Context: an optimization exercise on an open-source flow, tuned for a short achievable clock period and few clock cycles. The choices shown serve that exercise and are no tape-out recipe.
In this exercise RTL edits were held to simulation tests only and were not proved equivalent to the original.
The series may have gaps, and a smaller design here may also do less where the tests do not look.

==> design.v <==
module register_file (
  input  wire        clk,
  input  wire        reset,
  input  wire [4:0]  A1,
  input  wire [4:0]  A2,
  input  wire [4:0]  A3,
  input  wire        WE3,
  input  wire [31:0] WD3,
  output wire [31:0] RD1,
  output wire [31:0] RD2
);
  reg [31:0] regfile [1:31];
  integer i;
  assign RD1 = (A1 == 5'd0) ? 32'd0 : regfile[A1];
  assign RD2 = (A2 == 5'd0) ? 32'd0 : regfile[A2];
  always @(posedge clk or negedge reset) begin
    if (!reset) begin
      for (i = 1; i < 32; i = i + 1) regfile[i] <= 32'd0;
    end else if (WE3 && A3 != 5'd0) begin
      regfile[A3] <= WD3;
    end
  end
endmodule
module mul_s1 (input wire [31:0] a, input wire [31:0] b, output wire [176:0] r);
  wire s1_1 = (a[0] & b[28]) ^ (a[1] & b[27]);
  wire s1_2 = (a[0] & b[28]) & (a[1] & b[27]);
  wire s1_3 = (a[0] & b[29]) ^ (a[1] & b[28]) ^ (a[2] & b[27]);
  wire s1_4 = ((a[0] & b[29]) & (a[1] & b[28])) | ((a[2] & b[27]) & ((a[0] & b[29]) ^ (a[1] & b[28])));
  wire s1_5 = (a[3] & b[26]) ^ (a[4] & b[25]);
  wire s1_6 = (a[3] & b[26]) & (a[4] & b[25]);
  wire s1_7 = (a[0] & b[30]) ^ (a[1] & b[29]) ^ (a[2] & b[28]);
  wire s1_8 = ((a[0] & b[30]) & (a[1] & b[29])) | ((a[2] & b[28]) & ((a[0] & b[30]) ^ (a[1] & b[29])));
  wire s1_9 = (a[3] & b[27]) ^ (a[4] & b[26]) ^ (a[5] & b[25]);
  wire s1_10 = ((a[3] & b[27]) & (a[4] & b[26])) | ((a[5] & b[25]) & ((a[3] & b[27]) ^ (a[4] & b[26])));
  wire s1_11 = (a[6] & b[24]) ^ (a[7] & b[23]);
  wire s1_12 = (a[6] & b[24]) & (a[7] & b[23]);
  wire s1_13 = (a[0] & b[31]) ^ (a[1] & b[30]) ^ (a[2] & b[29]);
  wire s1_14 = ((a[0] & b[31]) & (a[1] & b[30])) | ((a[2] & b[29]) & ((a[0] & b[31]) ^ (a[1] & b[30])));
  wire s1_15 = (a[3] & b[28]) ^ (a[4] & b[27]) ^ (a[5] & b[26]);
  wire s1_16 = ((a[3] & b[28]) & (a[4] & b[27])) | ((a[5] & b[26]) & ((a[3] & b[28]) ^ (a[4] & b[27])));
  wire s1_17 = (a[6] & b[25]) ^ (a[7] & b[24]) ^ (a[8] & b[23]);
  wire s1_18 = ((a[6] & b[25]) & (a[7] & b[24])) | ((a[8] & b[23]) & ((a[6] & b[25]) ^ (a[7] & b[24])));
  wire s1_19 = (a[9] & b[22]) ^ (a[10] & b[21]);
  wire s1_20 = (a[9] & b[22]) & (a[10] & b[21]);
  wire s1_21 = (a[0] & b[19]) ^ (a[1] & b[18]);
  wire s1_22 = (a[0] & b[19]) & (a[1] & b[18]);
  wire s1_23 = (a[0] & b[20]) ^ (a[1] & b[19]) ^ (a[2] & b[18]);
  wire s1_24 = ((a[0] & b[20]) & (a[1] & b[19])) | ((a[2] & b[18]) & ((a[0] & b[20]) ^ (a[1] & b[19])));
  wire s1_25 = (a[3] & b[17]) ^ (a[4] & b[16]);
  wire s1_26 = (a[3] & b[17]) & (a[4] & b[16]);
  wire s1_27 = (a[0] & b[21]) ^ (a[1] & b[20]) ^ (a[2] & b[19]);
  wire s1_28 = ((a[0] & b[21]) & (a[1] & b[20])) | ((a[2] & b[19]) & ((a[0] & b[21]) ^ (a[1] & b[20])));
  wire s1_29 = (a[3] & b[18]) ^ (a[4] & b[17]) ^ (a[5] & b[16]);
  wire s1_30 = ((a[3] & b[18]) & (a[4] & b[17])) | ((a[5] & b[16]) & ((a[3] & b[18]) ^ (a[4] & b[17])));
  wire s1_31 = (a[6] & b[15]) ^ (a[7] & b[14]);
  wire s1_32 = (a[6] & b[15]) & (a[7] & b[14]);
  wire s1_33 = (a[0] & b[22]) ^ (a[1] & b[21]) ^ (a[2] & b[20]);
  wire s1_34 = ((a[0] & b[22]) & (a[1] & b[21])) | ((a[2] & b[20]) & ((a[0] & b[22]) ^ (a[1] & b[21])));
  wire s1_35 = (a[3] & b[19]) ^ (a[4] & b[18]) ^ (a[5] & b[17]);
  wire s1_36 = ((a[3] & b[19]) & (a[4] & b[18])) | ((a[5] & b[17]) & ((a[3] & b[19]) ^ (a[4] & b[18])));
  wire s1_37 = (a[6] & b[16]) ^ (a[7] & b[15]) ^ (a[8] & b[14]);
  wire s1_38 = ((a[6] & b[16]) & (a[7] & b[15])) | ((a[8] & b[14]) & ((a[6] & b[16]) ^ (a[7] & b[15])));
  wire s1_39 = (a[9] & b[13]) ^ (a[10] & b[12]);
  wire s1_40 = (a[9] & b[13]) & (a[10] & b[12]);
  wire s1_41 = (a[0] & b[23]) ^ (a[1] & b[22]) ^ (a[2] & b[21]);
  wire s1_42 = ((a[0] & b[23]) & (a[1] & b[22])) | ((a[2] & b[21]) & ((a[0] & b[23]) ^ (a[1] & b[22])));
  wire s1_43 = (a[3] & b[20]) ^ (a[4] & b[19]) ^ (a[5] & b[18]);
  wire s1_44 = ((a[3] & b[20]) & (a[4] & b[19])) | ((a[5] & b[18]) & ((a[3] & b[20]) ^ (a[4] & b[19])));
  wire s1_45 = (a[6] & b[17]) ^ (a[7] & b[16]) ^ (a[8] & b[15]);
  wire s1_46 = ((a[6] & b[17]) & (a[7] & b[16])) | ((a[8] & b[15]) & ((a[6] & b[17]) ^ (a[7] & b[16])));
  wire s1_47 = (a[9] & b[14]) ^ (a[10] & b[13]) ^ (a[11] & b[12]);
  wire s1_48 = ((a[9] & b[14]) & (a[10] & b[13])) | ((a[11] & b[12]) & ((a[9] & b[14]) ^ (a[10] & b[13])));
  wire s1_49 = (a[12] & b[11]) ^ (a[13] & b[10]);
  wire s1_50 = (a[12] & b[11]) & (a[13] & b[10]);
  wire s1_51 = (a[0] & b[24]) ^ (a[1] & b[23]) ^ (a[2] & b[22]);
  wire s1_52 = ((a[0] & b[24]) & (a[1] & b[23])) | ((a[2] & b[22]) & ((a[0] & b[24]) ^ (a[1] & b[23])));
  wire s1_53 = (a[3] & b[21]) ^ (a[4] & b[20]) ^ (a[5] & b[19]);
  wire s1_54 = ((a[3] & b[21]) & (a[4] & b[20])) | ((a[5] & b[19]) & ((a[3] & b[21]) ^ (a[4] & b[20])));
  wire s1_55 = (a[6] & b[18]) ^ (a[7] & b[17]) ^ (a[8] & b[16]);
  wire s1_56 = ((a[6] & b[18]) & (a[7] & b[17])) | ((a[8] & b[16]) & ((a[6] & b[18]) ^ (a[7] & b[17])));
  wire s1_57 = (a[9] & b[15]) ^ (a[10] & b[14]) ^ (a[11] & b[13]);
  wire s1_58 = ((a[9] & b[15]) & (a[10] & b[14])) | ((a[11] & b[13]) & ((a[9] & b[15]) ^ (a[10] & b[14])));
  wire s1_59 = (a[12] & b[12]) ^ (a[13] & b[11]) ^ (a[14] & b[10]);
  wire s1_60 = ((a[12] & b[12]) & (a[13] & b[11])) | ((a[14] & b[10]) & ((a[12] & b[12]) ^ (a[13] & b[11])));
  wire s1_61 = (a[15] & b[9]) ^ (a[16] & b[8]);
  wire s1_62 = (a[15] & b[9]) & (a[16] & b[8]);
  wire s1_63 = (a[0] & b[25]) ^ (a[1] & b[24]) ^ (a[2] & b[23]);
  wire s1_64 = ((a[0] & b[25]) & (a[1] & b[24])) | ((a[2] & b[23]) & ((a[0] & b[25]) ^ (a[1] & b[24])));
  wire s1_65 = (a[3] & b[22]) ^ (a[4] & b[21]) ^ (a[5] & b[20]);
  wire s1_66 = ((a[3] & b[22]) & (a[4] & b[21])) | ((a[5] & b[20]) & ((a[3] & b[22]) ^ (a[4] & b[21])));
  wire s1_67 = (a[6] & b[19]) ^ (a[7] & b[18]) ^ (a[8] & b[17]);
  wire s1_68 = ((a[6] & b[19]) & (a[7] & b[18])) | ((a[8] & b[17]) & ((a[6] & b[19]) ^ (a[7] & b[18])));
  wire s1_69 = (a[9] & b[16]) ^ (a[10] & b[15]) ^ (a[11] & b[14]);
  wire s1_70 = ((a[9] & b[16]) & (a[10] & b[15])) | ((a[11] & b[14]) & ((a[9] & b[16]) ^ (a[10] & b[15])));
  wire s1_71 = (a[12] & b[13]) ^ (a[13] & b[12]) ^ (a[14] & b[11]);
  wire s1_72 = ((a[12] & b[13]) & (a[13] & b[12])) | ((a[14] & b[11]) & ((a[12] & b[13]) ^ (a[13] & b[12])));
  wire s1_73 = (a[15] & b[10]) ^ (a[16] & b[9]) ^ (a[17] & b[8]);
  wire s1_74 = ((a[15] & b[10]) & (a[16] & b[9])) | ((a[17] & b[8]) & ((a[15] & b[10]) ^ (a[16] & b[9])));
  wire s1_75 = (a[18] & b[7]) ^ (a[19] & b[6]);
  wire s1_76 = (a[18] & b[7]) & (a[19] & b[6]);
  wire s1_77 = (a[0] & b[26]) ^ (a[1] & b[25]) ^ (a[2] & b[24]);
  wire s1_78 = ((a[0] & b[26]) & (a[1] & b[25])) | ((a[2] & b[24]) & ((a[0] & b[26]) ^ (a[1] & b[25])));
  wire s1_79 = (a[3] & b[23]) ^ (a[4] & b[22]) ^ (a[5] & b[21]);
  wire s1_80 = ((a[3] & b[23]) & (a[4] & b[22])) | ((a[5] & b[21]) & ((a[3] & b[23]) ^ (a[4] & b[22])));
  wire s1_81 = (a[6] & b[20]) ^ (a[7] & b[19]) ^ (a[8] & b[18]);
  wire s1_82 = ((a[6] & b[20]) & (a[7] & b[19])) | ((a[8] & b[18]) & ((a[6] & b[20]) ^ (a[7] & b[19])));
  wire s1_83 = (a[9] & b[17]) ^ (a[10] & b[16]) ^ (a[11] & b[15]);
  wire s1_84 = ((a[9] & b[17]) & (a[10] & b[16])) | ((a[11] & b[15]) & ((a[9] & b[17]) ^ (a[10] & b[16])));
  wire s1_85 = (a[12] & b[14]) ^ (a[13] & b[13]) ^ (a[14] & b[12]);
  wire s1_86 = ((a[12] & b[14]) & (a[13] & b[13])) | ((a[14] & b[12]) & ((a[12] & b[14]) ^ (a[13] & b[13])));
  wire s1_87 = (a[15] & b[11]) ^ (a[16] & b[10]) ^ (a[17] & b[9]);
  wire s1_88 = ((a[15] & b[11]) & (a[16] & b[10])) | ((a[17] & b[9]) & ((a[15] & b[11]) ^ (a[16] & b[10])));
  wire s1_89 = (a[18] & b[8]) ^ (a[19] & b[7]) ^ (a[20] & b[6]);
  wire s1_90 = ((a[18] & b[8]) & (a[19] & b[7])) | ((a[20] & b[6]) & ((a[18] & b[8]) ^ (a[19] & b[7])));
  wire s1_91 = (a[21] & b[5]) ^ (a[22] & b[4]);
  wire s1_92 = (a[21] & b[5]) & (a[22] & b[4]);
  wire s1_93 = (a[0] & b[27]) ^ (a[1] & b[26]) ^ (a[2] & b[25]);
  wire s1_94 = ((a[0] & b[27]) & (a[1] & b[26])) | ((a[2] & b[25]) & ((a[0] & b[27]) ^ (a[1] & b[26])));
  wire s1_95 = (a[3] & b[24]) ^ (a[4] & b[23]) ^ (a[5] & b[22]);
  wire s1_96 = ((a[3] & b[24]) & (a[4] & b[23])) | ((a[5] & b[22]) & ((a[3] & b[24]) ^ (a[4] & b[23])));
  wire s1_97 = (a[6] & b[21]) ^ (a[7] & b[20]) ^ (a[8] & b[19]);
  wire s1_98 = ((a[6] & b[21]) & (a[7] & b[20])) | ((a[8] & b[19]) & ((a[6] & b[21]) ^ (a[7] & b[20])));
  wire s1_99 = (a[9] & b[18]) ^ (a[10] & b[17]) ^ (a[11] & b[16]);
  wire s1_100 = ((a[9] & b[18]) & (a[10] & b[17])) | ((a[11] & b[16]) & ((a[9] & b[18]) ^ (a[10] & b[17])));
  wire s1_101 = (a[12] & b[15]) ^ (a[13] & b[14]) ^ (a[14] & b[13]);
  wire s1_102 = ((a[12] & b[15]) & (a[13] & b[14])) | ((a[14] & b[13]) & ((a[12] & b[15]) ^ (a[13] & b[14])));
  wire s1_103 = (a[15] & b[12]) ^ (a[16] & b[11]) ^ (a[17] & b[10]);
  wire s1_104 = ((a[15] & b[12]) & (a[16] & b[11])) | ((a[17] & b[10]) & ((a[15] & b[12]) ^ (a[16] & b[11])));
  wire s1_105 = (a[18] & b[9]) ^ (a[19] & b[8]) ^ (a[20] & b[7]);
  wire s1_106 = ((a[18] & b[9]) & (a[19] & b[8])) | ((a[20] & b[7]) & ((a[18] & b[9]) ^ (a[19] & b[8])));
  wire s1_107 = (a[21] & b[6]) ^ (a[22] & b[5]) ^ (a[23] & b[4]);
  wire s1_108 = ((a[21] & b[6]) & (a[22] & b[5])) | ((a[23] & b[4]) & ((a[21] & b[6]) ^ (a[22] & b[5])));
  wire s1_109 = (a[24] & b[3]) ^ (a[25] & b[2]);
  wire s1_110 = (a[24] & b[3]) & (a[25] & b[2]);
  wire s1_111 = s1_1 ^ (a[2] & b[26]) ^ (a[3] & b[25]);
  wire s1_112 = (s1_1 & (a[2] & b[26])) | ((a[3] & b[25]) & (s1_1 ^ (a[2] & b[26])));
  wire s1_113 = (a[4] & b[24]) ^ (a[5] & b[23]) ^ (a[6] & b[22]);
  wire s1_114 = ((a[4] & b[24]) & (a[5] & b[23])) | ((a[6] & b[22]) & ((a[4] & b[24]) ^ (a[5] & b[23])));
  wire s1_115 = (a[7] & b[21]) ^ (a[8] & b[20]) ^ (a[9] & b[19]);
  wire s1_116 = ((a[7] & b[21]) & (a[8] & b[20])) | ((a[9] & b[19]) & ((a[7] & b[21]) ^ (a[8] & b[20])));
  wire s1_117 = (a[10] & b[18]) ^ (a[11] & b[17]) ^ (a[12] & b[16]);
  wire s1_118 = ((a[10] & b[18]) & (a[11] & b[17])) | ((a[12] & b[16]) & ((a[10] & b[18]) ^ (a[11] & b[17])));
  wire s1_119 = (a[13] & b[15]) ^ (a[14] & b[14]) ^ (a[15] & b[13]);
  wire s1_120 = ((a[13] & b[15]) & (a[14] & b[14])) | ((a[15] & b[13]) & ((a[13] & b[15]) ^ (a[14] & b[14])));
  wire s1_121 = (a[16] & b[12]) ^ (a[17] & b[11]) ^ (a[18] & b[10]);
  wire s1_122 = ((a[16] & b[12]) & (a[17] & b[11])) | ((a[18] & b[10]) & ((a[16] & b[12]) ^ (a[17] & b[11])));
  wire s1_123 = (a[19] & b[9]) ^ (a[20] & b[8]) ^ (a[21] & b[7]);
  wire s1_124 = ((a[19] & b[9]) & (a[20] & b[8])) | ((a[21] & b[7]) & ((a[19] & b[9]) ^ (a[20] & b[8])));
  wire s1_125 = (a[22] & b[6]) ^ (a[23] & b[5]) ^ (a[24] & b[4]);
  wire s1_126 = ((a[22] & b[6]) & (a[23] & b[5])) | ((a[24] & b[4]) & ((a[22] & b[6]) ^ (a[23] & b[5])));
  wire s1_127 = (a[25] & b[3]) ^ (a[26] & b[2]) ^ (a[27] & b[1]);
  wire s1_128 = ((a[25] & b[3]) & (a[26] & b[2])) | ((a[27] & b[1]) & ((a[25] & b[3]) ^ (a[26] & b[2])));
  wire s1_129 = s1_2 ^ s1_3 ^ s1_5;
  wire s1_130 = (s1_2 & s1_3) | (s1_5 & (s1_2 ^ s1_3));
  wire s1_131 = (a[5] & b[24]) ^ (a[6] & b[23]) ^ (a[7] & b[22]);
  wire s1_132 = ((a[5] & b[24]) & (a[6] & b[23])) | ((a[7] & b[22]) & ((a[5] & b[24]) ^ (a[6] & b[23])));
  wire s1_133 = (a[8] & b[21]) ^ (a[9] & b[20]) ^ (a[10] & b[19]);
  wire s1_134 = ((a[8] & b[21]) & (a[9] & b[20])) | ((a[10] & b[19]) & ((a[8] & b[21]) ^ (a[9] & b[20])));
  wire s1_135 = (a[11] & b[18]) ^ (a[12] & b[17]) ^ (a[13] & b[16]);
  wire s1_136 = ((a[11] & b[18]) & (a[12] & b[17])) | ((a[13] & b[16]) & ((a[11] & b[18]) ^ (a[12] & b[17])));
  wire s1_137 = (a[14] & b[15]) ^ (a[15] & b[14]) ^ (a[16] & b[13]);
  wire s1_138 = ((a[14] & b[15]) & (a[15] & b[14])) | ((a[16] & b[13]) & ((a[14] & b[15]) ^ (a[15] & b[14])));
  wire s1_139 = (a[17] & b[12]) ^ (a[18] & b[11]) ^ (a[19] & b[10]);
  wire s1_140 = ((a[17] & b[12]) & (a[18] & b[11])) | ((a[19] & b[10]) & ((a[17] & b[12]) ^ (a[18] & b[11])));
  wire s1_141 = (a[20] & b[9]) ^ (a[21] & b[8]) ^ (a[22] & b[7]);
  wire s1_142 = ((a[20] & b[9]) & (a[21] & b[8])) | ((a[22] & b[7]) & ((a[20] & b[9]) ^ (a[21] & b[8])));
  wire s1_143 = (a[23] & b[6]) ^ (a[24] & b[5]) ^ (a[25] & b[4]);
  wire s1_144 = ((a[23] & b[6]) & (a[24] & b[5])) | ((a[25] & b[4]) & ((a[23] & b[6]) ^ (a[24] & b[5])));
  wire s1_145 = (a[26] & b[3]) ^ (a[27] & b[2]) ^ (a[28] & b[1]);
  wire s1_146 = ((a[26] & b[3]) & (a[27] & b[2])) | ((a[28] & b[1]) & ((a[26] & b[3]) ^ (a[27] & b[2])));
  wire s1_147 = s1_4 ^ s1_6 ^ s1_7;
  wire s1_148 = (s1_4 & s1_6) | (s1_7 & (s1_4 ^ s1_6));
  wire s1_149 = s1_9 ^ s1_11 ^ (a[8] & b[22]);
  wire s1_150 = (s1_9 & s1_11) | ((a[8] & b[22]) & (s1_9 ^ s1_11));
  wire s1_151 = (a[9] & b[21]) ^ (a[10] & b[20]) ^ (a[11] & b[19]);
  wire s1_152 = ((a[9] & b[21]) & (a[10] & b[20])) | ((a[11] & b[19]) & ((a[9] & b[21]) ^ (a[10] & b[20])));
  wire s1_153 = (a[12] & b[18]) ^ (a[13] & b[17]) ^ (a[14] & b[16]);
  wire s1_154 = ((a[12] & b[18]) & (a[13] & b[17])) | ((a[14] & b[16]) & ((a[12] & b[18]) ^ (a[13] & b[17])));
  wire s1_155 = (a[15] & b[15]) ^ (a[16] & b[14]) ^ (a[17] & b[13]);
  wire s1_156 = ((a[15] & b[15]) & (a[16] & b[14])) | ((a[17] & b[13]) & ((a[15] & b[15]) ^ (a[16] & b[14])));
  wire s1_157 = (a[18] & b[12]) ^ (a[19] & b[11]) ^ (a[20] & b[10]);
  wire s1_158 = ((a[18] & b[12]) & (a[19] & b[11])) | ((a[20] & b[10]) & ((a[18] & b[12]) ^ (a[19] & b[11])));
  wire s1_159 = (a[21] & b[9]) ^ (a[22] & b[8]) ^ (a[23] & b[7]);
  wire s1_160 = ((a[21] & b[9]) & (a[22] & b[8])) | ((a[23] & b[7]) & ((a[21] & b[9]) ^ (a[22] & b[8])));
  wire s1_161 = (a[24] & b[6]) ^ (a[25] & b[5]) ^ (a[26] & b[4]);
  wire s1_162 = ((a[24] & b[6]) & (a[25] & b[5])) | ((a[26] & b[4]) & ((a[24] & b[6]) ^ (a[25] & b[5])));
  wire s1_163 = (a[27] & b[3]) ^ (a[28] & b[2]) ^ (a[29] & b[1]);
  wire s1_164 = ((a[27] & b[3]) & (a[28] & b[2])) | ((a[29] & b[1]) & ((a[27] & b[3]) ^ (a[28] & b[2])));
  wire s1_165 = s1_8 ^ s1_10 ^ s1_12;
  wire s1_166 = (s1_8 & s1_10) | (s1_12 & (s1_8 ^ s1_10));
  wire s1_167 = s1_13 ^ s1_15 ^ s1_17;
  wire s1_168 = (s1_13 & s1_15) | (s1_17 & (s1_13 ^ s1_15));
  wire s1_169 = s1_19 ^ (a[11] & b[20]) ^ (a[12] & b[19]);
  wire s1_170 = (s1_19 & (a[11] & b[20])) | ((a[12] & b[19]) & (s1_19 ^ (a[11] & b[20])));
  wire s1_171 = (a[13] & b[18]) ^ (a[14] & b[17]) ^ (a[15] & b[16]);
  wire s1_172 = ((a[13] & b[18]) & (a[14] & b[17])) | ((a[15] & b[16]) & ((a[13] & b[18]) ^ (a[14] & b[17])));
  wire s1_173 = (a[16] & b[15]) ^ (a[17] & b[14]) ^ (a[18] & b[13]);
  wire s1_174 = ((a[16] & b[15]) & (a[17] & b[14])) | ((a[18] & b[13]) & ((a[16] & b[15]) ^ (a[17] & b[14])));
  wire s1_175 = (a[19] & b[12]) ^ (a[20] & b[11]) ^ (a[21] & b[10]);
  wire s1_176 = ((a[19] & b[12]) & (a[20] & b[11])) | ((a[21] & b[10]) & ((a[19] & b[12]) ^ (a[20] & b[11])));
  wire s1_177 = (a[22] & b[9]) ^ (a[23] & b[8]) ^ (a[24] & b[7]);
  wire s1_178 = ((a[22] & b[9]) & (a[23] & b[8])) | ((a[24] & b[7]) & ((a[22] & b[9]) ^ (a[23] & b[8])));
  wire s1_179 = (a[25] & b[6]) ^ (a[26] & b[5]) ^ (a[27] & b[4]);
  wire s1_180 = ((a[25] & b[6]) & (a[26] & b[5])) | ((a[27] & b[4]) & ((a[25] & b[6]) ^ (a[26] & b[5])));
  wire s1_181 = (a[28] & b[3]) ^ (a[29] & b[2]) ^ (a[30] & b[1]);
  wire s1_182 = ((a[28] & b[3]) & (a[29] & b[2])) | ((a[30] & b[1]) & ((a[28] & b[3]) ^ (a[29] & b[2])));
  wire s1_183 = (a[0] & b[13]) ^ (a[1] & b[12]);
  wire s1_184 = (a[0] & b[13]) & (a[1] & b[12]);
  wire s1_185 = (a[0] & b[14]) ^ (a[1] & b[13]) ^ (a[2] & b[12]);
  wire s1_186 = ((a[0] & b[14]) & (a[1] & b[13])) | ((a[2] & b[12]) & ((a[0] & b[14]) ^ (a[1] & b[13])));
  wire s1_187 = (a[3] & b[11]) ^ (a[4] & b[10]);
  wire s1_188 = (a[3] & b[11]) & (a[4] & b[10]);
  wire s1_189 = (a[0] & b[15]) ^ (a[1] & b[14]) ^ (a[2] & b[13]);
  wire s1_190 = ((a[0] & b[15]) & (a[1] & b[14])) | ((a[2] & b[13]) & ((a[0] & b[15]) ^ (a[1] & b[14])));
  wire s1_191 = (a[3] & b[12]) ^ (a[4] & b[11]) ^ (a[5] & b[10]);
  wire s1_192 = ((a[3] & b[12]) & (a[4] & b[11])) | ((a[5] & b[10]) & ((a[3] & b[12]) ^ (a[4] & b[11])));
  wire s1_193 = (a[6] & b[9]) ^ (a[7] & b[8]);
  wire s1_194 = (a[6] & b[9]) & (a[7] & b[8]);
  wire s1_195 = (a[0] & b[16]) ^ (a[1] & b[15]) ^ (a[2] & b[14]);
  wire s1_196 = ((a[0] & b[16]) & (a[1] & b[15])) | ((a[2] & b[14]) & ((a[0] & b[16]) ^ (a[1] & b[15])));
  wire s1_197 = (a[3] & b[13]) ^ (a[4] & b[12]) ^ (a[5] & b[11]);
  wire s1_198 = ((a[3] & b[13]) & (a[4] & b[12])) | ((a[5] & b[11]) & ((a[3] & b[13]) ^ (a[4] & b[12])));
  wire s1_199 = (a[6] & b[10]) ^ (a[7] & b[9]) ^ (a[8] & b[8]);
  wire s1_200 = ((a[6] & b[10]) & (a[7] & b[9])) | ((a[8] & b[8]) & ((a[6] & b[10]) ^ (a[7] & b[9])));
  wire s1_201 = (a[9] & b[7]) ^ (a[10] & b[6]);
  wire s1_202 = (a[9] & b[7]) & (a[10] & b[6]);
  wire s1_203 = (a[0] & b[17]) ^ (a[1] & b[16]) ^ (a[2] & b[15]);
  wire s1_204 = ((a[0] & b[17]) & (a[1] & b[16])) | ((a[2] & b[15]) & ((a[0] & b[17]) ^ (a[1] & b[16])));
  wire s1_205 = (a[3] & b[14]) ^ (a[4] & b[13]) ^ (a[5] & b[12]);
  wire s1_206 = ((a[3] & b[14]) & (a[4] & b[13])) | ((a[5] & b[12]) & ((a[3] & b[14]) ^ (a[4] & b[13])));
  wire s1_207 = (a[6] & b[11]) ^ (a[7] & b[10]) ^ (a[8] & b[9]);
  wire s1_208 = ((a[6] & b[11]) & (a[7] & b[10])) | ((a[8] & b[9]) & ((a[6] & b[11]) ^ (a[7] & b[10])));
  wire s1_209 = (a[9] & b[8]) ^ (a[10] & b[7]) ^ (a[11] & b[6]);
  wire s1_210 = ((a[9] & b[8]) & (a[10] & b[7])) | ((a[11] & b[6]) & ((a[9] & b[8]) ^ (a[10] & b[7])));
  wire s1_211 = (a[12] & b[5]) ^ (a[13] & b[4]);
  wire s1_212 = (a[12] & b[5]) & (a[13] & b[4]);
  wire s1_213 = (a[0] & b[18]) ^ (a[1] & b[17]) ^ (a[2] & b[16]);
  wire s1_214 = ((a[0] & b[18]) & (a[1] & b[17])) | ((a[2] & b[16]) & ((a[0] & b[18]) ^ (a[1] & b[17])));
  wire s1_215 = (a[3] & b[15]) ^ (a[4] & b[14]) ^ (a[5] & b[13]);
  wire s1_216 = ((a[3] & b[15]) & (a[4] & b[14])) | ((a[5] & b[13]) & ((a[3] & b[15]) ^ (a[4] & b[14])));
  wire s1_217 = (a[6] & b[12]) ^ (a[7] & b[11]) ^ (a[8] & b[10]);
  wire s1_218 = ((a[6] & b[12]) & (a[7] & b[11])) | ((a[8] & b[10]) & ((a[6] & b[12]) ^ (a[7] & b[11])));
  wire s1_219 = (a[9] & b[9]) ^ (a[10] & b[8]) ^ (a[11] & b[7]);
  wire s1_220 = ((a[9] & b[9]) & (a[10] & b[8])) | ((a[11] & b[7]) & ((a[9] & b[9]) ^ (a[10] & b[8])));
  wire s1_221 = (a[12] & b[6]) ^ (a[13] & b[5]) ^ (a[14] & b[4]);
  wire s1_222 = ((a[12] & b[6]) & (a[13] & b[5])) | ((a[14] & b[4]) & ((a[12] & b[6]) ^ (a[13] & b[5])));
  wire s1_223 = (a[15] & b[3]) ^ (a[16] & b[2]);
  wire s1_224 = (a[15] & b[3]) & (a[16] & b[2]);
  wire s1_225 = s1_21 ^ (a[2] & b[17]) ^ (a[3] & b[16]);
  wire s1_226 = (s1_21 & (a[2] & b[17])) | ((a[3] & b[16]) & (s1_21 ^ (a[2] & b[17])));
  wire s1_227 = (a[4] & b[15]) ^ (a[5] & b[14]) ^ (a[6] & b[13]);
  wire s1_228 = ((a[4] & b[15]) & (a[5] & b[14])) | ((a[6] & b[13]) & ((a[4] & b[15]) ^ (a[5] & b[14])));
  wire s1_229 = (a[7] & b[12]) ^ (a[8] & b[11]) ^ (a[9] & b[10]);
  wire s1_230 = ((a[7] & b[12]) & (a[8] & b[11])) | ((a[9] & b[10]) & ((a[7] & b[12]) ^ (a[8] & b[11])));
  wire s1_231 = (a[10] & b[9]) ^ (a[11] & b[8]) ^ (a[12] & b[7]);
  wire s1_232 = ((a[10] & b[9]) & (a[11] & b[8])) | ((a[12] & b[7]) & ((a[10] & b[9]) ^ (a[11] & b[8])));
  wire s1_233 = (a[13] & b[6]) ^ (a[14] & b[5]) ^ (a[15] & b[4]);
  wire s1_234 = ((a[13] & b[6]) & (a[14] & b[5])) | ((a[15] & b[4]) & ((a[13] & b[6]) ^ (a[14] & b[5])));
  wire s1_235 = (a[16] & b[3]) ^ (a[17] & b[2]) ^ (a[18] & b[1]);
  wire s1_236 = ((a[16] & b[3]) & (a[17] & b[2])) | ((a[18] & b[1]) & ((a[16] & b[3]) ^ (a[17] & b[2])));
  wire s1_237 = s1_22 ^ s1_23 ^ s1_25;
  wire s1_238 = (s1_22 & s1_23) | (s1_25 & (s1_22 ^ s1_23));
  wire s1_239 = (a[5] & b[15]) ^ (a[6] & b[14]) ^ (a[7] & b[13]);
  wire s1_240 = ((a[5] & b[15]) & (a[6] & b[14])) | ((a[7] & b[13]) & ((a[5] & b[15]) ^ (a[6] & b[14])));
  wire s1_241 = (a[8] & b[12]) ^ (a[9] & b[11]) ^ (a[10] & b[10]);
  wire s1_242 = ((a[8] & b[12]) & (a[9] & b[11])) | ((a[10] & b[10]) & ((a[8] & b[12]) ^ (a[9] & b[11])));
  wire s1_243 = (a[11] & b[9]) ^ (a[12] & b[8]) ^ (a[13] & b[7]);
  wire s1_244 = ((a[11] & b[9]) & (a[12] & b[8])) | ((a[13] & b[7]) & ((a[11] & b[9]) ^ (a[12] & b[8])));
  wire s1_245 = (a[14] & b[6]) ^ (a[15] & b[5]) ^ (a[16] & b[4]);
  wire s1_246 = ((a[14] & b[6]) & (a[15] & b[5])) | ((a[16] & b[4]) & ((a[14] & b[6]) ^ (a[15] & b[5])));
  wire s1_247 = (a[17] & b[3]) ^ (a[18] & b[2]) ^ (a[19] & b[1]);
  wire s1_248 = ((a[17] & b[3]) & (a[18] & b[2])) | ((a[19] & b[1]) & ((a[17] & b[3]) ^ (a[18] & b[2])));
  wire s1_249 = s1_24 ^ s1_26 ^ s1_27;
  wire s1_250 = (s1_24 & s1_26) | (s1_27 & (s1_24 ^ s1_26));
  wire s1_251 = s1_29 ^ s1_31 ^ (a[8] & b[13]);
  wire s1_252 = (s1_29 & s1_31) | ((a[8] & b[13]) & (s1_29 ^ s1_31));
  wire s1_253 = (a[9] & b[12]) ^ (a[10] & b[11]) ^ (a[11] & b[10]);
  wire s1_254 = ((a[9] & b[12]) & (a[10] & b[11])) | ((a[11] & b[10]) & ((a[9] & b[12]) ^ (a[10] & b[11])));
  wire s1_255 = (a[12] & b[9]) ^ (a[13] & b[8]) ^ (a[14] & b[7]);
  wire s1_256 = ((a[12] & b[9]) & (a[13] & b[8])) | ((a[14] & b[7]) & ((a[12] & b[9]) ^ (a[13] & b[8])));
  wire s1_257 = (a[15] & b[6]) ^ (a[16] & b[5]) ^ (a[17] & b[4]);
  wire s1_258 = ((a[15] & b[6]) & (a[16] & b[5])) | ((a[17] & b[4]) & ((a[15] & b[6]) ^ (a[16] & b[5])));
  wire s1_259 = (a[18] & b[3]) ^ (a[19] & b[2]) ^ (a[20] & b[1]);
  wire s1_260 = ((a[18] & b[3]) & (a[19] & b[2])) | ((a[20] & b[1]) & ((a[18] & b[3]) ^ (a[19] & b[2])));
  wire s1_261 = s1_28 ^ s1_30 ^ s1_32;
  wire s1_262 = (s1_28 & s1_30) | (s1_32 & (s1_28 ^ s1_30));
  wire s1_263 = s1_33 ^ s1_35 ^ s1_37;
  wire s1_264 = (s1_33 & s1_35) | (s1_37 & (s1_33 ^ s1_35));
  wire s1_265 = s1_39 ^ (a[11] & b[11]) ^ (a[12] & b[10]);
  wire s1_266 = (s1_39 & (a[11] & b[11])) | ((a[12] & b[10]) & (s1_39 ^ (a[11] & b[11])));
  wire s1_267 = (a[13] & b[9]) ^ (a[14] & b[8]) ^ (a[15] & b[7]);
  wire s1_268 = ((a[13] & b[9]) & (a[14] & b[8])) | ((a[15] & b[7]) & ((a[13] & b[9]) ^ (a[14] & b[8])));
  wire s1_269 = (a[16] & b[6]) ^ (a[17] & b[5]) ^ (a[18] & b[4]);
  wire s1_270 = ((a[16] & b[6]) & (a[17] & b[5])) | ((a[18] & b[4]) & ((a[16] & b[6]) ^ (a[17] & b[5])));
  wire s1_271 = (a[19] & b[3]) ^ (a[20] & b[2]) ^ (a[21] & b[1]);
  wire s1_272 = ((a[19] & b[3]) & (a[20] & b[2])) | ((a[21] & b[1]) & ((a[19] & b[3]) ^ (a[20] & b[2])));
  wire s1_273 = s1_34 ^ s1_36 ^ s1_38;
  wire s1_274 = (s1_34 & s1_36) | (s1_38 & (s1_34 ^ s1_36));
  wire s1_275 = s1_40 ^ s1_41 ^ s1_43;
  wire s1_276 = (s1_40 & s1_41) | (s1_43 & (s1_40 ^ s1_41));
  wire s1_277 = s1_45 ^ s1_47 ^ s1_49;
  wire s1_278 = (s1_45 & s1_47) | (s1_49 & (s1_45 ^ s1_47));
  wire s1_279 = (a[14] & b[9]) ^ (a[15] & b[8]) ^ (a[16] & b[7]);
  wire s1_280 = ((a[14] & b[9]) & (a[15] & b[8])) | ((a[16] & b[7]) & ((a[14] & b[9]) ^ (a[15] & b[8])));
  wire s1_281 = (a[17] & b[6]) ^ (a[18] & b[5]) ^ (a[19] & b[4]);
  wire s1_282 = ((a[17] & b[6]) & (a[18] & b[5])) | ((a[19] & b[4]) & ((a[17] & b[6]) ^ (a[18] & b[5])));
  wire s1_283 = (a[20] & b[3]) ^ (a[21] & b[2]) ^ (a[22] & b[1]);
  wire s1_284 = ((a[20] & b[3]) & (a[21] & b[2])) | ((a[22] & b[1]) & ((a[20] & b[3]) ^ (a[21] & b[2])));
  wire s1_285 = s1_42 ^ s1_44 ^ s1_46;
  wire s1_286 = (s1_42 & s1_44) | (s1_46 & (s1_42 ^ s1_44));
  wire s1_287 = s1_48 ^ s1_50 ^ s1_51;
  wire s1_288 = (s1_48 & s1_50) | (s1_51 & (s1_48 ^ s1_50));
  wire s1_289 = s1_53 ^ s1_55 ^ s1_57;
  wire s1_290 = (s1_53 & s1_55) | (s1_57 & (s1_53 ^ s1_55));
  wire s1_291 = s1_59 ^ s1_61 ^ (a[17] & b[7]);
  wire s1_292 = (s1_59 & s1_61) | ((a[17] & b[7]) & (s1_59 ^ s1_61));
  wire s1_293 = (a[18] & b[6]) ^ (a[19] & b[5]) ^ (a[20] & b[4]);
  wire s1_294 = ((a[18] & b[6]) & (a[19] & b[5])) | ((a[20] & b[4]) & ((a[18] & b[6]) ^ (a[19] & b[5])));
  wire s1_295 = (a[21] & b[3]) ^ (a[22] & b[2]) ^ (a[23] & b[1]);
  wire s1_296 = ((a[21] & b[3]) & (a[22] & b[2])) | ((a[23] & b[1]) & ((a[21] & b[3]) ^ (a[22] & b[2])));
  wire s1_297 = s1_52 ^ s1_54 ^ s1_56;
  wire s1_298 = (s1_52 & s1_54) | (s1_56 & (s1_52 ^ s1_54));
  wire s1_299 = s1_58 ^ s1_60 ^ s1_62;
  wire s1_300 = (s1_58 & s1_60) | (s1_62 & (s1_58 ^ s1_60));
  wire s1_301 = s1_63 ^ s1_65 ^ s1_67;
  wire s1_302 = (s1_63 & s1_65) | (s1_67 & (s1_63 ^ s1_65));
  wire s1_303 = s1_69 ^ s1_71 ^ s1_73;
  wire s1_304 = (s1_69 & s1_71) | (s1_73 & (s1_69 ^ s1_71));
  wire s1_305 = s1_75 ^ (a[20] & b[5]) ^ (a[21] & b[4]);
  wire s1_306 = (s1_75 & (a[20] & b[5])) | ((a[21] & b[4]) & (s1_75 ^ (a[20] & b[5])));
  wire s1_307 = (a[22] & b[3]) ^ (a[23] & b[2]) ^ (a[24] & b[1]);
  wire s1_308 = ((a[22] & b[3]) & (a[23] & b[2])) | ((a[24] & b[1]) & ((a[22] & b[3]) ^ (a[23] & b[2])));
  wire s1_309 = s1_64 ^ s1_66 ^ s1_68;
  wire s1_310 = (s1_64 & s1_66) | (s1_68 & (s1_64 ^ s1_66));
  wire s1_311 = s1_70 ^ s1_72 ^ s1_74;
  wire s1_312 = (s1_70 & s1_72) | (s1_74 & (s1_70 ^ s1_72));
  wire s1_313 = s1_76 ^ s1_77 ^ s1_79;
  wire s1_314 = (s1_76 & s1_77) | (s1_79 & (s1_76 ^ s1_77));
  wire s1_315 = s1_81 ^ s1_83 ^ s1_85;
  wire s1_316 = (s1_81 & s1_83) | (s1_85 & (s1_81 ^ s1_83));
  wire s1_317 = s1_87 ^ s1_89 ^ s1_91;
  wire s1_318 = (s1_87 & s1_89) | (s1_91 & (s1_87 ^ s1_89));
  wire s1_319 = (a[23] & b[3]) ^ (a[24] & b[2]) ^ (a[25] & b[1]);
  wire s1_320 = ((a[23] & b[3]) & (a[24] & b[2])) | ((a[25] & b[1]) & ((a[23] & b[3]) ^ (a[24] & b[2])));
  wire s1_321 = s1_78 ^ s1_80 ^ s1_82;
  wire s1_322 = (s1_78 & s1_80) | (s1_82 & (s1_78 ^ s1_80));
  wire s1_323 = s1_84 ^ s1_86 ^ s1_88;
  wire s1_324 = (s1_84 & s1_86) | (s1_88 & (s1_84 ^ s1_86));
  wire s1_325 = s1_90 ^ s1_92 ^ s1_93;
  wire s1_326 = (s1_90 & s1_92) | (s1_93 & (s1_90 ^ s1_92));
  wire s1_327 = s1_95 ^ s1_97 ^ s1_99;
  wire s1_328 = (s1_95 & s1_97) | (s1_99 & (s1_95 ^ s1_97));
  wire s1_329 = s1_101 ^ s1_103 ^ s1_105;
  wire s1_330 = (s1_101 & s1_103) | (s1_105 & (s1_101 ^ s1_103));
  wire s1_331 = s1_107 ^ s1_109 ^ (a[26] & b[1]);
  wire s1_332 = (s1_107 & s1_109) | ((a[26] & b[1]) & (s1_107 ^ s1_109));
  wire s1_333 = s1_94 ^ s1_96 ^ s1_98;
  wire s1_334 = (s1_94 & s1_96) | (s1_98 & (s1_94 ^ s1_96));
  wire s1_335 = s1_100 ^ s1_102 ^ s1_104;
  wire s1_336 = (s1_100 & s1_102) | (s1_104 & (s1_100 ^ s1_102));
  wire s1_337 = s1_106 ^ s1_108 ^ s1_110;
  wire s1_338 = (s1_106 & s1_108) | (s1_110 & (s1_106 ^ s1_108));
  wire s1_339 = s1_111 ^ s1_113 ^ s1_115;
  wire s1_340 = (s1_111 & s1_113) | (s1_115 & (s1_111 ^ s1_113));
  wire s1_341 = s1_117 ^ s1_119 ^ s1_121;
  wire s1_342 = (s1_117 & s1_119) | (s1_121 & (s1_117 ^ s1_119));
  wire s1_343 = s1_123 ^ s1_125 ^ s1_127;
  wire s1_344 = (s1_123 & s1_125) | (s1_127 & (s1_123 ^ s1_125));
  wire s1_345 = s1_112 ^ s1_114 ^ s1_116;
  wire s1_346 = (s1_112 & s1_114) | (s1_116 & (s1_112 ^ s1_114));
  wire s1_347 = s1_118 ^ s1_120 ^ s1_122;
  wire s1_348 = (s1_118 & s1_120) | (s1_122 & (s1_118 ^ s1_120));
  wire s1_349 = s1_124 ^ s1_126 ^ s1_128;
  wire s1_350 = (s1_124 & s1_126) | (s1_128 & (s1_124 ^ s1_126));
  wire s1_351 = s1_129 ^ s1_131 ^ s1_133;
  wire s1_352 = (s1_129 & s1_131) | (s1_133 & (s1_129 ^ s1_131));
  wire s1_353 = s1_135 ^ s1_137 ^ s1_139;
  wire s1_354 = (s1_135 & s1_137) | (s1_139 & (s1_135 ^ s1_137));
  wire s1_355 = s1_141 ^ s1_143 ^ s1_145;
  wire s1_356 = (s1_141 & s1_143) | (s1_145 & (s1_141 ^ s1_143));
  wire s1_357 = s1_130 ^ s1_132 ^ s1_134;
  wire s1_358 = (s1_130 & s1_132) | (s1_134 & (s1_130 ^ s1_132));
  wire s1_359 = s1_136 ^ s1_138 ^ s1_140;
  wire s1_360 = (s1_136 & s1_138) | (s1_140 & (s1_136 ^ s1_138));
  wire s1_361 = s1_142 ^ s1_144 ^ s1_146;
  wire s1_362 = (s1_142 & s1_144) | (s1_146 & (s1_142 ^ s1_144));
  wire s1_363 = s1_147 ^ s1_149 ^ s1_151;
  wire s1_364 = (s1_147 & s1_149) | (s1_151 & (s1_147 ^ s1_149));
  wire s1_365 = s1_153 ^ s1_155 ^ s1_157;
  wire s1_366 = (s1_153 & s1_155) | (s1_157 & (s1_153 ^ s1_155));
  wire s1_367 = s1_159 ^ s1_161 ^ s1_163;
  wire s1_368 = (s1_159 & s1_161) | (s1_163 & (s1_159 ^ s1_161));
  wire s1_369 = s1_148 ^ s1_150 ^ s1_152;
  wire s1_370 = (s1_148 & s1_150) | (s1_152 & (s1_148 ^ s1_150));
  wire s1_371 = s1_154 ^ s1_156 ^ s1_158;
  wire s1_372 = (s1_154 & s1_156) | (s1_158 & (s1_154 ^ s1_156));
  wire s1_373 = s1_160 ^ s1_162 ^ s1_164;
  wire s1_374 = (s1_160 & s1_162) | (s1_164 & (s1_160 ^ s1_162));
  wire s1_375 = s1_165 ^ s1_167 ^ s1_169;
  wire s1_376 = (s1_165 & s1_167) | (s1_169 & (s1_165 ^ s1_167));
  wire s1_377 = s1_171 ^ s1_173 ^ s1_175;
  wire s1_378 = (s1_171 & s1_173) | (s1_175 & (s1_171 ^ s1_173));
  wire s1_379 = s1_177 ^ s1_179 ^ s1_181;
  wire s1_380 = (s1_177 & s1_179) | (s1_181 & (s1_177 ^ s1_179));
  wire s1_381 = (a[0] & b[9]) ^ (a[1] & b[8]);
  wire s1_382 = (a[0] & b[9]) & (a[1] & b[8]);
  wire s1_383 = (a[0] & b[10]) ^ (a[1] & b[9]) ^ (a[2] & b[8]);
  wire s1_384 = ((a[0] & b[10]) & (a[1] & b[9])) | ((a[2] & b[8]) & ((a[0] & b[10]) ^ (a[1] & b[9])));
  wire s1_385 = (a[3] & b[7]) ^ (a[4] & b[6]);
  wire s1_386 = (a[3] & b[7]) & (a[4] & b[6]);
  wire s1_387 = (a[0] & b[11]) ^ (a[1] & b[10]) ^ (a[2] & b[9]);
  wire s1_388 = ((a[0] & b[11]) & (a[1] & b[10])) | ((a[2] & b[9]) & ((a[0] & b[11]) ^ (a[1] & b[10])));
  wire s1_389 = (a[3] & b[8]) ^ (a[4] & b[7]) ^ (a[5] & b[6]);
  wire s1_390 = ((a[3] & b[8]) & (a[4] & b[7])) | ((a[5] & b[6]) & ((a[3] & b[8]) ^ (a[4] & b[7])));
  wire s1_391 = (a[6] & b[5]) ^ (a[7] & b[4]);
  wire s1_392 = (a[6] & b[5]) & (a[7] & b[4]);
  wire s1_393 = (a[0] & b[12]) ^ (a[1] & b[11]) ^ (a[2] & b[10]);
  wire s1_394 = ((a[0] & b[12]) & (a[1] & b[11])) | ((a[2] & b[10]) & ((a[0] & b[12]) ^ (a[1] & b[11])));
  wire s1_395 = (a[3] & b[9]) ^ (a[4] & b[8]) ^ (a[5] & b[7]);
  wire s1_396 = ((a[3] & b[9]) & (a[4] & b[8])) | ((a[5] & b[7]) & ((a[3] & b[9]) ^ (a[4] & b[8])));
  wire s1_397 = (a[6] & b[6]) ^ (a[7] & b[5]) ^ (a[8] & b[4]);
  wire s1_398 = ((a[6] & b[6]) & (a[7] & b[5])) | ((a[8] & b[4]) & ((a[6] & b[6]) ^ (a[7] & b[5])));
  wire s1_399 = (a[9] & b[3]) ^ (a[10] & b[2]);
  wire s1_400 = (a[9] & b[3]) & (a[10] & b[2]);
  wire s1_401 = s1_183 ^ (a[2] & b[11]) ^ (a[3] & b[10]);
  wire s1_402 = (s1_183 & (a[2] & b[11])) | ((a[3] & b[10]) & (s1_183 ^ (a[2] & b[11])));
  wire s1_403 = (a[4] & b[9]) ^ (a[5] & b[8]) ^ (a[6] & b[7]);
  wire s1_404 = ((a[4] & b[9]) & (a[5] & b[8])) | ((a[6] & b[7]) & ((a[4] & b[9]) ^ (a[5] & b[8])));
  wire s1_405 = (a[7] & b[6]) ^ (a[8] & b[5]) ^ (a[9] & b[4]);
  wire s1_406 = ((a[7] & b[6]) & (a[8] & b[5])) | ((a[9] & b[4]) & ((a[7] & b[6]) ^ (a[8] & b[5])));
  wire s1_407 = (a[10] & b[3]) ^ (a[11] & b[2]) ^ (a[12] & b[1]);
  wire s1_408 = ((a[10] & b[3]) & (a[11] & b[2])) | ((a[12] & b[1]) & ((a[10] & b[3]) ^ (a[11] & b[2])));
  wire s1_409 = s1_184 ^ s1_185 ^ s1_187;
  wire s1_410 = (s1_184 & s1_185) | (s1_187 & (s1_184 ^ s1_185));
  wire s1_411 = (a[5] & b[9]) ^ (a[6] & b[8]) ^ (a[7] & b[7]);
  wire s1_412 = ((a[5] & b[9]) & (a[6] & b[8])) | ((a[7] & b[7]) & ((a[5] & b[9]) ^ (a[6] & b[8])));
  wire s1_413 = (a[8] & b[6]) ^ (a[9] & b[5]) ^ (a[10] & b[4]);
  wire s1_414 = ((a[8] & b[6]) & (a[9] & b[5])) | ((a[10] & b[4]) & ((a[8] & b[6]) ^ (a[9] & b[5])));
  wire s1_415 = (a[11] & b[3]) ^ (a[12] & b[2]) ^ (a[13] & b[1]);
  wire s1_416 = ((a[11] & b[3]) & (a[12] & b[2])) | ((a[13] & b[1]) & ((a[11] & b[3]) ^ (a[12] & b[2])));
  wire s1_417 = s1_186 ^ s1_188 ^ s1_189;
  wire s1_418 = (s1_186 & s1_188) | (s1_189 & (s1_186 ^ s1_188));
  wire s1_419 = s1_191 ^ s1_193 ^ (a[8] & b[7]);
  wire s1_420 = (s1_191 & s1_193) | ((a[8] & b[7]) & (s1_191 ^ s1_193));
  wire s1_421 = (a[9] & b[6]) ^ (a[10] & b[5]) ^ (a[11] & b[4]);
  wire s1_422 = ((a[9] & b[6]) & (a[10] & b[5])) | ((a[11] & b[4]) & ((a[9] & b[6]) ^ (a[10] & b[5])));
  wire s1_423 = (a[12] & b[3]) ^ (a[13] & b[2]) ^ (a[14] & b[1]);
  wire s1_424 = ((a[12] & b[3]) & (a[13] & b[2])) | ((a[14] & b[1]) & ((a[12] & b[3]) ^ (a[13] & b[2])));
  wire s1_425 = s1_190 ^ s1_192 ^ s1_194;
  wire s1_426 = (s1_190 & s1_192) | (s1_194 & (s1_190 ^ s1_192));
  wire s1_427 = s1_195 ^ s1_197 ^ s1_199;
  wire s1_428 = (s1_195 & s1_197) | (s1_199 & (s1_195 ^ s1_197));
  wire s1_429 = s1_201 ^ (a[11] & b[5]) ^ (a[12] & b[4]);
  wire s1_430 = (s1_201 & (a[11] & b[5])) | ((a[12] & b[4]) & (s1_201 ^ (a[11] & b[5])));
  wire s1_431 = (a[13] & b[3]) ^ (a[14] & b[2]) ^ (a[15] & b[1]);
  wire s1_432 = ((a[13] & b[3]) & (a[14] & b[2])) | ((a[15] & b[1]) & ((a[13] & b[3]) ^ (a[14] & b[2])));
  wire s1_433 = s1_196 ^ s1_198 ^ s1_200;
  wire s1_434 = (s1_196 & s1_198) | (s1_200 & (s1_196 ^ s1_198));
  wire s1_435 = s1_202 ^ s1_203 ^ s1_205;
  wire s1_436 = (s1_202 & s1_203) | (s1_205 & (s1_202 ^ s1_203));
  wire s1_437 = s1_207 ^ s1_209 ^ s1_211;
  wire s1_438 = (s1_207 & s1_209) | (s1_211 & (s1_207 ^ s1_209));
  wire s1_439 = (a[14] & b[3]) ^ (a[15] & b[2]) ^ (a[16] & b[1]);
  wire s1_440 = ((a[14] & b[3]) & (a[15] & b[2])) | ((a[16] & b[1]) & ((a[14] & b[3]) ^ (a[15] & b[2])));
  wire s1_441 = s1_204 ^ s1_206 ^ s1_208;
  wire s1_442 = (s1_204 & s1_206) | (s1_208 & (s1_204 ^ s1_206));
  wire s1_443 = s1_210 ^ s1_212 ^ s1_213;
  wire s1_444 = (s1_210 & s1_212) | (s1_213 & (s1_210 ^ s1_212));
  wire s1_445 = s1_215 ^ s1_217 ^ s1_219;
  wire s1_446 = (s1_215 & s1_217) | (s1_219 & (s1_215 ^ s1_217));
  wire s1_447 = s1_221 ^ s1_223 ^ (a[17] & b[1]);
  wire s1_448 = (s1_221 & s1_223) | ((a[17] & b[1]) & (s1_221 ^ s1_223));
  wire s1_449 = s1_214 ^ s1_216 ^ s1_218;
  wire s1_450 = (s1_214 & s1_216) | (s1_218 & (s1_214 ^ s1_216));
  wire s1_451 = s1_220 ^ s1_222 ^ s1_224;
  wire s1_452 = (s1_220 & s1_222) | (s1_224 & (s1_220 ^ s1_222));
  wire s1_453 = s1_225 ^ s1_227 ^ s1_229;
  wire s1_454 = (s1_225 & s1_227) | (s1_229 & (s1_225 ^ s1_227));
  wire s1_455 = s1_231 ^ s1_233 ^ s1_235;
  wire s1_456 = (s1_231 & s1_233) | (s1_235 & (s1_231 ^ s1_233));
  wire s1_457 = s1_226 ^ s1_228 ^ s1_230;
  wire s1_458 = (s1_226 & s1_228) | (s1_230 & (s1_226 ^ s1_228));
  wire s1_459 = s1_232 ^ s1_234 ^ s1_236;
  wire s1_460 = (s1_232 & s1_234) | (s1_236 & (s1_232 ^ s1_234));
  wire s1_461 = s1_237 ^ s1_239 ^ s1_241;
  wire s1_462 = (s1_237 & s1_239) | (s1_241 & (s1_237 ^ s1_239));
  wire s1_463 = s1_243 ^ s1_245 ^ s1_247;
  wire s1_464 = (s1_243 & s1_245) | (s1_247 & (s1_243 ^ s1_245));
  wire s1_465 = s1_238 ^ s1_240 ^ s1_242;
  wire s1_466 = (s1_238 & s1_240) | (s1_242 & (s1_238 ^ s1_240));
  wire s1_467 = s1_244 ^ s1_246 ^ s1_248;
  wire s1_468 = (s1_244 & s1_246) | (s1_248 & (s1_244 ^ s1_246));
  wire s1_469 = s1_249 ^ s1_251 ^ s1_253;
  wire s1_470 = (s1_249 & s1_251) | (s1_253 & (s1_249 ^ s1_251));
  wire s1_471 = s1_255 ^ s1_257 ^ s1_259;
  wire s1_472 = (s1_255 & s1_257) | (s1_259 & (s1_255 ^ s1_257));
  wire s1_473 = s1_250 ^ s1_252 ^ s1_254;
  wire s1_474 = (s1_250 & s1_252) | (s1_254 & (s1_250 ^ s1_252));
  wire s1_475 = s1_256 ^ s1_258 ^ s1_260;
  wire s1_476 = (s1_256 & s1_258) | (s1_260 & (s1_256 ^ s1_258));
  wire s1_477 = s1_261 ^ s1_263 ^ s1_265;
  wire s1_478 = (s1_261 & s1_263) | (s1_265 & (s1_261 ^ s1_263));
  wire s1_479 = s1_267 ^ s1_269 ^ s1_271;
  wire s1_480 = (s1_267 & s1_269) | (s1_271 & (s1_267 ^ s1_269));
  wire s1_481 = s1_262 ^ s1_264 ^ s1_266;
  wire s1_482 = (s1_262 & s1_264) | (s1_266 & (s1_262 ^ s1_264));
  wire s1_483 = s1_268 ^ s1_270 ^ s1_272;
  wire s1_484 = (s1_268 & s1_270) | (s1_272 & (s1_268 ^ s1_270));
  wire s1_485 = s1_273 ^ s1_275 ^ s1_277;
  wire s1_486 = (s1_273 & s1_275) | (s1_277 & (s1_273 ^ s1_275));
  wire s1_487 = s1_279 ^ s1_281 ^ s1_283;
  wire s1_488 = (s1_279 & s1_281) | (s1_283 & (s1_279 ^ s1_281));
  wire s1_489 = s1_274 ^ s1_276 ^ s1_278;
  wire s1_490 = (s1_274 & s1_276) | (s1_278 & (s1_274 ^ s1_276));
  wire s1_491 = s1_280 ^ s1_282 ^ s1_284;
  wire s1_492 = (s1_280 & s1_282) | (s1_284 & (s1_280 ^ s1_282));
  wire s1_493 = s1_285 ^ s1_287 ^ s1_289;
  wire s1_494 = (s1_285 & s1_287) | (s1_289 & (s1_285 ^ s1_287));
  wire s1_495 = s1_291 ^ s1_293 ^ s1_295;
  wire s1_496 = (s1_291 & s1_293) | (s1_295 & (s1_291 ^ s1_293));
  wire s1_497 = s1_286 ^ s1_288 ^ s1_290;
  wire s1_498 = (s1_286 & s1_288) | (s1_290 & (s1_286 ^ s1_288));
  wire s1_499 = s1_292 ^ s1_294 ^ s1_296;
  wire s1_500 = (s1_292 & s1_294) | (s1_296 & (s1_292 ^ s1_294));
  wire s1_501 = s1_297 ^ s1_299 ^ s1_301;
  wire s1_502 = (s1_297 & s1_299) | (s1_301 & (s1_297 ^ s1_299));
  wire s1_503 = s1_303 ^ s1_305 ^ s1_307;
  wire s1_504 = (s1_303 & s1_305) | (s1_307 & (s1_303 ^ s1_305));
  wire s1_505 = s1_298 ^ s1_300 ^ s1_302;
  wire s1_506 = (s1_298 & s1_300) | (s1_302 & (s1_298 ^ s1_300));
  wire s1_507 = s1_304 ^ s1_306 ^ s1_308;
  wire s1_508 = (s1_304 & s1_306) | (s1_308 & (s1_304 ^ s1_306));
  wire s1_509 = s1_309 ^ s1_311 ^ s1_313;
  wire s1_510 = (s1_309 & s1_311) | (s1_313 & (s1_309 ^ s1_311));
  wire s1_511 = s1_315 ^ s1_317 ^ s1_319;
  wire s1_512 = (s1_315 & s1_317) | (s1_319 & (s1_315 ^ s1_317));
  wire s1_513 = s1_310 ^ s1_312 ^ s1_314;
  wire s1_514 = (s1_310 & s1_312) | (s1_314 & (s1_310 ^ s1_312));
  wire s1_515 = s1_316 ^ s1_318 ^ s1_320;
  wire s1_516 = (s1_316 & s1_318) | (s1_320 & (s1_316 ^ s1_318));
  wire s1_517 = s1_321 ^ s1_323 ^ s1_325;
  wire s1_518 = (s1_321 & s1_323) | (s1_325 & (s1_321 ^ s1_323));
  wire s1_519 = s1_327 ^ s1_329 ^ s1_331;
  wire s1_520 = (s1_327 & s1_329) | (s1_331 & (s1_327 ^ s1_329));
  wire s1_521 = s1_322 ^ s1_324 ^ s1_326;
  wire s1_522 = (s1_322 & s1_324) | (s1_326 & (s1_322 ^ s1_324));
  wire s1_523 = s1_328 ^ s1_330 ^ s1_332;
  wire s1_524 = (s1_328 & s1_330) | (s1_332 & (s1_328 ^ s1_330));
  wire s1_525 = s1_333 ^ s1_335 ^ s1_337;
  wire s1_526 = (s1_333 & s1_335) | (s1_337 & (s1_333 ^ s1_335));
  wire s1_527 = s1_339 ^ s1_341 ^ s1_343;
  wire s1_528 = (s1_339 & s1_341) | (s1_343 & (s1_339 ^ s1_341));
  wire s1_529 = s1_334 ^ s1_336 ^ s1_338;
  wire s1_530 = (s1_334 & s1_336) | (s1_338 & (s1_334 ^ s1_336));
  wire s1_531 = s1_340 ^ s1_342 ^ s1_344;
  wire s1_532 = (s1_340 & s1_342) | (s1_344 & (s1_340 ^ s1_342));
  wire s1_533 = s1_345 ^ s1_347 ^ s1_349;
  wire s1_534 = (s1_345 & s1_347) | (s1_349 & (s1_345 ^ s1_347));
  wire s1_535 = s1_351 ^ s1_353 ^ s1_355;
  wire s1_536 = (s1_351 & s1_353) | (s1_355 & (s1_351 ^ s1_353));
  wire s1_537 = s1_346 ^ s1_348 ^ s1_350;
  wire s1_538 = (s1_346 & s1_348) | (s1_350 & (s1_346 ^ s1_348));
  wire s1_539 = s1_352 ^ s1_354 ^ s1_356;
  wire s1_540 = (s1_352 & s1_354) | (s1_356 & (s1_352 ^ s1_354));
  wire s1_541 = s1_357 ^ s1_359 ^ s1_361;
  wire s1_542 = (s1_357 & s1_359) | (s1_361 & (s1_357 ^ s1_359));
  wire s1_543 = s1_363 ^ s1_365 ^ s1_367;
  wire s1_544 = (s1_363 & s1_365) | (s1_367 & (s1_363 ^ s1_365));
  wire s1_545 = s1_358 ^ s1_360 ^ s1_362;
  wire s1_546 = (s1_358 & s1_360) | (s1_362 & (s1_358 ^ s1_360));
  wire s1_547 = s1_364 ^ s1_366 ^ s1_368;
  wire s1_548 = (s1_364 & s1_366) | (s1_368 & (s1_364 ^ s1_366));
  wire s1_549 = s1_369 ^ s1_371 ^ s1_373;
  wire s1_550 = (s1_369 & s1_371) | (s1_373 & (s1_369 ^ s1_371));
  wire s1_551 = s1_375 ^ s1_377 ^ s1_379;
  wire s1_552 = (s1_375 & s1_377) | (s1_379 & (s1_375 ^ s1_377));
  wire s1_553 = (a[0] & b[6]) ^ (a[1] & b[5]);
  wire s1_554 = (a[0] & b[6]) & (a[1] & b[5]);
  wire s1_555 = (a[0] & b[7]) ^ (a[1] & b[6]) ^ (a[2] & b[5]);
  wire s1_556 = ((a[0] & b[7]) & (a[1] & b[6])) | ((a[2] & b[5]) & ((a[0] & b[7]) ^ (a[1] & b[6])));
  wire s1_557 = (a[3] & b[4]) ^ (a[4] & b[3]);
  wire s1_558 = (a[3] & b[4]) & (a[4] & b[3]);
  wire s1_559 = (a[0] & b[8]) ^ (a[1] & b[7]) ^ (a[2] & b[6]);
  wire s1_560 = ((a[0] & b[8]) & (a[1] & b[7])) | ((a[2] & b[6]) & ((a[0] & b[8]) ^ (a[1] & b[7])));
  wire s1_561 = (a[3] & b[5]) ^ (a[4] & b[4]) ^ (a[5] & b[3]);
  wire s1_562 = ((a[3] & b[5]) & (a[4] & b[4])) | ((a[5] & b[3]) & ((a[3] & b[5]) ^ (a[4] & b[4])));
  wire s1_563 = (a[6] & b[2]) ^ (a[7] & b[1]);
  wire s1_564 = (a[6] & b[2]) & (a[7] & b[1]);
  wire s1_565 = s1_381 ^ (a[2] & b[7]) ^ (a[3] & b[6]);
  wire s1_566 = (s1_381 & (a[2] & b[7])) | ((a[3] & b[6]) & (s1_381 ^ (a[2] & b[7])));
  wire s1_567 = (a[4] & b[5]) ^ (a[5] & b[4]) ^ (a[6] & b[3]);
  wire s1_568 = ((a[4] & b[5]) & (a[5] & b[4])) | ((a[6] & b[3]) & ((a[4] & b[5]) ^ (a[5] & b[4])));
  wire s1_569 = (a[7] & b[2]) ^ (a[8] & b[1]) ^ (a[9] & b[0]);
  wire s1_570 = ((a[7] & b[2]) & (a[8] & b[1])) | ((a[9] & b[0]) & ((a[7] & b[2]) ^ (a[8] & b[1])));
  wire s1_571 = s1_382 ^ s1_383 ^ s1_385;
  wire s1_572 = (s1_382 & s1_383) | (s1_385 & (s1_382 ^ s1_383));
  wire s1_573 = (a[5] & b[5]) ^ (a[6] & b[4]) ^ (a[7] & b[3]);
  wire s1_574 = ((a[5] & b[5]) & (a[6] & b[4])) | ((a[7] & b[3]) & ((a[5] & b[5]) ^ (a[6] & b[4])));
  wire s1_575 = (a[8] & b[2]) ^ (a[9] & b[1]) ^ (a[10] & b[0]);
  wire s1_576 = ((a[8] & b[2]) & (a[9] & b[1])) | ((a[10] & b[0]) & ((a[8] & b[2]) ^ (a[9] & b[1])));
  wire s1_577 = s1_384 ^ s1_386 ^ s1_387;
  wire s1_578 = (s1_384 & s1_386) | (s1_387 & (s1_384 ^ s1_386));
  wire s1_579 = s1_389 ^ s1_391 ^ (a[8] & b[3]);
  wire s1_580 = (s1_389 & s1_391) | ((a[8] & b[3]) & (s1_389 ^ s1_391));
  wire s1_581 = (a[9] & b[2]) ^ (a[10] & b[1]) ^ (a[11] & b[0]);
  wire s1_582 = ((a[9] & b[2]) & (a[10] & b[1])) | ((a[11] & b[0]) & ((a[9] & b[2]) ^ (a[10] & b[1])));
  wire s1_583 = s1_388 ^ s1_390 ^ s1_392;
  wire s1_584 = (s1_388 & s1_390) | (s1_392 & (s1_388 ^ s1_390));
  wire s1_585 = s1_393 ^ s1_395 ^ s1_397;
  wire s1_586 = (s1_393 & s1_395) | (s1_397 & (s1_393 ^ s1_395));
  wire s1_587 = s1_399 ^ (a[11] & b[1]) ^ (a[12] & b[0]);
  wire s1_588 = (s1_399 & (a[11] & b[1])) | ((a[12] & b[0]) & (s1_399 ^ (a[11] & b[1])));
  wire s1_589 = s1_394 ^ s1_396 ^ s1_398;
  wire s1_590 = (s1_394 & s1_396) | (s1_398 & (s1_394 ^ s1_396));
  wire s1_591 = s1_400 ^ s1_401 ^ s1_403;
  wire s1_592 = (s1_400 & s1_401) | (s1_403 & (s1_400 ^ s1_401));
  wire s1_593 = s1_405 ^ s1_407 ^ (a[13] & b[0]);
  wire s1_594 = (s1_405 & s1_407) | ((a[13] & b[0]) & (s1_405 ^ s1_407));
  wire s1_595 = s1_402 ^ s1_404 ^ s1_406;
  wire s1_596 = (s1_402 & s1_404) | (s1_406 & (s1_402 ^ s1_404));
  wire s1_597 = s1_408 ^ s1_409 ^ s1_411;
  wire s1_598 = (s1_408 & s1_409) | (s1_411 & (s1_408 ^ s1_409));
  wire s1_599 = s1_413 ^ s1_415 ^ (a[14] & b[0]);
  wire s1_600 = (s1_413 & s1_415) | ((a[14] & b[0]) & (s1_413 ^ s1_415));
  wire s1_601 = s1_410 ^ s1_412 ^ s1_414;
  wire s1_602 = (s1_410 & s1_412) | (s1_414 & (s1_410 ^ s1_412));
  wire s1_603 = s1_416 ^ s1_417 ^ s1_419;
  wire s1_604 = (s1_416 & s1_417) | (s1_419 & (s1_416 ^ s1_417));
  wire s1_605 = s1_421 ^ s1_423 ^ (a[15] & b[0]);
  wire s1_606 = (s1_421 & s1_423) | ((a[15] & b[0]) & (s1_421 ^ s1_423));
  wire s1_607 = s1_418 ^ s1_420 ^ s1_422;
  wire s1_608 = (s1_418 & s1_420) | (s1_422 & (s1_418 ^ s1_420));
  wire s1_609 = s1_424 ^ s1_425 ^ s1_427;
  wire s1_610 = (s1_424 & s1_425) | (s1_427 & (s1_424 ^ s1_425));
  wire s1_611 = s1_429 ^ s1_431 ^ (a[16] & b[0]);
  wire s1_612 = (s1_429 & s1_431) | ((a[16] & b[0]) & (s1_429 ^ s1_431));
  wire s1_613 = s1_426 ^ s1_428 ^ s1_430;
  wire s1_614 = (s1_426 & s1_428) | (s1_430 & (s1_426 ^ s1_428));
  wire s1_615 = s1_432 ^ s1_433 ^ s1_435;
  wire s1_616 = (s1_432 & s1_433) | (s1_435 & (s1_432 ^ s1_433));
  wire s1_617 = s1_437 ^ s1_439 ^ (a[17] & b[0]);
  wire s1_618 = (s1_437 & s1_439) | ((a[17] & b[0]) & (s1_437 ^ s1_439));
  wire s1_619 = s1_434 ^ s1_436 ^ s1_438;
  wire s1_620 = (s1_434 & s1_436) | (s1_438 & (s1_434 ^ s1_436));
  wire s1_621 = s1_440 ^ s1_441 ^ s1_443;
  wire s1_622 = (s1_440 & s1_441) | (s1_443 & (s1_440 ^ s1_441));
  wire s1_623 = s1_445 ^ s1_447 ^ (a[18] & b[0]);
  wire s1_624 = (s1_445 & s1_447) | ((a[18] & b[0]) & (s1_445 ^ s1_447));
  wire s1_625 = s1_442 ^ s1_444 ^ s1_446;
  wire s1_626 = (s1_442 & s1_444) | (s1_446 & (s1_442 ^ s1_444));
  wire s1_627 = s1_448 ^ s1_449 ^ s1_451;
  wire s1_628 = (s1_448 & s1_449) | (s1_451 & (s1_448 ^ s1_449));
  wire s1_629 = s1_453 ^ s1_455 ^ (a[19] & b[0]);
  wire s1_630 = (s1_453 & s1_455) | ((a[19] & b[0]) & (s1_453 ^ s1_455));
  wire s1_631 = s1_450 ^ s1_452 ^ s1_454;
  wire s1_632 = (s1_450 & s1_452) | (s1_454 & (s1_450 ^ s1_452));
  wire s1_633 = s1_456 ^ s1_457 ^ s1_459;
  wire s1_634 = (s1_456 & s1_457) | (s1_459 & (s1_456 ^ s1_457));
  wire s1_635 = s1_461 ^ s1_463 ^ (a[20] & b[0]);
  wire s1_636 = (s1_461 & s1_463) | ((a[20] & b[0]) & (s1_461 ^ s1_463));
  wire s1_637 = s1_458 ^ s1_460 ^ s1_462;
  wire s1_638 = (s1_458 & s1_460) | (s1_462 & (s1_458 ^ s1_460));
  wire s1_639 = s1_464 ^ s1_465 ^ s1_467;
  wire s1_640 = (s1_464 & s1_465) | (s1_467 & (s1_464 ^ s1_465));
  wire s1_641 = s1_469 ^ s1_471 ^ (a[21] & b[0]);
  wire s1_642 = (s1_469 & s1_471) | ((a[21] & b[0]) & (s1_469 ^ s1_471));
  wire s1_643 = s1_466 ^ s1_468 ^ s1_470;
  wire s1_644 = (s1_466 & s1_468) | (s1_470 & (s1_466 ^ s1_468));
  wire s1_645 = s1_472 ^ s1_473 ^ s1_475;
  wire s1_646 = (s1_472 & s1_473) | (s1_475 & (s1_472 ^ s1_473));
  wire s1_647 = s1_477 ^ s1_479 ^ (a[22] & b[0]);
  wire s1_648 = (s1_477 & s1_479) | ((a[22] & b[0]) & (s1_477 ^ s1_479));
  wire s1_649 = s1_474 ^ s1_476 ^ s1_478;
  wire s1_650 = (s1_474 & s1_476) | (s1_478 & (s1_474 ^ s1_476));
  wire s1_651 = s1_480 ^ s1_481 ^ s1_483;
  wire s1_652 = (s1_480 & s1_481) | (s1_483 & (s1_480 ^ s1_481));
  wire s1_653 = s1_485 ^ s1_487 ^ (a[23] & b[0]);
  wire s1_654 = (s1_485 & s1_487) | ((a[23] & b[0]) & (s1_485 ^ s1_487));
  wire s1_655 = s1_482 ^ s1_484 ^ s1_486;
  wire s1_656 = (s1_482 & s1_484) | (s1_486 & (s1_482 ^ s1_484));
  wire s1_657 = s1_488 ^ s1_489 ^ s1_491;
  wire s1_658 = (s1_488 & s1_489) | (s1_491 & (s1_488 ^ s1_489));
  wire s1_659 = s1_493 ^ s1_495 ^ (a[24] & b[0]);
  wire s1_660 = (s1_493 & s1_495) | ((a[24] & b[0]) & (s1_493 ^ s1_495));
  wire s1_661 = s1_490 ^ s1_492 ^ s1_494;
  wire s1_662 = (s1_490 & s1_492) | (s1_494 & (s1_490 ^ s1_492));
  wire s1_663 = s1_496 ^ s1_497 ^ s1_499;
  wire s1_664 = (s1_496 & s1_497) | (s1_499 & (s1_496 ^ s1_497));
  wire s1_665 = s1_501 ^ s1_503 ^ (a[25] & b[0]);
  wire s1_666 = (s1_501 & s1_503) | ((a[25] & b[0]) & (s1_501 ^ s1_503));
  wire s1_667 = s1_498 ^ s1_500 ^ s1_502;
  wire s1_668 = (s1_498 & s1_500) | (s1_502 & (s1_498 ^ s1_500));
  wire s1_669 = s1_504 ^ s1_505 ^ s1_507;
  wire s1_670 = (s1_504 & s1_505) | (s1_507 & (s1_504 ^ s1_505));
  wire s1_671 = s1_509 ^ s1_511 ^ (a[26] & b[0]);
  wire s1_672 = (s1_509 & s1_511) | ((a[26] & b[0]) & (s1_509 ^ s1_511));
  wire s1_673 = s1_506 ^ s1_508 ^ s1_510;
  wire s1_674 = (s1_506 & s1_508) | (s1_510 & (s1_506 ^ s1_508));
  wire s1_675 = s1_512 ^ s1_513 ^ s1_515;
  wire s1_676 = (s1_512 & s1_513) | (s1_515 & (s1_512 ^ s1_513));
  wire s1_677 = s1_517 ^ s1_519 ^ (a[27] & b[0]);
  wire s1_678 = (s1_517 & s1_519) | ((a[27] & b[0]) & (s1_517 ^ s1_519));
  wire s1_679 = s1_514 ^ s1_516 ^ s1_518;
  wire s1_680 = (s1_514 & s1_516) | (s1_518 & (s1_514 ^ s1_516));
  wire s1_681 = s1_520 ^ s1_521 ^ s1_523;
  wire s1_682 = (s1_520 & s1_521) | (s1_523 & (s1_520 ^ s1_521));
  wire s1_683 = s1_525 ^ s1_527 ^ (a[28] & b[0]);
  wire s1_684 = (s1_525 & s1_527) | ((a[28] & b[0]) & (s1_525 ^ s1_527));
  wire s1_685 = s1_522 ^ s1_524 ^ s1_526;
  wire s1_686 = (s1_522 & s1_524) | (s1_526 & (s1_522 ^ s1_524));
  wire s1_687 = s1_528 ^ s1_529 ^ s1_531;
  wire s1_688 = (s1_528 & s1_529) | (s1_531 & (s1_528 ^ s1_529));
  wire s1_689 = s1_533 ^ s1_535 ^ (a[29] & b[0]);
  wire s1_690 = (s1_533 & s1_535) | ((a[29] & b[0]) & (s1_533 ^ s1_535));
  wire s1_691 = s1_530 ^ s1_532 ^ s1_534;
  wire s1_692 = (s1_530 & s1_532) | (s1_534 & (s1_530 ^ s1_532));
  wire s1_693 = s1_536 ^ s1_537 ^ s1_539;
  wire s1_694 = (s1_536 & s1_537) | (s1_539 & (s1_536 ^ s1_537));
  wire s1_695 = s1_541 ^ s1_543 ^ (a[30] & b[0]);
  wire s1_696 = (s1_541 & s1_543) | ((a[30] & b[0]) & (s1_541 ^ s1_543));
  wire s1_697 = s1_538 ^ s1_540 ^ s1_542;
  wire s1_698 = (s1_538 & s1_540) | (s1_542 & (s1_538 ^ s1_540));
  wire s1_699 = s1_544 ^ s1_545 ^ s1_547;
  wire s1_700 = (s1_544 & s1_545) | (s1_547 & (s1_544 ^ s1_545));
  wire s1_701 = s1_549 ^ s1_551 ^ (a[31] & b[0]);
  wire s1_702 = (s1_549 & s1_551) | ((a[31] & b[0]) & (s1_549 ^ s1_551));
  assign r[0] = (a[0] & b[0]);
  assign r[1] = (a[0] & b[1]);
  assign r[2] = (a[1] & b[0]);
  assign r[3] = (a[0] & b[2]);
  assign r[4] = (a[1] & b[1]);
  assign r[5] = (a[2] & b[0]);
  assign r[6] = (a[0] & b[3]);
  assign r[7] = (a[1] & b[2]);
  assign r[8] = (a[2] & b[1]);
  assign r[9] = (a[3] & b[0]);
  assign r[10] = (a[0] & b[4]);
  assign r[11] = (a[1] & b[3]);
  assign r[12] = (a[2] & b[2]);
  assign r[13] = (a[3] & b[1]);
  assign r[14] = (a[4] & b[0]);
  assign r[15] = (a[0] & b[5]);
  assign r[16] = (a[1] & b[4]);
  assign r[17] = (a[2] & b[3]);
  assign r[18] = (a[3] & b[2]);
  assign r[19] = (a[4] & b[1]);
  assign r[20] = (a[5] & b[0]);
  assign r[21] = s1_553;
  assign r[22] = (a[2] & b[4]);
  assign r[23] = (a[3] & b[3]);
  assign r[24] = (a[4] & b[2]);
  assign r[25] = (a[5] & b[1]);
  assign r[26] = (a[6] & b[0]);
  assign r[27] = s1_554;
  assign r[28] = s1_555;
  assign r[29] = s1_557;
  assign r[30] = (a[5] & b[2]);
  assign r[31] = (a[6] & b[1]);
  assign r[32] = (a[7] & b[0]);
  assign r[33] = s1_556;
  assign r[34] = s1_558;
  assign r[35] = s1_559;
  assign r[36] = s1_561;
  assign r[37] = s1_563;
  assign r[38] = (a[8] & b[0]);
  assign r[39] = s1_560;
  assign r[40] = s1_562;
  assign r[41] = s1_564;
  assign r[42] = s1_565;
  assign r[43] = s1_567;
  assign r[44] = s1_569;
  assign r[45] = s1_566;
  assign r[46] = s1_568;
  assign r[47] = s1_570;
  assign r[48] = s1_571;
  assign r[49] = s1_573;
  assign r[50] = s1_575;
  assign r[51] = s1_572;
  assign r[52] = s1_574;
  assign r[53] = s1_576;
  assign r[54] = s1_577;
  assign r[55] = s1_579;
  assign r[56] = s1_581;
  assign r[57] = s1_578;
  assign r[58] = s1_580;
  assign r[59] = s1_582;
  assign r[60] = s1_583;
  assign r[61] = s1_585;
  assign r[62] = s1_587;
  assign r[63] = s1_584;
  assign r[64] = s1_586;
  assign r[65] = s1_588;
  assign r[66] = s1_589;
  assign r[67] = s1_591;
  assign r[68] = s1_593;
  assign r[69] = s1_590;
  assign r[70] = s1_592;
  assign r[71] = s1_594;
  assign r[72] = s1_595;
  assign r[73] = s1_597;
  assign r[74] = s1_599;
  assign r[75] = s1_596;
  assign r[76] = s1_598;
  assign r[77] = s1_600;
  assign r[78] = s1_601;
  assign r[79] = s1_603;
  assign r[80] = s1_605;
  assign r[81] = s1_602;
  assign r[82] = s1_604;
  assign r[83] = s1_606;
  assign r[84] = s1_607;
  assign r[85] = s1_609;
  assign r[86] = s1_611;
  assign r[87] = s1_608;
  assign r[88] = s1_610;
  assign r[89] = s1_612;
  assign r[90] = s1_613;
  assign r[91] = s1_615;
  assign r[92] = s1_617;
  assign r[93] = s1_614;
  assign r[94] = s1_616;
  assign r[95] = s1_618;
  assign r[96] = s1_619;
  assign r[97] = s1_621;
  assign r[98] = s1_623;
  assign r[99] = s1_620;
  assign r[100] = s1_622;
  assign r[101] = s1_624;
  assign r[102] = s1_625;
  assign r[103] = s1_627;
  assign r[104] = s1_629;
  assign r[105] = s1_626;
  assign r[106] = s1_628;
  assign r[107] = s1_630;
  assign r[108] = s1_631;
  assign r[109] = s1_633;
  assign r[110] = s1_635;
  assign r[111] = s1_632;
  assign r[112] = s1_634;
  assign r[113] = s1_636;
  assign r[114] = s1_637;
  assign r[115] = s1_639;
  assign r[116] = s1_641;
  assign r[117] = s1_638;
  assign r[118] = s1_640;
  assign r[119] = s1_642;
  assign r[120] = s1_643;
  assign r[121] = s1_645;
  assign r[122] = s1_647;
  assign r[123] = s1_644;
  assign r[124] = s1_646;
  assign r[125] = s1_648;
  assign r[126] = s1_649;
  assign r[127] = s1_651;
  assign r[128] = s1_653;
  assign r[129] = s1_650;
  assign r[130] = s1_652;
  assign r[131] = s1_654;
  assign r[132] = s1_655;
  assign r[133] = s1_657;
  assign r[134] = s1_659;
  assign r[135] = s1_656;
  assign r[136] = s1_658;
  assign r[137] = s1_660;
  assign r[138] = s1_661;
  assign r[139] = s1_663;
  assign r[140] = s1_665;
  assign r[141] = s1_662;
  assign r[142] = s1_664;
  assign r[143] = s1_666;
  assign r[144] = s1_667;
  assign r[145] = s1_669;
  assign r[146] = s1_671;
  assign r[147] = s1_668;
  assign r[148] = s1_670;
  assign r[149] = s1_672;
  assign r[150] = s1_673;
  assign r[151] = s1_675;
  assign r[152] = s1_677;
  assign r[153] = s1_674;
  assign r[154] = s1_676;
  assign r[155] = s1_678;
  assign r[156] = s1_679;
  assign r[157] = s1_681;
  assign r[158] = s1_683;
  assign r[159] = s1_680;
  assign r[160] = s1_682;
  assign r[161] = s1_684;
  assign r[162] = s1_685;
  assign r[163] = s1_687;
  assign r[164] = s1_689;
  assign r[165] = s1_686;
  assign r[166] = s1_688;
  assign r[167] = s1_690;
  assign r[168] = s1_691;
  assign r[169] = s1_693;
  assign r[170] = s1_695;
  assign r[171] = s1_692;
  assign r[172] = s1_694;
  assign r[173] = s1_696;
  assign r[174] = s1_697;
  assign r[175] = s1_699;
  assign r[176] = s1_701;
endmodule
module mul_s2 (input wire [176:0] r, output wire [31:0] p);
  wire s2_1 = r[10] ^ r[11];
  wire s2_2 = r[10] & r[11];
  wire s2_3 = r[15] ^ r[16] ^ r[17];
  wire s2_4 = (r[15] & r[16]) | (r[17] & (r[15] ^ r[16]));
  wire s2_5 = r[18] ^ r[19];
  wire s2_6 = r[18] & r[19];
  wire s2_7 = r[21] ^ r[22] ^ r[23];
  wire s2_8 = (r[21] & r[22]) | (r[23] & (r[21] ^ r[22]));
  wire s2_9 = r[24] ^ r[25] ^ r[26];
  wire s2_10 = (r[24] & r[25]) | (r[26] & (r[24] ^ r[25]));
  wire s2_11 = r[27] ^ r[28] ^ r[29];
  wire s2_12 = (r[27] & r[28]) | (r[29] & (r[27] ^ r[28]));
  wire s2_13 = r[30] ^ r[31] ^ r[32];
  wire s2_14 = (r[30] & r[31]) | (r[32] & (r[30] ^ r[31]));
  wire s2_15 = r[33] ^ r[34] ^ r[35];
  wire s2_16 = (r[33] & r[34]) | (r[35] & (r[33] ^ r[34]));
  wire s2_17 = r[36] ^ r[37] ^ r[38];
  wire s2_18 = (r[36] & r[37]) | (r[38] & (r[36] ^ r[37]));
  wire s2_19 = r[39] ^ r[40] ^ r[41];
  wire s2_20 = (r[39] & r[40]) | (r[41] & (r[39] ^ r[40]));
  wire s2_21 = r[42] ^ r[43] ^ r[44];
  wire s2_22 = (r[42] & r[43]) | (r[44] & (r[42] ^ r[43]));
  wire s2_23 = r[45] ^ r[46] ^ r[47];
  wire s2_24 = (r[45] & r[46]) | (r[47] & (r[45] ^ r[46]));
  wire s2_25 = r[48] ^ r[49] ^ r[50];
  wire s2_26 = (r[48] & r[49]) | (r[50] & (r[48] ^ r[49]));
  wire s2_27 = r[51] ^ r[52] ^ r[53];
  wire s2_28 = (r[51] & r[52]) | (r[53] & (r[51] ^ r[52]));
  wire s2_29 = r[54] ^ r[55] ^ r[56];
  wire s2_30 = (r[54] & r[55]) | (r[56] & (r[54] ^ r[55]));
  wire s2_31 = r[57] ^ r[58] ^ r[59];
  wire s2_32 = (r[57] & r[58]) | (r[59] & (r[57] ^ r[58]));
  wire s2_33 = r[60] ^ r[61] ^ r[62];
  wire s2_34 = (r[60] & r[61]) | (r[62] & (r[60] ^ r[61]));
  wire s2_35 = r[63] ^ r[64] ^ r[65];
  wire s2_36 = (r[63] & r[64]) | (r[65] & (r[63] ^ r[64]));
  wire s2_37 = r[66] ^ r[67] ^ r[68];
  wire s2_38 = (r[66] & r[67]) | (r[68] & (r[66] ^ r[67]));
  wire s2_39 = r[69] ^ r[70] ^ r[71];
  wire s2_40 = (r[69] & r[70]) | (r[71] & (r[69] ^ r[70]));
  wire s2_41 = r[72] ^ r[73] ^ r[74];
  wire s2_42 = (r[72] & r[73]) | (r[74] & (r[72] ^ r[73]));
  wire s2_43 = r[75] ^ r[76] ^ r[77];
  wire s2_44 = (r[75] & r[76]) | (r[77] & (r[75] ^ r[76]));
  wire s2_45 = r[78] ^ r[79] ^ r[80];
  wire s2_46 = (r[78] & r[79]) | (r[80] & (r[78] ^ r[79]));
  wire s2_47 = r[81] ^ r[82] ^ r[83];
  wire s2_48 = (r[81] & r[82]) | (r[83] & (r[81] ^ r[82]));
  wire s2_49 = r[84] ^ r[85] ^ r[86];
  wire s2_50 = (r[84] & r[85]) | (r[86] & (r[84] ^ r[85]));
  wire s2_51 = r[87] ^ r[88] ^ r[89];
  wire s2_52 = (r[87] & r[88]) | (r[89] & (r[87] ^ r[88]));
  wire s2_53 = r[90] ^ r[91] ^ r[92];
  wire s2_54 = (r[90] & r[91]) | (r[92] & (r[90] ^ r[91]));
  wire s2_55 = r[93] ^ r[94] ^ r[95];
  wire s2_56 = (r[93] & r[94]) | (r[95] & (r[93] ^ r[94]));
  wire s2_57 = r[96] ^ r[97] ^ r[98];
  wire s2_58 = (r[96] & r[97]) | (r[98] & (r[96] ^ r[97]));
  wire s2_59 = r[99] ^ r[100] ^ r[101];
  wire s2_60 = (r[99] & r[100]) | (r[101] & (r[99] ^ r[100]));
  wire s2_61 = r[102] ^ r[103] ^ r[104];
  wire s2_62 = (r[102] & r[103]) | (r[104] & (r[102] ^ r[103]));
  wire s2_63 = r[105] ^ r[106] ^ r[107];
  wire s2_64 = (r[105] & r[106]) | (r[107] & (r[105] ^ r[106]));
  wire s2_65 = r[108] ^ r[109] ^ r[110];
  wire s2_66 = (r[108] & r[109]) | (r[110] & (r[108] ^ r[109]));
  wire s2_67 = r[111] ^ r[112] ^ r[113];
  wire s2_68 = (r[111] & r[112]) | (r[113] & (r[111] ^ r[112]));
  wire s2_69 = r[114] ^ r[115] ^ r[116];
  wire s2_70 = (r[114] & r[115]) | (r[116] & (r[114] ^ r[115]));
  wire s2_71 = r[117] ^ r[118] ^ r[119];
  wire s2_72 = (r[117] & r[118]) | (r[119] & (r[117] ^ r[118]));
  wire s2_73 = r[120] ^ r[121] ^ r[122];
  wire s2_74 = (r[120] & r[121]) | (r[122] & (r[120] ^ r[121]));
  wire s2_75 = r[123] ^ r[124] ^ r[125];
  wire s2_76 = (r[123] & r[124]) | (r[125] & (r[123] ^ r[124]));
  wire s2_77 = r[126] ^ r[127] ^ r[128];
  wire s2_78 = (r[126] & r[127]) | (r[128] & (r[126] ^ r[127]));
  wire s2_79 = r[129] ^ r[130] ^ r[131];
  wire s2_80 = (r[129] & r[130]) | (r[131] & (r[129] ^ r[130]));
  wire s2_81 = r[132] ^ r[133] ^ r[134];
  wire s2_82 = (r[132] & r[133]) | (r[134] & (r[132] ^ r[133]));
  wire s2_83 = r[135] ^ r[136] ^ r[137];
  wire s2_84 = (r[135] & r[136]) | (r[137] & (r[135] ^ r[136]));
  wire s2_85 = r[138] ^ r[139] ^ r[140];
  wire s2_86 = (r[138] & r[139]) | (r[140] & (r[138] ^ r[139]));
  wire s2_87 = r[141] ^ r[142] ^ r[143];
  wire s2_88 = (r[141] & r[142]) | (r[143] & (r[141] ^ r[142]));
  wire s2_89 = r[144] ^ r[145] ^ r[146];
  wire s2_90 = (r[144] & r[145]) | (r[146] & (r[144] ^ r[145]));
  wire s2_91 = r[147] ^ r[148] ^ r[149];
  wire s2_92 = (r[147] & r[148]) | (r[149] & (r[147] ^ r[148]));
  wire s2_93 = r[150] ^ r[151] ^ r[152];
  wire s2_94 = (r[150] & r[151]) | (r[152] & (r[150] ^ r[151]));
  wire s2_95 = r[153] ^ r[154] ^ r[155];
  wire s2_96 = (r[153] & r[154]) | (r[155] & (r[153] ^ r[154]));
  wire s2_97 = r[156] ^ r[157] ^ r[158];
  wire s2_98 = (r[156] & r[157]) | (r[158] & (r[156] ^ r[157]));
  wire s2_99 = r[159] ^ r[160] ^ r[161];
  wire s2_100 = (r[159] & r[160]) | (r[161] & (r[159] ^ r[160]));
  wire s2_101 = r[162] ^ r[163] ^ r[164];
  wire s2_102 = (r[162] & r[163]) | (r[164] & (r[162] ^ r[163]));
  wire s2_103 = r[165] ^ r[166] ^ r[167];
  wire s2_104 = (r[165] & r[166]) | (r[167] & (r[165] ^ r[166]));
  wire s2_105 = r[168] ^ r[169] ^ r[170];
  wire s2_106 = (r[168] & r[169]) | (r[170] & (r[168] ^ r[169]));
  wire s2_107 = r[171] ^ r[172] ^ r[173];
  wire s2_108 = (r[171] & r[172]) | (r[173] & (r[171] ^ r[172]));
  wire s2_109 = r[174] ^ r[175] ^ r[176];
  wire s2_110 = (r[174] & r[175]) | (r[176] & (r[174] ^ r[175]));
  wire s2_111 = r[6] ^ r[7];
  wire s2_112 = r[6] & r[7];
  wire s2_113 = s2_1 ^ r[12] ^ r[13];
  wire s2_114 = (s2_1 & r[12]) | (r[13] & (s2_1 ^ r[12]));
  wire s2_115 = s2_2 ^ s2_3 ^ s2_5;
  wire s2_116 = (s2_2 & s2_3) | (s2_5 & (s2_2 ^ s2_3));
  wire s2_117 = s2_4 ^ s2_6 ^ s2_7;
  wire s2_118 = (s2_4 & s2_6) | (s2_7 & (s2_4 ^ s2_6));
  wire s2_119 = s2_8 ^ s2_10 ^ s2_11;
  wire s2_120 = (s2_8 & s2_10) | (s2_11 & (s2_8 ^ s2_10));
  wire s2_121 = s2_12 ^ s2_14 ^ s2_15;
  wire s2_122 = (s2_12 & s2_14) | (s2_15 & (s2_12 ^ s2_14));
  wire s2_123 = s2_16 ^ s2_18 ^ s2_19;
  wire s2_124 = (s2_16 & s2_18) | (s2_19 & (s2_16 ^ s2_18));
  wire s2_125 = s2_20 ^ s2_22 ^ s2_23;
  wire s2_126 = (s2_20 & s2_22) | (s2_23 & (s2_20 ^ s2_22));
  wire s2_127 = s2_24 ^ s2_26 ^ s2_27;
  wire s2_128 = (s2_24 & s2_26) | (s2_27 & (s2_24 ^ s2_26));
  wire s2_129 = s2_28 ^ s2_30 ^ s2_31;
  wire s2_130 = (s2_28 & s2_30) | (s2_31 & (s2_28 ^ s2_30));
  wire s2_131 = s2_32 ^ s2_34 ^ s2_35;
  wire s2_132 = (s2_32 & s2_34) | (s2_35 & (s2_32 ^ s2_34));
  wire s2_133 = s2_36 ^ s2_38 ^ s2_39;
  wire s2_134 = (s2_36 & s2_38) | (s2_39 & (s2_36 ^ s2_38));
  wire s2_135 = s2_40 ^ s2_42 ^ s2_43;
  wire s2_136 = (s2_40 & s2_42) | (s2_43 & (s2_40 ^ s2_42));
  wire s2_137 = s2_44 ^ s2_46 ^ s2_47;
  wire s2_138 = (s2_44 & s2_46) | (s2_47 & (s2_44 ^ s2_46));
  wire s2_139 = s2_48 ^ s2_50 ^ s2_51;
  wire s2_140 = (s2_48 & s2_50) | (s2_51 & (s2_48 ^ s2_50));
  wire s2_141 = s2_52 ^ s2_54 ^ s2_55;
  wire s2_142 = (s2_52 & s2_54) | (s2_55 & (s2_52 ^ s2_54));
  wire s2_143 = s2_56 ^ s2_58 ^ s2_59;
  wire s2_144 = (s2_56 & s2_58) | (s2_59 & (s2_56 ^ s2_58));
  wire s2_145 = s2_60 ^ s2_62 ^ s2_63;
  wire s2_146 = (s2_60 & s2_62) | (s2_63 & (s2_60 ^ s2_62));
  wire s2_147 = s2_64 ^ s2_66 ^ s2_67;
  wire s2_148 = (s2_64 & s2_66) | (s2_67 & (s2_64 ^ s2_66));
  wire s2_149 = s2_68 ^ s2_70 ^ s2_71;
  wire s2_150 = (s2_68 & s2_70) | (s2_71 & (s2_68 ^ s2_70));
  wire s2_151 = s2_72 ^ s2_74 ^ s2_75;
  wire s2_152 = (s2_72 & s2_74) | (s2_75 & (s2_72 ^ s2_74));
  wire s2_153 = s2_76 ^ s2_78 ^ s2_79;
  wire s2_154 = (s2_76 & s2_78) | (s2_79 & (s2_76 ^ s2_78));
  wire s2_155 = s2_80 ^ s2_82 ^ s2_83;
  wire s2_156 = (s2_80 & s2_82) | (s2_83 & (s2_80 ^ s2_82));
  wire s2_157 = s2_84 ^ s2_86 ^ s2_87;
  wire s2_158 = (s2_84 & s2_86) | (s2_87 & (s2_84 ^ s2_86));
  wire s2_159 = s2_88 ^ s2_90 ^ s2_91;
  wire s2_160 = (s2_88 & s2_90) | (s2_91 & (s2_88 ^ s2_90));
  wire s2_161 = s2_92 ^ s2_94 ^ s2_95;
  wire s2_162 = (s2_92 & s2_94) | (s2_95 & (s2_92 ^ s2_94));
  wire s2_163 = s2_96 ^ s2_98 ^ s2_99;
  wire s2_164 = (s2_96 & s2_98) | (s2_99 & (s2_96 ^ s2_98));
  wire s2_165 = s2_100 ^ s2_102 ^ s2_103;
  wire s2_166 = (s2_100 & s2_102) | (s2_103 & (s2_100 ^ s2_102));
  wire s2_167 = s2_104 ^ s2_106 ^ s2_107;
  wire s2_168 = (s2_104 & s2_106) | (s2_107 & (s2_104 ^ s2_106));
  wire s2_169 = r[3] ^ r[4];
  wire s2_170 = r[3] & r[4];
  wire s2_171 = s2_111 ^ r[8] ^ r[9];
  wire s2_172 = (s2_111 & r[8]) | (r[9] & (s2_111 ^ r[8]));
  wire s2_173 = s2_112 ^ s2_113 ^ r[14];
  wire s2_174 = (s2_112 & s2_113) | (r[14] & (s2_112 ^ s2_113));
  wire s2_175 = s2_114 ^ s2_115 ^ r[20];
  wire s2_176 = (s2_114 & s2_115) | (r[20] & (s2_114 ^ s2_115));
  wire s2_177 = s2_116 ^ s2_117 ^ s2_9;
  wire s2_178 = (s2_116 & s2_117) | (s2_9 & (s2_116 ^ s2_117));
  wire s2_179 = s2_118 ^ s2_119 ^ s2_13;
  wire s2_180 = (s2_118 & s2_119) | (s2_13 & (s2_118 ^ s2_119));
  wire s2_181 = s2_120 ^ s2_121 ^ s2_17;
  wire s2_182 = (s2_120 & s2_121) | (s2_17 & (s2_120 ^ s2_121));
  wire s2_183 = s2_122 ^ s2_123 ^ s2_21;
  wire s2_184 = (s2_122 & s2_123) | (s2_21 & (s2_122 ^ s2_123));
  wire s2_185 = s2_124 ^ s2_125 ^ s2_25;
  wire s2_186 = (s2_124 & s2_125) | (s2_25 & (s2_124 ^ s2_125));
  wire s2_187 = s2_126 ^ s2_127 ^ s2_29;
  wire s2_188 = (s2_126 & s2_127) | (s2_29 & (s2_126 ^ s2_127));
  wire s2_189 = s2_128 ^ s2_129 ^ s2_33;
  wire s2_190 = (s2_128 & s2_129) | (s2_33 & (s2_128 ^ s2_129));
  wire s2_191 = s2_130 ^ s2_131 ^ s2_37;
  wire s2_192 = (s2_130 & s2_131) | (s2_37 & (s2_130 ^ s2_131));
  wire s2_193 = s2_132 ^ s2_133 ^ s2_41;
  wire s2_194 = (s2_132 & s2_133) | (s2_41 & (s2_132 ^ s2_133));
  wire s2_195 = s2_134 ^ s2_135 ^ s2_45;
  wire s2_196 = (s2_134 & s2_135) | (s2_45 & (s2_134 ^ s2_135));
  wire s2_197 = s2_136 ^ s2_137 ^ s2_49;
  wire s2_198 = (s2_136 & s2_137) | (s2_49 & (s2_136 ^ s2_137));
  wire s2_199 = s2_138 ^ s2_139 ^ s2_53;
  wire s2_200 = (s2_138 & s2_139) | (s2_53 & (s2_138 ^ s2_139));
  wire s2_201 = s2_140 ^ s2_141 ^ s2_57;
  wire s2_202 = (s2_140 & s2_141) | (s2_57 & (s2_140 ^ s2_141));
  wire s2_203 = s2_142 ^ s2_143 ^ s2_61;
  wire s2_204 = (s2_142 & s2_143) | (s2_61 & (s2_142 ^ s2_143));
  wire s2_205 = s2_144 ^ s2_145 ^ s2_65;
  wire s2_206 = (s2_144 & s2_145) | (s2_65 & (s2_144 ^ s2_145));
  wire s2_207 = s2_146 ^ s2_147 ^ s2_69;
  wire s2_208 = (s2_146 & s2_147) | (s2_69 & (s2_146 ^ s2_147));
  wire s2_209 = s2_148 ^ s2_149 ^ s2_73;
  wire s2_210 = (s2_148 & s2_149) | (s2_73 & (s2_148 ^ s2_149));
  wire s2_211 = s2_150 ^ s2_151 ^ s2_77;
  wire s2_212 = (s2_150 & s2_151) | (s2_77 & (s2_150 ^ s2_151));
  wire s2_213 = s2_152 ^ s2_153 ^ s2_81;
  wire s2_214 = (s2_152 & s2_153) | (s2_81 & (s2_152 ^ s2_153));
  wire s2_215 = s2_154 ^ s2_155 ^ s2_85;
  wire s2_216 = (s2_154 & s2_155) | (s2_85 & (s2_154 ^ s2_155));
  wire s2_217 = s2_156 ^ s2_157 ^ s2_89;
  wire s2_218 = (s2_156 & s2_157) | (s2_89 & (s2_156 ^ s2_157));
  wire s2_219 = s2_158 ^ s2_159 ^ s2_93;
  wire s2_220 = (s2_158 & s2_159) | (s2_93 & (s2_158 ^ s2_159));
  wire s2_221 = s2_160 ^ s2_161 ^ s2_97;
  wire s2_222 = (s2_160 & s2_161) | (s2_97 & (s2_160 ^ s2_161));
  wire s2_223 = s2_162 ^ s2_163 ^ s2_101;
  wire s2_224 = (s2_162 & s2_163) | (s2_101 & (s2_162 ^ s2_163));
  wire s2_225 = s2_164 ^ s2_165 ^ s2_105;
  wire s2_226 = (s2_164 & s2_165) | (s2_105 & (s2_164 ^ s2_165));
  wire s2_227 = s2_166 ^ s2_167 ^ s2_109;
  wire s2_228 = (s2_166 & s2_167) | (s2_109 & (s2_166 ^ s2_167));
  wire [31:0] x = {s2_226, s2_224, s2_222, s2_220, s2_218, s2_216, s2_214, s2_212, s2_210, s2_208, s2_206, s2_204, s2_202, s2_200, s2_198, s2_196, s2_194, s2_192, s2_190, s2_188, s2_186, s2_184, s2_182, s2_180, s2_178, s2_176, s2_174, s2_172, s2_170, s2_169, r[1], r[0]};
  wire [31:0] y = {s2_227, s2_225, s2_223, s2_221, s2_219, s2_217, s2_215, s2_213, s2_211, s2_209, s2_207, s2_205, s2_203, s2_201, s2_199, s2_197, s2_195, s2_193, s2_191, s2_189, s2_187, s2_185, s2_183, s2_181, s2_179, s2_177, s2_175, s2_173, s2_171, r[5], r[2], 1'b0};
  assign p = x + y;
endmodule
module TOP_MIPS (
    input           CLK,
    input           Reset,
    output   [31:0] imem_addr,
    input    [31:0] imem_rdata,
    output   [31:0] dmem_addr,
    output   [31:0] dmem_wdata,
    output          dmem_we,
    input    [31:0] dmem_rdata
);
    localparam MB = 177;    
    reg  [31:0] pcF;
    reg  [31:0] instD, pcp4D;
    reg  [31:0] rsvE, rtvE, immE;
    reg  [4:0]  destE;
    reg         wrE, isLwE, isSwE, isMulE, isSubE, isSltE, useImmE, fwdAE, fwdBE;
    reg  [31:0] aluOutM, wdataM;
    reg  [4:0]  destM;
    reg         wrM, isLwM, isMulM, weM;
    reg  [MB-1:0] rowsM;
    wire [31:0] pcp4F  = pcF + 32'd4;
    wire [31:0] instF  = imem_rdata;
    wire        jF     = (instF[31:26] == 6'b000010);
    wire [31:0] jtargF = {pcp4F[31:28], instF[25:0], 2'b00};
    wire [5:0]  opD  = instD[31:26];
    wire [4:0]  rsD  = instD[25:21];
    wire [4:0]  rtD  = instD[20:16];
    wire [4:0]  rdD  = instD[15:11];
    wire [5:0]  fnD  = instD[5:0];
    wire [31:0] immD = {{16{instD[15]}}, instD[15:0]};
    wire isRD    = (opD == 6'h00);
    wire isAddiD = (opD == 6'h08);
    wire isLwD   = (opD == 6'h23);
    wire isSwD   = (opD == 6'h2B);
    wire isBeqD  = (opD == 6'h04);
    wire isMulD  = isRD & (fnD == 6'h1C);
    wire isSubD  = isRD & (fnD == 6'h22);
    wire isSltD  = isRD & (fnD == 6'h2A);
    wire sameD   = (rsD == rtD);
    wire [4:0] destD = isRD ? rdD : rtD;
    wire       wrD   = (isRD | isAddiD | isLwD) & (destD != 5'd0);
    wire useRsD = isRD | isAddiD | isLwD | isSwD | (isBeqD & ~sameD);
    wire useRtD = isRD | isSwD | (isBeqD & ~sameD);
    wire [31:0] rfA, rfB;
    wire [31:0] resultM;
    register_file rf (
        .clk(CLK), .reset(Reset),
        .A1(rsD), .A2(rtD),
        .A3(destM), .WE3(wrM), .WD3(resultM),
        .RD1(rfA), .RD2(rfB)
    );
    wire eA = wrE & (destE == rsD);
    wire eB = wrE & (destE == rtD);
    wire mA = wrM & (destM == rsD);
    wire mB = wrM & (destM == rtD);
    wire [31:0] rsvD = mA ? resultM : rfA;
    wire [31:0] rtvD = mB ? resultM : rfB;
    wire lmE = (isLwE | isMulE) & wrE;
    wire lmM = (isLwM | isMulM) & wrM;
    wire stallD = (lmE & ((useRsD & eA) | (useRtD & eB)))
                | (isBeqD & ~sameD & lmM & (mA | mB));
    wire [31:0] aluResE;
    wire [31:0] brA = eA ? aluResE : mA ? aluOutM : rfA;
    wire [31:0] brB = eB ? aluResE : mB ? aluOutM : rfB;
    wire        brTakenD = isBeqD & (sameD | (brA == brB)) & ~stallD;
    wire [31:0] brTargD  = pcp4D + {immD[29:0], 2'b00};
    always @(posedge CLK or negedge Reset) begin
        if (!Reset) begin
            pcF   <= 32'd0;
            instD <= 32'd0;
            pcp4D <= 32'd0;
        end else if (!stallD) begin
            pcF   <= brTakenD ? brTargD : jF ? jtargF : pcp4F;
            instD <= (brTakenD | jF) ? 32'd0 : instF;
            pcp4D <= pcp4F;
        end
    end
    always @(posedge CLK or negedge Reset) begin
        if (!Reset) begin
            rsvE <= 32'd0; rtvE <= 32'd0; immE <= 32'd0; destE <= 5'd0;
            wrE <= 1'b0; isLwE <= 1'b0; isSwE <= 1'b0; isMulE <= 1'b0;
            isSubE <= 1'b0; isSltE <= 1'b0; useImmE <= 1'b0; fwdAE <= 1'b0; fwdBE <= 1'b0;
        end else begin
            rsvE    <= rsvD;
            rtvE    <= rtvD;
            immE    <= immD;
            destE   <= destD;
            wrE     <= wrD & ~stallD;
            isLwE   <= isLwD & ~stallD;
            isSwE   <= isSwD & ~stallD;
            isMulE  <= isMulD & ~stallD;
            isSubE  <= isSubD;
            isSltE  <= isSltD;
            useImmE <= isAddiD | isLwD | isSwD;
            fwdAE   <= eA & ~stallD;
            fwdBE   <= eB & ~stallD;
        end
    end
    wire [31:0] srcA = fwdAE ? aluOutM : rsvE;
    wire [31:0] srcB = fwdBE ? aluOutM : rtvE;
    wire [31:0] opB  = useImmE ? immE : srcB;
    wire [31:0] sumE = srcA + opB;
    wire [32:0] difE = {1'b0, srcA} - {1'b0, srcB};
    assign aluResE = isSubE ? difE[31:0] : isSltE ? {31'd0, difE[32]} : sumE;
    wire [MB-1:0] rowsE;
    mul_s1 mul1 (.a(srcA), .b(srcB), .r(rowsE));
    always @(posedge CLK or negedge Reset) begin
        if (!Reset) begin
            aluOutM <= 32'd0; wdataM <= 32'd0; destM <= 5'd0;
            wrM <= 1'b0; isLwM <= 1'b0; isMulM <= 1'b0; weM <= 1'b0;
            rowsM <= {MB{1'b0}};
        end else begin
            aluOutM <= aluResE;
            wdataM  <= srcB;
            destM   <= destE;
            wrM     <= wrE;
            isLwM   <= isLwE;
            isMulM  <= isMulE;
            weM     <= isSwE;
            rowsM   <= rowsE;
        end
    end
    wire [31:0] mulResM;
    mul_s2 mul2 (.r(rowsM), .p(mulResM));
    assign resultM = isLwM ? dmem_rdata : isMulM ? mulResM : aluOutM;
    assign imem_addr  = pcF;
    assign dmem_addr  = aluOutM;
    assign dmem_wdata = wdataM;
    assign dmem_we    = weM;
endmodule
==> run.sh <==
#!/bin/bash
# synth_recipe.tcl (not shown) runs the flow's synth.tcl, then flattens the netlist and writes it again
# the make line also repeats each setting of config.mk as NAME=value (left out here)
make -C /OpenROAD-flow-scripts/flow DESIGN_CONFIG=/design/flow/config.mk WORK_HOME=/design/flow/orfs CLKGATE_MAP_FILE= SYNTH_SCRIPT=/design/flow/synth_recipe.tcl finish
==> config.mk <==
export PLATFORM = sky130hd
export DESIGN_NAME = TOP_MIPS
export DESIGN_NICKNAME = TOP_MIPS
export VERILOG_FILES = /design/flow/design.v
export SDC_FILE = /design/flow/constraint.sdc
export NUM_CORES = 4
export LEC_CHECK = 0
export ABC_CLOCK_PERIOD_IN_PS = 4000
export CAP_MARGIN = 20
export CORE_MARGIN = 2
export CORE_UTILIZATION = 40
export SLEW_MARGIN = 20
==> constraint.sdc <==
create_clock -name core_clock -period 20.0 [get_ports {CLK}]
set_input_delay 4.0000 -clock core_clock [delete_from_list [all_inputs] [get_ports {CLK}]]
set_output_delay 4.0000 -clock core_clock [all_outputs]
set_load 0.01 [all_outputs]
Figure 1. Clock routing (run 1).
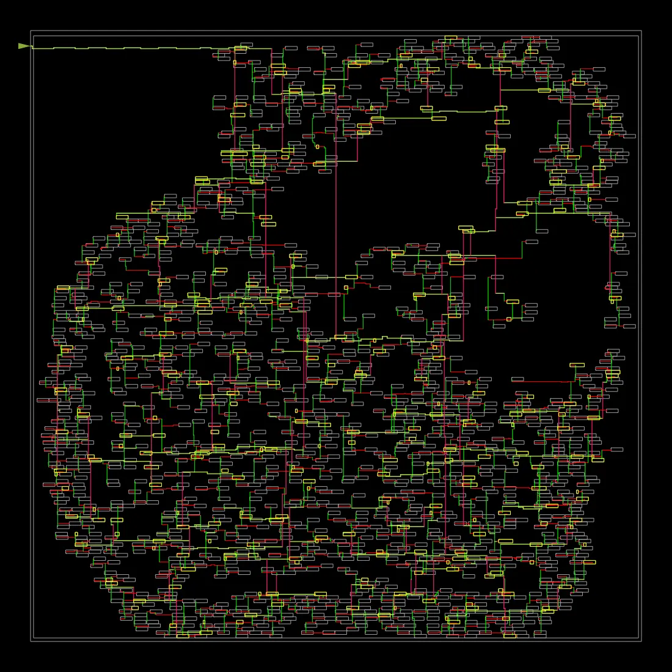
clk latency of the worst-skew pair: 930 ps
number of CTS-inserted buffers: 165
Layout Skew: 111 ps
clk_buf instances: 220

Figure 2. Pin map (run 1).
Bar = 100 microns. Pins as bars across the die edge, other pins in grey.
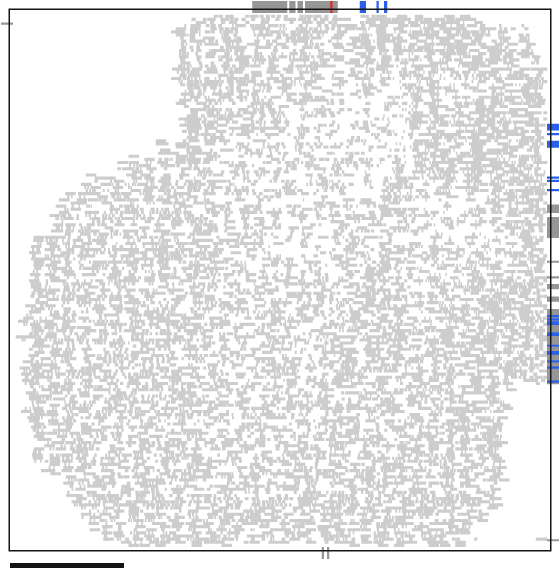
Red marks dmem_we, pins 1, direction output, edge top. Blue marks dmem_wdata, pins 32, direction output, edge 24 right, 8 top.

Figure 3. Cell area per tile (run 1).
The die is cut into 24 by 24 equal tiles; dark purple is low, yellow is high, 0 to 100% covered.
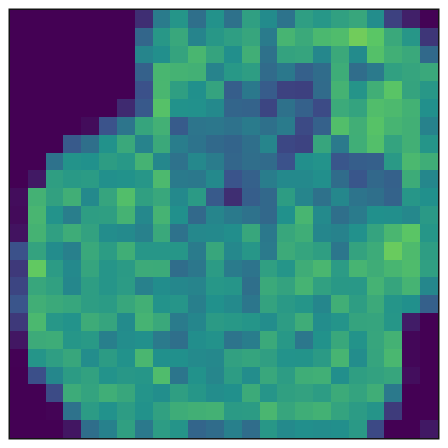
0.50% of the tiles are over 75% full. 13% of the tiles are nearly empty. The fullest tile reaches 78%.

==> metrics.md, run 1 <==
| Metric | Value |
|---|---|
| Layout Area Growth over Synthesis | 13.3% |
| Syn_nets | 10,400 |
| Critical Path Source Type | register |
| Global-route wire length before repair | 635,000 microns |
| RSZ-0062 raised after global routing | false |
| Hpwl dp | 299,000 microns |
| Ys async rst share | 1.00 |
| Number of synthesized register bits | 1,432 |
| Setup CP Type | reg -> reg |
| Height of the die | 472 microns |
| Postcts setup bufs | 0 |
| Dpl cell area | 93,000 sq um |
| Setup TNS | 0 ps |
| Top cell type's share of synthesized area | 0.409 |
| Clock root cell | clkbuf_16 |
| H-tree levels | 4 |
| Via/cell ratio | 6.78 |
| Final worst slack | 11,450 ps |
| DR pass1 iterations | 12 |
| Crit Path Max Fanout | 36 |
| Core Util, Final | 0.456 |
| Nets | 10,300 |
| Final std cells w/o fill | 12,700 |
| Vias in the first global route | 81,500 |
| Drt drc | 0 |
| Fin. Hold Viols | 0 |
| Pre-CTS WS | 11,610 ps |
| Post-synth EDFFs | 0 |
| Worst hold path class | reg -> reg |
| Min cycle time layout | 8550 ps |
| Clk sinks | 1,432 |
| Most frequent cells in the layout | dfrtp_1, nand2_1, o21ai_0 |
| Gates resized, CTS repair | 0 |
| Commonest non-fill, non-tap cell in the layout | dfrtp_1 |
| Die extent in x | 472 microns |
| Post-synthesis cell area | 87,600 sq um |
| Slew headroom | 0.0960 |
| GRT Util Overall | 0.402 |
| Initial Util | 0.403 |
| Avg Cell Area, Syn | 9.00 sq um |
| Routability cong. | 1.03 |
| IO Port Bufs | 162 |
| Area of the multi-input gates | 47,600 sq um |
| Cell count after synthesis | 9,731 |
| Layout cell share with drive strength beyond 1 | 0.0945 |
| DRT Wirelength | 458,000 microns |
| Crit path DAT | 9300 ps |
| Pins Over Slew Limit | 0 |
| Critical Path Sink Type | register |
| Placed cells | 12,300 |
| ANT nets after route | 0 |
| Top_reg_cell synth | dfrtp_1 |
| WL per Instance | 36.2 microns |
| Max clock buf depth | 3 |
| CP required | 20,750 ps |
| Top Ports | 163 |
| Die area | 223,000 sq um |
| Design area | 99,200 sq um |
| Post-synth cell types | 108 |
| Largest net degree at the start of global routing | 174 |
| Synth area leader | dfrtp_1 |
| Core area | 217,000 sq um |
| Top cells by area, synth | dfrtp_1, fa_1, o21ai_0 |
| Filler cells | 20,800 |
| Status | complete, no violations |
| Sequential share of the synthesized area | 0.409 |
| F_max | 117 MHz |
| Clock transition at path regs | 60 ps |
| DR iter-0 viols | 16,300 |
| Max Cap Violations | 0 |
| Tightest Pin Transition | 1350 ps |
| Post-route clock period utilization | 0.428 |
| GRT overflow | 0 |
| Hold-fix buffers, CTS | 0 |
| Placement Rows | 171 |
Testbench counts for the RTL of run 1, summed over its fixed seeds: cycles 18,543.
run 1: routing by layer:
metal	global-route usage	part of all wire	up-vias
met4	0.261	0.083	26
met3	0.172	0.15	2306
met2	0.550	0.39	7727
li1	-	-	33900
met5	0.00195	0.00084	-
met1	0.517	0.37	41800
run 1: layout make-up:
type | count | area share
multi-input combinational | 6994 | 0.479
sequential | 1432 | 0.361
clock buffer | 220 | 0.0469
timing repair buffer | 480 | 0.0411
tap | 2854 | 0.0360
inverter | 535 | 0.0202
clock inverter | 88 | 0.0136
antenna | 55 | 0.00139
run 1: registers in the layout (all words and copies together) (netlist names), 5 cells and up:
| signal | count |
|---|---|
| rf.regfile | 992 |
| rowsM | 177 |
| aluOutM | 32 |
| instD | 32 |
| pcF | 32 |
| pcp4D | 32 |
| rsvE | 32 |
| rtvE | 32 |
| wdataM | 32 |
| immE | 16 |
| destE | 5 |
| destM | 5 |
run 1: cells by family (layout without fill, tap and decap cells):
group	count (synthesis)	after routing	synth area share
mux	137	137	0.0161
fa+ha+maj	578	578	0.118
simple gates	3426	3426	0.185
buf+inv	1305	1323	0.0593
other cells	0	55	0
flops	1432	1432	0.409
xor+xnor	230	230	0.0230
compound gates	2623	2623	0.190
run 1: path summary, 6_finish.rpt:
kind | startpoint | end | cells past startpoint | slack, ps
worst max-delay path | fwdBE | instD[12] | 25 | 11450
worst max register to register | fwdBE | instD[12] | 25 | 11450
worst min-delay path | isLwE | isLwM | 0 | 400
max in group asynchronous | Reset | instD[21] | 4 | 13440
worst min register to register | isLwE | isLwM | 0 | 400
min in group asynchronous | Reset | rf.regfile[25][31] | 1 | 3100
run 1: critical path, stage by stage (launching register included):
cell and delay [ps]:
dfrtp_2 340, buf_4 680, mux2i_1 170, buf_4 240, inv_1 580, mux2_2 290, ha_1 180, inv_1 70
fa_1 450, nor2b_1 220, o2111a_1 240, o211ai_1 190, a211oi_1 590, o211ai_1 220, and4_1 240, a211oi_1 650
o211ai_1 190, o211ai_1 170, nand2_1 80, nand4b_1 250, nor4_2 350, nand4_2 320, a21oi_4 980, nor3_4 260
buf_16 250, a22o_1 180
run 1: synthesized netlist by cell type, types with 132 or more instances:
cell       count
nand4_1      167
nand2_1     1357
dfrtp_1     1432
xnor2_1      141
inv_1        529
o21ai_0     1166
a2111oi_0    132
nand3_1      289
clkbuf_1     596
and3_1       507
ha_1         168
a22oi_1      381
a21oi_1      297
nor2_1       697
fa_1         410
Figure 4. Zoomed window (run 1).
Window x 98 to 138, y 98 to 138 microns. Cells in grey, sequential cells in the stronger grey; small squares are vias.
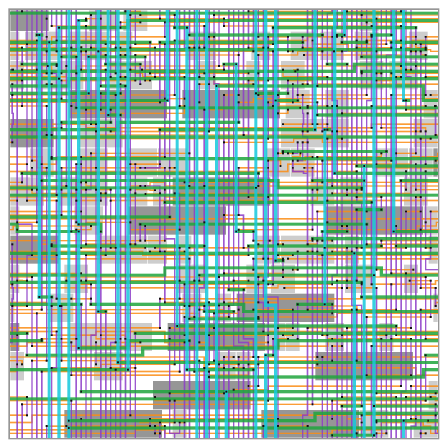

==> run 2: too many edits to list; what changed since run 1 <==
design.v: 1267 -> 1293 lines; modules unchanged: 0
  adder: new, 35 lines
  register_file: edited, 23 -> 33 lines
  mul_s1: edited, 881 -> 965 lines
  mul_s2: edited, 233 -> 65 lines
  TOP_MIPS: edited, 130 -> 195 lines
==> module register_file as of run 2 <==
module register_file (
  input  wire        clk,
  input  wire        reset,
  input  wire [31:1] A1,
  input  wire [31:1] A2,
  input  wire [4:0]  A3,
  input  wire        WE3,
  input  wire [31:0] WD3,
  output reg  [31:0] RD1,
  output reg  [31:0] RD2,
  output reg  [31:1] valid
);
  reg [31:0] regfile [1:31];
  integer i;
  always @(*) begin
    RD1 = 32'd0;
    RD2 = 32'd0;
    for (i = 1; i < 32; i = i + 1) begin
      RD1 = RD1 | ({32{A1[i]}} & regfile[i]);
      RD2 = RD2 | ({32{A2[i]}} & regfile[i]);
    end
  end
  always @(posedge clk) begin
    if (WE3 && A3 != 5'd0) regfile[A3] <= WD3;
  end
  always @(posedge clk or negedge reset) begin
    if (!reset) begin
      valid <= 31'd0;
    end else if (WE3 && A3 != 5'd0) begin
      valid[A3] <= 1'b1;
    end
  end
endmodule
==> module TOP_MIPS as of run 2 <==
module TOP_MIPS (
    input           CLK,
    input           Reset,
    output   [31:0] imem_addr,
    input    [31:0] imem_rdata,
    output   [31:0] dmem_addr,
    output   [31:0] dmem_wdata,
    output          dmem_we,
    input    [31:0] dmem_rdata
);
    localparam MB = 93;     
    reg  [31:0] pcF;
    reg  [31:0] instD, pcp4D;
    reg         validD;              
    reg  [31:1] rsOhD, rtOhD;        
    wire [31:1] rfValid;             
    reg         eA, eB, mA, mB;      
    reg  [31:0] aE, bE, maE, mbE;    
    reg  [31:0] addrE, wdataE;       
    reg  [4:0]  destE;
    reg         wrE, isLwE, isMulE, weE, cinE, isSltE;
    reg  [31:0] resM;                
    reg  [4:0]  destM;
    reg         wrM, isMulM;
    reg  [MB-1:0] rowsM;
    wire [31:0] pcp4F  = pcF + 32'd4;
    wire [31:0] instF  = imem_rdata;
    wire [4:0]  rsF    = instF[25:21];
    wire [4:0]  rtF    = instF[20:16];
    wire        jF     = (instF[31:26] == 6'b000010);
    wire [31:0] jtargF = {pcp4F[31:28], instF[25:0], 2'b00};
    wire [5:0]  opD  = instD[31:26];
    wire [4:0]  rsD  = instD[25:21];
    wire [4:0]  rtD  = instD[20:16];
    wire [4:0]  rdD  = instD[15:11];
    wire [5:0]  fnD  = instD[5:0];
    wire [31:0] immD = {{16{instD[15]}}, instD[15:0]};
    wire isRD    = validD & (opD == 6'h00);
    wire isAddiD = validD & (opD == 6'h08);
    wire isLwD   = validD & (opD == 6'h23);
    wire isSwD   = validD & (opD == 6'h2B);
    wire isBeqD  = validD & (opD == 6'h04);
    wire isMulD  = isRD & (fnD == 6'h1C);
    wire isSubD  = isRD & (fnD == 6'h22);
    wire isSltD  = isRD & (fnD == 6'h2A);
    wire isMemD  = isLwD | isSwD;
    wire sameD   = (rsD == rtD);
    wire brCmpD  = isBeqD & ~sameD;              
    wire [4:0] destD = isRD ? rdD : rtD;
    wire       wrD   = (isRD | isAddiD | isLwD) & (destD != 5'd0);
    wire useRsD = isRD | isAddiD | isMemD | brCmpD;
    wire useRtD = isRD | isSwD | brCmpD;
    wire [31:0] rfA, rfB;
    wire [31:0] resultM;
    register_file rf (
        .clk(CLK), .reset(Reset), .valid(rfValid),
        .A1(rsOhD), .A2(rtOhD),
        .A3(destM), .WE3(wrM), .WD3(resultM),
        .RD1(rfA), .RD2(rfB)
    );
    wire lwE  = isLwE & wrE;
    wire mulE = isMulE & wrE;
    wire mulM = isMulM & wrM;
    wire stallD = (mulE & ((useRsD & eA) | (useRtD & eB)))
                | (lwE & ((isMemD & eA) | (brCmpD & (eA | eB))))
                | (isMemD & ((isSltE & eA) | (isMulM & mA)))
                | (brCmpD & mulM & (mA | mB));
    wire [31:0] earlyA = (mA & ~isMulM) ? resM : rfA;
    wire [31:0] earlyB = (mB & ~isMulM) ? resM : rfB;
    wire [31:0] aluResE;
    wire [31:0] mulResM;
    wire ldA  = eA & isLwE;                      
    wire ldB  = eB & isLwE;
    wire muA  = ~eA & mA & isMulM;
    wire muB  = ~eB & mB & isMulM;
    wire [31:0] midA = eA ? aluResE : muA ? mulResM : earlyA;
    wire [31:0] midB = eB ? aluResE : muB ? mulResM : earlyB;
    wire [31:0] rsvD = ldA ? dmem_rdata : midA;
    wire [31:0] rtvD = ldB ? dmem_rdata : midB;
    wire        invD = isSubD | isSltD;          
    wire [31:0] opbD = (ldB & ~isAddiD) ? (dmem_rdata ^ {32{invD}}) :
                       isAddiD ? immD : (midB ^ {32{invD}});
    wire [31:0] addrRfD, addrFwD;
    adder #(32) agu (.A(earlyA), .B(immD), .CI(1'b0), .S(addrRfD), .CO());
    wire [31:0] csS = aE ^ bE ^ immD;
    wire [31:0] csC = (aE & bE) | (aE & immD) | (bE & immD);
    adder #(32) aguF (.A(csS), .B({csC[30:0], cinE}), .CI(1'b0), .S(addrFwD), .CO());
    wire [31:0] addrD = eA ? addrFwD : addrRfD;
    wire eqN  = (earlyA == earlyB);
    wire eqEA = aluEq(earlyB);
    wire eqEB = aluEq(earlyA);
    wire eqD  = sameD | (eA ? eqEA : eB ? eqEB : eqN);
    wire        brTakenD = isBeqD & eqD & ~stallD;
    wire [31:0] brTargD;
    adder #(32) brAdd (.A(pcp4D), .B({immD[29:0], 2'b00}), .CI(1'b0), .S(brTargD), .CO());
    always @(posedge CLK or negedge Reset) begin
        if (!Reset) begin
            pcF    <= 32'd0;
            validD <= 1'b0;
        end else if (!stallD) begin
            pcF    <= brTakenD ? brTargD : jF ? jtargF : pcp4F;
            validD <= ~brTakenD;
        end
    end
    wire [31:1] wrOhM = wrM ? onehot(destM) : 31'd0;
    always @(posedge CLK) begin
        if (!stallD) begin
            instD <= instF;
            pcp4D <= pcp4F;
            rsOhD <= onehot(rsF) & (rfValid | wrOhM);
            rtOhD <= onehot(rtF) & (rfValid | wrOhM);
        end else begin
            rsOhD <= rsOhD | (onehot(rsD) & wrOhM);
            rtOhD <= rtOhD | (onehot(rtD) & wrOhM);
        end
    end
    always @(posedge CLK or negedge Reset) begin
        if (!Reset) begin
            eA <= 1'b0; eB <= 1'b0; mA <= 1'b0; mB <= 1'b0;
        end else if (stallD) begin
            eA <= 1'b0;                  
            eB <= 1'b0;
            mA <= eA;                    
            mB <= eB;
        end else begin
            eA <= wrD & (destD == rsF);
            eB <= wrD & (destD == rtF);
            mA <= wrE & (destE == rsF);
            mB <= wrE & (destE == rtF);
        end
    end
    function [31:1] onehot(input [4:0] r);
        integer k;
        begin
            for (k = 1; k < 32; k = k + 1) onehot[k] = (r == k);
        end
    endfunction
    always @(posedge CLK or negedge Reset) begin
        if (!Reset) begin
            wrE <= 1'b0; isLwE <= 1'b0; isMulE <= 1'b0; weE <= 1'b0;
        end else begin
            wrE     <= wrD & ~stallD;
            isLwE   <= isLwD & ~stallD;
            isMulE  <= isMulD & ~stallD;
            weE     <= isSwD & ~stallD;
        end
    end
    always @(posedge CLK) begin
        aE      <= rsvD;
        bE      <= opbD;
        maE     <= isMulD ? rsvD : 32'd0;     
        mbE     <= isMulD ? rtvD : 32'd0;
        addrE   <= addrD;
        wdataE  <= rtvD;
        destE   <= destD;
        cinE    <= invD;
        isSltE  <= isSltD;
    end
    wire [31:0] sumE;
    wire        coE;
    adder #(32) addE (.A(aE), .B(bE), .CI(cinE), .S(sumE), .CO(coE));
    assign aluResE = isSltE ? {31'd0, ~coE} : sumE;    
    wire [31:0] axbE = aE ^ bE;
    wire [31:0] aabE = aE & bE;
    function aluEq(input [31:0] k);
        reg [31:0] t, c;
        begin
            t = axbE ^ k;                        
            c = aabE | (axbE & t);               
            if (isSltE) aluEq = (k[31:1] == 31'd0) & (k[0] == ~coE);
            else        aluEq = (t[0] == cinE) & (t[31:1] == c[30:0]);
        end
    endfunction
    wire [MB-1:0] rowsE;
    mul_s1 mul1 (.a(maE), .b(mbE), .r(rowsE));
    always @(posedge CLK or negedge Reset) begin
        if (!Reset) begin
            wrM <= 1'b0; isMulM <= 1'b0;
        end else begin
            wrM     <= wrE;
            isMulM  <= isMulE;
        end
    end
    always @(posedge CLK) begin
        resM    <= isLwE ? dmem_rdata : aluResE;
        destM   <= destE;
        rowsM   <= rowsE;
    end
    mul_s2 mul2 (.r(rowsM), .p(mulResM));
    assign resultM = isMulM ? mulResM : resM;
    assign imem_addr  = pcF;
    assign dmem_addr  = addrE;
    assign dmem_wdata = wdataE;
    assign dmem_we    = weE;
endmodule
==> module adder as of run 2 <==
module adder #(parameter W = 32, parameter L = 5) (
    input  wire [W-1:0] A,
    input  wire [W-1:0] B,
    input  wire         CI,
    output wire [W-1:0] S,
    output wire         CO
);
    wire [W-1:0] g [0:L];
    wire [W-1:0] p [0:L];
    assign g[0] = A & B;
    assign p[0] = A ^ B;
    genvar k, i;
    generate
        for (k = 0; k < L; k = k + 1) begin : lvl
            for (i = 0; i < W; i = i + 1) begin : bit_
                if (i >= (1 << k)) begin : comb
                    assign g[k+1][i] = g[k][i] | (p[k][i] & g[k][i - (1 << k)]);
                    assign p[k+1][i] = p[k][i] & p[k][i - (1 << k)];
                end else begin : pass
                    assign g[k+1][i] = g[k][i];
                    assign p[k+1][i] = p[k][i];
                end
            end
        end
    endgenerate
    wire [W:0] c;
    assign c[0] = CI;
    generate
        for (i = 0; i < W; i = i + 1) begin : cy
            assign c[i+1] = g[L][i] | (p[L][i] & CI);
        end
    endgenerate
    assign S  = p[0] ^ c[W-1:0];
    assign CO = c[W];
endmodule
==> module mul_s2 as of run 2 <==
module mul_s2 (input wire [92:0] r, output wire [31:0] p);
  wire s2_1 = r[3] ^ r[4];
  wire s2_2 = r[3] & r[4];
  wire s2_3 = r[6] ^ r[7] ^ r[8];
  wire s2_4 = (r[6] & r[7]) | (r[8] & (r[6] ^ r[7]));
  wire s2_5 = r[9] ^ r[10] ^ r[11];
  wire s2_6 = (r[9] & r[10]) | (r[11] & (r[9] ^ r[10]));
  wire s2_7 = r[12] ^ r[13] ^ r[14];
  wire s2_8 = (r[12] & r[13]) | (r[14] & (r[12] ^ r[13]));
  wire s2_9 = r[15] ^ r[16] ^ r[17];
  wire s2_10 = (r[15] & r[16]) | (r[17] & (r[15] ^ r[16]));
  wire s2_11 = r[18] ^ r[19] ^ r[20];
  wire s2_12 = (r[18] & r[19]) | (r[20] & (r[18] ^ r[19]));
  wire s2_13 = r[21] ^ r[22] ^ r[23];
  wire s2_14 = (r[21] & r[22]) | (r[23] & (r[21] ^ r[22]));
  wire s2_15 = r[24] ^ r[25] ^ r[26];
  wire s2_16 = (r[24] & r[25]) | (r[26] & (r[24] ^ r[25]));
  wire s2_17 = r[27] ^ r[28] ^ r[29];
  wire s2_18 = (r[27] & r[28]) | (r[29] & (r[27] ^ r[28]));
  wire s2_19 = r[30] ^ r[31] ^ r[32];
  wire s2_20 = (r[30] & r[31]) | (r[32] & (r[30] ^ r[31]));
  wire s2_21 = r[33] ^ r[34] ^ r[35];
  wire s2_22 = (r[33] & r[34]) | (r[35] & (r[33] ^ r[34]));
  wire s2_23 = r[36] ^ r[37] ^ r[38];
  wire s2_24 = (r[36] & r[37]) | (r[38] & (r[36] ^ r[37]));
  wire s2_25 = r[39] ^ r[40] ^ r[41];
  wire s2_26 = (r[39] & r[40]) | (r[41] & (r[39] ^ r[40]));
  wire s2_27 = r[42] ^ r[43] ^ r[44];
  wire s2_28 = (r[42] & r[43]) | (r[44] & (r[42] ^ r[43]));
  wire s2_29 = r[45] ^ r[46] ^ r[47];
  wire s2_30 = (r[45] & r[46]) | (r[47] & (r[45] ^ r[46]));
  wire s2_31 = r[48] ^ r[49] ^ r[50];
  wire s2_32 = (r[48] & r[49]) | (r[50] & (r[48] ^ r[49]));
  wire s2_33 = r[51] ^ r[52] ^ r[53];
  wire s2_34 = (r[51] & r[52]) | (r[53] & (r[51] ^ r[52]));
  wire s2_35 = r[54] ^ r[55] ^ r[56];
  wire s2_36 = (r[54] & r[55]) | (r[56] & (r[54] ^ r[55]));
  wire s2_37 = r[57] ^ r[58] ^ r[59];
  wire s2_38 = (r[57] & r[58]) | (r[59] & (r[57] ^ r[58]));
  wire s2_39 = r[60] ^ r[61] ^ r[62];
  wire s2_40 = (r[60] & r[61]) | (r[62] & (r[60] ^ r[61]));
  wire s2_41 = r[63] ^ r[64] ^ r[65];
  wire s2_42 = (r[63] & r[64]) | (r[65] & (r[63] ^ r[64]));
  wire s2_43 = r[66] ^ r[67] ^ r[68];
  wire s2_44 = (r[66] & r[67]) | (r[68] & (r[66] ^ r[67]));
  wire s2_45 = r[69] ^ r[70] ^ r[71];
  wire s2_46 = (r[69] & r[70]) | (r[71] & (r[69] ^ r[70]));
  wire s2_47 = r[72] ^ r[73] ^ r[74];
  wire s2_48 = (r[72] & r[73]) | (r[74] & (r[72] ^ r[73]));
  wire s2_49 = r[75] ^ r[76] ^ r[77];
  wire s2_50 = (r[75] & r[76]) | (r[77] & (r[75] ^ r[76]));
  wire s2_51 = r[78] ^ r[79] ^ r[80];
  wire s2_52 = (r[78] & r[79]) | (r[80] & (r[78] ^ r[79]));
  wire s2_53 = r[81] ^ r[82] ^ r[83];
  wire s2_54 = (r[81] & r[82]) | (r[83] & (r[81] ^ r[82]));
  wire s2_55 = r[84] ^ r[85] ^ r[86];
  wire s2_56 = (r[84] & r[85]) | (r[86] & (r[84] ^ r[85]));
  wire s2_57 = r[87] ^ r[88] ^ r[89];
  wire s2_58 = (r[87] & r[88]) | (r[89] & (r[87] ^ r[88]));
  wire s2_59 = r[90] ^ r[91] ^ r[92];
  wire s2_60 = (r[90] & r[91]) | (r[92] & (r[90] ^ r[91]));
  wire [31:0] x = {s2_58, s2_56, s2_54, s2_52, s2_50, s2_48, s2_46, s2_44, s2_42, s2_40, s2_38, s2_36, s2_34, s2_32, s2_30, s2_28, s2_26, s2_24, s2_22, s2_20, s2_18, s2_16, s2_14, s2_12, s2_10, s2_8, s2_6, s2_4, s2_2, s2_1, r[1], r[0]};
  wire [31:0] y = {s2_59, s2_57, s2_55, s2_53, s2_51, s2_49, s2_47, s2_45, s2_43, s2_41, s2_39, s2_37, s2_35, s2_33, s2_31, s2_29, s2_27, s2_25, s2_23, s2_21, s2_19, s2_17, s2_15, s2_13, s2_11, s2_9, s2_7, s2_5, s2_3, r[5], r[2], 1'b0};
  adder #(32) fin (.A(x), .B(y), .CI(1'b0), .S(p), .CO());
endmodule
==> flow/run.sh (new file) <==
#!/bin/bash
set -euo pipefail
bash standard.sh synth > synth.log 2>&1
bash standard.sh SETUP_SLACK_MARGIN=14.8 finish > layout.log 2>&1
==> standard.sh (new file) <==
#!/bin/bash
# synth_recipe.tcl (not shown) runs the flow's synth.tcl, then flattens the netlist and writes it again
# the make line also repeats each setting of config.mk as NAME=value (left out here)
make -C /OpenROAD-flow-scripts/flow DESIGN_CONFIG=/design/flow/config.mk WORK_HOME=/design/flow/orfs CLKGATE_MAP_FILE= SYNTH_SCRIPT=/design/flow/synth_recipe.tcl "${@:-finish}"
--- a/config.mk
+++ b/config.mk
@@ -11,2 +11,3 @@
 export CORE_UTILIZATION = 40
 export SLEW_MARGIN = 20
+export TNS_END_PERCENT = 50
removed: run.sh
Figure 5. Zoomed window (run 2).
Window x 97 to 137, y 97 to 137 microns. Cells in grey, sequential cells in the stronger grey; small squares are vias.
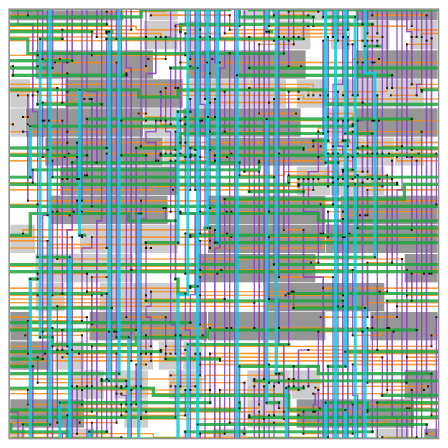
Purple marks metal 2. Orange marks metal 1. Green marks metal 3. Cyan marks metal 4.
Sequential cells in the window: 22. Netlist names of flops here include rf.regfile (22). Most frequent: edfxtp_1 (22), a22oi_1 (9), a22o_1 (5). 56 logic cells have their middle in the window.

Figure 6. Cell area per tile (run 2).
The die is cut into 23 by 23 equal tiles; dark purple is low, yellow is high, 0 to 100% covered.
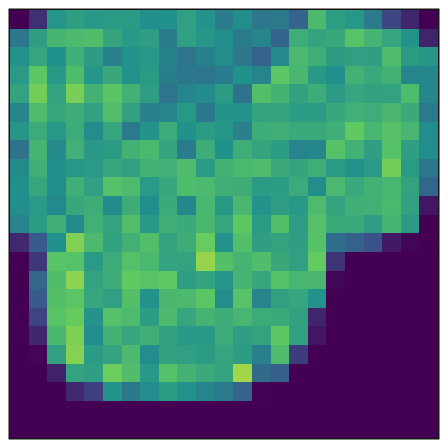
The fullest tile reaches 86%. The densest ninth of the die: middle. The emptiest ninth of the die: bottom right. 22% of the tiles are nearly empty.

==> metrics.md, run 2 <==
| Metric | Value |
|---|---|
| Met1 Use GR | 0.441 |
| Post-synth EDFFs | 1,056 |
| Die area | 219,000 sq um |
| CP top delay family | compound AO/OA/AOI/OAI gates |
| Clk sinks | 1,521 |
| Top Ports | 163 |
| Cell depth of the worst setup path | 17 |
| Avg Cell Area, Syn | 11.6 sq um |
| Most frequent cells in the layout | edfxtp_1, inv_1, and2_1 |
| CP peak stage delay | 900 ps |
| DR pass1 iterations | 15 |
| Max Cap Violations | 0 |
| Crit path top cell by count | nand4_1 |
| Most frequent cells after synthesis | edfxtp_1, inv_1, and2_1, fa_1, dfxtp_1 |
| Commonest non-fill, non-tap cell in the layout | edfxtp_1 |
| Post-route clock period utilization | 0.275 |
| Worst Reg-to-Reg Cells | 17 |
| Placement Rows | 170 |
| Critical Path Sink Type | register |
| Drt drc | 0 |
| Crit Path Max Fanout | 27 |
| GR Util met2 | 0.492 |
| Global-route wire length before repair | 546,000 microns |
| Synth area leader | edfxtp_1 |
| CP required | 20,760 ps |
| Top cell type's share of synthesized area | 0.369 |
| Core area | 214,000 sq um |
| WL per Instance | 38.0 microns |
| Top cells by area, synth | edfxtp_1, fa_1, dfxtp_1 |
| Clk latency of the worst-skew pair | 880 ps |
| Critical path cell sequence | buf_6 > a22o_1 > a221oi_1 > nand4_1 > o32a_1 > inv_1 > fa_1 > xor2_1 > nand4_1 > nor4_1 > nand4_1 > nor2_1 > a211o_1 > and2_1 > buf_6 > nor2_4 > a221o_1 |
| Slowest-stage cell, CP | dfxtp_2 |
| Initial Util | 0.402 |
| Fin. Hold Viols | 0 |
| GRT Util Overall | 0.357 |
| Hpwl dp | 240,000 microns |
| Status | complete, no violations |
| Slew headroom | 0.112 |
| Pins Over Slew Limit | 0 |
| Max reg flops | 992 |
| H-tree levels | 4 |
| Top_reg_cell synth | edfxtp_1 |
| Number of CTS-inserted buffers | 165 |
| ANT nets after route | 0 |
| Busiest grt layer | met2 |
| Min cycle time layout | 5500 ps |
| Tightest Pin Transition | 1330 ps |
| Post-synthesis cell area | 85,900 sq um |
| Hold-fix buffers, CTS | 0 |
| Clock transition at path regs | 60 ps |
| Layout cell share with drive strength beyond 1 | 0.125 |
| Vias in the first global route | 70,500 |
| Nets | 8,262 |
| Post-synth cell types | 89 |
| Clock root cell | clkbuf_16 |
| Routing usage on met3 | 0.173 |
| Crit path DAT | 6260 ps |
| Height of the die | 467 microns |
| Layout Area Growth over Synthesis | 14.4% |
| RSZ-0062 raised after global routing | true |
| Ys async rst share | 0.0487 |
| Top-count cell post-synth | edfxtp_1 |
| DR iter-0 viols | 15,300 |
| Top reg by flops | rf.regfile |
| Worst hold path class | reg -> reg |
| DRT Wirelength | 400,000 microns |
| Routability cong. | 1.03 |
Testbench counts for the RTL of run 2, summed over its fixed seeds: cycles 17,775.
Figure 7. Clock routing (run 2).
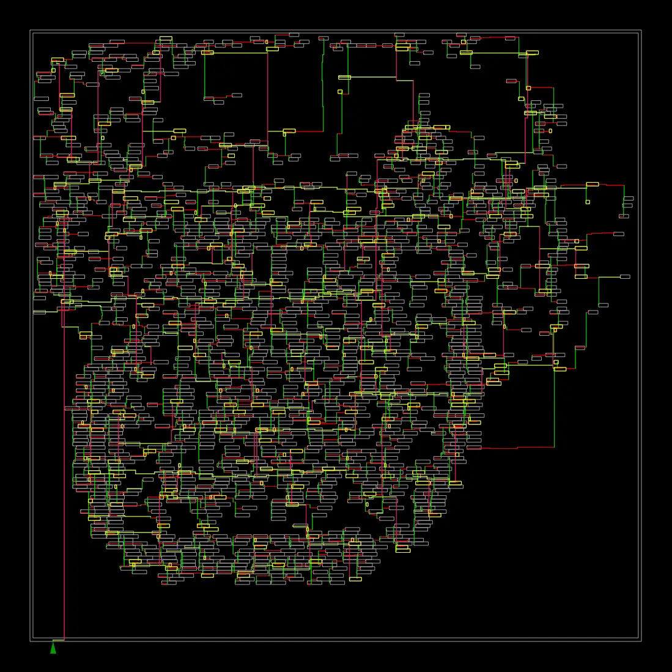
Layout Skew: 84.6 ps
clk_buf instances: 215
sequential cell count: 1,521

## run 2: cell types whose count changed after synthesis, sizes merged, moves of 303 or more
| cell | previous run | this run |
|---|---|---|
| nor2 | 709 | 271 |
| clkbuf | 596 | 293 |
| edfxtp | 0 | 1056 |
| and3 | 509 | 42 |
| dfxtp | 0 | 391 |
| and2 | 18 | 547 |
| dfrtp | 1432 | 74 |
| o21ai | 1178 | 162 |
| nand2 | 1358 | 377 |
## run 2: layout make-up
type / instances / area [sq um] / area share
flip-flops and latches: 1521 / 41700 / 0.424
well taps: 2838 / 3550 / 0.0361
diodes: 21 / 52.6 / 0.000534
multi-input cells: 4851 / 41200 / 0.419
inverters: 560 / 2110 / 0.0214
clock buffers: 215 / 4480 / 0.0456
repair buffers: 427 / 4160 / 0.0424
clock inverters: 93 / 1120 / 0.0114
## run 2: cells by family after synthesis
kind of cell	count (synthesis)	share of synthesized area
compound gates	1877	0.167
simple gates	1850	0.116
xor+xnor	371	0.0383
buf+inv	1009	0.0481
mux	75	0.00929
fa+ha+maj	672	0.140
flops	1521	0.482
## run 2: final timing paths
| check | start | to | slack (ps) |
|---|---|---|---|
| setup / recovery | rtOhD[3] | pcF[4] | 14500 |
| hold / removal | destE[4] | destM[4] | 400 |
| setup reg to reg | rtOhD[3] | pcF[4] | 14500 |
| hold reg to reg | destE[4] | destM[4] | 400 |
| max in group asynchronous | Reset | eA | 15790 |
| min in group asynchronous | Reset | pcF[10] | 2930 |
## run 2: per-stage QoR
step            util  std cells  cell area [sq um]  worst slack [ps]
2_1_floorplan      -       7375              86000             14700
3_3_place_gp   0.424      10100              90700             13210
3_5_place_dp   0.424      10100              90800             13100
4_1_cts        0.456      10500              97600             14490
5_1_grt        0.459      10500              98300             14510
6_report       0.459      10500              98300             14500
## run 2: routing by layer
metal / routed length [microns] / part of all wire / vias up
li1: - / - / 27700
met1: 138000 / 0.35 / 35600
met2: 158000 / 0.40 / 7126
met3: 68000 / 0.17 / 2243
met4: 35100 / 0.088 / 22
met5: 598 / 0.0015 / -
## run 2: timing repair
action | CTS | global route
gates resized for setup | 471 | 261
buffers inserted | 57 | 21
setup endpoints to repair | 167 | 219
pin swaps | 34 | 24
gates cloned | 9 | 4
Figure 8. Pin map (run 2).
Bar = 100 microns. Pins as bars across the die edge, other pins in grey.
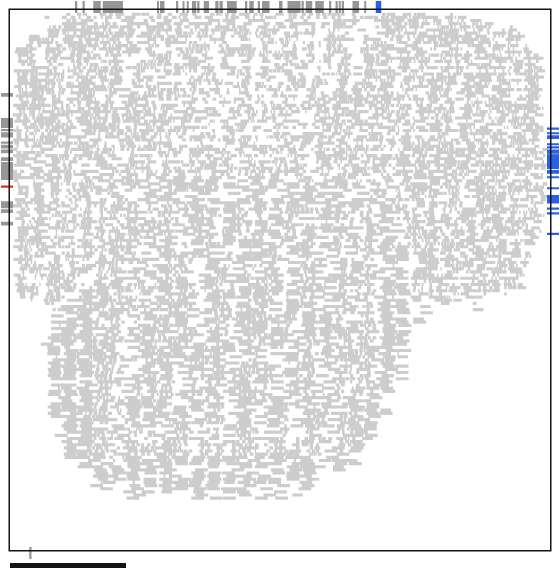

## Run 3: what changed since run 2
--- a/design.v
+++ b/design.v
@@ -37,6 +37,8 @@
   input  wire        clk,
   input  wire        reset,
-  input  wire [31:1] A1,
+  input  wire [31:1] A1,           
   input  wire [31:1] A2,
+  input  wire [31:1] A1n,          
+  input  wire [31:1] A2n,
   input  wire [4:0]  A3,
   input  wire        WE3,
@@ -52,6 +54,6 @@
     RD2 = 32'd0;
     for (i = 1; i < 32; i = i + 1) begin
-      RD1 = RD1 | ({32{A1[i]}} & regfile[i]);
-      RD2 = RD2 | ({32{A2[i]}} & regfile[i]);
+      RD1 = RD1 | ({{16{~A1n[i]}}, {16{A1[i]}}} & regfile[i]);
+      RD2 = RD2 | ({{16{~A2n[i]}}, {16{A2[i]}}} & regfile[i]);
     end
   end
@@ -1109,10 +1111,13 @@
     localparam MB = 93;     
     reg  [31:0] pcF;
+    reg  [31:0] pcOut;               
     reg  [31:0] instD, pcp4D;
     reg         validD;              
     reg  [31:1] rsOhD, rtOhD;        
+    reg  [31:1] rsOhDn, rtOhDn;      
     wire [31:1] rfValid;             
     reg         eA, eB, mA, mB;      
     reg  [31:0] aE, bE, maE, mbE;    
+    reg  [31:0] axbE, aabE;          
     reg  [31:0] addrE, wdataE;       
     reg  [4:0]  destE;
@@ -1153,5 +1158,5 @@
     register_file rf (
         .clk(CLK), .reset(Reset), .valid(rfValid),
-        .A1(rsOhD), .A2(rtOhD),
+        .A1(rsOhD), .A2(rtOhD), .A1n(rsOhDn), .A2n(rtOhDn),
         .A3(destM), .WE3(wrM), .WD3(resultM),
         .RD1(rfA), .RD2(rfB)
@@ -1201,14 +1206,24 @@
         end
     end
+    always @(posedge CLK) begin
+        if (!Reset)
+            pcOut <= 32'd0;
+        else if (!stallD)
+            pcOut <= brTakenD ? brTargD : jF ? jtargF : pcp4F;
+    end
     wire [31:1] wrOhM = wrM ? onehot(destM) : 31'd0;
     always @(posedge CLK) begin
         if (!stallD) begin
-            instD <= instF;
-            pcp4D <= pcp4F;
-            rsOhD <= onehot(rsF) & (rfValid | wrOhM);
-            rtOhD <= onehot(rtF) & (rfValid | wrOhM);
+            instD  <= instF;
+            pcp4D  <= pcp4F;
+            rsOhD  <= onehot(rsF) & (rfValid | wrOhM);
+            rtOhD  <= onehot(rtF) & (rfValid | wrOhM);
+            rsOhDn <= ~(onehot(rsF) & (rfValid | wrOhM));
+            rtOhDn <= ~(onehot(rtF) & (rfValid | wrOhM));
         end else begin
-            rsOhD <= rsOhD | (onehot(rsD) & wrOhM);
-            rtOhD <= rtOhD | (onehot(rtD) & wrOhM);
+            rsOhD  <= rsOhD | (onehot(rsD) & wrOhM);
+            rtOhD  <= rtOhD | (onehot(rtD) & wrOhM);
+            rsOhDn <= rsOhDn & ~(onehot(rsD) & wrOhM);
+            rtOhDn <= rtOhDn & ~(onehot(rtD) & wrOhM);
         end
     end
@@ -1247,4 +1262,6 @@
         aE      <= rsvD;
         bE      <= opbD;
+        axbE    <= rsvD ^ opbD;
+        aabE    <= rsvD & opbD;
         maE     <= isMulD ? rsvD : 32'd0;     
         mbE     <= isMulD ? rtvD : 32'd0;
@@ -1259,6 +1276,4 @@
     adder #(32) addE (.A(aE), .B(bE), .CI(cinE), .S(sumE), .CO(coE));
     assign aluResE = isSltE ? {31'd0, ~coE} : sumE;    
-    wire [31:0] axbE = aE ^ bE;
-    wire [31:0] aabE = aE & bE;
     function aluEq(input [31:0] k);
         reg [31:0] t, c;
@@ -1287,5 +1302,5 @@
     mul_s2 mul2 (.r(rowsM), .p(mulResM));
     assign resultM = isMulM ? mulResM : resM;
-    assign imem_addr  = pcF;
+    assign imem_addr  = pcOut;
     assign dmem_addr  = addrE;
     assign dmem_wdata = wdataE;
==> flow/run.sh (replaced) <==
#!/bin/bash
set -euo pipefail
bash standard.sh synth > synth.log 2>&1
bash standard.sh SETUP_SLACK_MARGIN=15 "BUFFER_PORTS_ARGS=-buffer_cell sky130_fd_sc_hd__buf_4" finish > layout.log 2>&1
--- a/config.mk
+++ b/config.mk
@@ -9,5 +9,5 @@
 export CAP_MARGIN = 20
 export CORE_MARGIN = 2
-export CORE_UTILIZATION = 40
+export CORE_UTILIZATION = 50
 export SLEW_MARGIN = 20
-export TNS_END_PERCENT = 50
+export TNS_END_PERCENT = 100
Figure 9. Pin map (run 3).
Bar = 100 microns. Pins as bars across the die edge, other pins in grey.
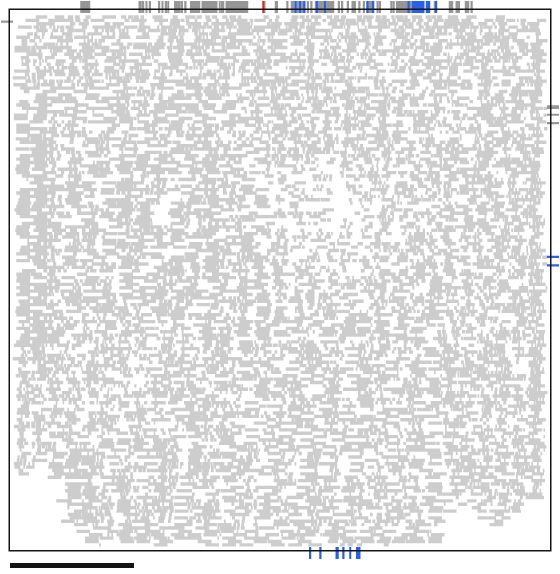
Red marks dmem_we, pins 1, direction output, edge top. Blue marks dmem_wdata, pins 32, direction output, edge 21 top, 9 bottom, 2 right.

Figure 10. Clock routing (run 3).
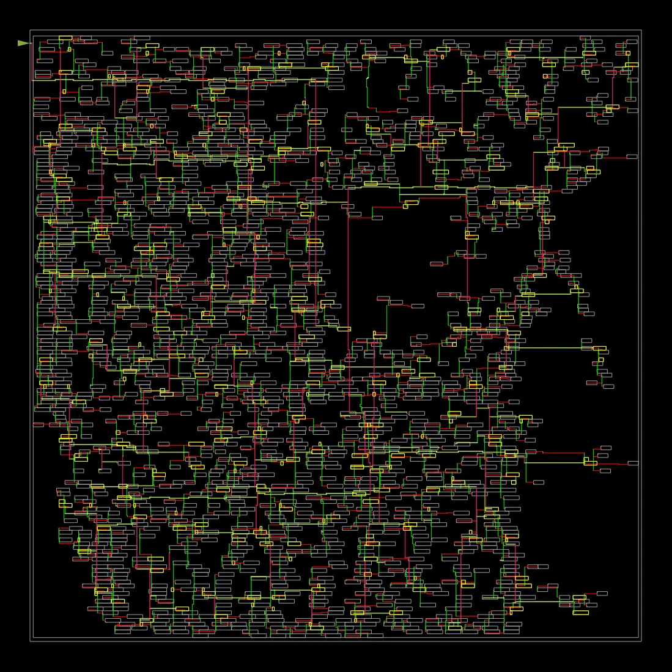
number of CTS-inserted buffers: 183
clk_buf instances: 237

Figure 11. Cell area per tile (run 3).
The die is cut into 22 by 22 equal tiles; dark purple is low, yellow is high, 0 to 100% covered.
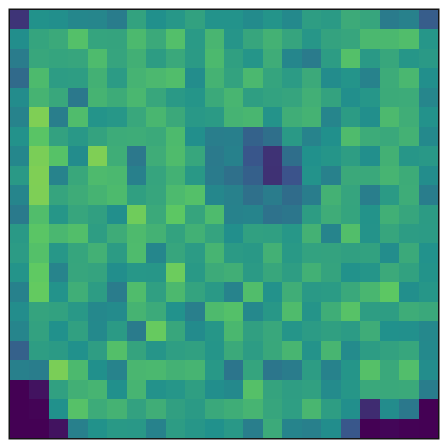
The mean over all tiles is 54%. 2.1% of the tiles are nearly empty. The fullest tile reaches 80%. 2.3% of the tiles are over 75% full.

==> metrics.md, run 3 <==
| Metric | Value |
|---|---|
| Setup TNS | 0 ps |
| Top_reg_cell synth | edfxtp_1 |
| Critical Path Source Type | register |
| Largest net degree at the start of global routing | 98 |
| Clock transition at path regs | 60 ps |
| Synth area leader | edfxtp_1 |
| Top-count cell post-synth | edfxtp_1 |
| Max clock buf depth | 3 |
| Top cells by area, synth | edfxtp_1, dfxtp_1, fa_1 |
| Filler cells | 15,600 |
| Worst r2r dst | pcF[30] |
| Crit path capture | dmem_wdata[0] |
| CP top delay family | flip-flops |
| Crit Path Max Fanout | 1 |
| Tightest Pin Transition | 1300 ps |
| Busiest grt layer | met2 |
| Post-synth cell types | 95 |
| Clk sinks | 1,678 |
| CP bufs+invs | 1 |
| GR Util met2 | 0.650 |
| Status | complete, no violations |
| Layout Area Growth over Synthesis | 14.0% |
| Met1 Use GR | 0.580 |
| Avg Cell Area, Syn | 11.2 sq um |
| DR iter-0 viols | 14,200 |
| Worst hold path class | reg -> reg |
| Slew headroom | 0.134 |
| IO Port Bufs | 162 |
| Setup CP Type | reg -> out |
| Layout Skew | 84.7 ps |
| Vias in the first global route | 73,900 |
| Most frequent cells after synthesis | edfxtp_1, inv_1, and2_1, dfxtp_1, fa_1 |
| Height of the die | 434 microns |
| Die area | 188,000 sq um |
| Crit path DAT | 1450 ps |
| R2R Path Start | rsOhDn[14] |
| Via/cell ratio | 6.96 |
| Number of synthesized register bits | 1,678 |
| GRT Util Overall | 0.456 |
| Critical path cell sequence | buf_6 |
| Cell depth of the worst setup path | 1 |
| Worst Reg-to-Reg Cells | 16 |
| Ys async rst share | 0.0441 |
| Initial Util | 0.504 |
| Routability cong. | 1.02 |
| Die extent in x | 434 microns |
| Min cycle time layout | 5450 ps |
| CP required | 16,000 ps |
| CP startpoint | wdataE[0] |
| Setup slack, reg-to-reg | 14,890 ps |
| WL per Instance | 39.2 microns |
| ANT nets after route | 0 |
| Post-synth EDFFs | 1,056 |
| DR pass1 iterations | 12 |
| Top reg by flops | rf.regfile |
| Commonest non-fill, non-tap cell in the layout | edfxtp_1 |
| Syn_nets | 9,082 |
Testbench counts for the RTL of run 3, summed over its fixed seeds: cycles 17,775.
## run 3: cell count changes after synthesis, moves of 99 or more
cell	previous run	this run
nand2b_1	32	314
nor2b_1	28	161
a22o_1	331	227
ha_1	187	288
a221oi_1	293	157
dfxtp_1	391	548
inv_1	560	800
o2111ai_1	5	104
a22oi_1	348	174
## run 3: cells by family (layout without fill, tap and decap cells)
family | Yosys count | after routing | synth area share
compound gates | 1811 | 1811 | 0.146
simple gates | 2365 | 2366 | 0.140
other cells | 0 | 38 | 0
xor+xnor | 353 | 353 | 0.0334
fa+ha+maj | 730 | 730 | 0.135
mux | 88 | 88 | 0.00999
buf+inv | 1261 | 1595 | 0.0537
flops | 1678 | 1678 | 0.482
## run 3: routing by layer
metal | wire [microns] | vias to the layer above
met4 | 38600 | 16
li1 | - | 30200
met5 | 99 | -
met2 | 180000 | 7175
met1 | 153000 | 38000
met3 | 64600 | 2055
## run 3: worst min path at each step
stage	slack (ps)	cells after the start	end	start
final	420	0	isMulM	isMulE
after CTS	410	0	isMulM	isMulE
after global routing	440	0	isMulM	isMulE
after detailed placement	390	0	isMulM	isMulE
after global placement	410	0	isMulM	isMulE
after floorplan	370	0	isMulM	isMulE
## run 3: final cells by class
| cell class | count | area [sq um] | area share |
|---|---|---|---|
| Antenna cell | 38 | 95.1 | 0.000902 |
| Multi-Input combinational cell | 5348 | 44100 | 0.419 |
| Inverter | 813 | 3100 | 0.0294 |
| Sequential cell | 1678 | 44900 | 0.426 |
| Timing Repair Buffer | 438 | 3870 | 0.0367 |
| Clock buffer | 237 | 4990 | 0.0473 |
| Tap cell | 2464 | 3080 | 0.0293 |
| Clock inverter | 107 | 1270 | 0.0121 |
## run 3: what timing repair did
item | CTS | global route
resized for setup | 283 | 120
setup endpoints to repair | 219 | 235
pin swaps | 9 | 17
endpoints found under the hold margin | 0 | 0
gates cloned | 1 | 2
hold buffers | 0 | 0
buffers inserted | 22 | 29
## run 3: metrics by stage
stage	instance area (sq um)	util	std cells	setup WS [ps]
6_report	105000	0.574	11100	14550
5_1_grt	105000	0.574	11100	14560
4_1_cts	104000	0.569	11100	14550
3_5_place_dp	97200	0.530	10700	13430
3_3_place_gp	97100	0.529	10700	13570
2_1_floorplan	92900	-	8286	14720
## Run 4: what changed since run 3
--- a/config.mk
+++ b/config.mk
@@ -9,5 +9,5 @@
 export CAP_MARGIN = 20
 export CORE_MARGIN = 2
-export CORE_UTILIZATION = 50
+export CORE_UTILIZATION = 40
 export SLEW_MARGIN = 20
 export TNS_END_PERCENT = 100
==> metrics.md, run 4 <==
| Metric | Value |
|---|---|
| Fin. Hold Viols | 0 |
| CP startpoint | wdataE[19] |
| Post-synthesis cell area | 92,500 sq um |
| GR Util met2 | 0.523 |
| Worst Reg-to-Reg Cells | 16 |
| Number of synthesized register bits | 1,678 |
| Hold-fix buffers, CTS | 0 |
| GRT overflow | 0 |
| Top cells by area, synth | edfxtp_1, dfxtp_1, fa_1 |
| Post-synth EDFFs | 1,056 |
| Max clock buf depth | 3 |
| CTS tree | done |
| Largest net degree at the start of global routing | 87 |
| Layout Area Growth over Synthesis | 14.4% |
| CP top delay family | flip-flops |
| Top cell type's share of synthesized area | 0.343 |
| Top-count cell post-synth | edfxtp_1 |
| Avg Cell Area, Syn | 11.2 sq um |
| Initial antenna violation count | 39 |
| Nets | 9,239 |
| Setup CP Type | reg -> out |
| ANT nets after route | 0 |
| Setup TNS | 0 ps |
| GRT Util Overall | 0.367 |
| Number of CTS-inserted buffers | 180 |
| Worst hold path class | reg -> reg |
| Hpwl dp | 284,000 microns |
| Layout cell share with drive strength beyond 1 | 0.137 |
| Design area | 106,000 sq um |
| Slew headroom | 0.107 |
| Core area | 230,000 sq um |
| Layout Skew | 47.6 ps |
| Dpl cell area | 97,900 sq um |
| Crit Path Max Fanout | 1 |
| DRT Wirelength | 444,000 microns |
| Die extent in x | 485 microns |
| Top flop regs | rf.regfile x992, rowsM x93 |
| Max Cap Violations | 0 |
| R2R Path Start | rsOhD[13] |
| Post-synth cell types | 95 |
| Met1 Use GR | 0.469 |
| Clk sinks | 1,678 |
| Global-route wire length before repair | 601,000 microns |
| Vias in the first global route | 74,400 |
| Post-route clock period utilization | 0.273 |
| Routing usage on met3 | 0.136 |
| Yosys Warn Count | 3 |
| Tightest Pin Transition | 1340 ps |
| Placement Rows | 176 |
| Core Util, Final | 0.460 |
| DR iter-0 viols | 14,300 |
| Hold_sp | isMulE |
| Critical Path Source Type | register |
| Pins Over Slew Limit | 0 |
| Crit path DAT | 1450 ps |
| Filler cells | 21,100 |
| Top Ports | 163 |
| CP required | 16,000 ps |
| DR pass1 iterations | 8 |
| Max reg flops | 992 |
| Clock transition at path regs | 70 ps |
| Ys async rst share | 0.0441 |
| WL per Instance | 38.1 microns |
| Via Count | 78,100 |
| Endpoints failing setup | 0 |
| Top reg by flops | rf.regfile |
| Critical path cell sequence | buf_6 |
| Height of the die | 485 microns |
| Min cycle time layout | 5450 ps |
| Setup slack, reg-to-reg | 14,940 ps |
| Routability cong. | 1.01 |
| Clk latency of the worst-skew pair | 890 ps |
| Status | complete, no violations |
| Sequential share of the synthesized area | 0.482 |
| Commonest non-fill, non-tap cell in the layout | edfxtp_1 |
| Die area | 235,000 sq um |
| Critical Path Sink Type | output pin |
| F_max | 183 MHz |
| Most frequent cells after synthesis | edfxtp_1, inv_1, and2_1, dfxtp_1, fa_1 |
| Slowest-stage cell, CP | dfxtp_4 |
| Syn_nets | 9,082 |
| Min-Delay Path Depth | 0 |
| IO Port Bufs | 162 |
| Via/cell ratio | 6.70 |
| Worst r2r dst | addrE[26] |
| Worst hold endpoint | isMulM |
| Clock root cell | clkbuf_16 |
| Cell count after synthesis | 8,286 |
| CP bufs+invs | 1 |
| RSZ-0062 raised after global routing | true |
| H-tree levels | 4 |
| Initial Util | 0.402 |
| Drt drc | 0 |
| Most frequent cells in the layout | edfxtp_1, inv_1, and2_1 |
| Busiest grt layer | met2 |
| Synth area leader | edfxtp_1 |
| Top_reg_cell synth | edfxtp_1 |
| CP peak stage delay | 460 ps |
[run 4: cell counts after synthesis]
No cell type changed its count.
[run 4: worst register-to-register path, stage by stage, from the launching register on]
cell and delay, ps:
dfxtp_2 630, a221oi_1 560, nand4_1 230, o32a_4 410
ha_1 260, fa_2 420, a211oi_2 300, o21bai_1 150
and4_1 270, o311a_4 400, a31oi_4 230, a2111o_1 230
a31oi_2 180, a21o_1 230, a21oi_1 180, xor2_1 150
o21ai_0 80
[run 4: layout make-up]
cell class                      instances  area [sq um]  area share
Antenna cell                           30          75.1    0.000710
Clock buffer                          219          4840      0.0458
Clock inverter                        119          1400      0.0132
Inverter                              813          3100      0.0293
Multi-Input combinational cell       5348         44000       0.416
Sequential cell                      1678         44900       0.424
Tap cell                             3026          3790      0.0358
Timing Repair Buffer                  422          3760      0.0355
[run 4: cell families after synthesis]
kind of cell / Yosys count / synth area share
AND/OR/NAND/NOR: 2365 / 0.140
flip-flops: 1678 / 0.482
AO/OA/AOI/OAI: 1811 / 0.146
adder cells (fa/ha/maj): 730 / 0.135
multiplexers: 88 / 0.00999
buffers and inverters: 1261 / 0.0537
XOR/XNOR: 353 / 0.0334
[run 4: worst max path at each step]
| stage | cells past startpoint | slack (ps) | end |
|---|---|---|---|
| after floorplan | 7 | 14720 | pcF[20] |
| after global placement | 6 | 13830 | axbE[29] |
| after detailed placement | 7 | 13900 | axbE[26] |
| after CTS | 1 | 14520 | dmem_wdata[19] |
| after global routing | 1 | 14540 | dmem_wdata[19] |
| final | 1 | 14550 | dmem_wdata[19] |
[run 4: metrics by stage]
step	worst slack, ps	instances
3_3_place_gp	13830	11300
6_report	14550	11700
3_5_place_dp	13900	11300
4_1_cts	14520	11600
2_1_floorplan	14720	8286
5_1_grt	14540	11600
[run 4: what timing repair did]
item                       in CTS  in global routing
cloned                          1                  1
setup buffers                  11                 22
pin swaps                       0                 10
resized for setup             274                 91
setup endpoints to repair     186                266
[run 4: routing by layer]
layer,wire length [microns],part of all wire
met1,159000,0.36
met2,181000,0.41
met3,67700,0.15
met4,36100,0.081
met5,221,0.00050
Figure 12. Zoomed window (run 4).
Window x 101 to 141, y 101 to 141 microns. Cells in grey, sequential cells in the stronger grey; small squares are vias.
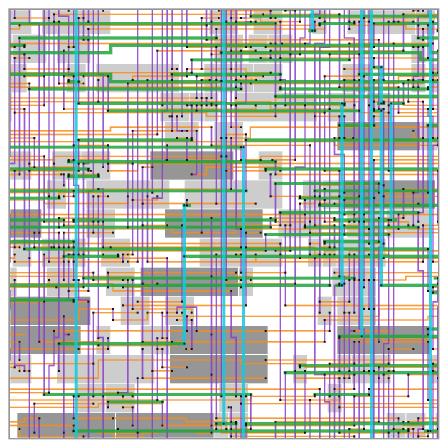
Cyan marks metal 4. Purple marks metal 2. Green marks metal 3. Orange marks metal 1.
Sequential cells in the window: 12. Most frequent: nor2_1 (17), o31ai_1 (10). Netlist names of flops here include rf.valid (8), rsOhD (2), rsOhDn (2). 91 logic cells have their middle in the window.

Figure 13. Clock routing (run 4).
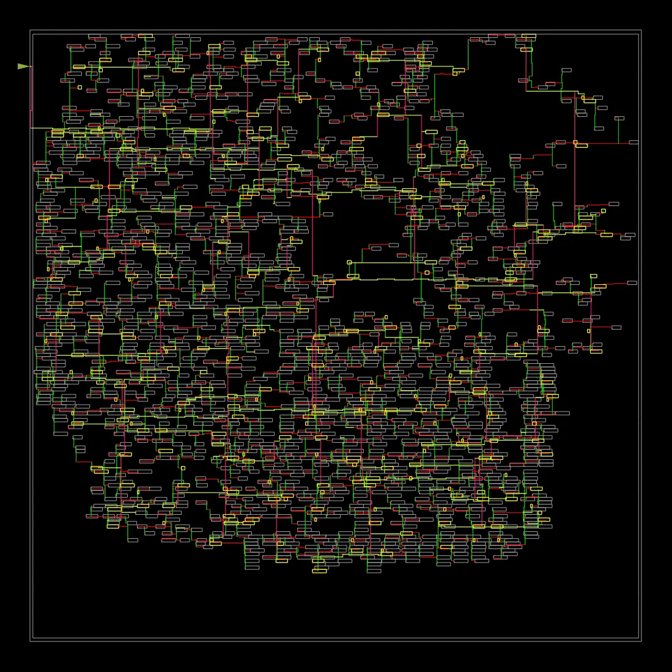
clk_buf instances: 219

Figure 14. Pin map (run 4).
Bar = 100 microns. Pins as bars across the die edge, other pins in grey.
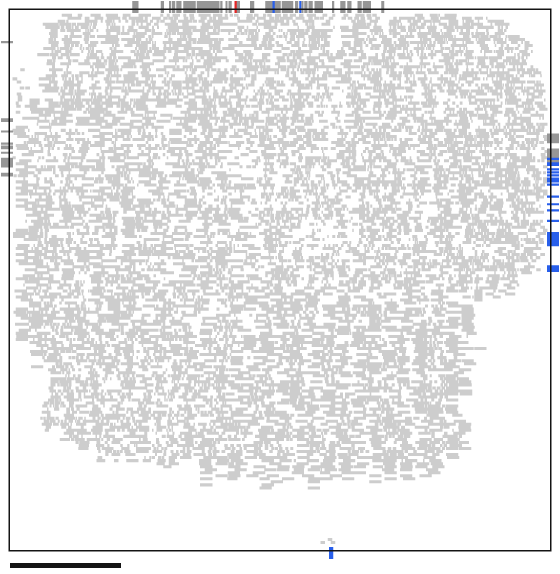
Red marks dmem_we, pins 1, direction output, edge top. Blue marks dmem_wdata, pins 32, direction output, edge 27 right, 3 bottom, 2 top.
All pins by edge: 103 top, 41 right, 16 left, 3 bottom.

Figure 15. Cell area per tile (run 4).
The die is cut into 24 by 24 equal tiles; dark purple is low, yellow is high, 0 to 100% covered.
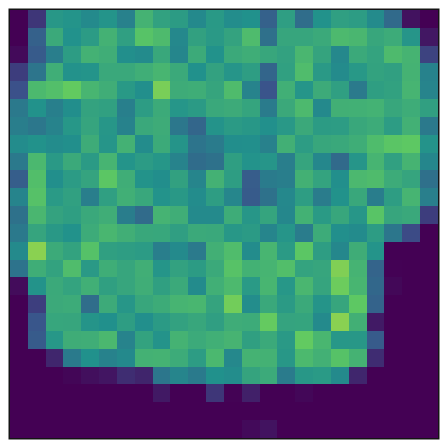

## Run 5: what changed since run 4
--- a/config.mk
+++ b/config.mk
@@ -10,4 +10,6 @@
 export CORE_MARGIN = 2
 export CORE_UTILIZATION = 40
+export CTS_CLUSTER_DIAMETER = 100
+export CTS_CLUSTER_SIZE = 20
 export SLEW_MARGIN = 20
 export TNS_END_PERCENT = 100
Figure 16. Cell area per tile (run 5).
The die is cut into 24 by 24 equal tiles; dark purple is low, yellow is high, 0 to 100% covered.
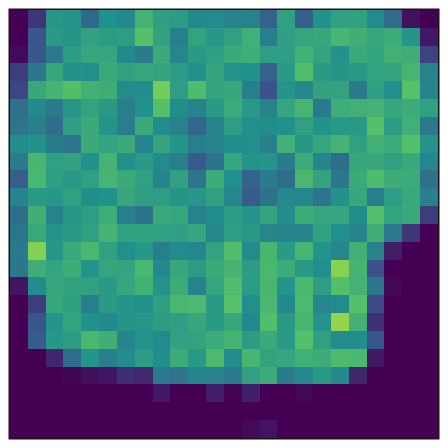
0.70% of the tiles are over 75% full. The fullest tile reaches 83%. The mean over all tiles is 42%. 18% of the tiles are nearly empty.

Figure 17. Zoomed window (run 5).
Window x 101 to 141, y 101 to 141 microns. Cells in grey, sequential cells in the stronger grey; small squares are vias.
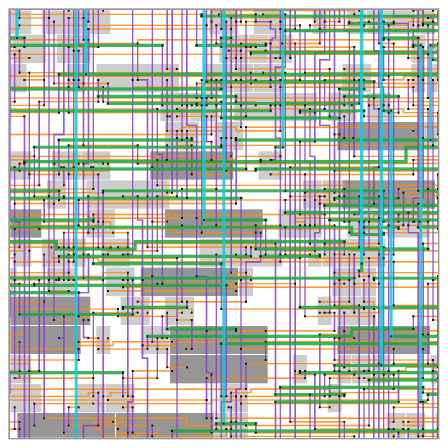
Green marks metal 3. Purple marks metal 2. Cyan marks metal 4. Orange marks metal 1.
Netlist names of flops here include rf.valid (8), rsOhD (2), rsOhDn (2). Most frequent: nor2_1 (17), o31ai_1 (11). Sequential cells in the window: 12. 89 logic cells have their middle in the window.

==> metrics.md, run 5 <==
| Metric | Value |
|---|---|
| Top flop regs | rf.regfile x992, rowsM x93 |
| Pins Over Slew Limit | 0 |
| Post-synth cell types | 95 |
| Die extent in x | 485 microns |
| Hold_sp | isMulE |
| Critical path cell sequence | buf_6 |
| Post-Synth XOR/XNOR Area | 0.0334 |
| Hold-fix buffers, CTS | 0 |
| Min-Delay Path Depth | 0 |
| Sequential share of the synthesized area | 0.482 |
| Simple-gate share of the synthesized area | 0.140 |
| Clock root cell | clkbuf_16 |
| Critical Path Sink Type | output pin |
| Tightest Pin Transition | 1330 ps |
| CP peak stage delay | 470 ps |
| IO Port Bufs | 162 |
| Most frequent cells in the layout | edfxtp_1, inv_1, and2_1 |
| Status | complete, no violations |
| F_max | 185 MHz |
| R2R Path Start | rsOhDn[22] |
| Core Util, Final | 0.446 |
| Filler cells | 21,400 |
| Clk latency of the worst-skew pair | 830 ps |
| Height of the die | 485 microns |
| Ys async rst share | 0.0441 |
| Top reg by flops | rf.regfile |
| Crit path DAT | 1400 ps |
| Clock transition at path regs | 90 ps |
| Number of synthesized register bits | 1,678 |
| Worst hold endpoint | isMulM |
| Max clock buf depth | 3 |
| CP top delay family | flip-flops |
| Complex-gate fraction of the synthesized area | 0.146 |
| Min cycle time layout | 5400 ps |
| Placement Rows | 176 |
| WL per Instance | 38.3 microns |
| Post-route clock period utilization | 0.270 |
| Largest net degree at the start of global routing | 87 |
| Setup TNS | 0 ps |
| Layout Area Growth over Synthesis | 10.8% |
| Largest family of logic cells by synthesized area | compound AO/OA/AOI/OAI gates |
| Global-route wire length before repair | 596,000 microns |
| Vias in the first global route | 73,400 |
| Yosys Warn Count | 3 |
| H-tree levels | 3 |
| Top_reg_cell synth | edfxtp_1 |
| Layout cell share with drive strength beyond 1 | 0.119 |
| Drt drc | 0 |
| Max Cap Violations | 0 |
| RSZ-0062 raised after global routing | true |
| Initial antenna violation count | 34 |
Figure 18. Clock routing (run 5).
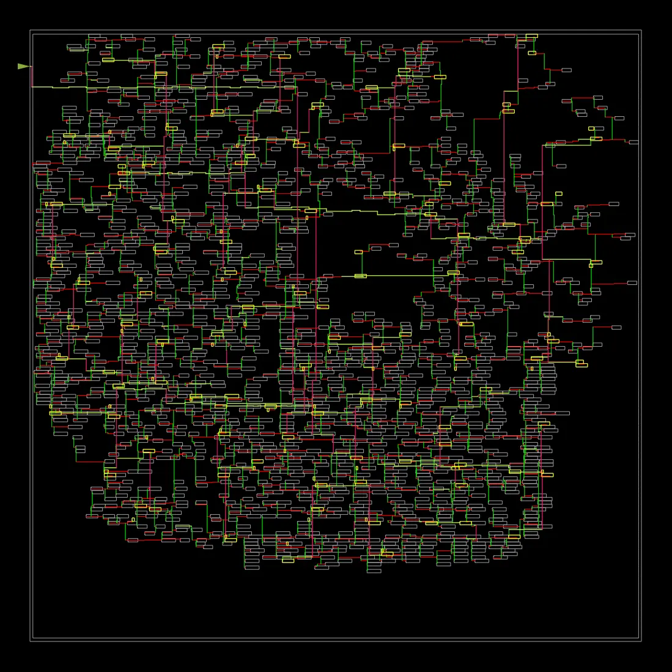
clk sinks: 1,678
Layout Skew: 49.2 ps
clk_buf instances: 152
number of CTS-inserted buffers: 98

-- run 5: cell type report --
cell class	instances	area share
inverter	813	0.0302
clock inverter	18	0.00235
timing repair buffer	426	0.0366
clock buffer	152	0.0262
antenna	26	0.000635
tap	3026	0.0370
sequential	1678	0.438
multi-input combinational	5348	0.429
-- run 5: worst max path at each step --
stage | startpoint | end | slack (ps) | depth (start not counted)
floorplan | imem_rdata[29] | pcF[20] | 14720 | 7
global placement | dmem_rdata[29] | axbE[29] | 13830 | 6
detailed placement | dmem_rdata[26] | axbE[26] | 13900 | 7
CTS | wdataE[19] | dmem_wdata[19] | 14560 | 1
global route | wdataE[19] | dmem_wdata[19] | 14590 | 1
finish | wdataE[19] | dmem_wdata[19] | 14600 | 1
-- run 5: what timing repair did --
item,in CTS,in global routing
pin swaps,0,9
resized for setup,269,88
buffers inserted,14,24
endpoints found under the setup margin,188,304
cloned,1,0
-- run 5: stage by stage --
step / worst slack (ps) / hold WS, ps / instance area [sq um]
after detailed placement: 13900 / 401 / 97900
final: 14600 / 431 / 102000
after global routing: 14590 / 433 / 102000
after global placement: 13830 / 410 / 97900
after CTS: 14560 / 421 / 102000
after floorplan: 14720 / 369 / 92900
-- run 5: cell families after synthesis --
| group | count (synthesis) |
|---|---|
| simple gates | 2365 |
| compound gates | 1811 |
| flops | 1678 |
| buf+inv | 1261 |
| fa+ha+maj | 730 |
| xor+xnor | 353 |
| mux | 88 |
-- run 5: metal layers --
| layer | wire [microns] | GRT usage | part of all wire |
|---|---|---|---|
| met5 | 220 | 0.000408 | 0.00050 |
| met3 | 65100 | 0.131 | 0.15 |
| met1 | 159000 | 0.465 | 0.36 |
| met4 | 37500 | 0.237 | 0.085 |
| met2 | 179000 | 0.516 | 0.41 |
## Run 6: what changed since run 5
--- a/config.mk
+++ b/config.mk
@@ -11,5 +11,5 @@
 export CORE_UTILIZATION = 40
 export CTS_CLUSTER_DIAMETER = 100
-export CTS_CLUSTER_SIZE = 20
+export CTS_CLUSTER_SIZE = 25
 export SLEW_MARGIN = 20
 export TNS_END_PERCENT = 100
Figure 19. Clock routing (run 6).
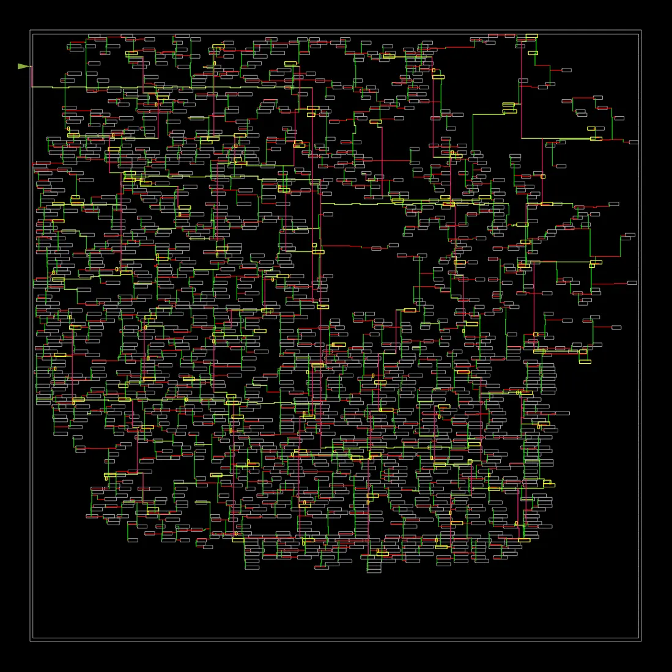
sequential cell count: 1,678
Layout Skew: 44.2 ps
clk_buf instances: 131

Figure 20. Pin map (run 6).
Bar = 100 microns. Pins as bars across the die edge, other pins in grey.
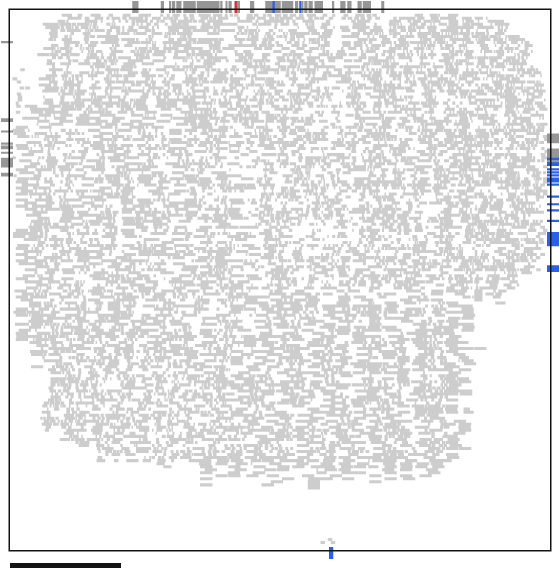
Red marks dmem_we, pins 1, direction output, edge top. Blue marks dmem_wdata, pins 32, direction output, edge 27 right, 3 bottom, 2 top.
All pins by edge: 103 top, 41 right, 16 left, 3 bottom.

Figure 21. Zoomed window (run 6).
Window x 101 to 141, y 101 to 141 microns. Cells in grey, sequential cells in the stronger grey; small squares are vias.
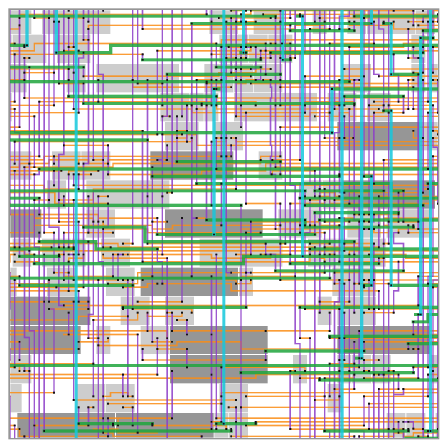
Green marks metal 3. Cyan marks metal 4. Orange marks metal 1. Purple marks metal 2.
Sequential cells in the window: 12. Netlist names of flops here include rf.valid (8), rsOhD (2), rsOhDn (2). 89 logic cells have their middle in the window. Most frequent: nor2_1 (17), o31ai_1 (11).

==> metrics.md, run 6 <==
| Metric | Value |
|---|---|
| Status | complete, no violations |
| Routability cong. | 1.01 |
| Die area | 235,000 sq um |
| Number of CTS-inserted buffers | 83 |
| Post-route clock period utilization | 0.270 |
| DRT Wirelength | 439,000 microns |
| Ys async rst share | 0.0441 |
| RSZ-0062 raised after global routing | true |
| ANT nets after route | 0 |
| Clock root cell | clkbuf_16 |
| Hold-fix buffers, CTS | 0 |
| CP top delay family | flip-flops |
| Initial antenna violation count | 33 |
| Number of synthesized register bits | 1,678 |
| Top reg by flops | rf.regfile |
| Commonest non-fill, non-tap cell in the layout | edfxtp_1 |
| Filler cells | 21,400 |
| Max Cap Violations | 0 |
| Height of the die | 485 microns |
| Layout Area Growth over Synthesis | 10.7% |
| Top Ports | 163 |
| Via/cell ratio | 6.70 |
| Simple-gate share of the synthesized area | 0.140 |
| CP bufs+invs | 1 |
| Critical Path Source Type | register |
| Avg Cell Area, Syn | 11.2 sq um |
| Critical Path Sink Type | output pin |
| CP startpoint | wdataE[19] |
| Setup slack, reg-to-reg | 14,870 ps |
| Clock transition at path regs | 100 ps |
| Cell count after synthesis | 8,286 |
| Hpwl dp | 284,000 microns |
| Clk sinks | 1,678 |
| Clk latency of the worst-skew pair | 810 ps |
| Slew headroom | 0.190 |
| Top cell type's share of synthesized area | 0.343 |
| Initial Util | 0.402 |
| CP required | 16,000 ps |
| Layout cell share with drive strength beyond 1 | 0.120 |
| Global-route wire length before repair | 595,000 microns |
| Die extent in x | 485 microns |
| Post-synth cell types | 95 |
| Slowest-stage cell, CP | dfxtp_4 |
| Cell depth of the worst setup path | 1 |
| Critical path cell sequence | buf_6 |
| Post-synthesis cell area | 92,500 sq um |
| Most frequent cells in the layout | edfxtp_1, inv_1, and2_1 |
| Vias in the first global route | 73,200 |
| Min cycle time layout | 5400 ps |
| WL per Instance | 38.3 microns |
| Yosys Warn Count | 3 |
| Fin. Hold Viols | 0 |
| CTS tree | done |
| Worst Reg-to-Reg Cells | 17 |
| Core area | 230,000 sq um |
| Area share of fa/ha/maj cells after synthesis | 0.135 |
| Max clock buf depth | 3 |
| F_max | 185 MHz |
| CP peak stage delay | 470 ps |
| R2R Path Start | rsOhDn[22] |
| Tightest Pin Transition | 1220 ps |
| Crit Path Max Fanout | 1 |
| Syn_nets | 9,082 |
| Via Count | 76,900 |
| IO Port Bufs | 162 |
| Top_reg_cell synth | edfxtp_1 |
| Placement Rows | 176 |
| Top cells by area, synth | edfxtp_1, dfxtp_1, fa_1 |
| Complex-gate fraction of the synthesized area | 0.146 |
| Worst hold path class | reg -> reg |
| Most frequent cells after synthesis | edfxtp_1, inv_1, and2_1, dfxtp_1, fa_1 |
| Setup TNS | 0 ps |
| Placed cells | 11,300 |
| GRT overflow | 0 |
| DR iter-0 viols | 13,800 |
| Nets | 9,151 |
| Top-count cell post-synth | edfxtp_1 |
| Worst r2r dst | pcOut[30] |
| Post-synthesis mux area share | 0.00999 |
| Top flop regs | rf.regfile x992, rowsM x93 |
| Sequential share of the synthesized area | 0.482 |
| Post-synth EDFFs | 1,056 |
| Crit path DAT | 1400 ps |
| Post-Synth XOR/XNOR Area | 0.0334 |
| Endpoints failing setup | 0 |
| Drt drc | 0 |
| Final std cells w/o fill | 11,500 |
| Synth area leader | edfxtp_1 |
| Largest net degree at the start of global routing | 87 |
| DR pass1 iterations | 14 |
| Pins Over Slew Limit | 0 |
| Setup CP Type | reg -> out |
| Largest family of logic cells by synthesized area | compound AO/OA/AOI/OAI gates |
| GRT Util Overall | 0.363 |
run 6: cell counts after synthesis:
Identical to the previous run, type by type.
run 6: cell families after synthesis:
| family | count (synthesis) |
|---|---|
| xor gates and xnor gates | 353 |
| adders and majority gates | 730 |
| muxes | 88 |
| DFF | 1678 |
| AOI/OAI and AO/OA | 1811 |
| and+or+nand+nor | 2365 |
| buffers and inverters | 1261 |
run 6: through the flow:
| stage | hold slack [ps] | util | instance area [sq um] | setup WS (ps) |
|---|---|---|---|---|
| 4_1_cts | 422 | 0.442 | 102000 | 14570 |
| 5_1_grt | 434 | 0.445 | 102000 | 14600 |
| 3_3_place_gp | 410 | 0.426 | 97900 | 13830 |
| 2_1_floorplan | 369 | - | 92900 | 14720 |
| 3_5_place_dp | 401 | 0.426 | 97900 | 13900 |
| 6_report | 417 | 0.445 | 102000 | 14600 |
run 6: worst register-to-register path: stages, from the launching register on:
cell	delay [ps]
dfxtp_1	700
inv_1	520
a22o_1	380
nor4_1	380
a31oi_1	190
buf_4	210
inv_1	70
ha_1	230
xor2_1	190
nor4_1	270
nand4_1	170
nor4_4	430
a211oi_1	150
inv_1	200
o31a_2	190
buf_8	310
a211oi_1	180
a311oi_1	290
run 6: cell type report:
type,count,area (sq um),share of cell area
antenna,28,70.1,0.000685
clock buffer,131,2340,0.0229
clock inverter,21,305,0.00298
inverter,813,3100,0.0303
multi-input combinational,5348,44000,0.430
sequential,1678,44900,0.438
tap,3026,3790,0.0370
timing repair buffer,431,3870,0.0378
run 6: worst min-delay path by stage:
stage | start | endpoint | slack [ps] | cells past startpoint
after detailed placement | isMulE | isMulM | 400 | 0
after global placement | isMulE | isMulM | 410 | 0
after global routing | isMulE | isMulM | 430 | 0
after floorplan | isMulE | isMulM | 370 | 0
after CTS | isMulE | isMulM | 420 | 0
final | isMulE | isMulM | 420 | 0
run 6: layer usage:
layer,wire [microns],track usage,vias up,share of wire
met2,178000,0.515,6959,0.40
met5,187,0.00388,-,0.00043
met4,38500,0.233,18,0.088
met1,158000,0.468,38100,0.36
met3,65100,0.129,1920,0.15
li1,-,-,29800,-
run 6: timing repair:
item	in CTS	in global routing
setup endpoints to repair	187	296
pin swaps	1	7
hold endpoints to repair	0	0
setup buffers	14	28
gates cloned	1	0
gates resized for setup	269	100

afterwards: timing with drivers on the ports:
Ports are ideal in the flow. The routed layouts listed here were re-timed in OpenROAD. Step 1, drivers: a clkbuf_16 drives CLK and a buf_2 each remaining input, both assumed. Step 2 adds t to the input delays and takes it off the output delays; t is the mean of the earliest and latest rising clock arrival at the registers after step 1. Input paths then give back, and output paths get back, about the clock's delay inside the block. a / b / c = ideal / step 1 / step 2; a / b = the first two.
run | t, ns | slack for setup (ns) | worst setup path after step 2 | latest minus earliest clock arrival (ns) | worst data-port slew with drivers (ns)
run 1 | 0.968 | 11.449 / 11.449 / 11.449 | register to register | 0.117 / 0.116 | 0.08
run 2 | 0.941 | 14.497 / 14.428 / 13.688 | input to register | 0.084 / 0.085 | 0.09
run 3 | 0.942 | 14.550 / 14.457 / 14.115 | input to register | 0.085 / 0.085 | 0.10
run 4 | 0.964 | 14.549 / 14.456 / 13.963 | input to register | 0.049 / 0.049 | 0.11
run 5 | 0.906 | 14.597 / 14.499 / 14.026 | input to register | 0.050 / 0.050 | 0.10
run 6 | 0.888 | 14.604 / 14.507 / 14.012 | input to register | 0.046 / 0.046 | 0.11
After both steps setup and hold are still met in every run listed. For run 2, which loses most, drivers alone change the setup slack by -0.069 ns; drivers and shift together by -0.809 ns.
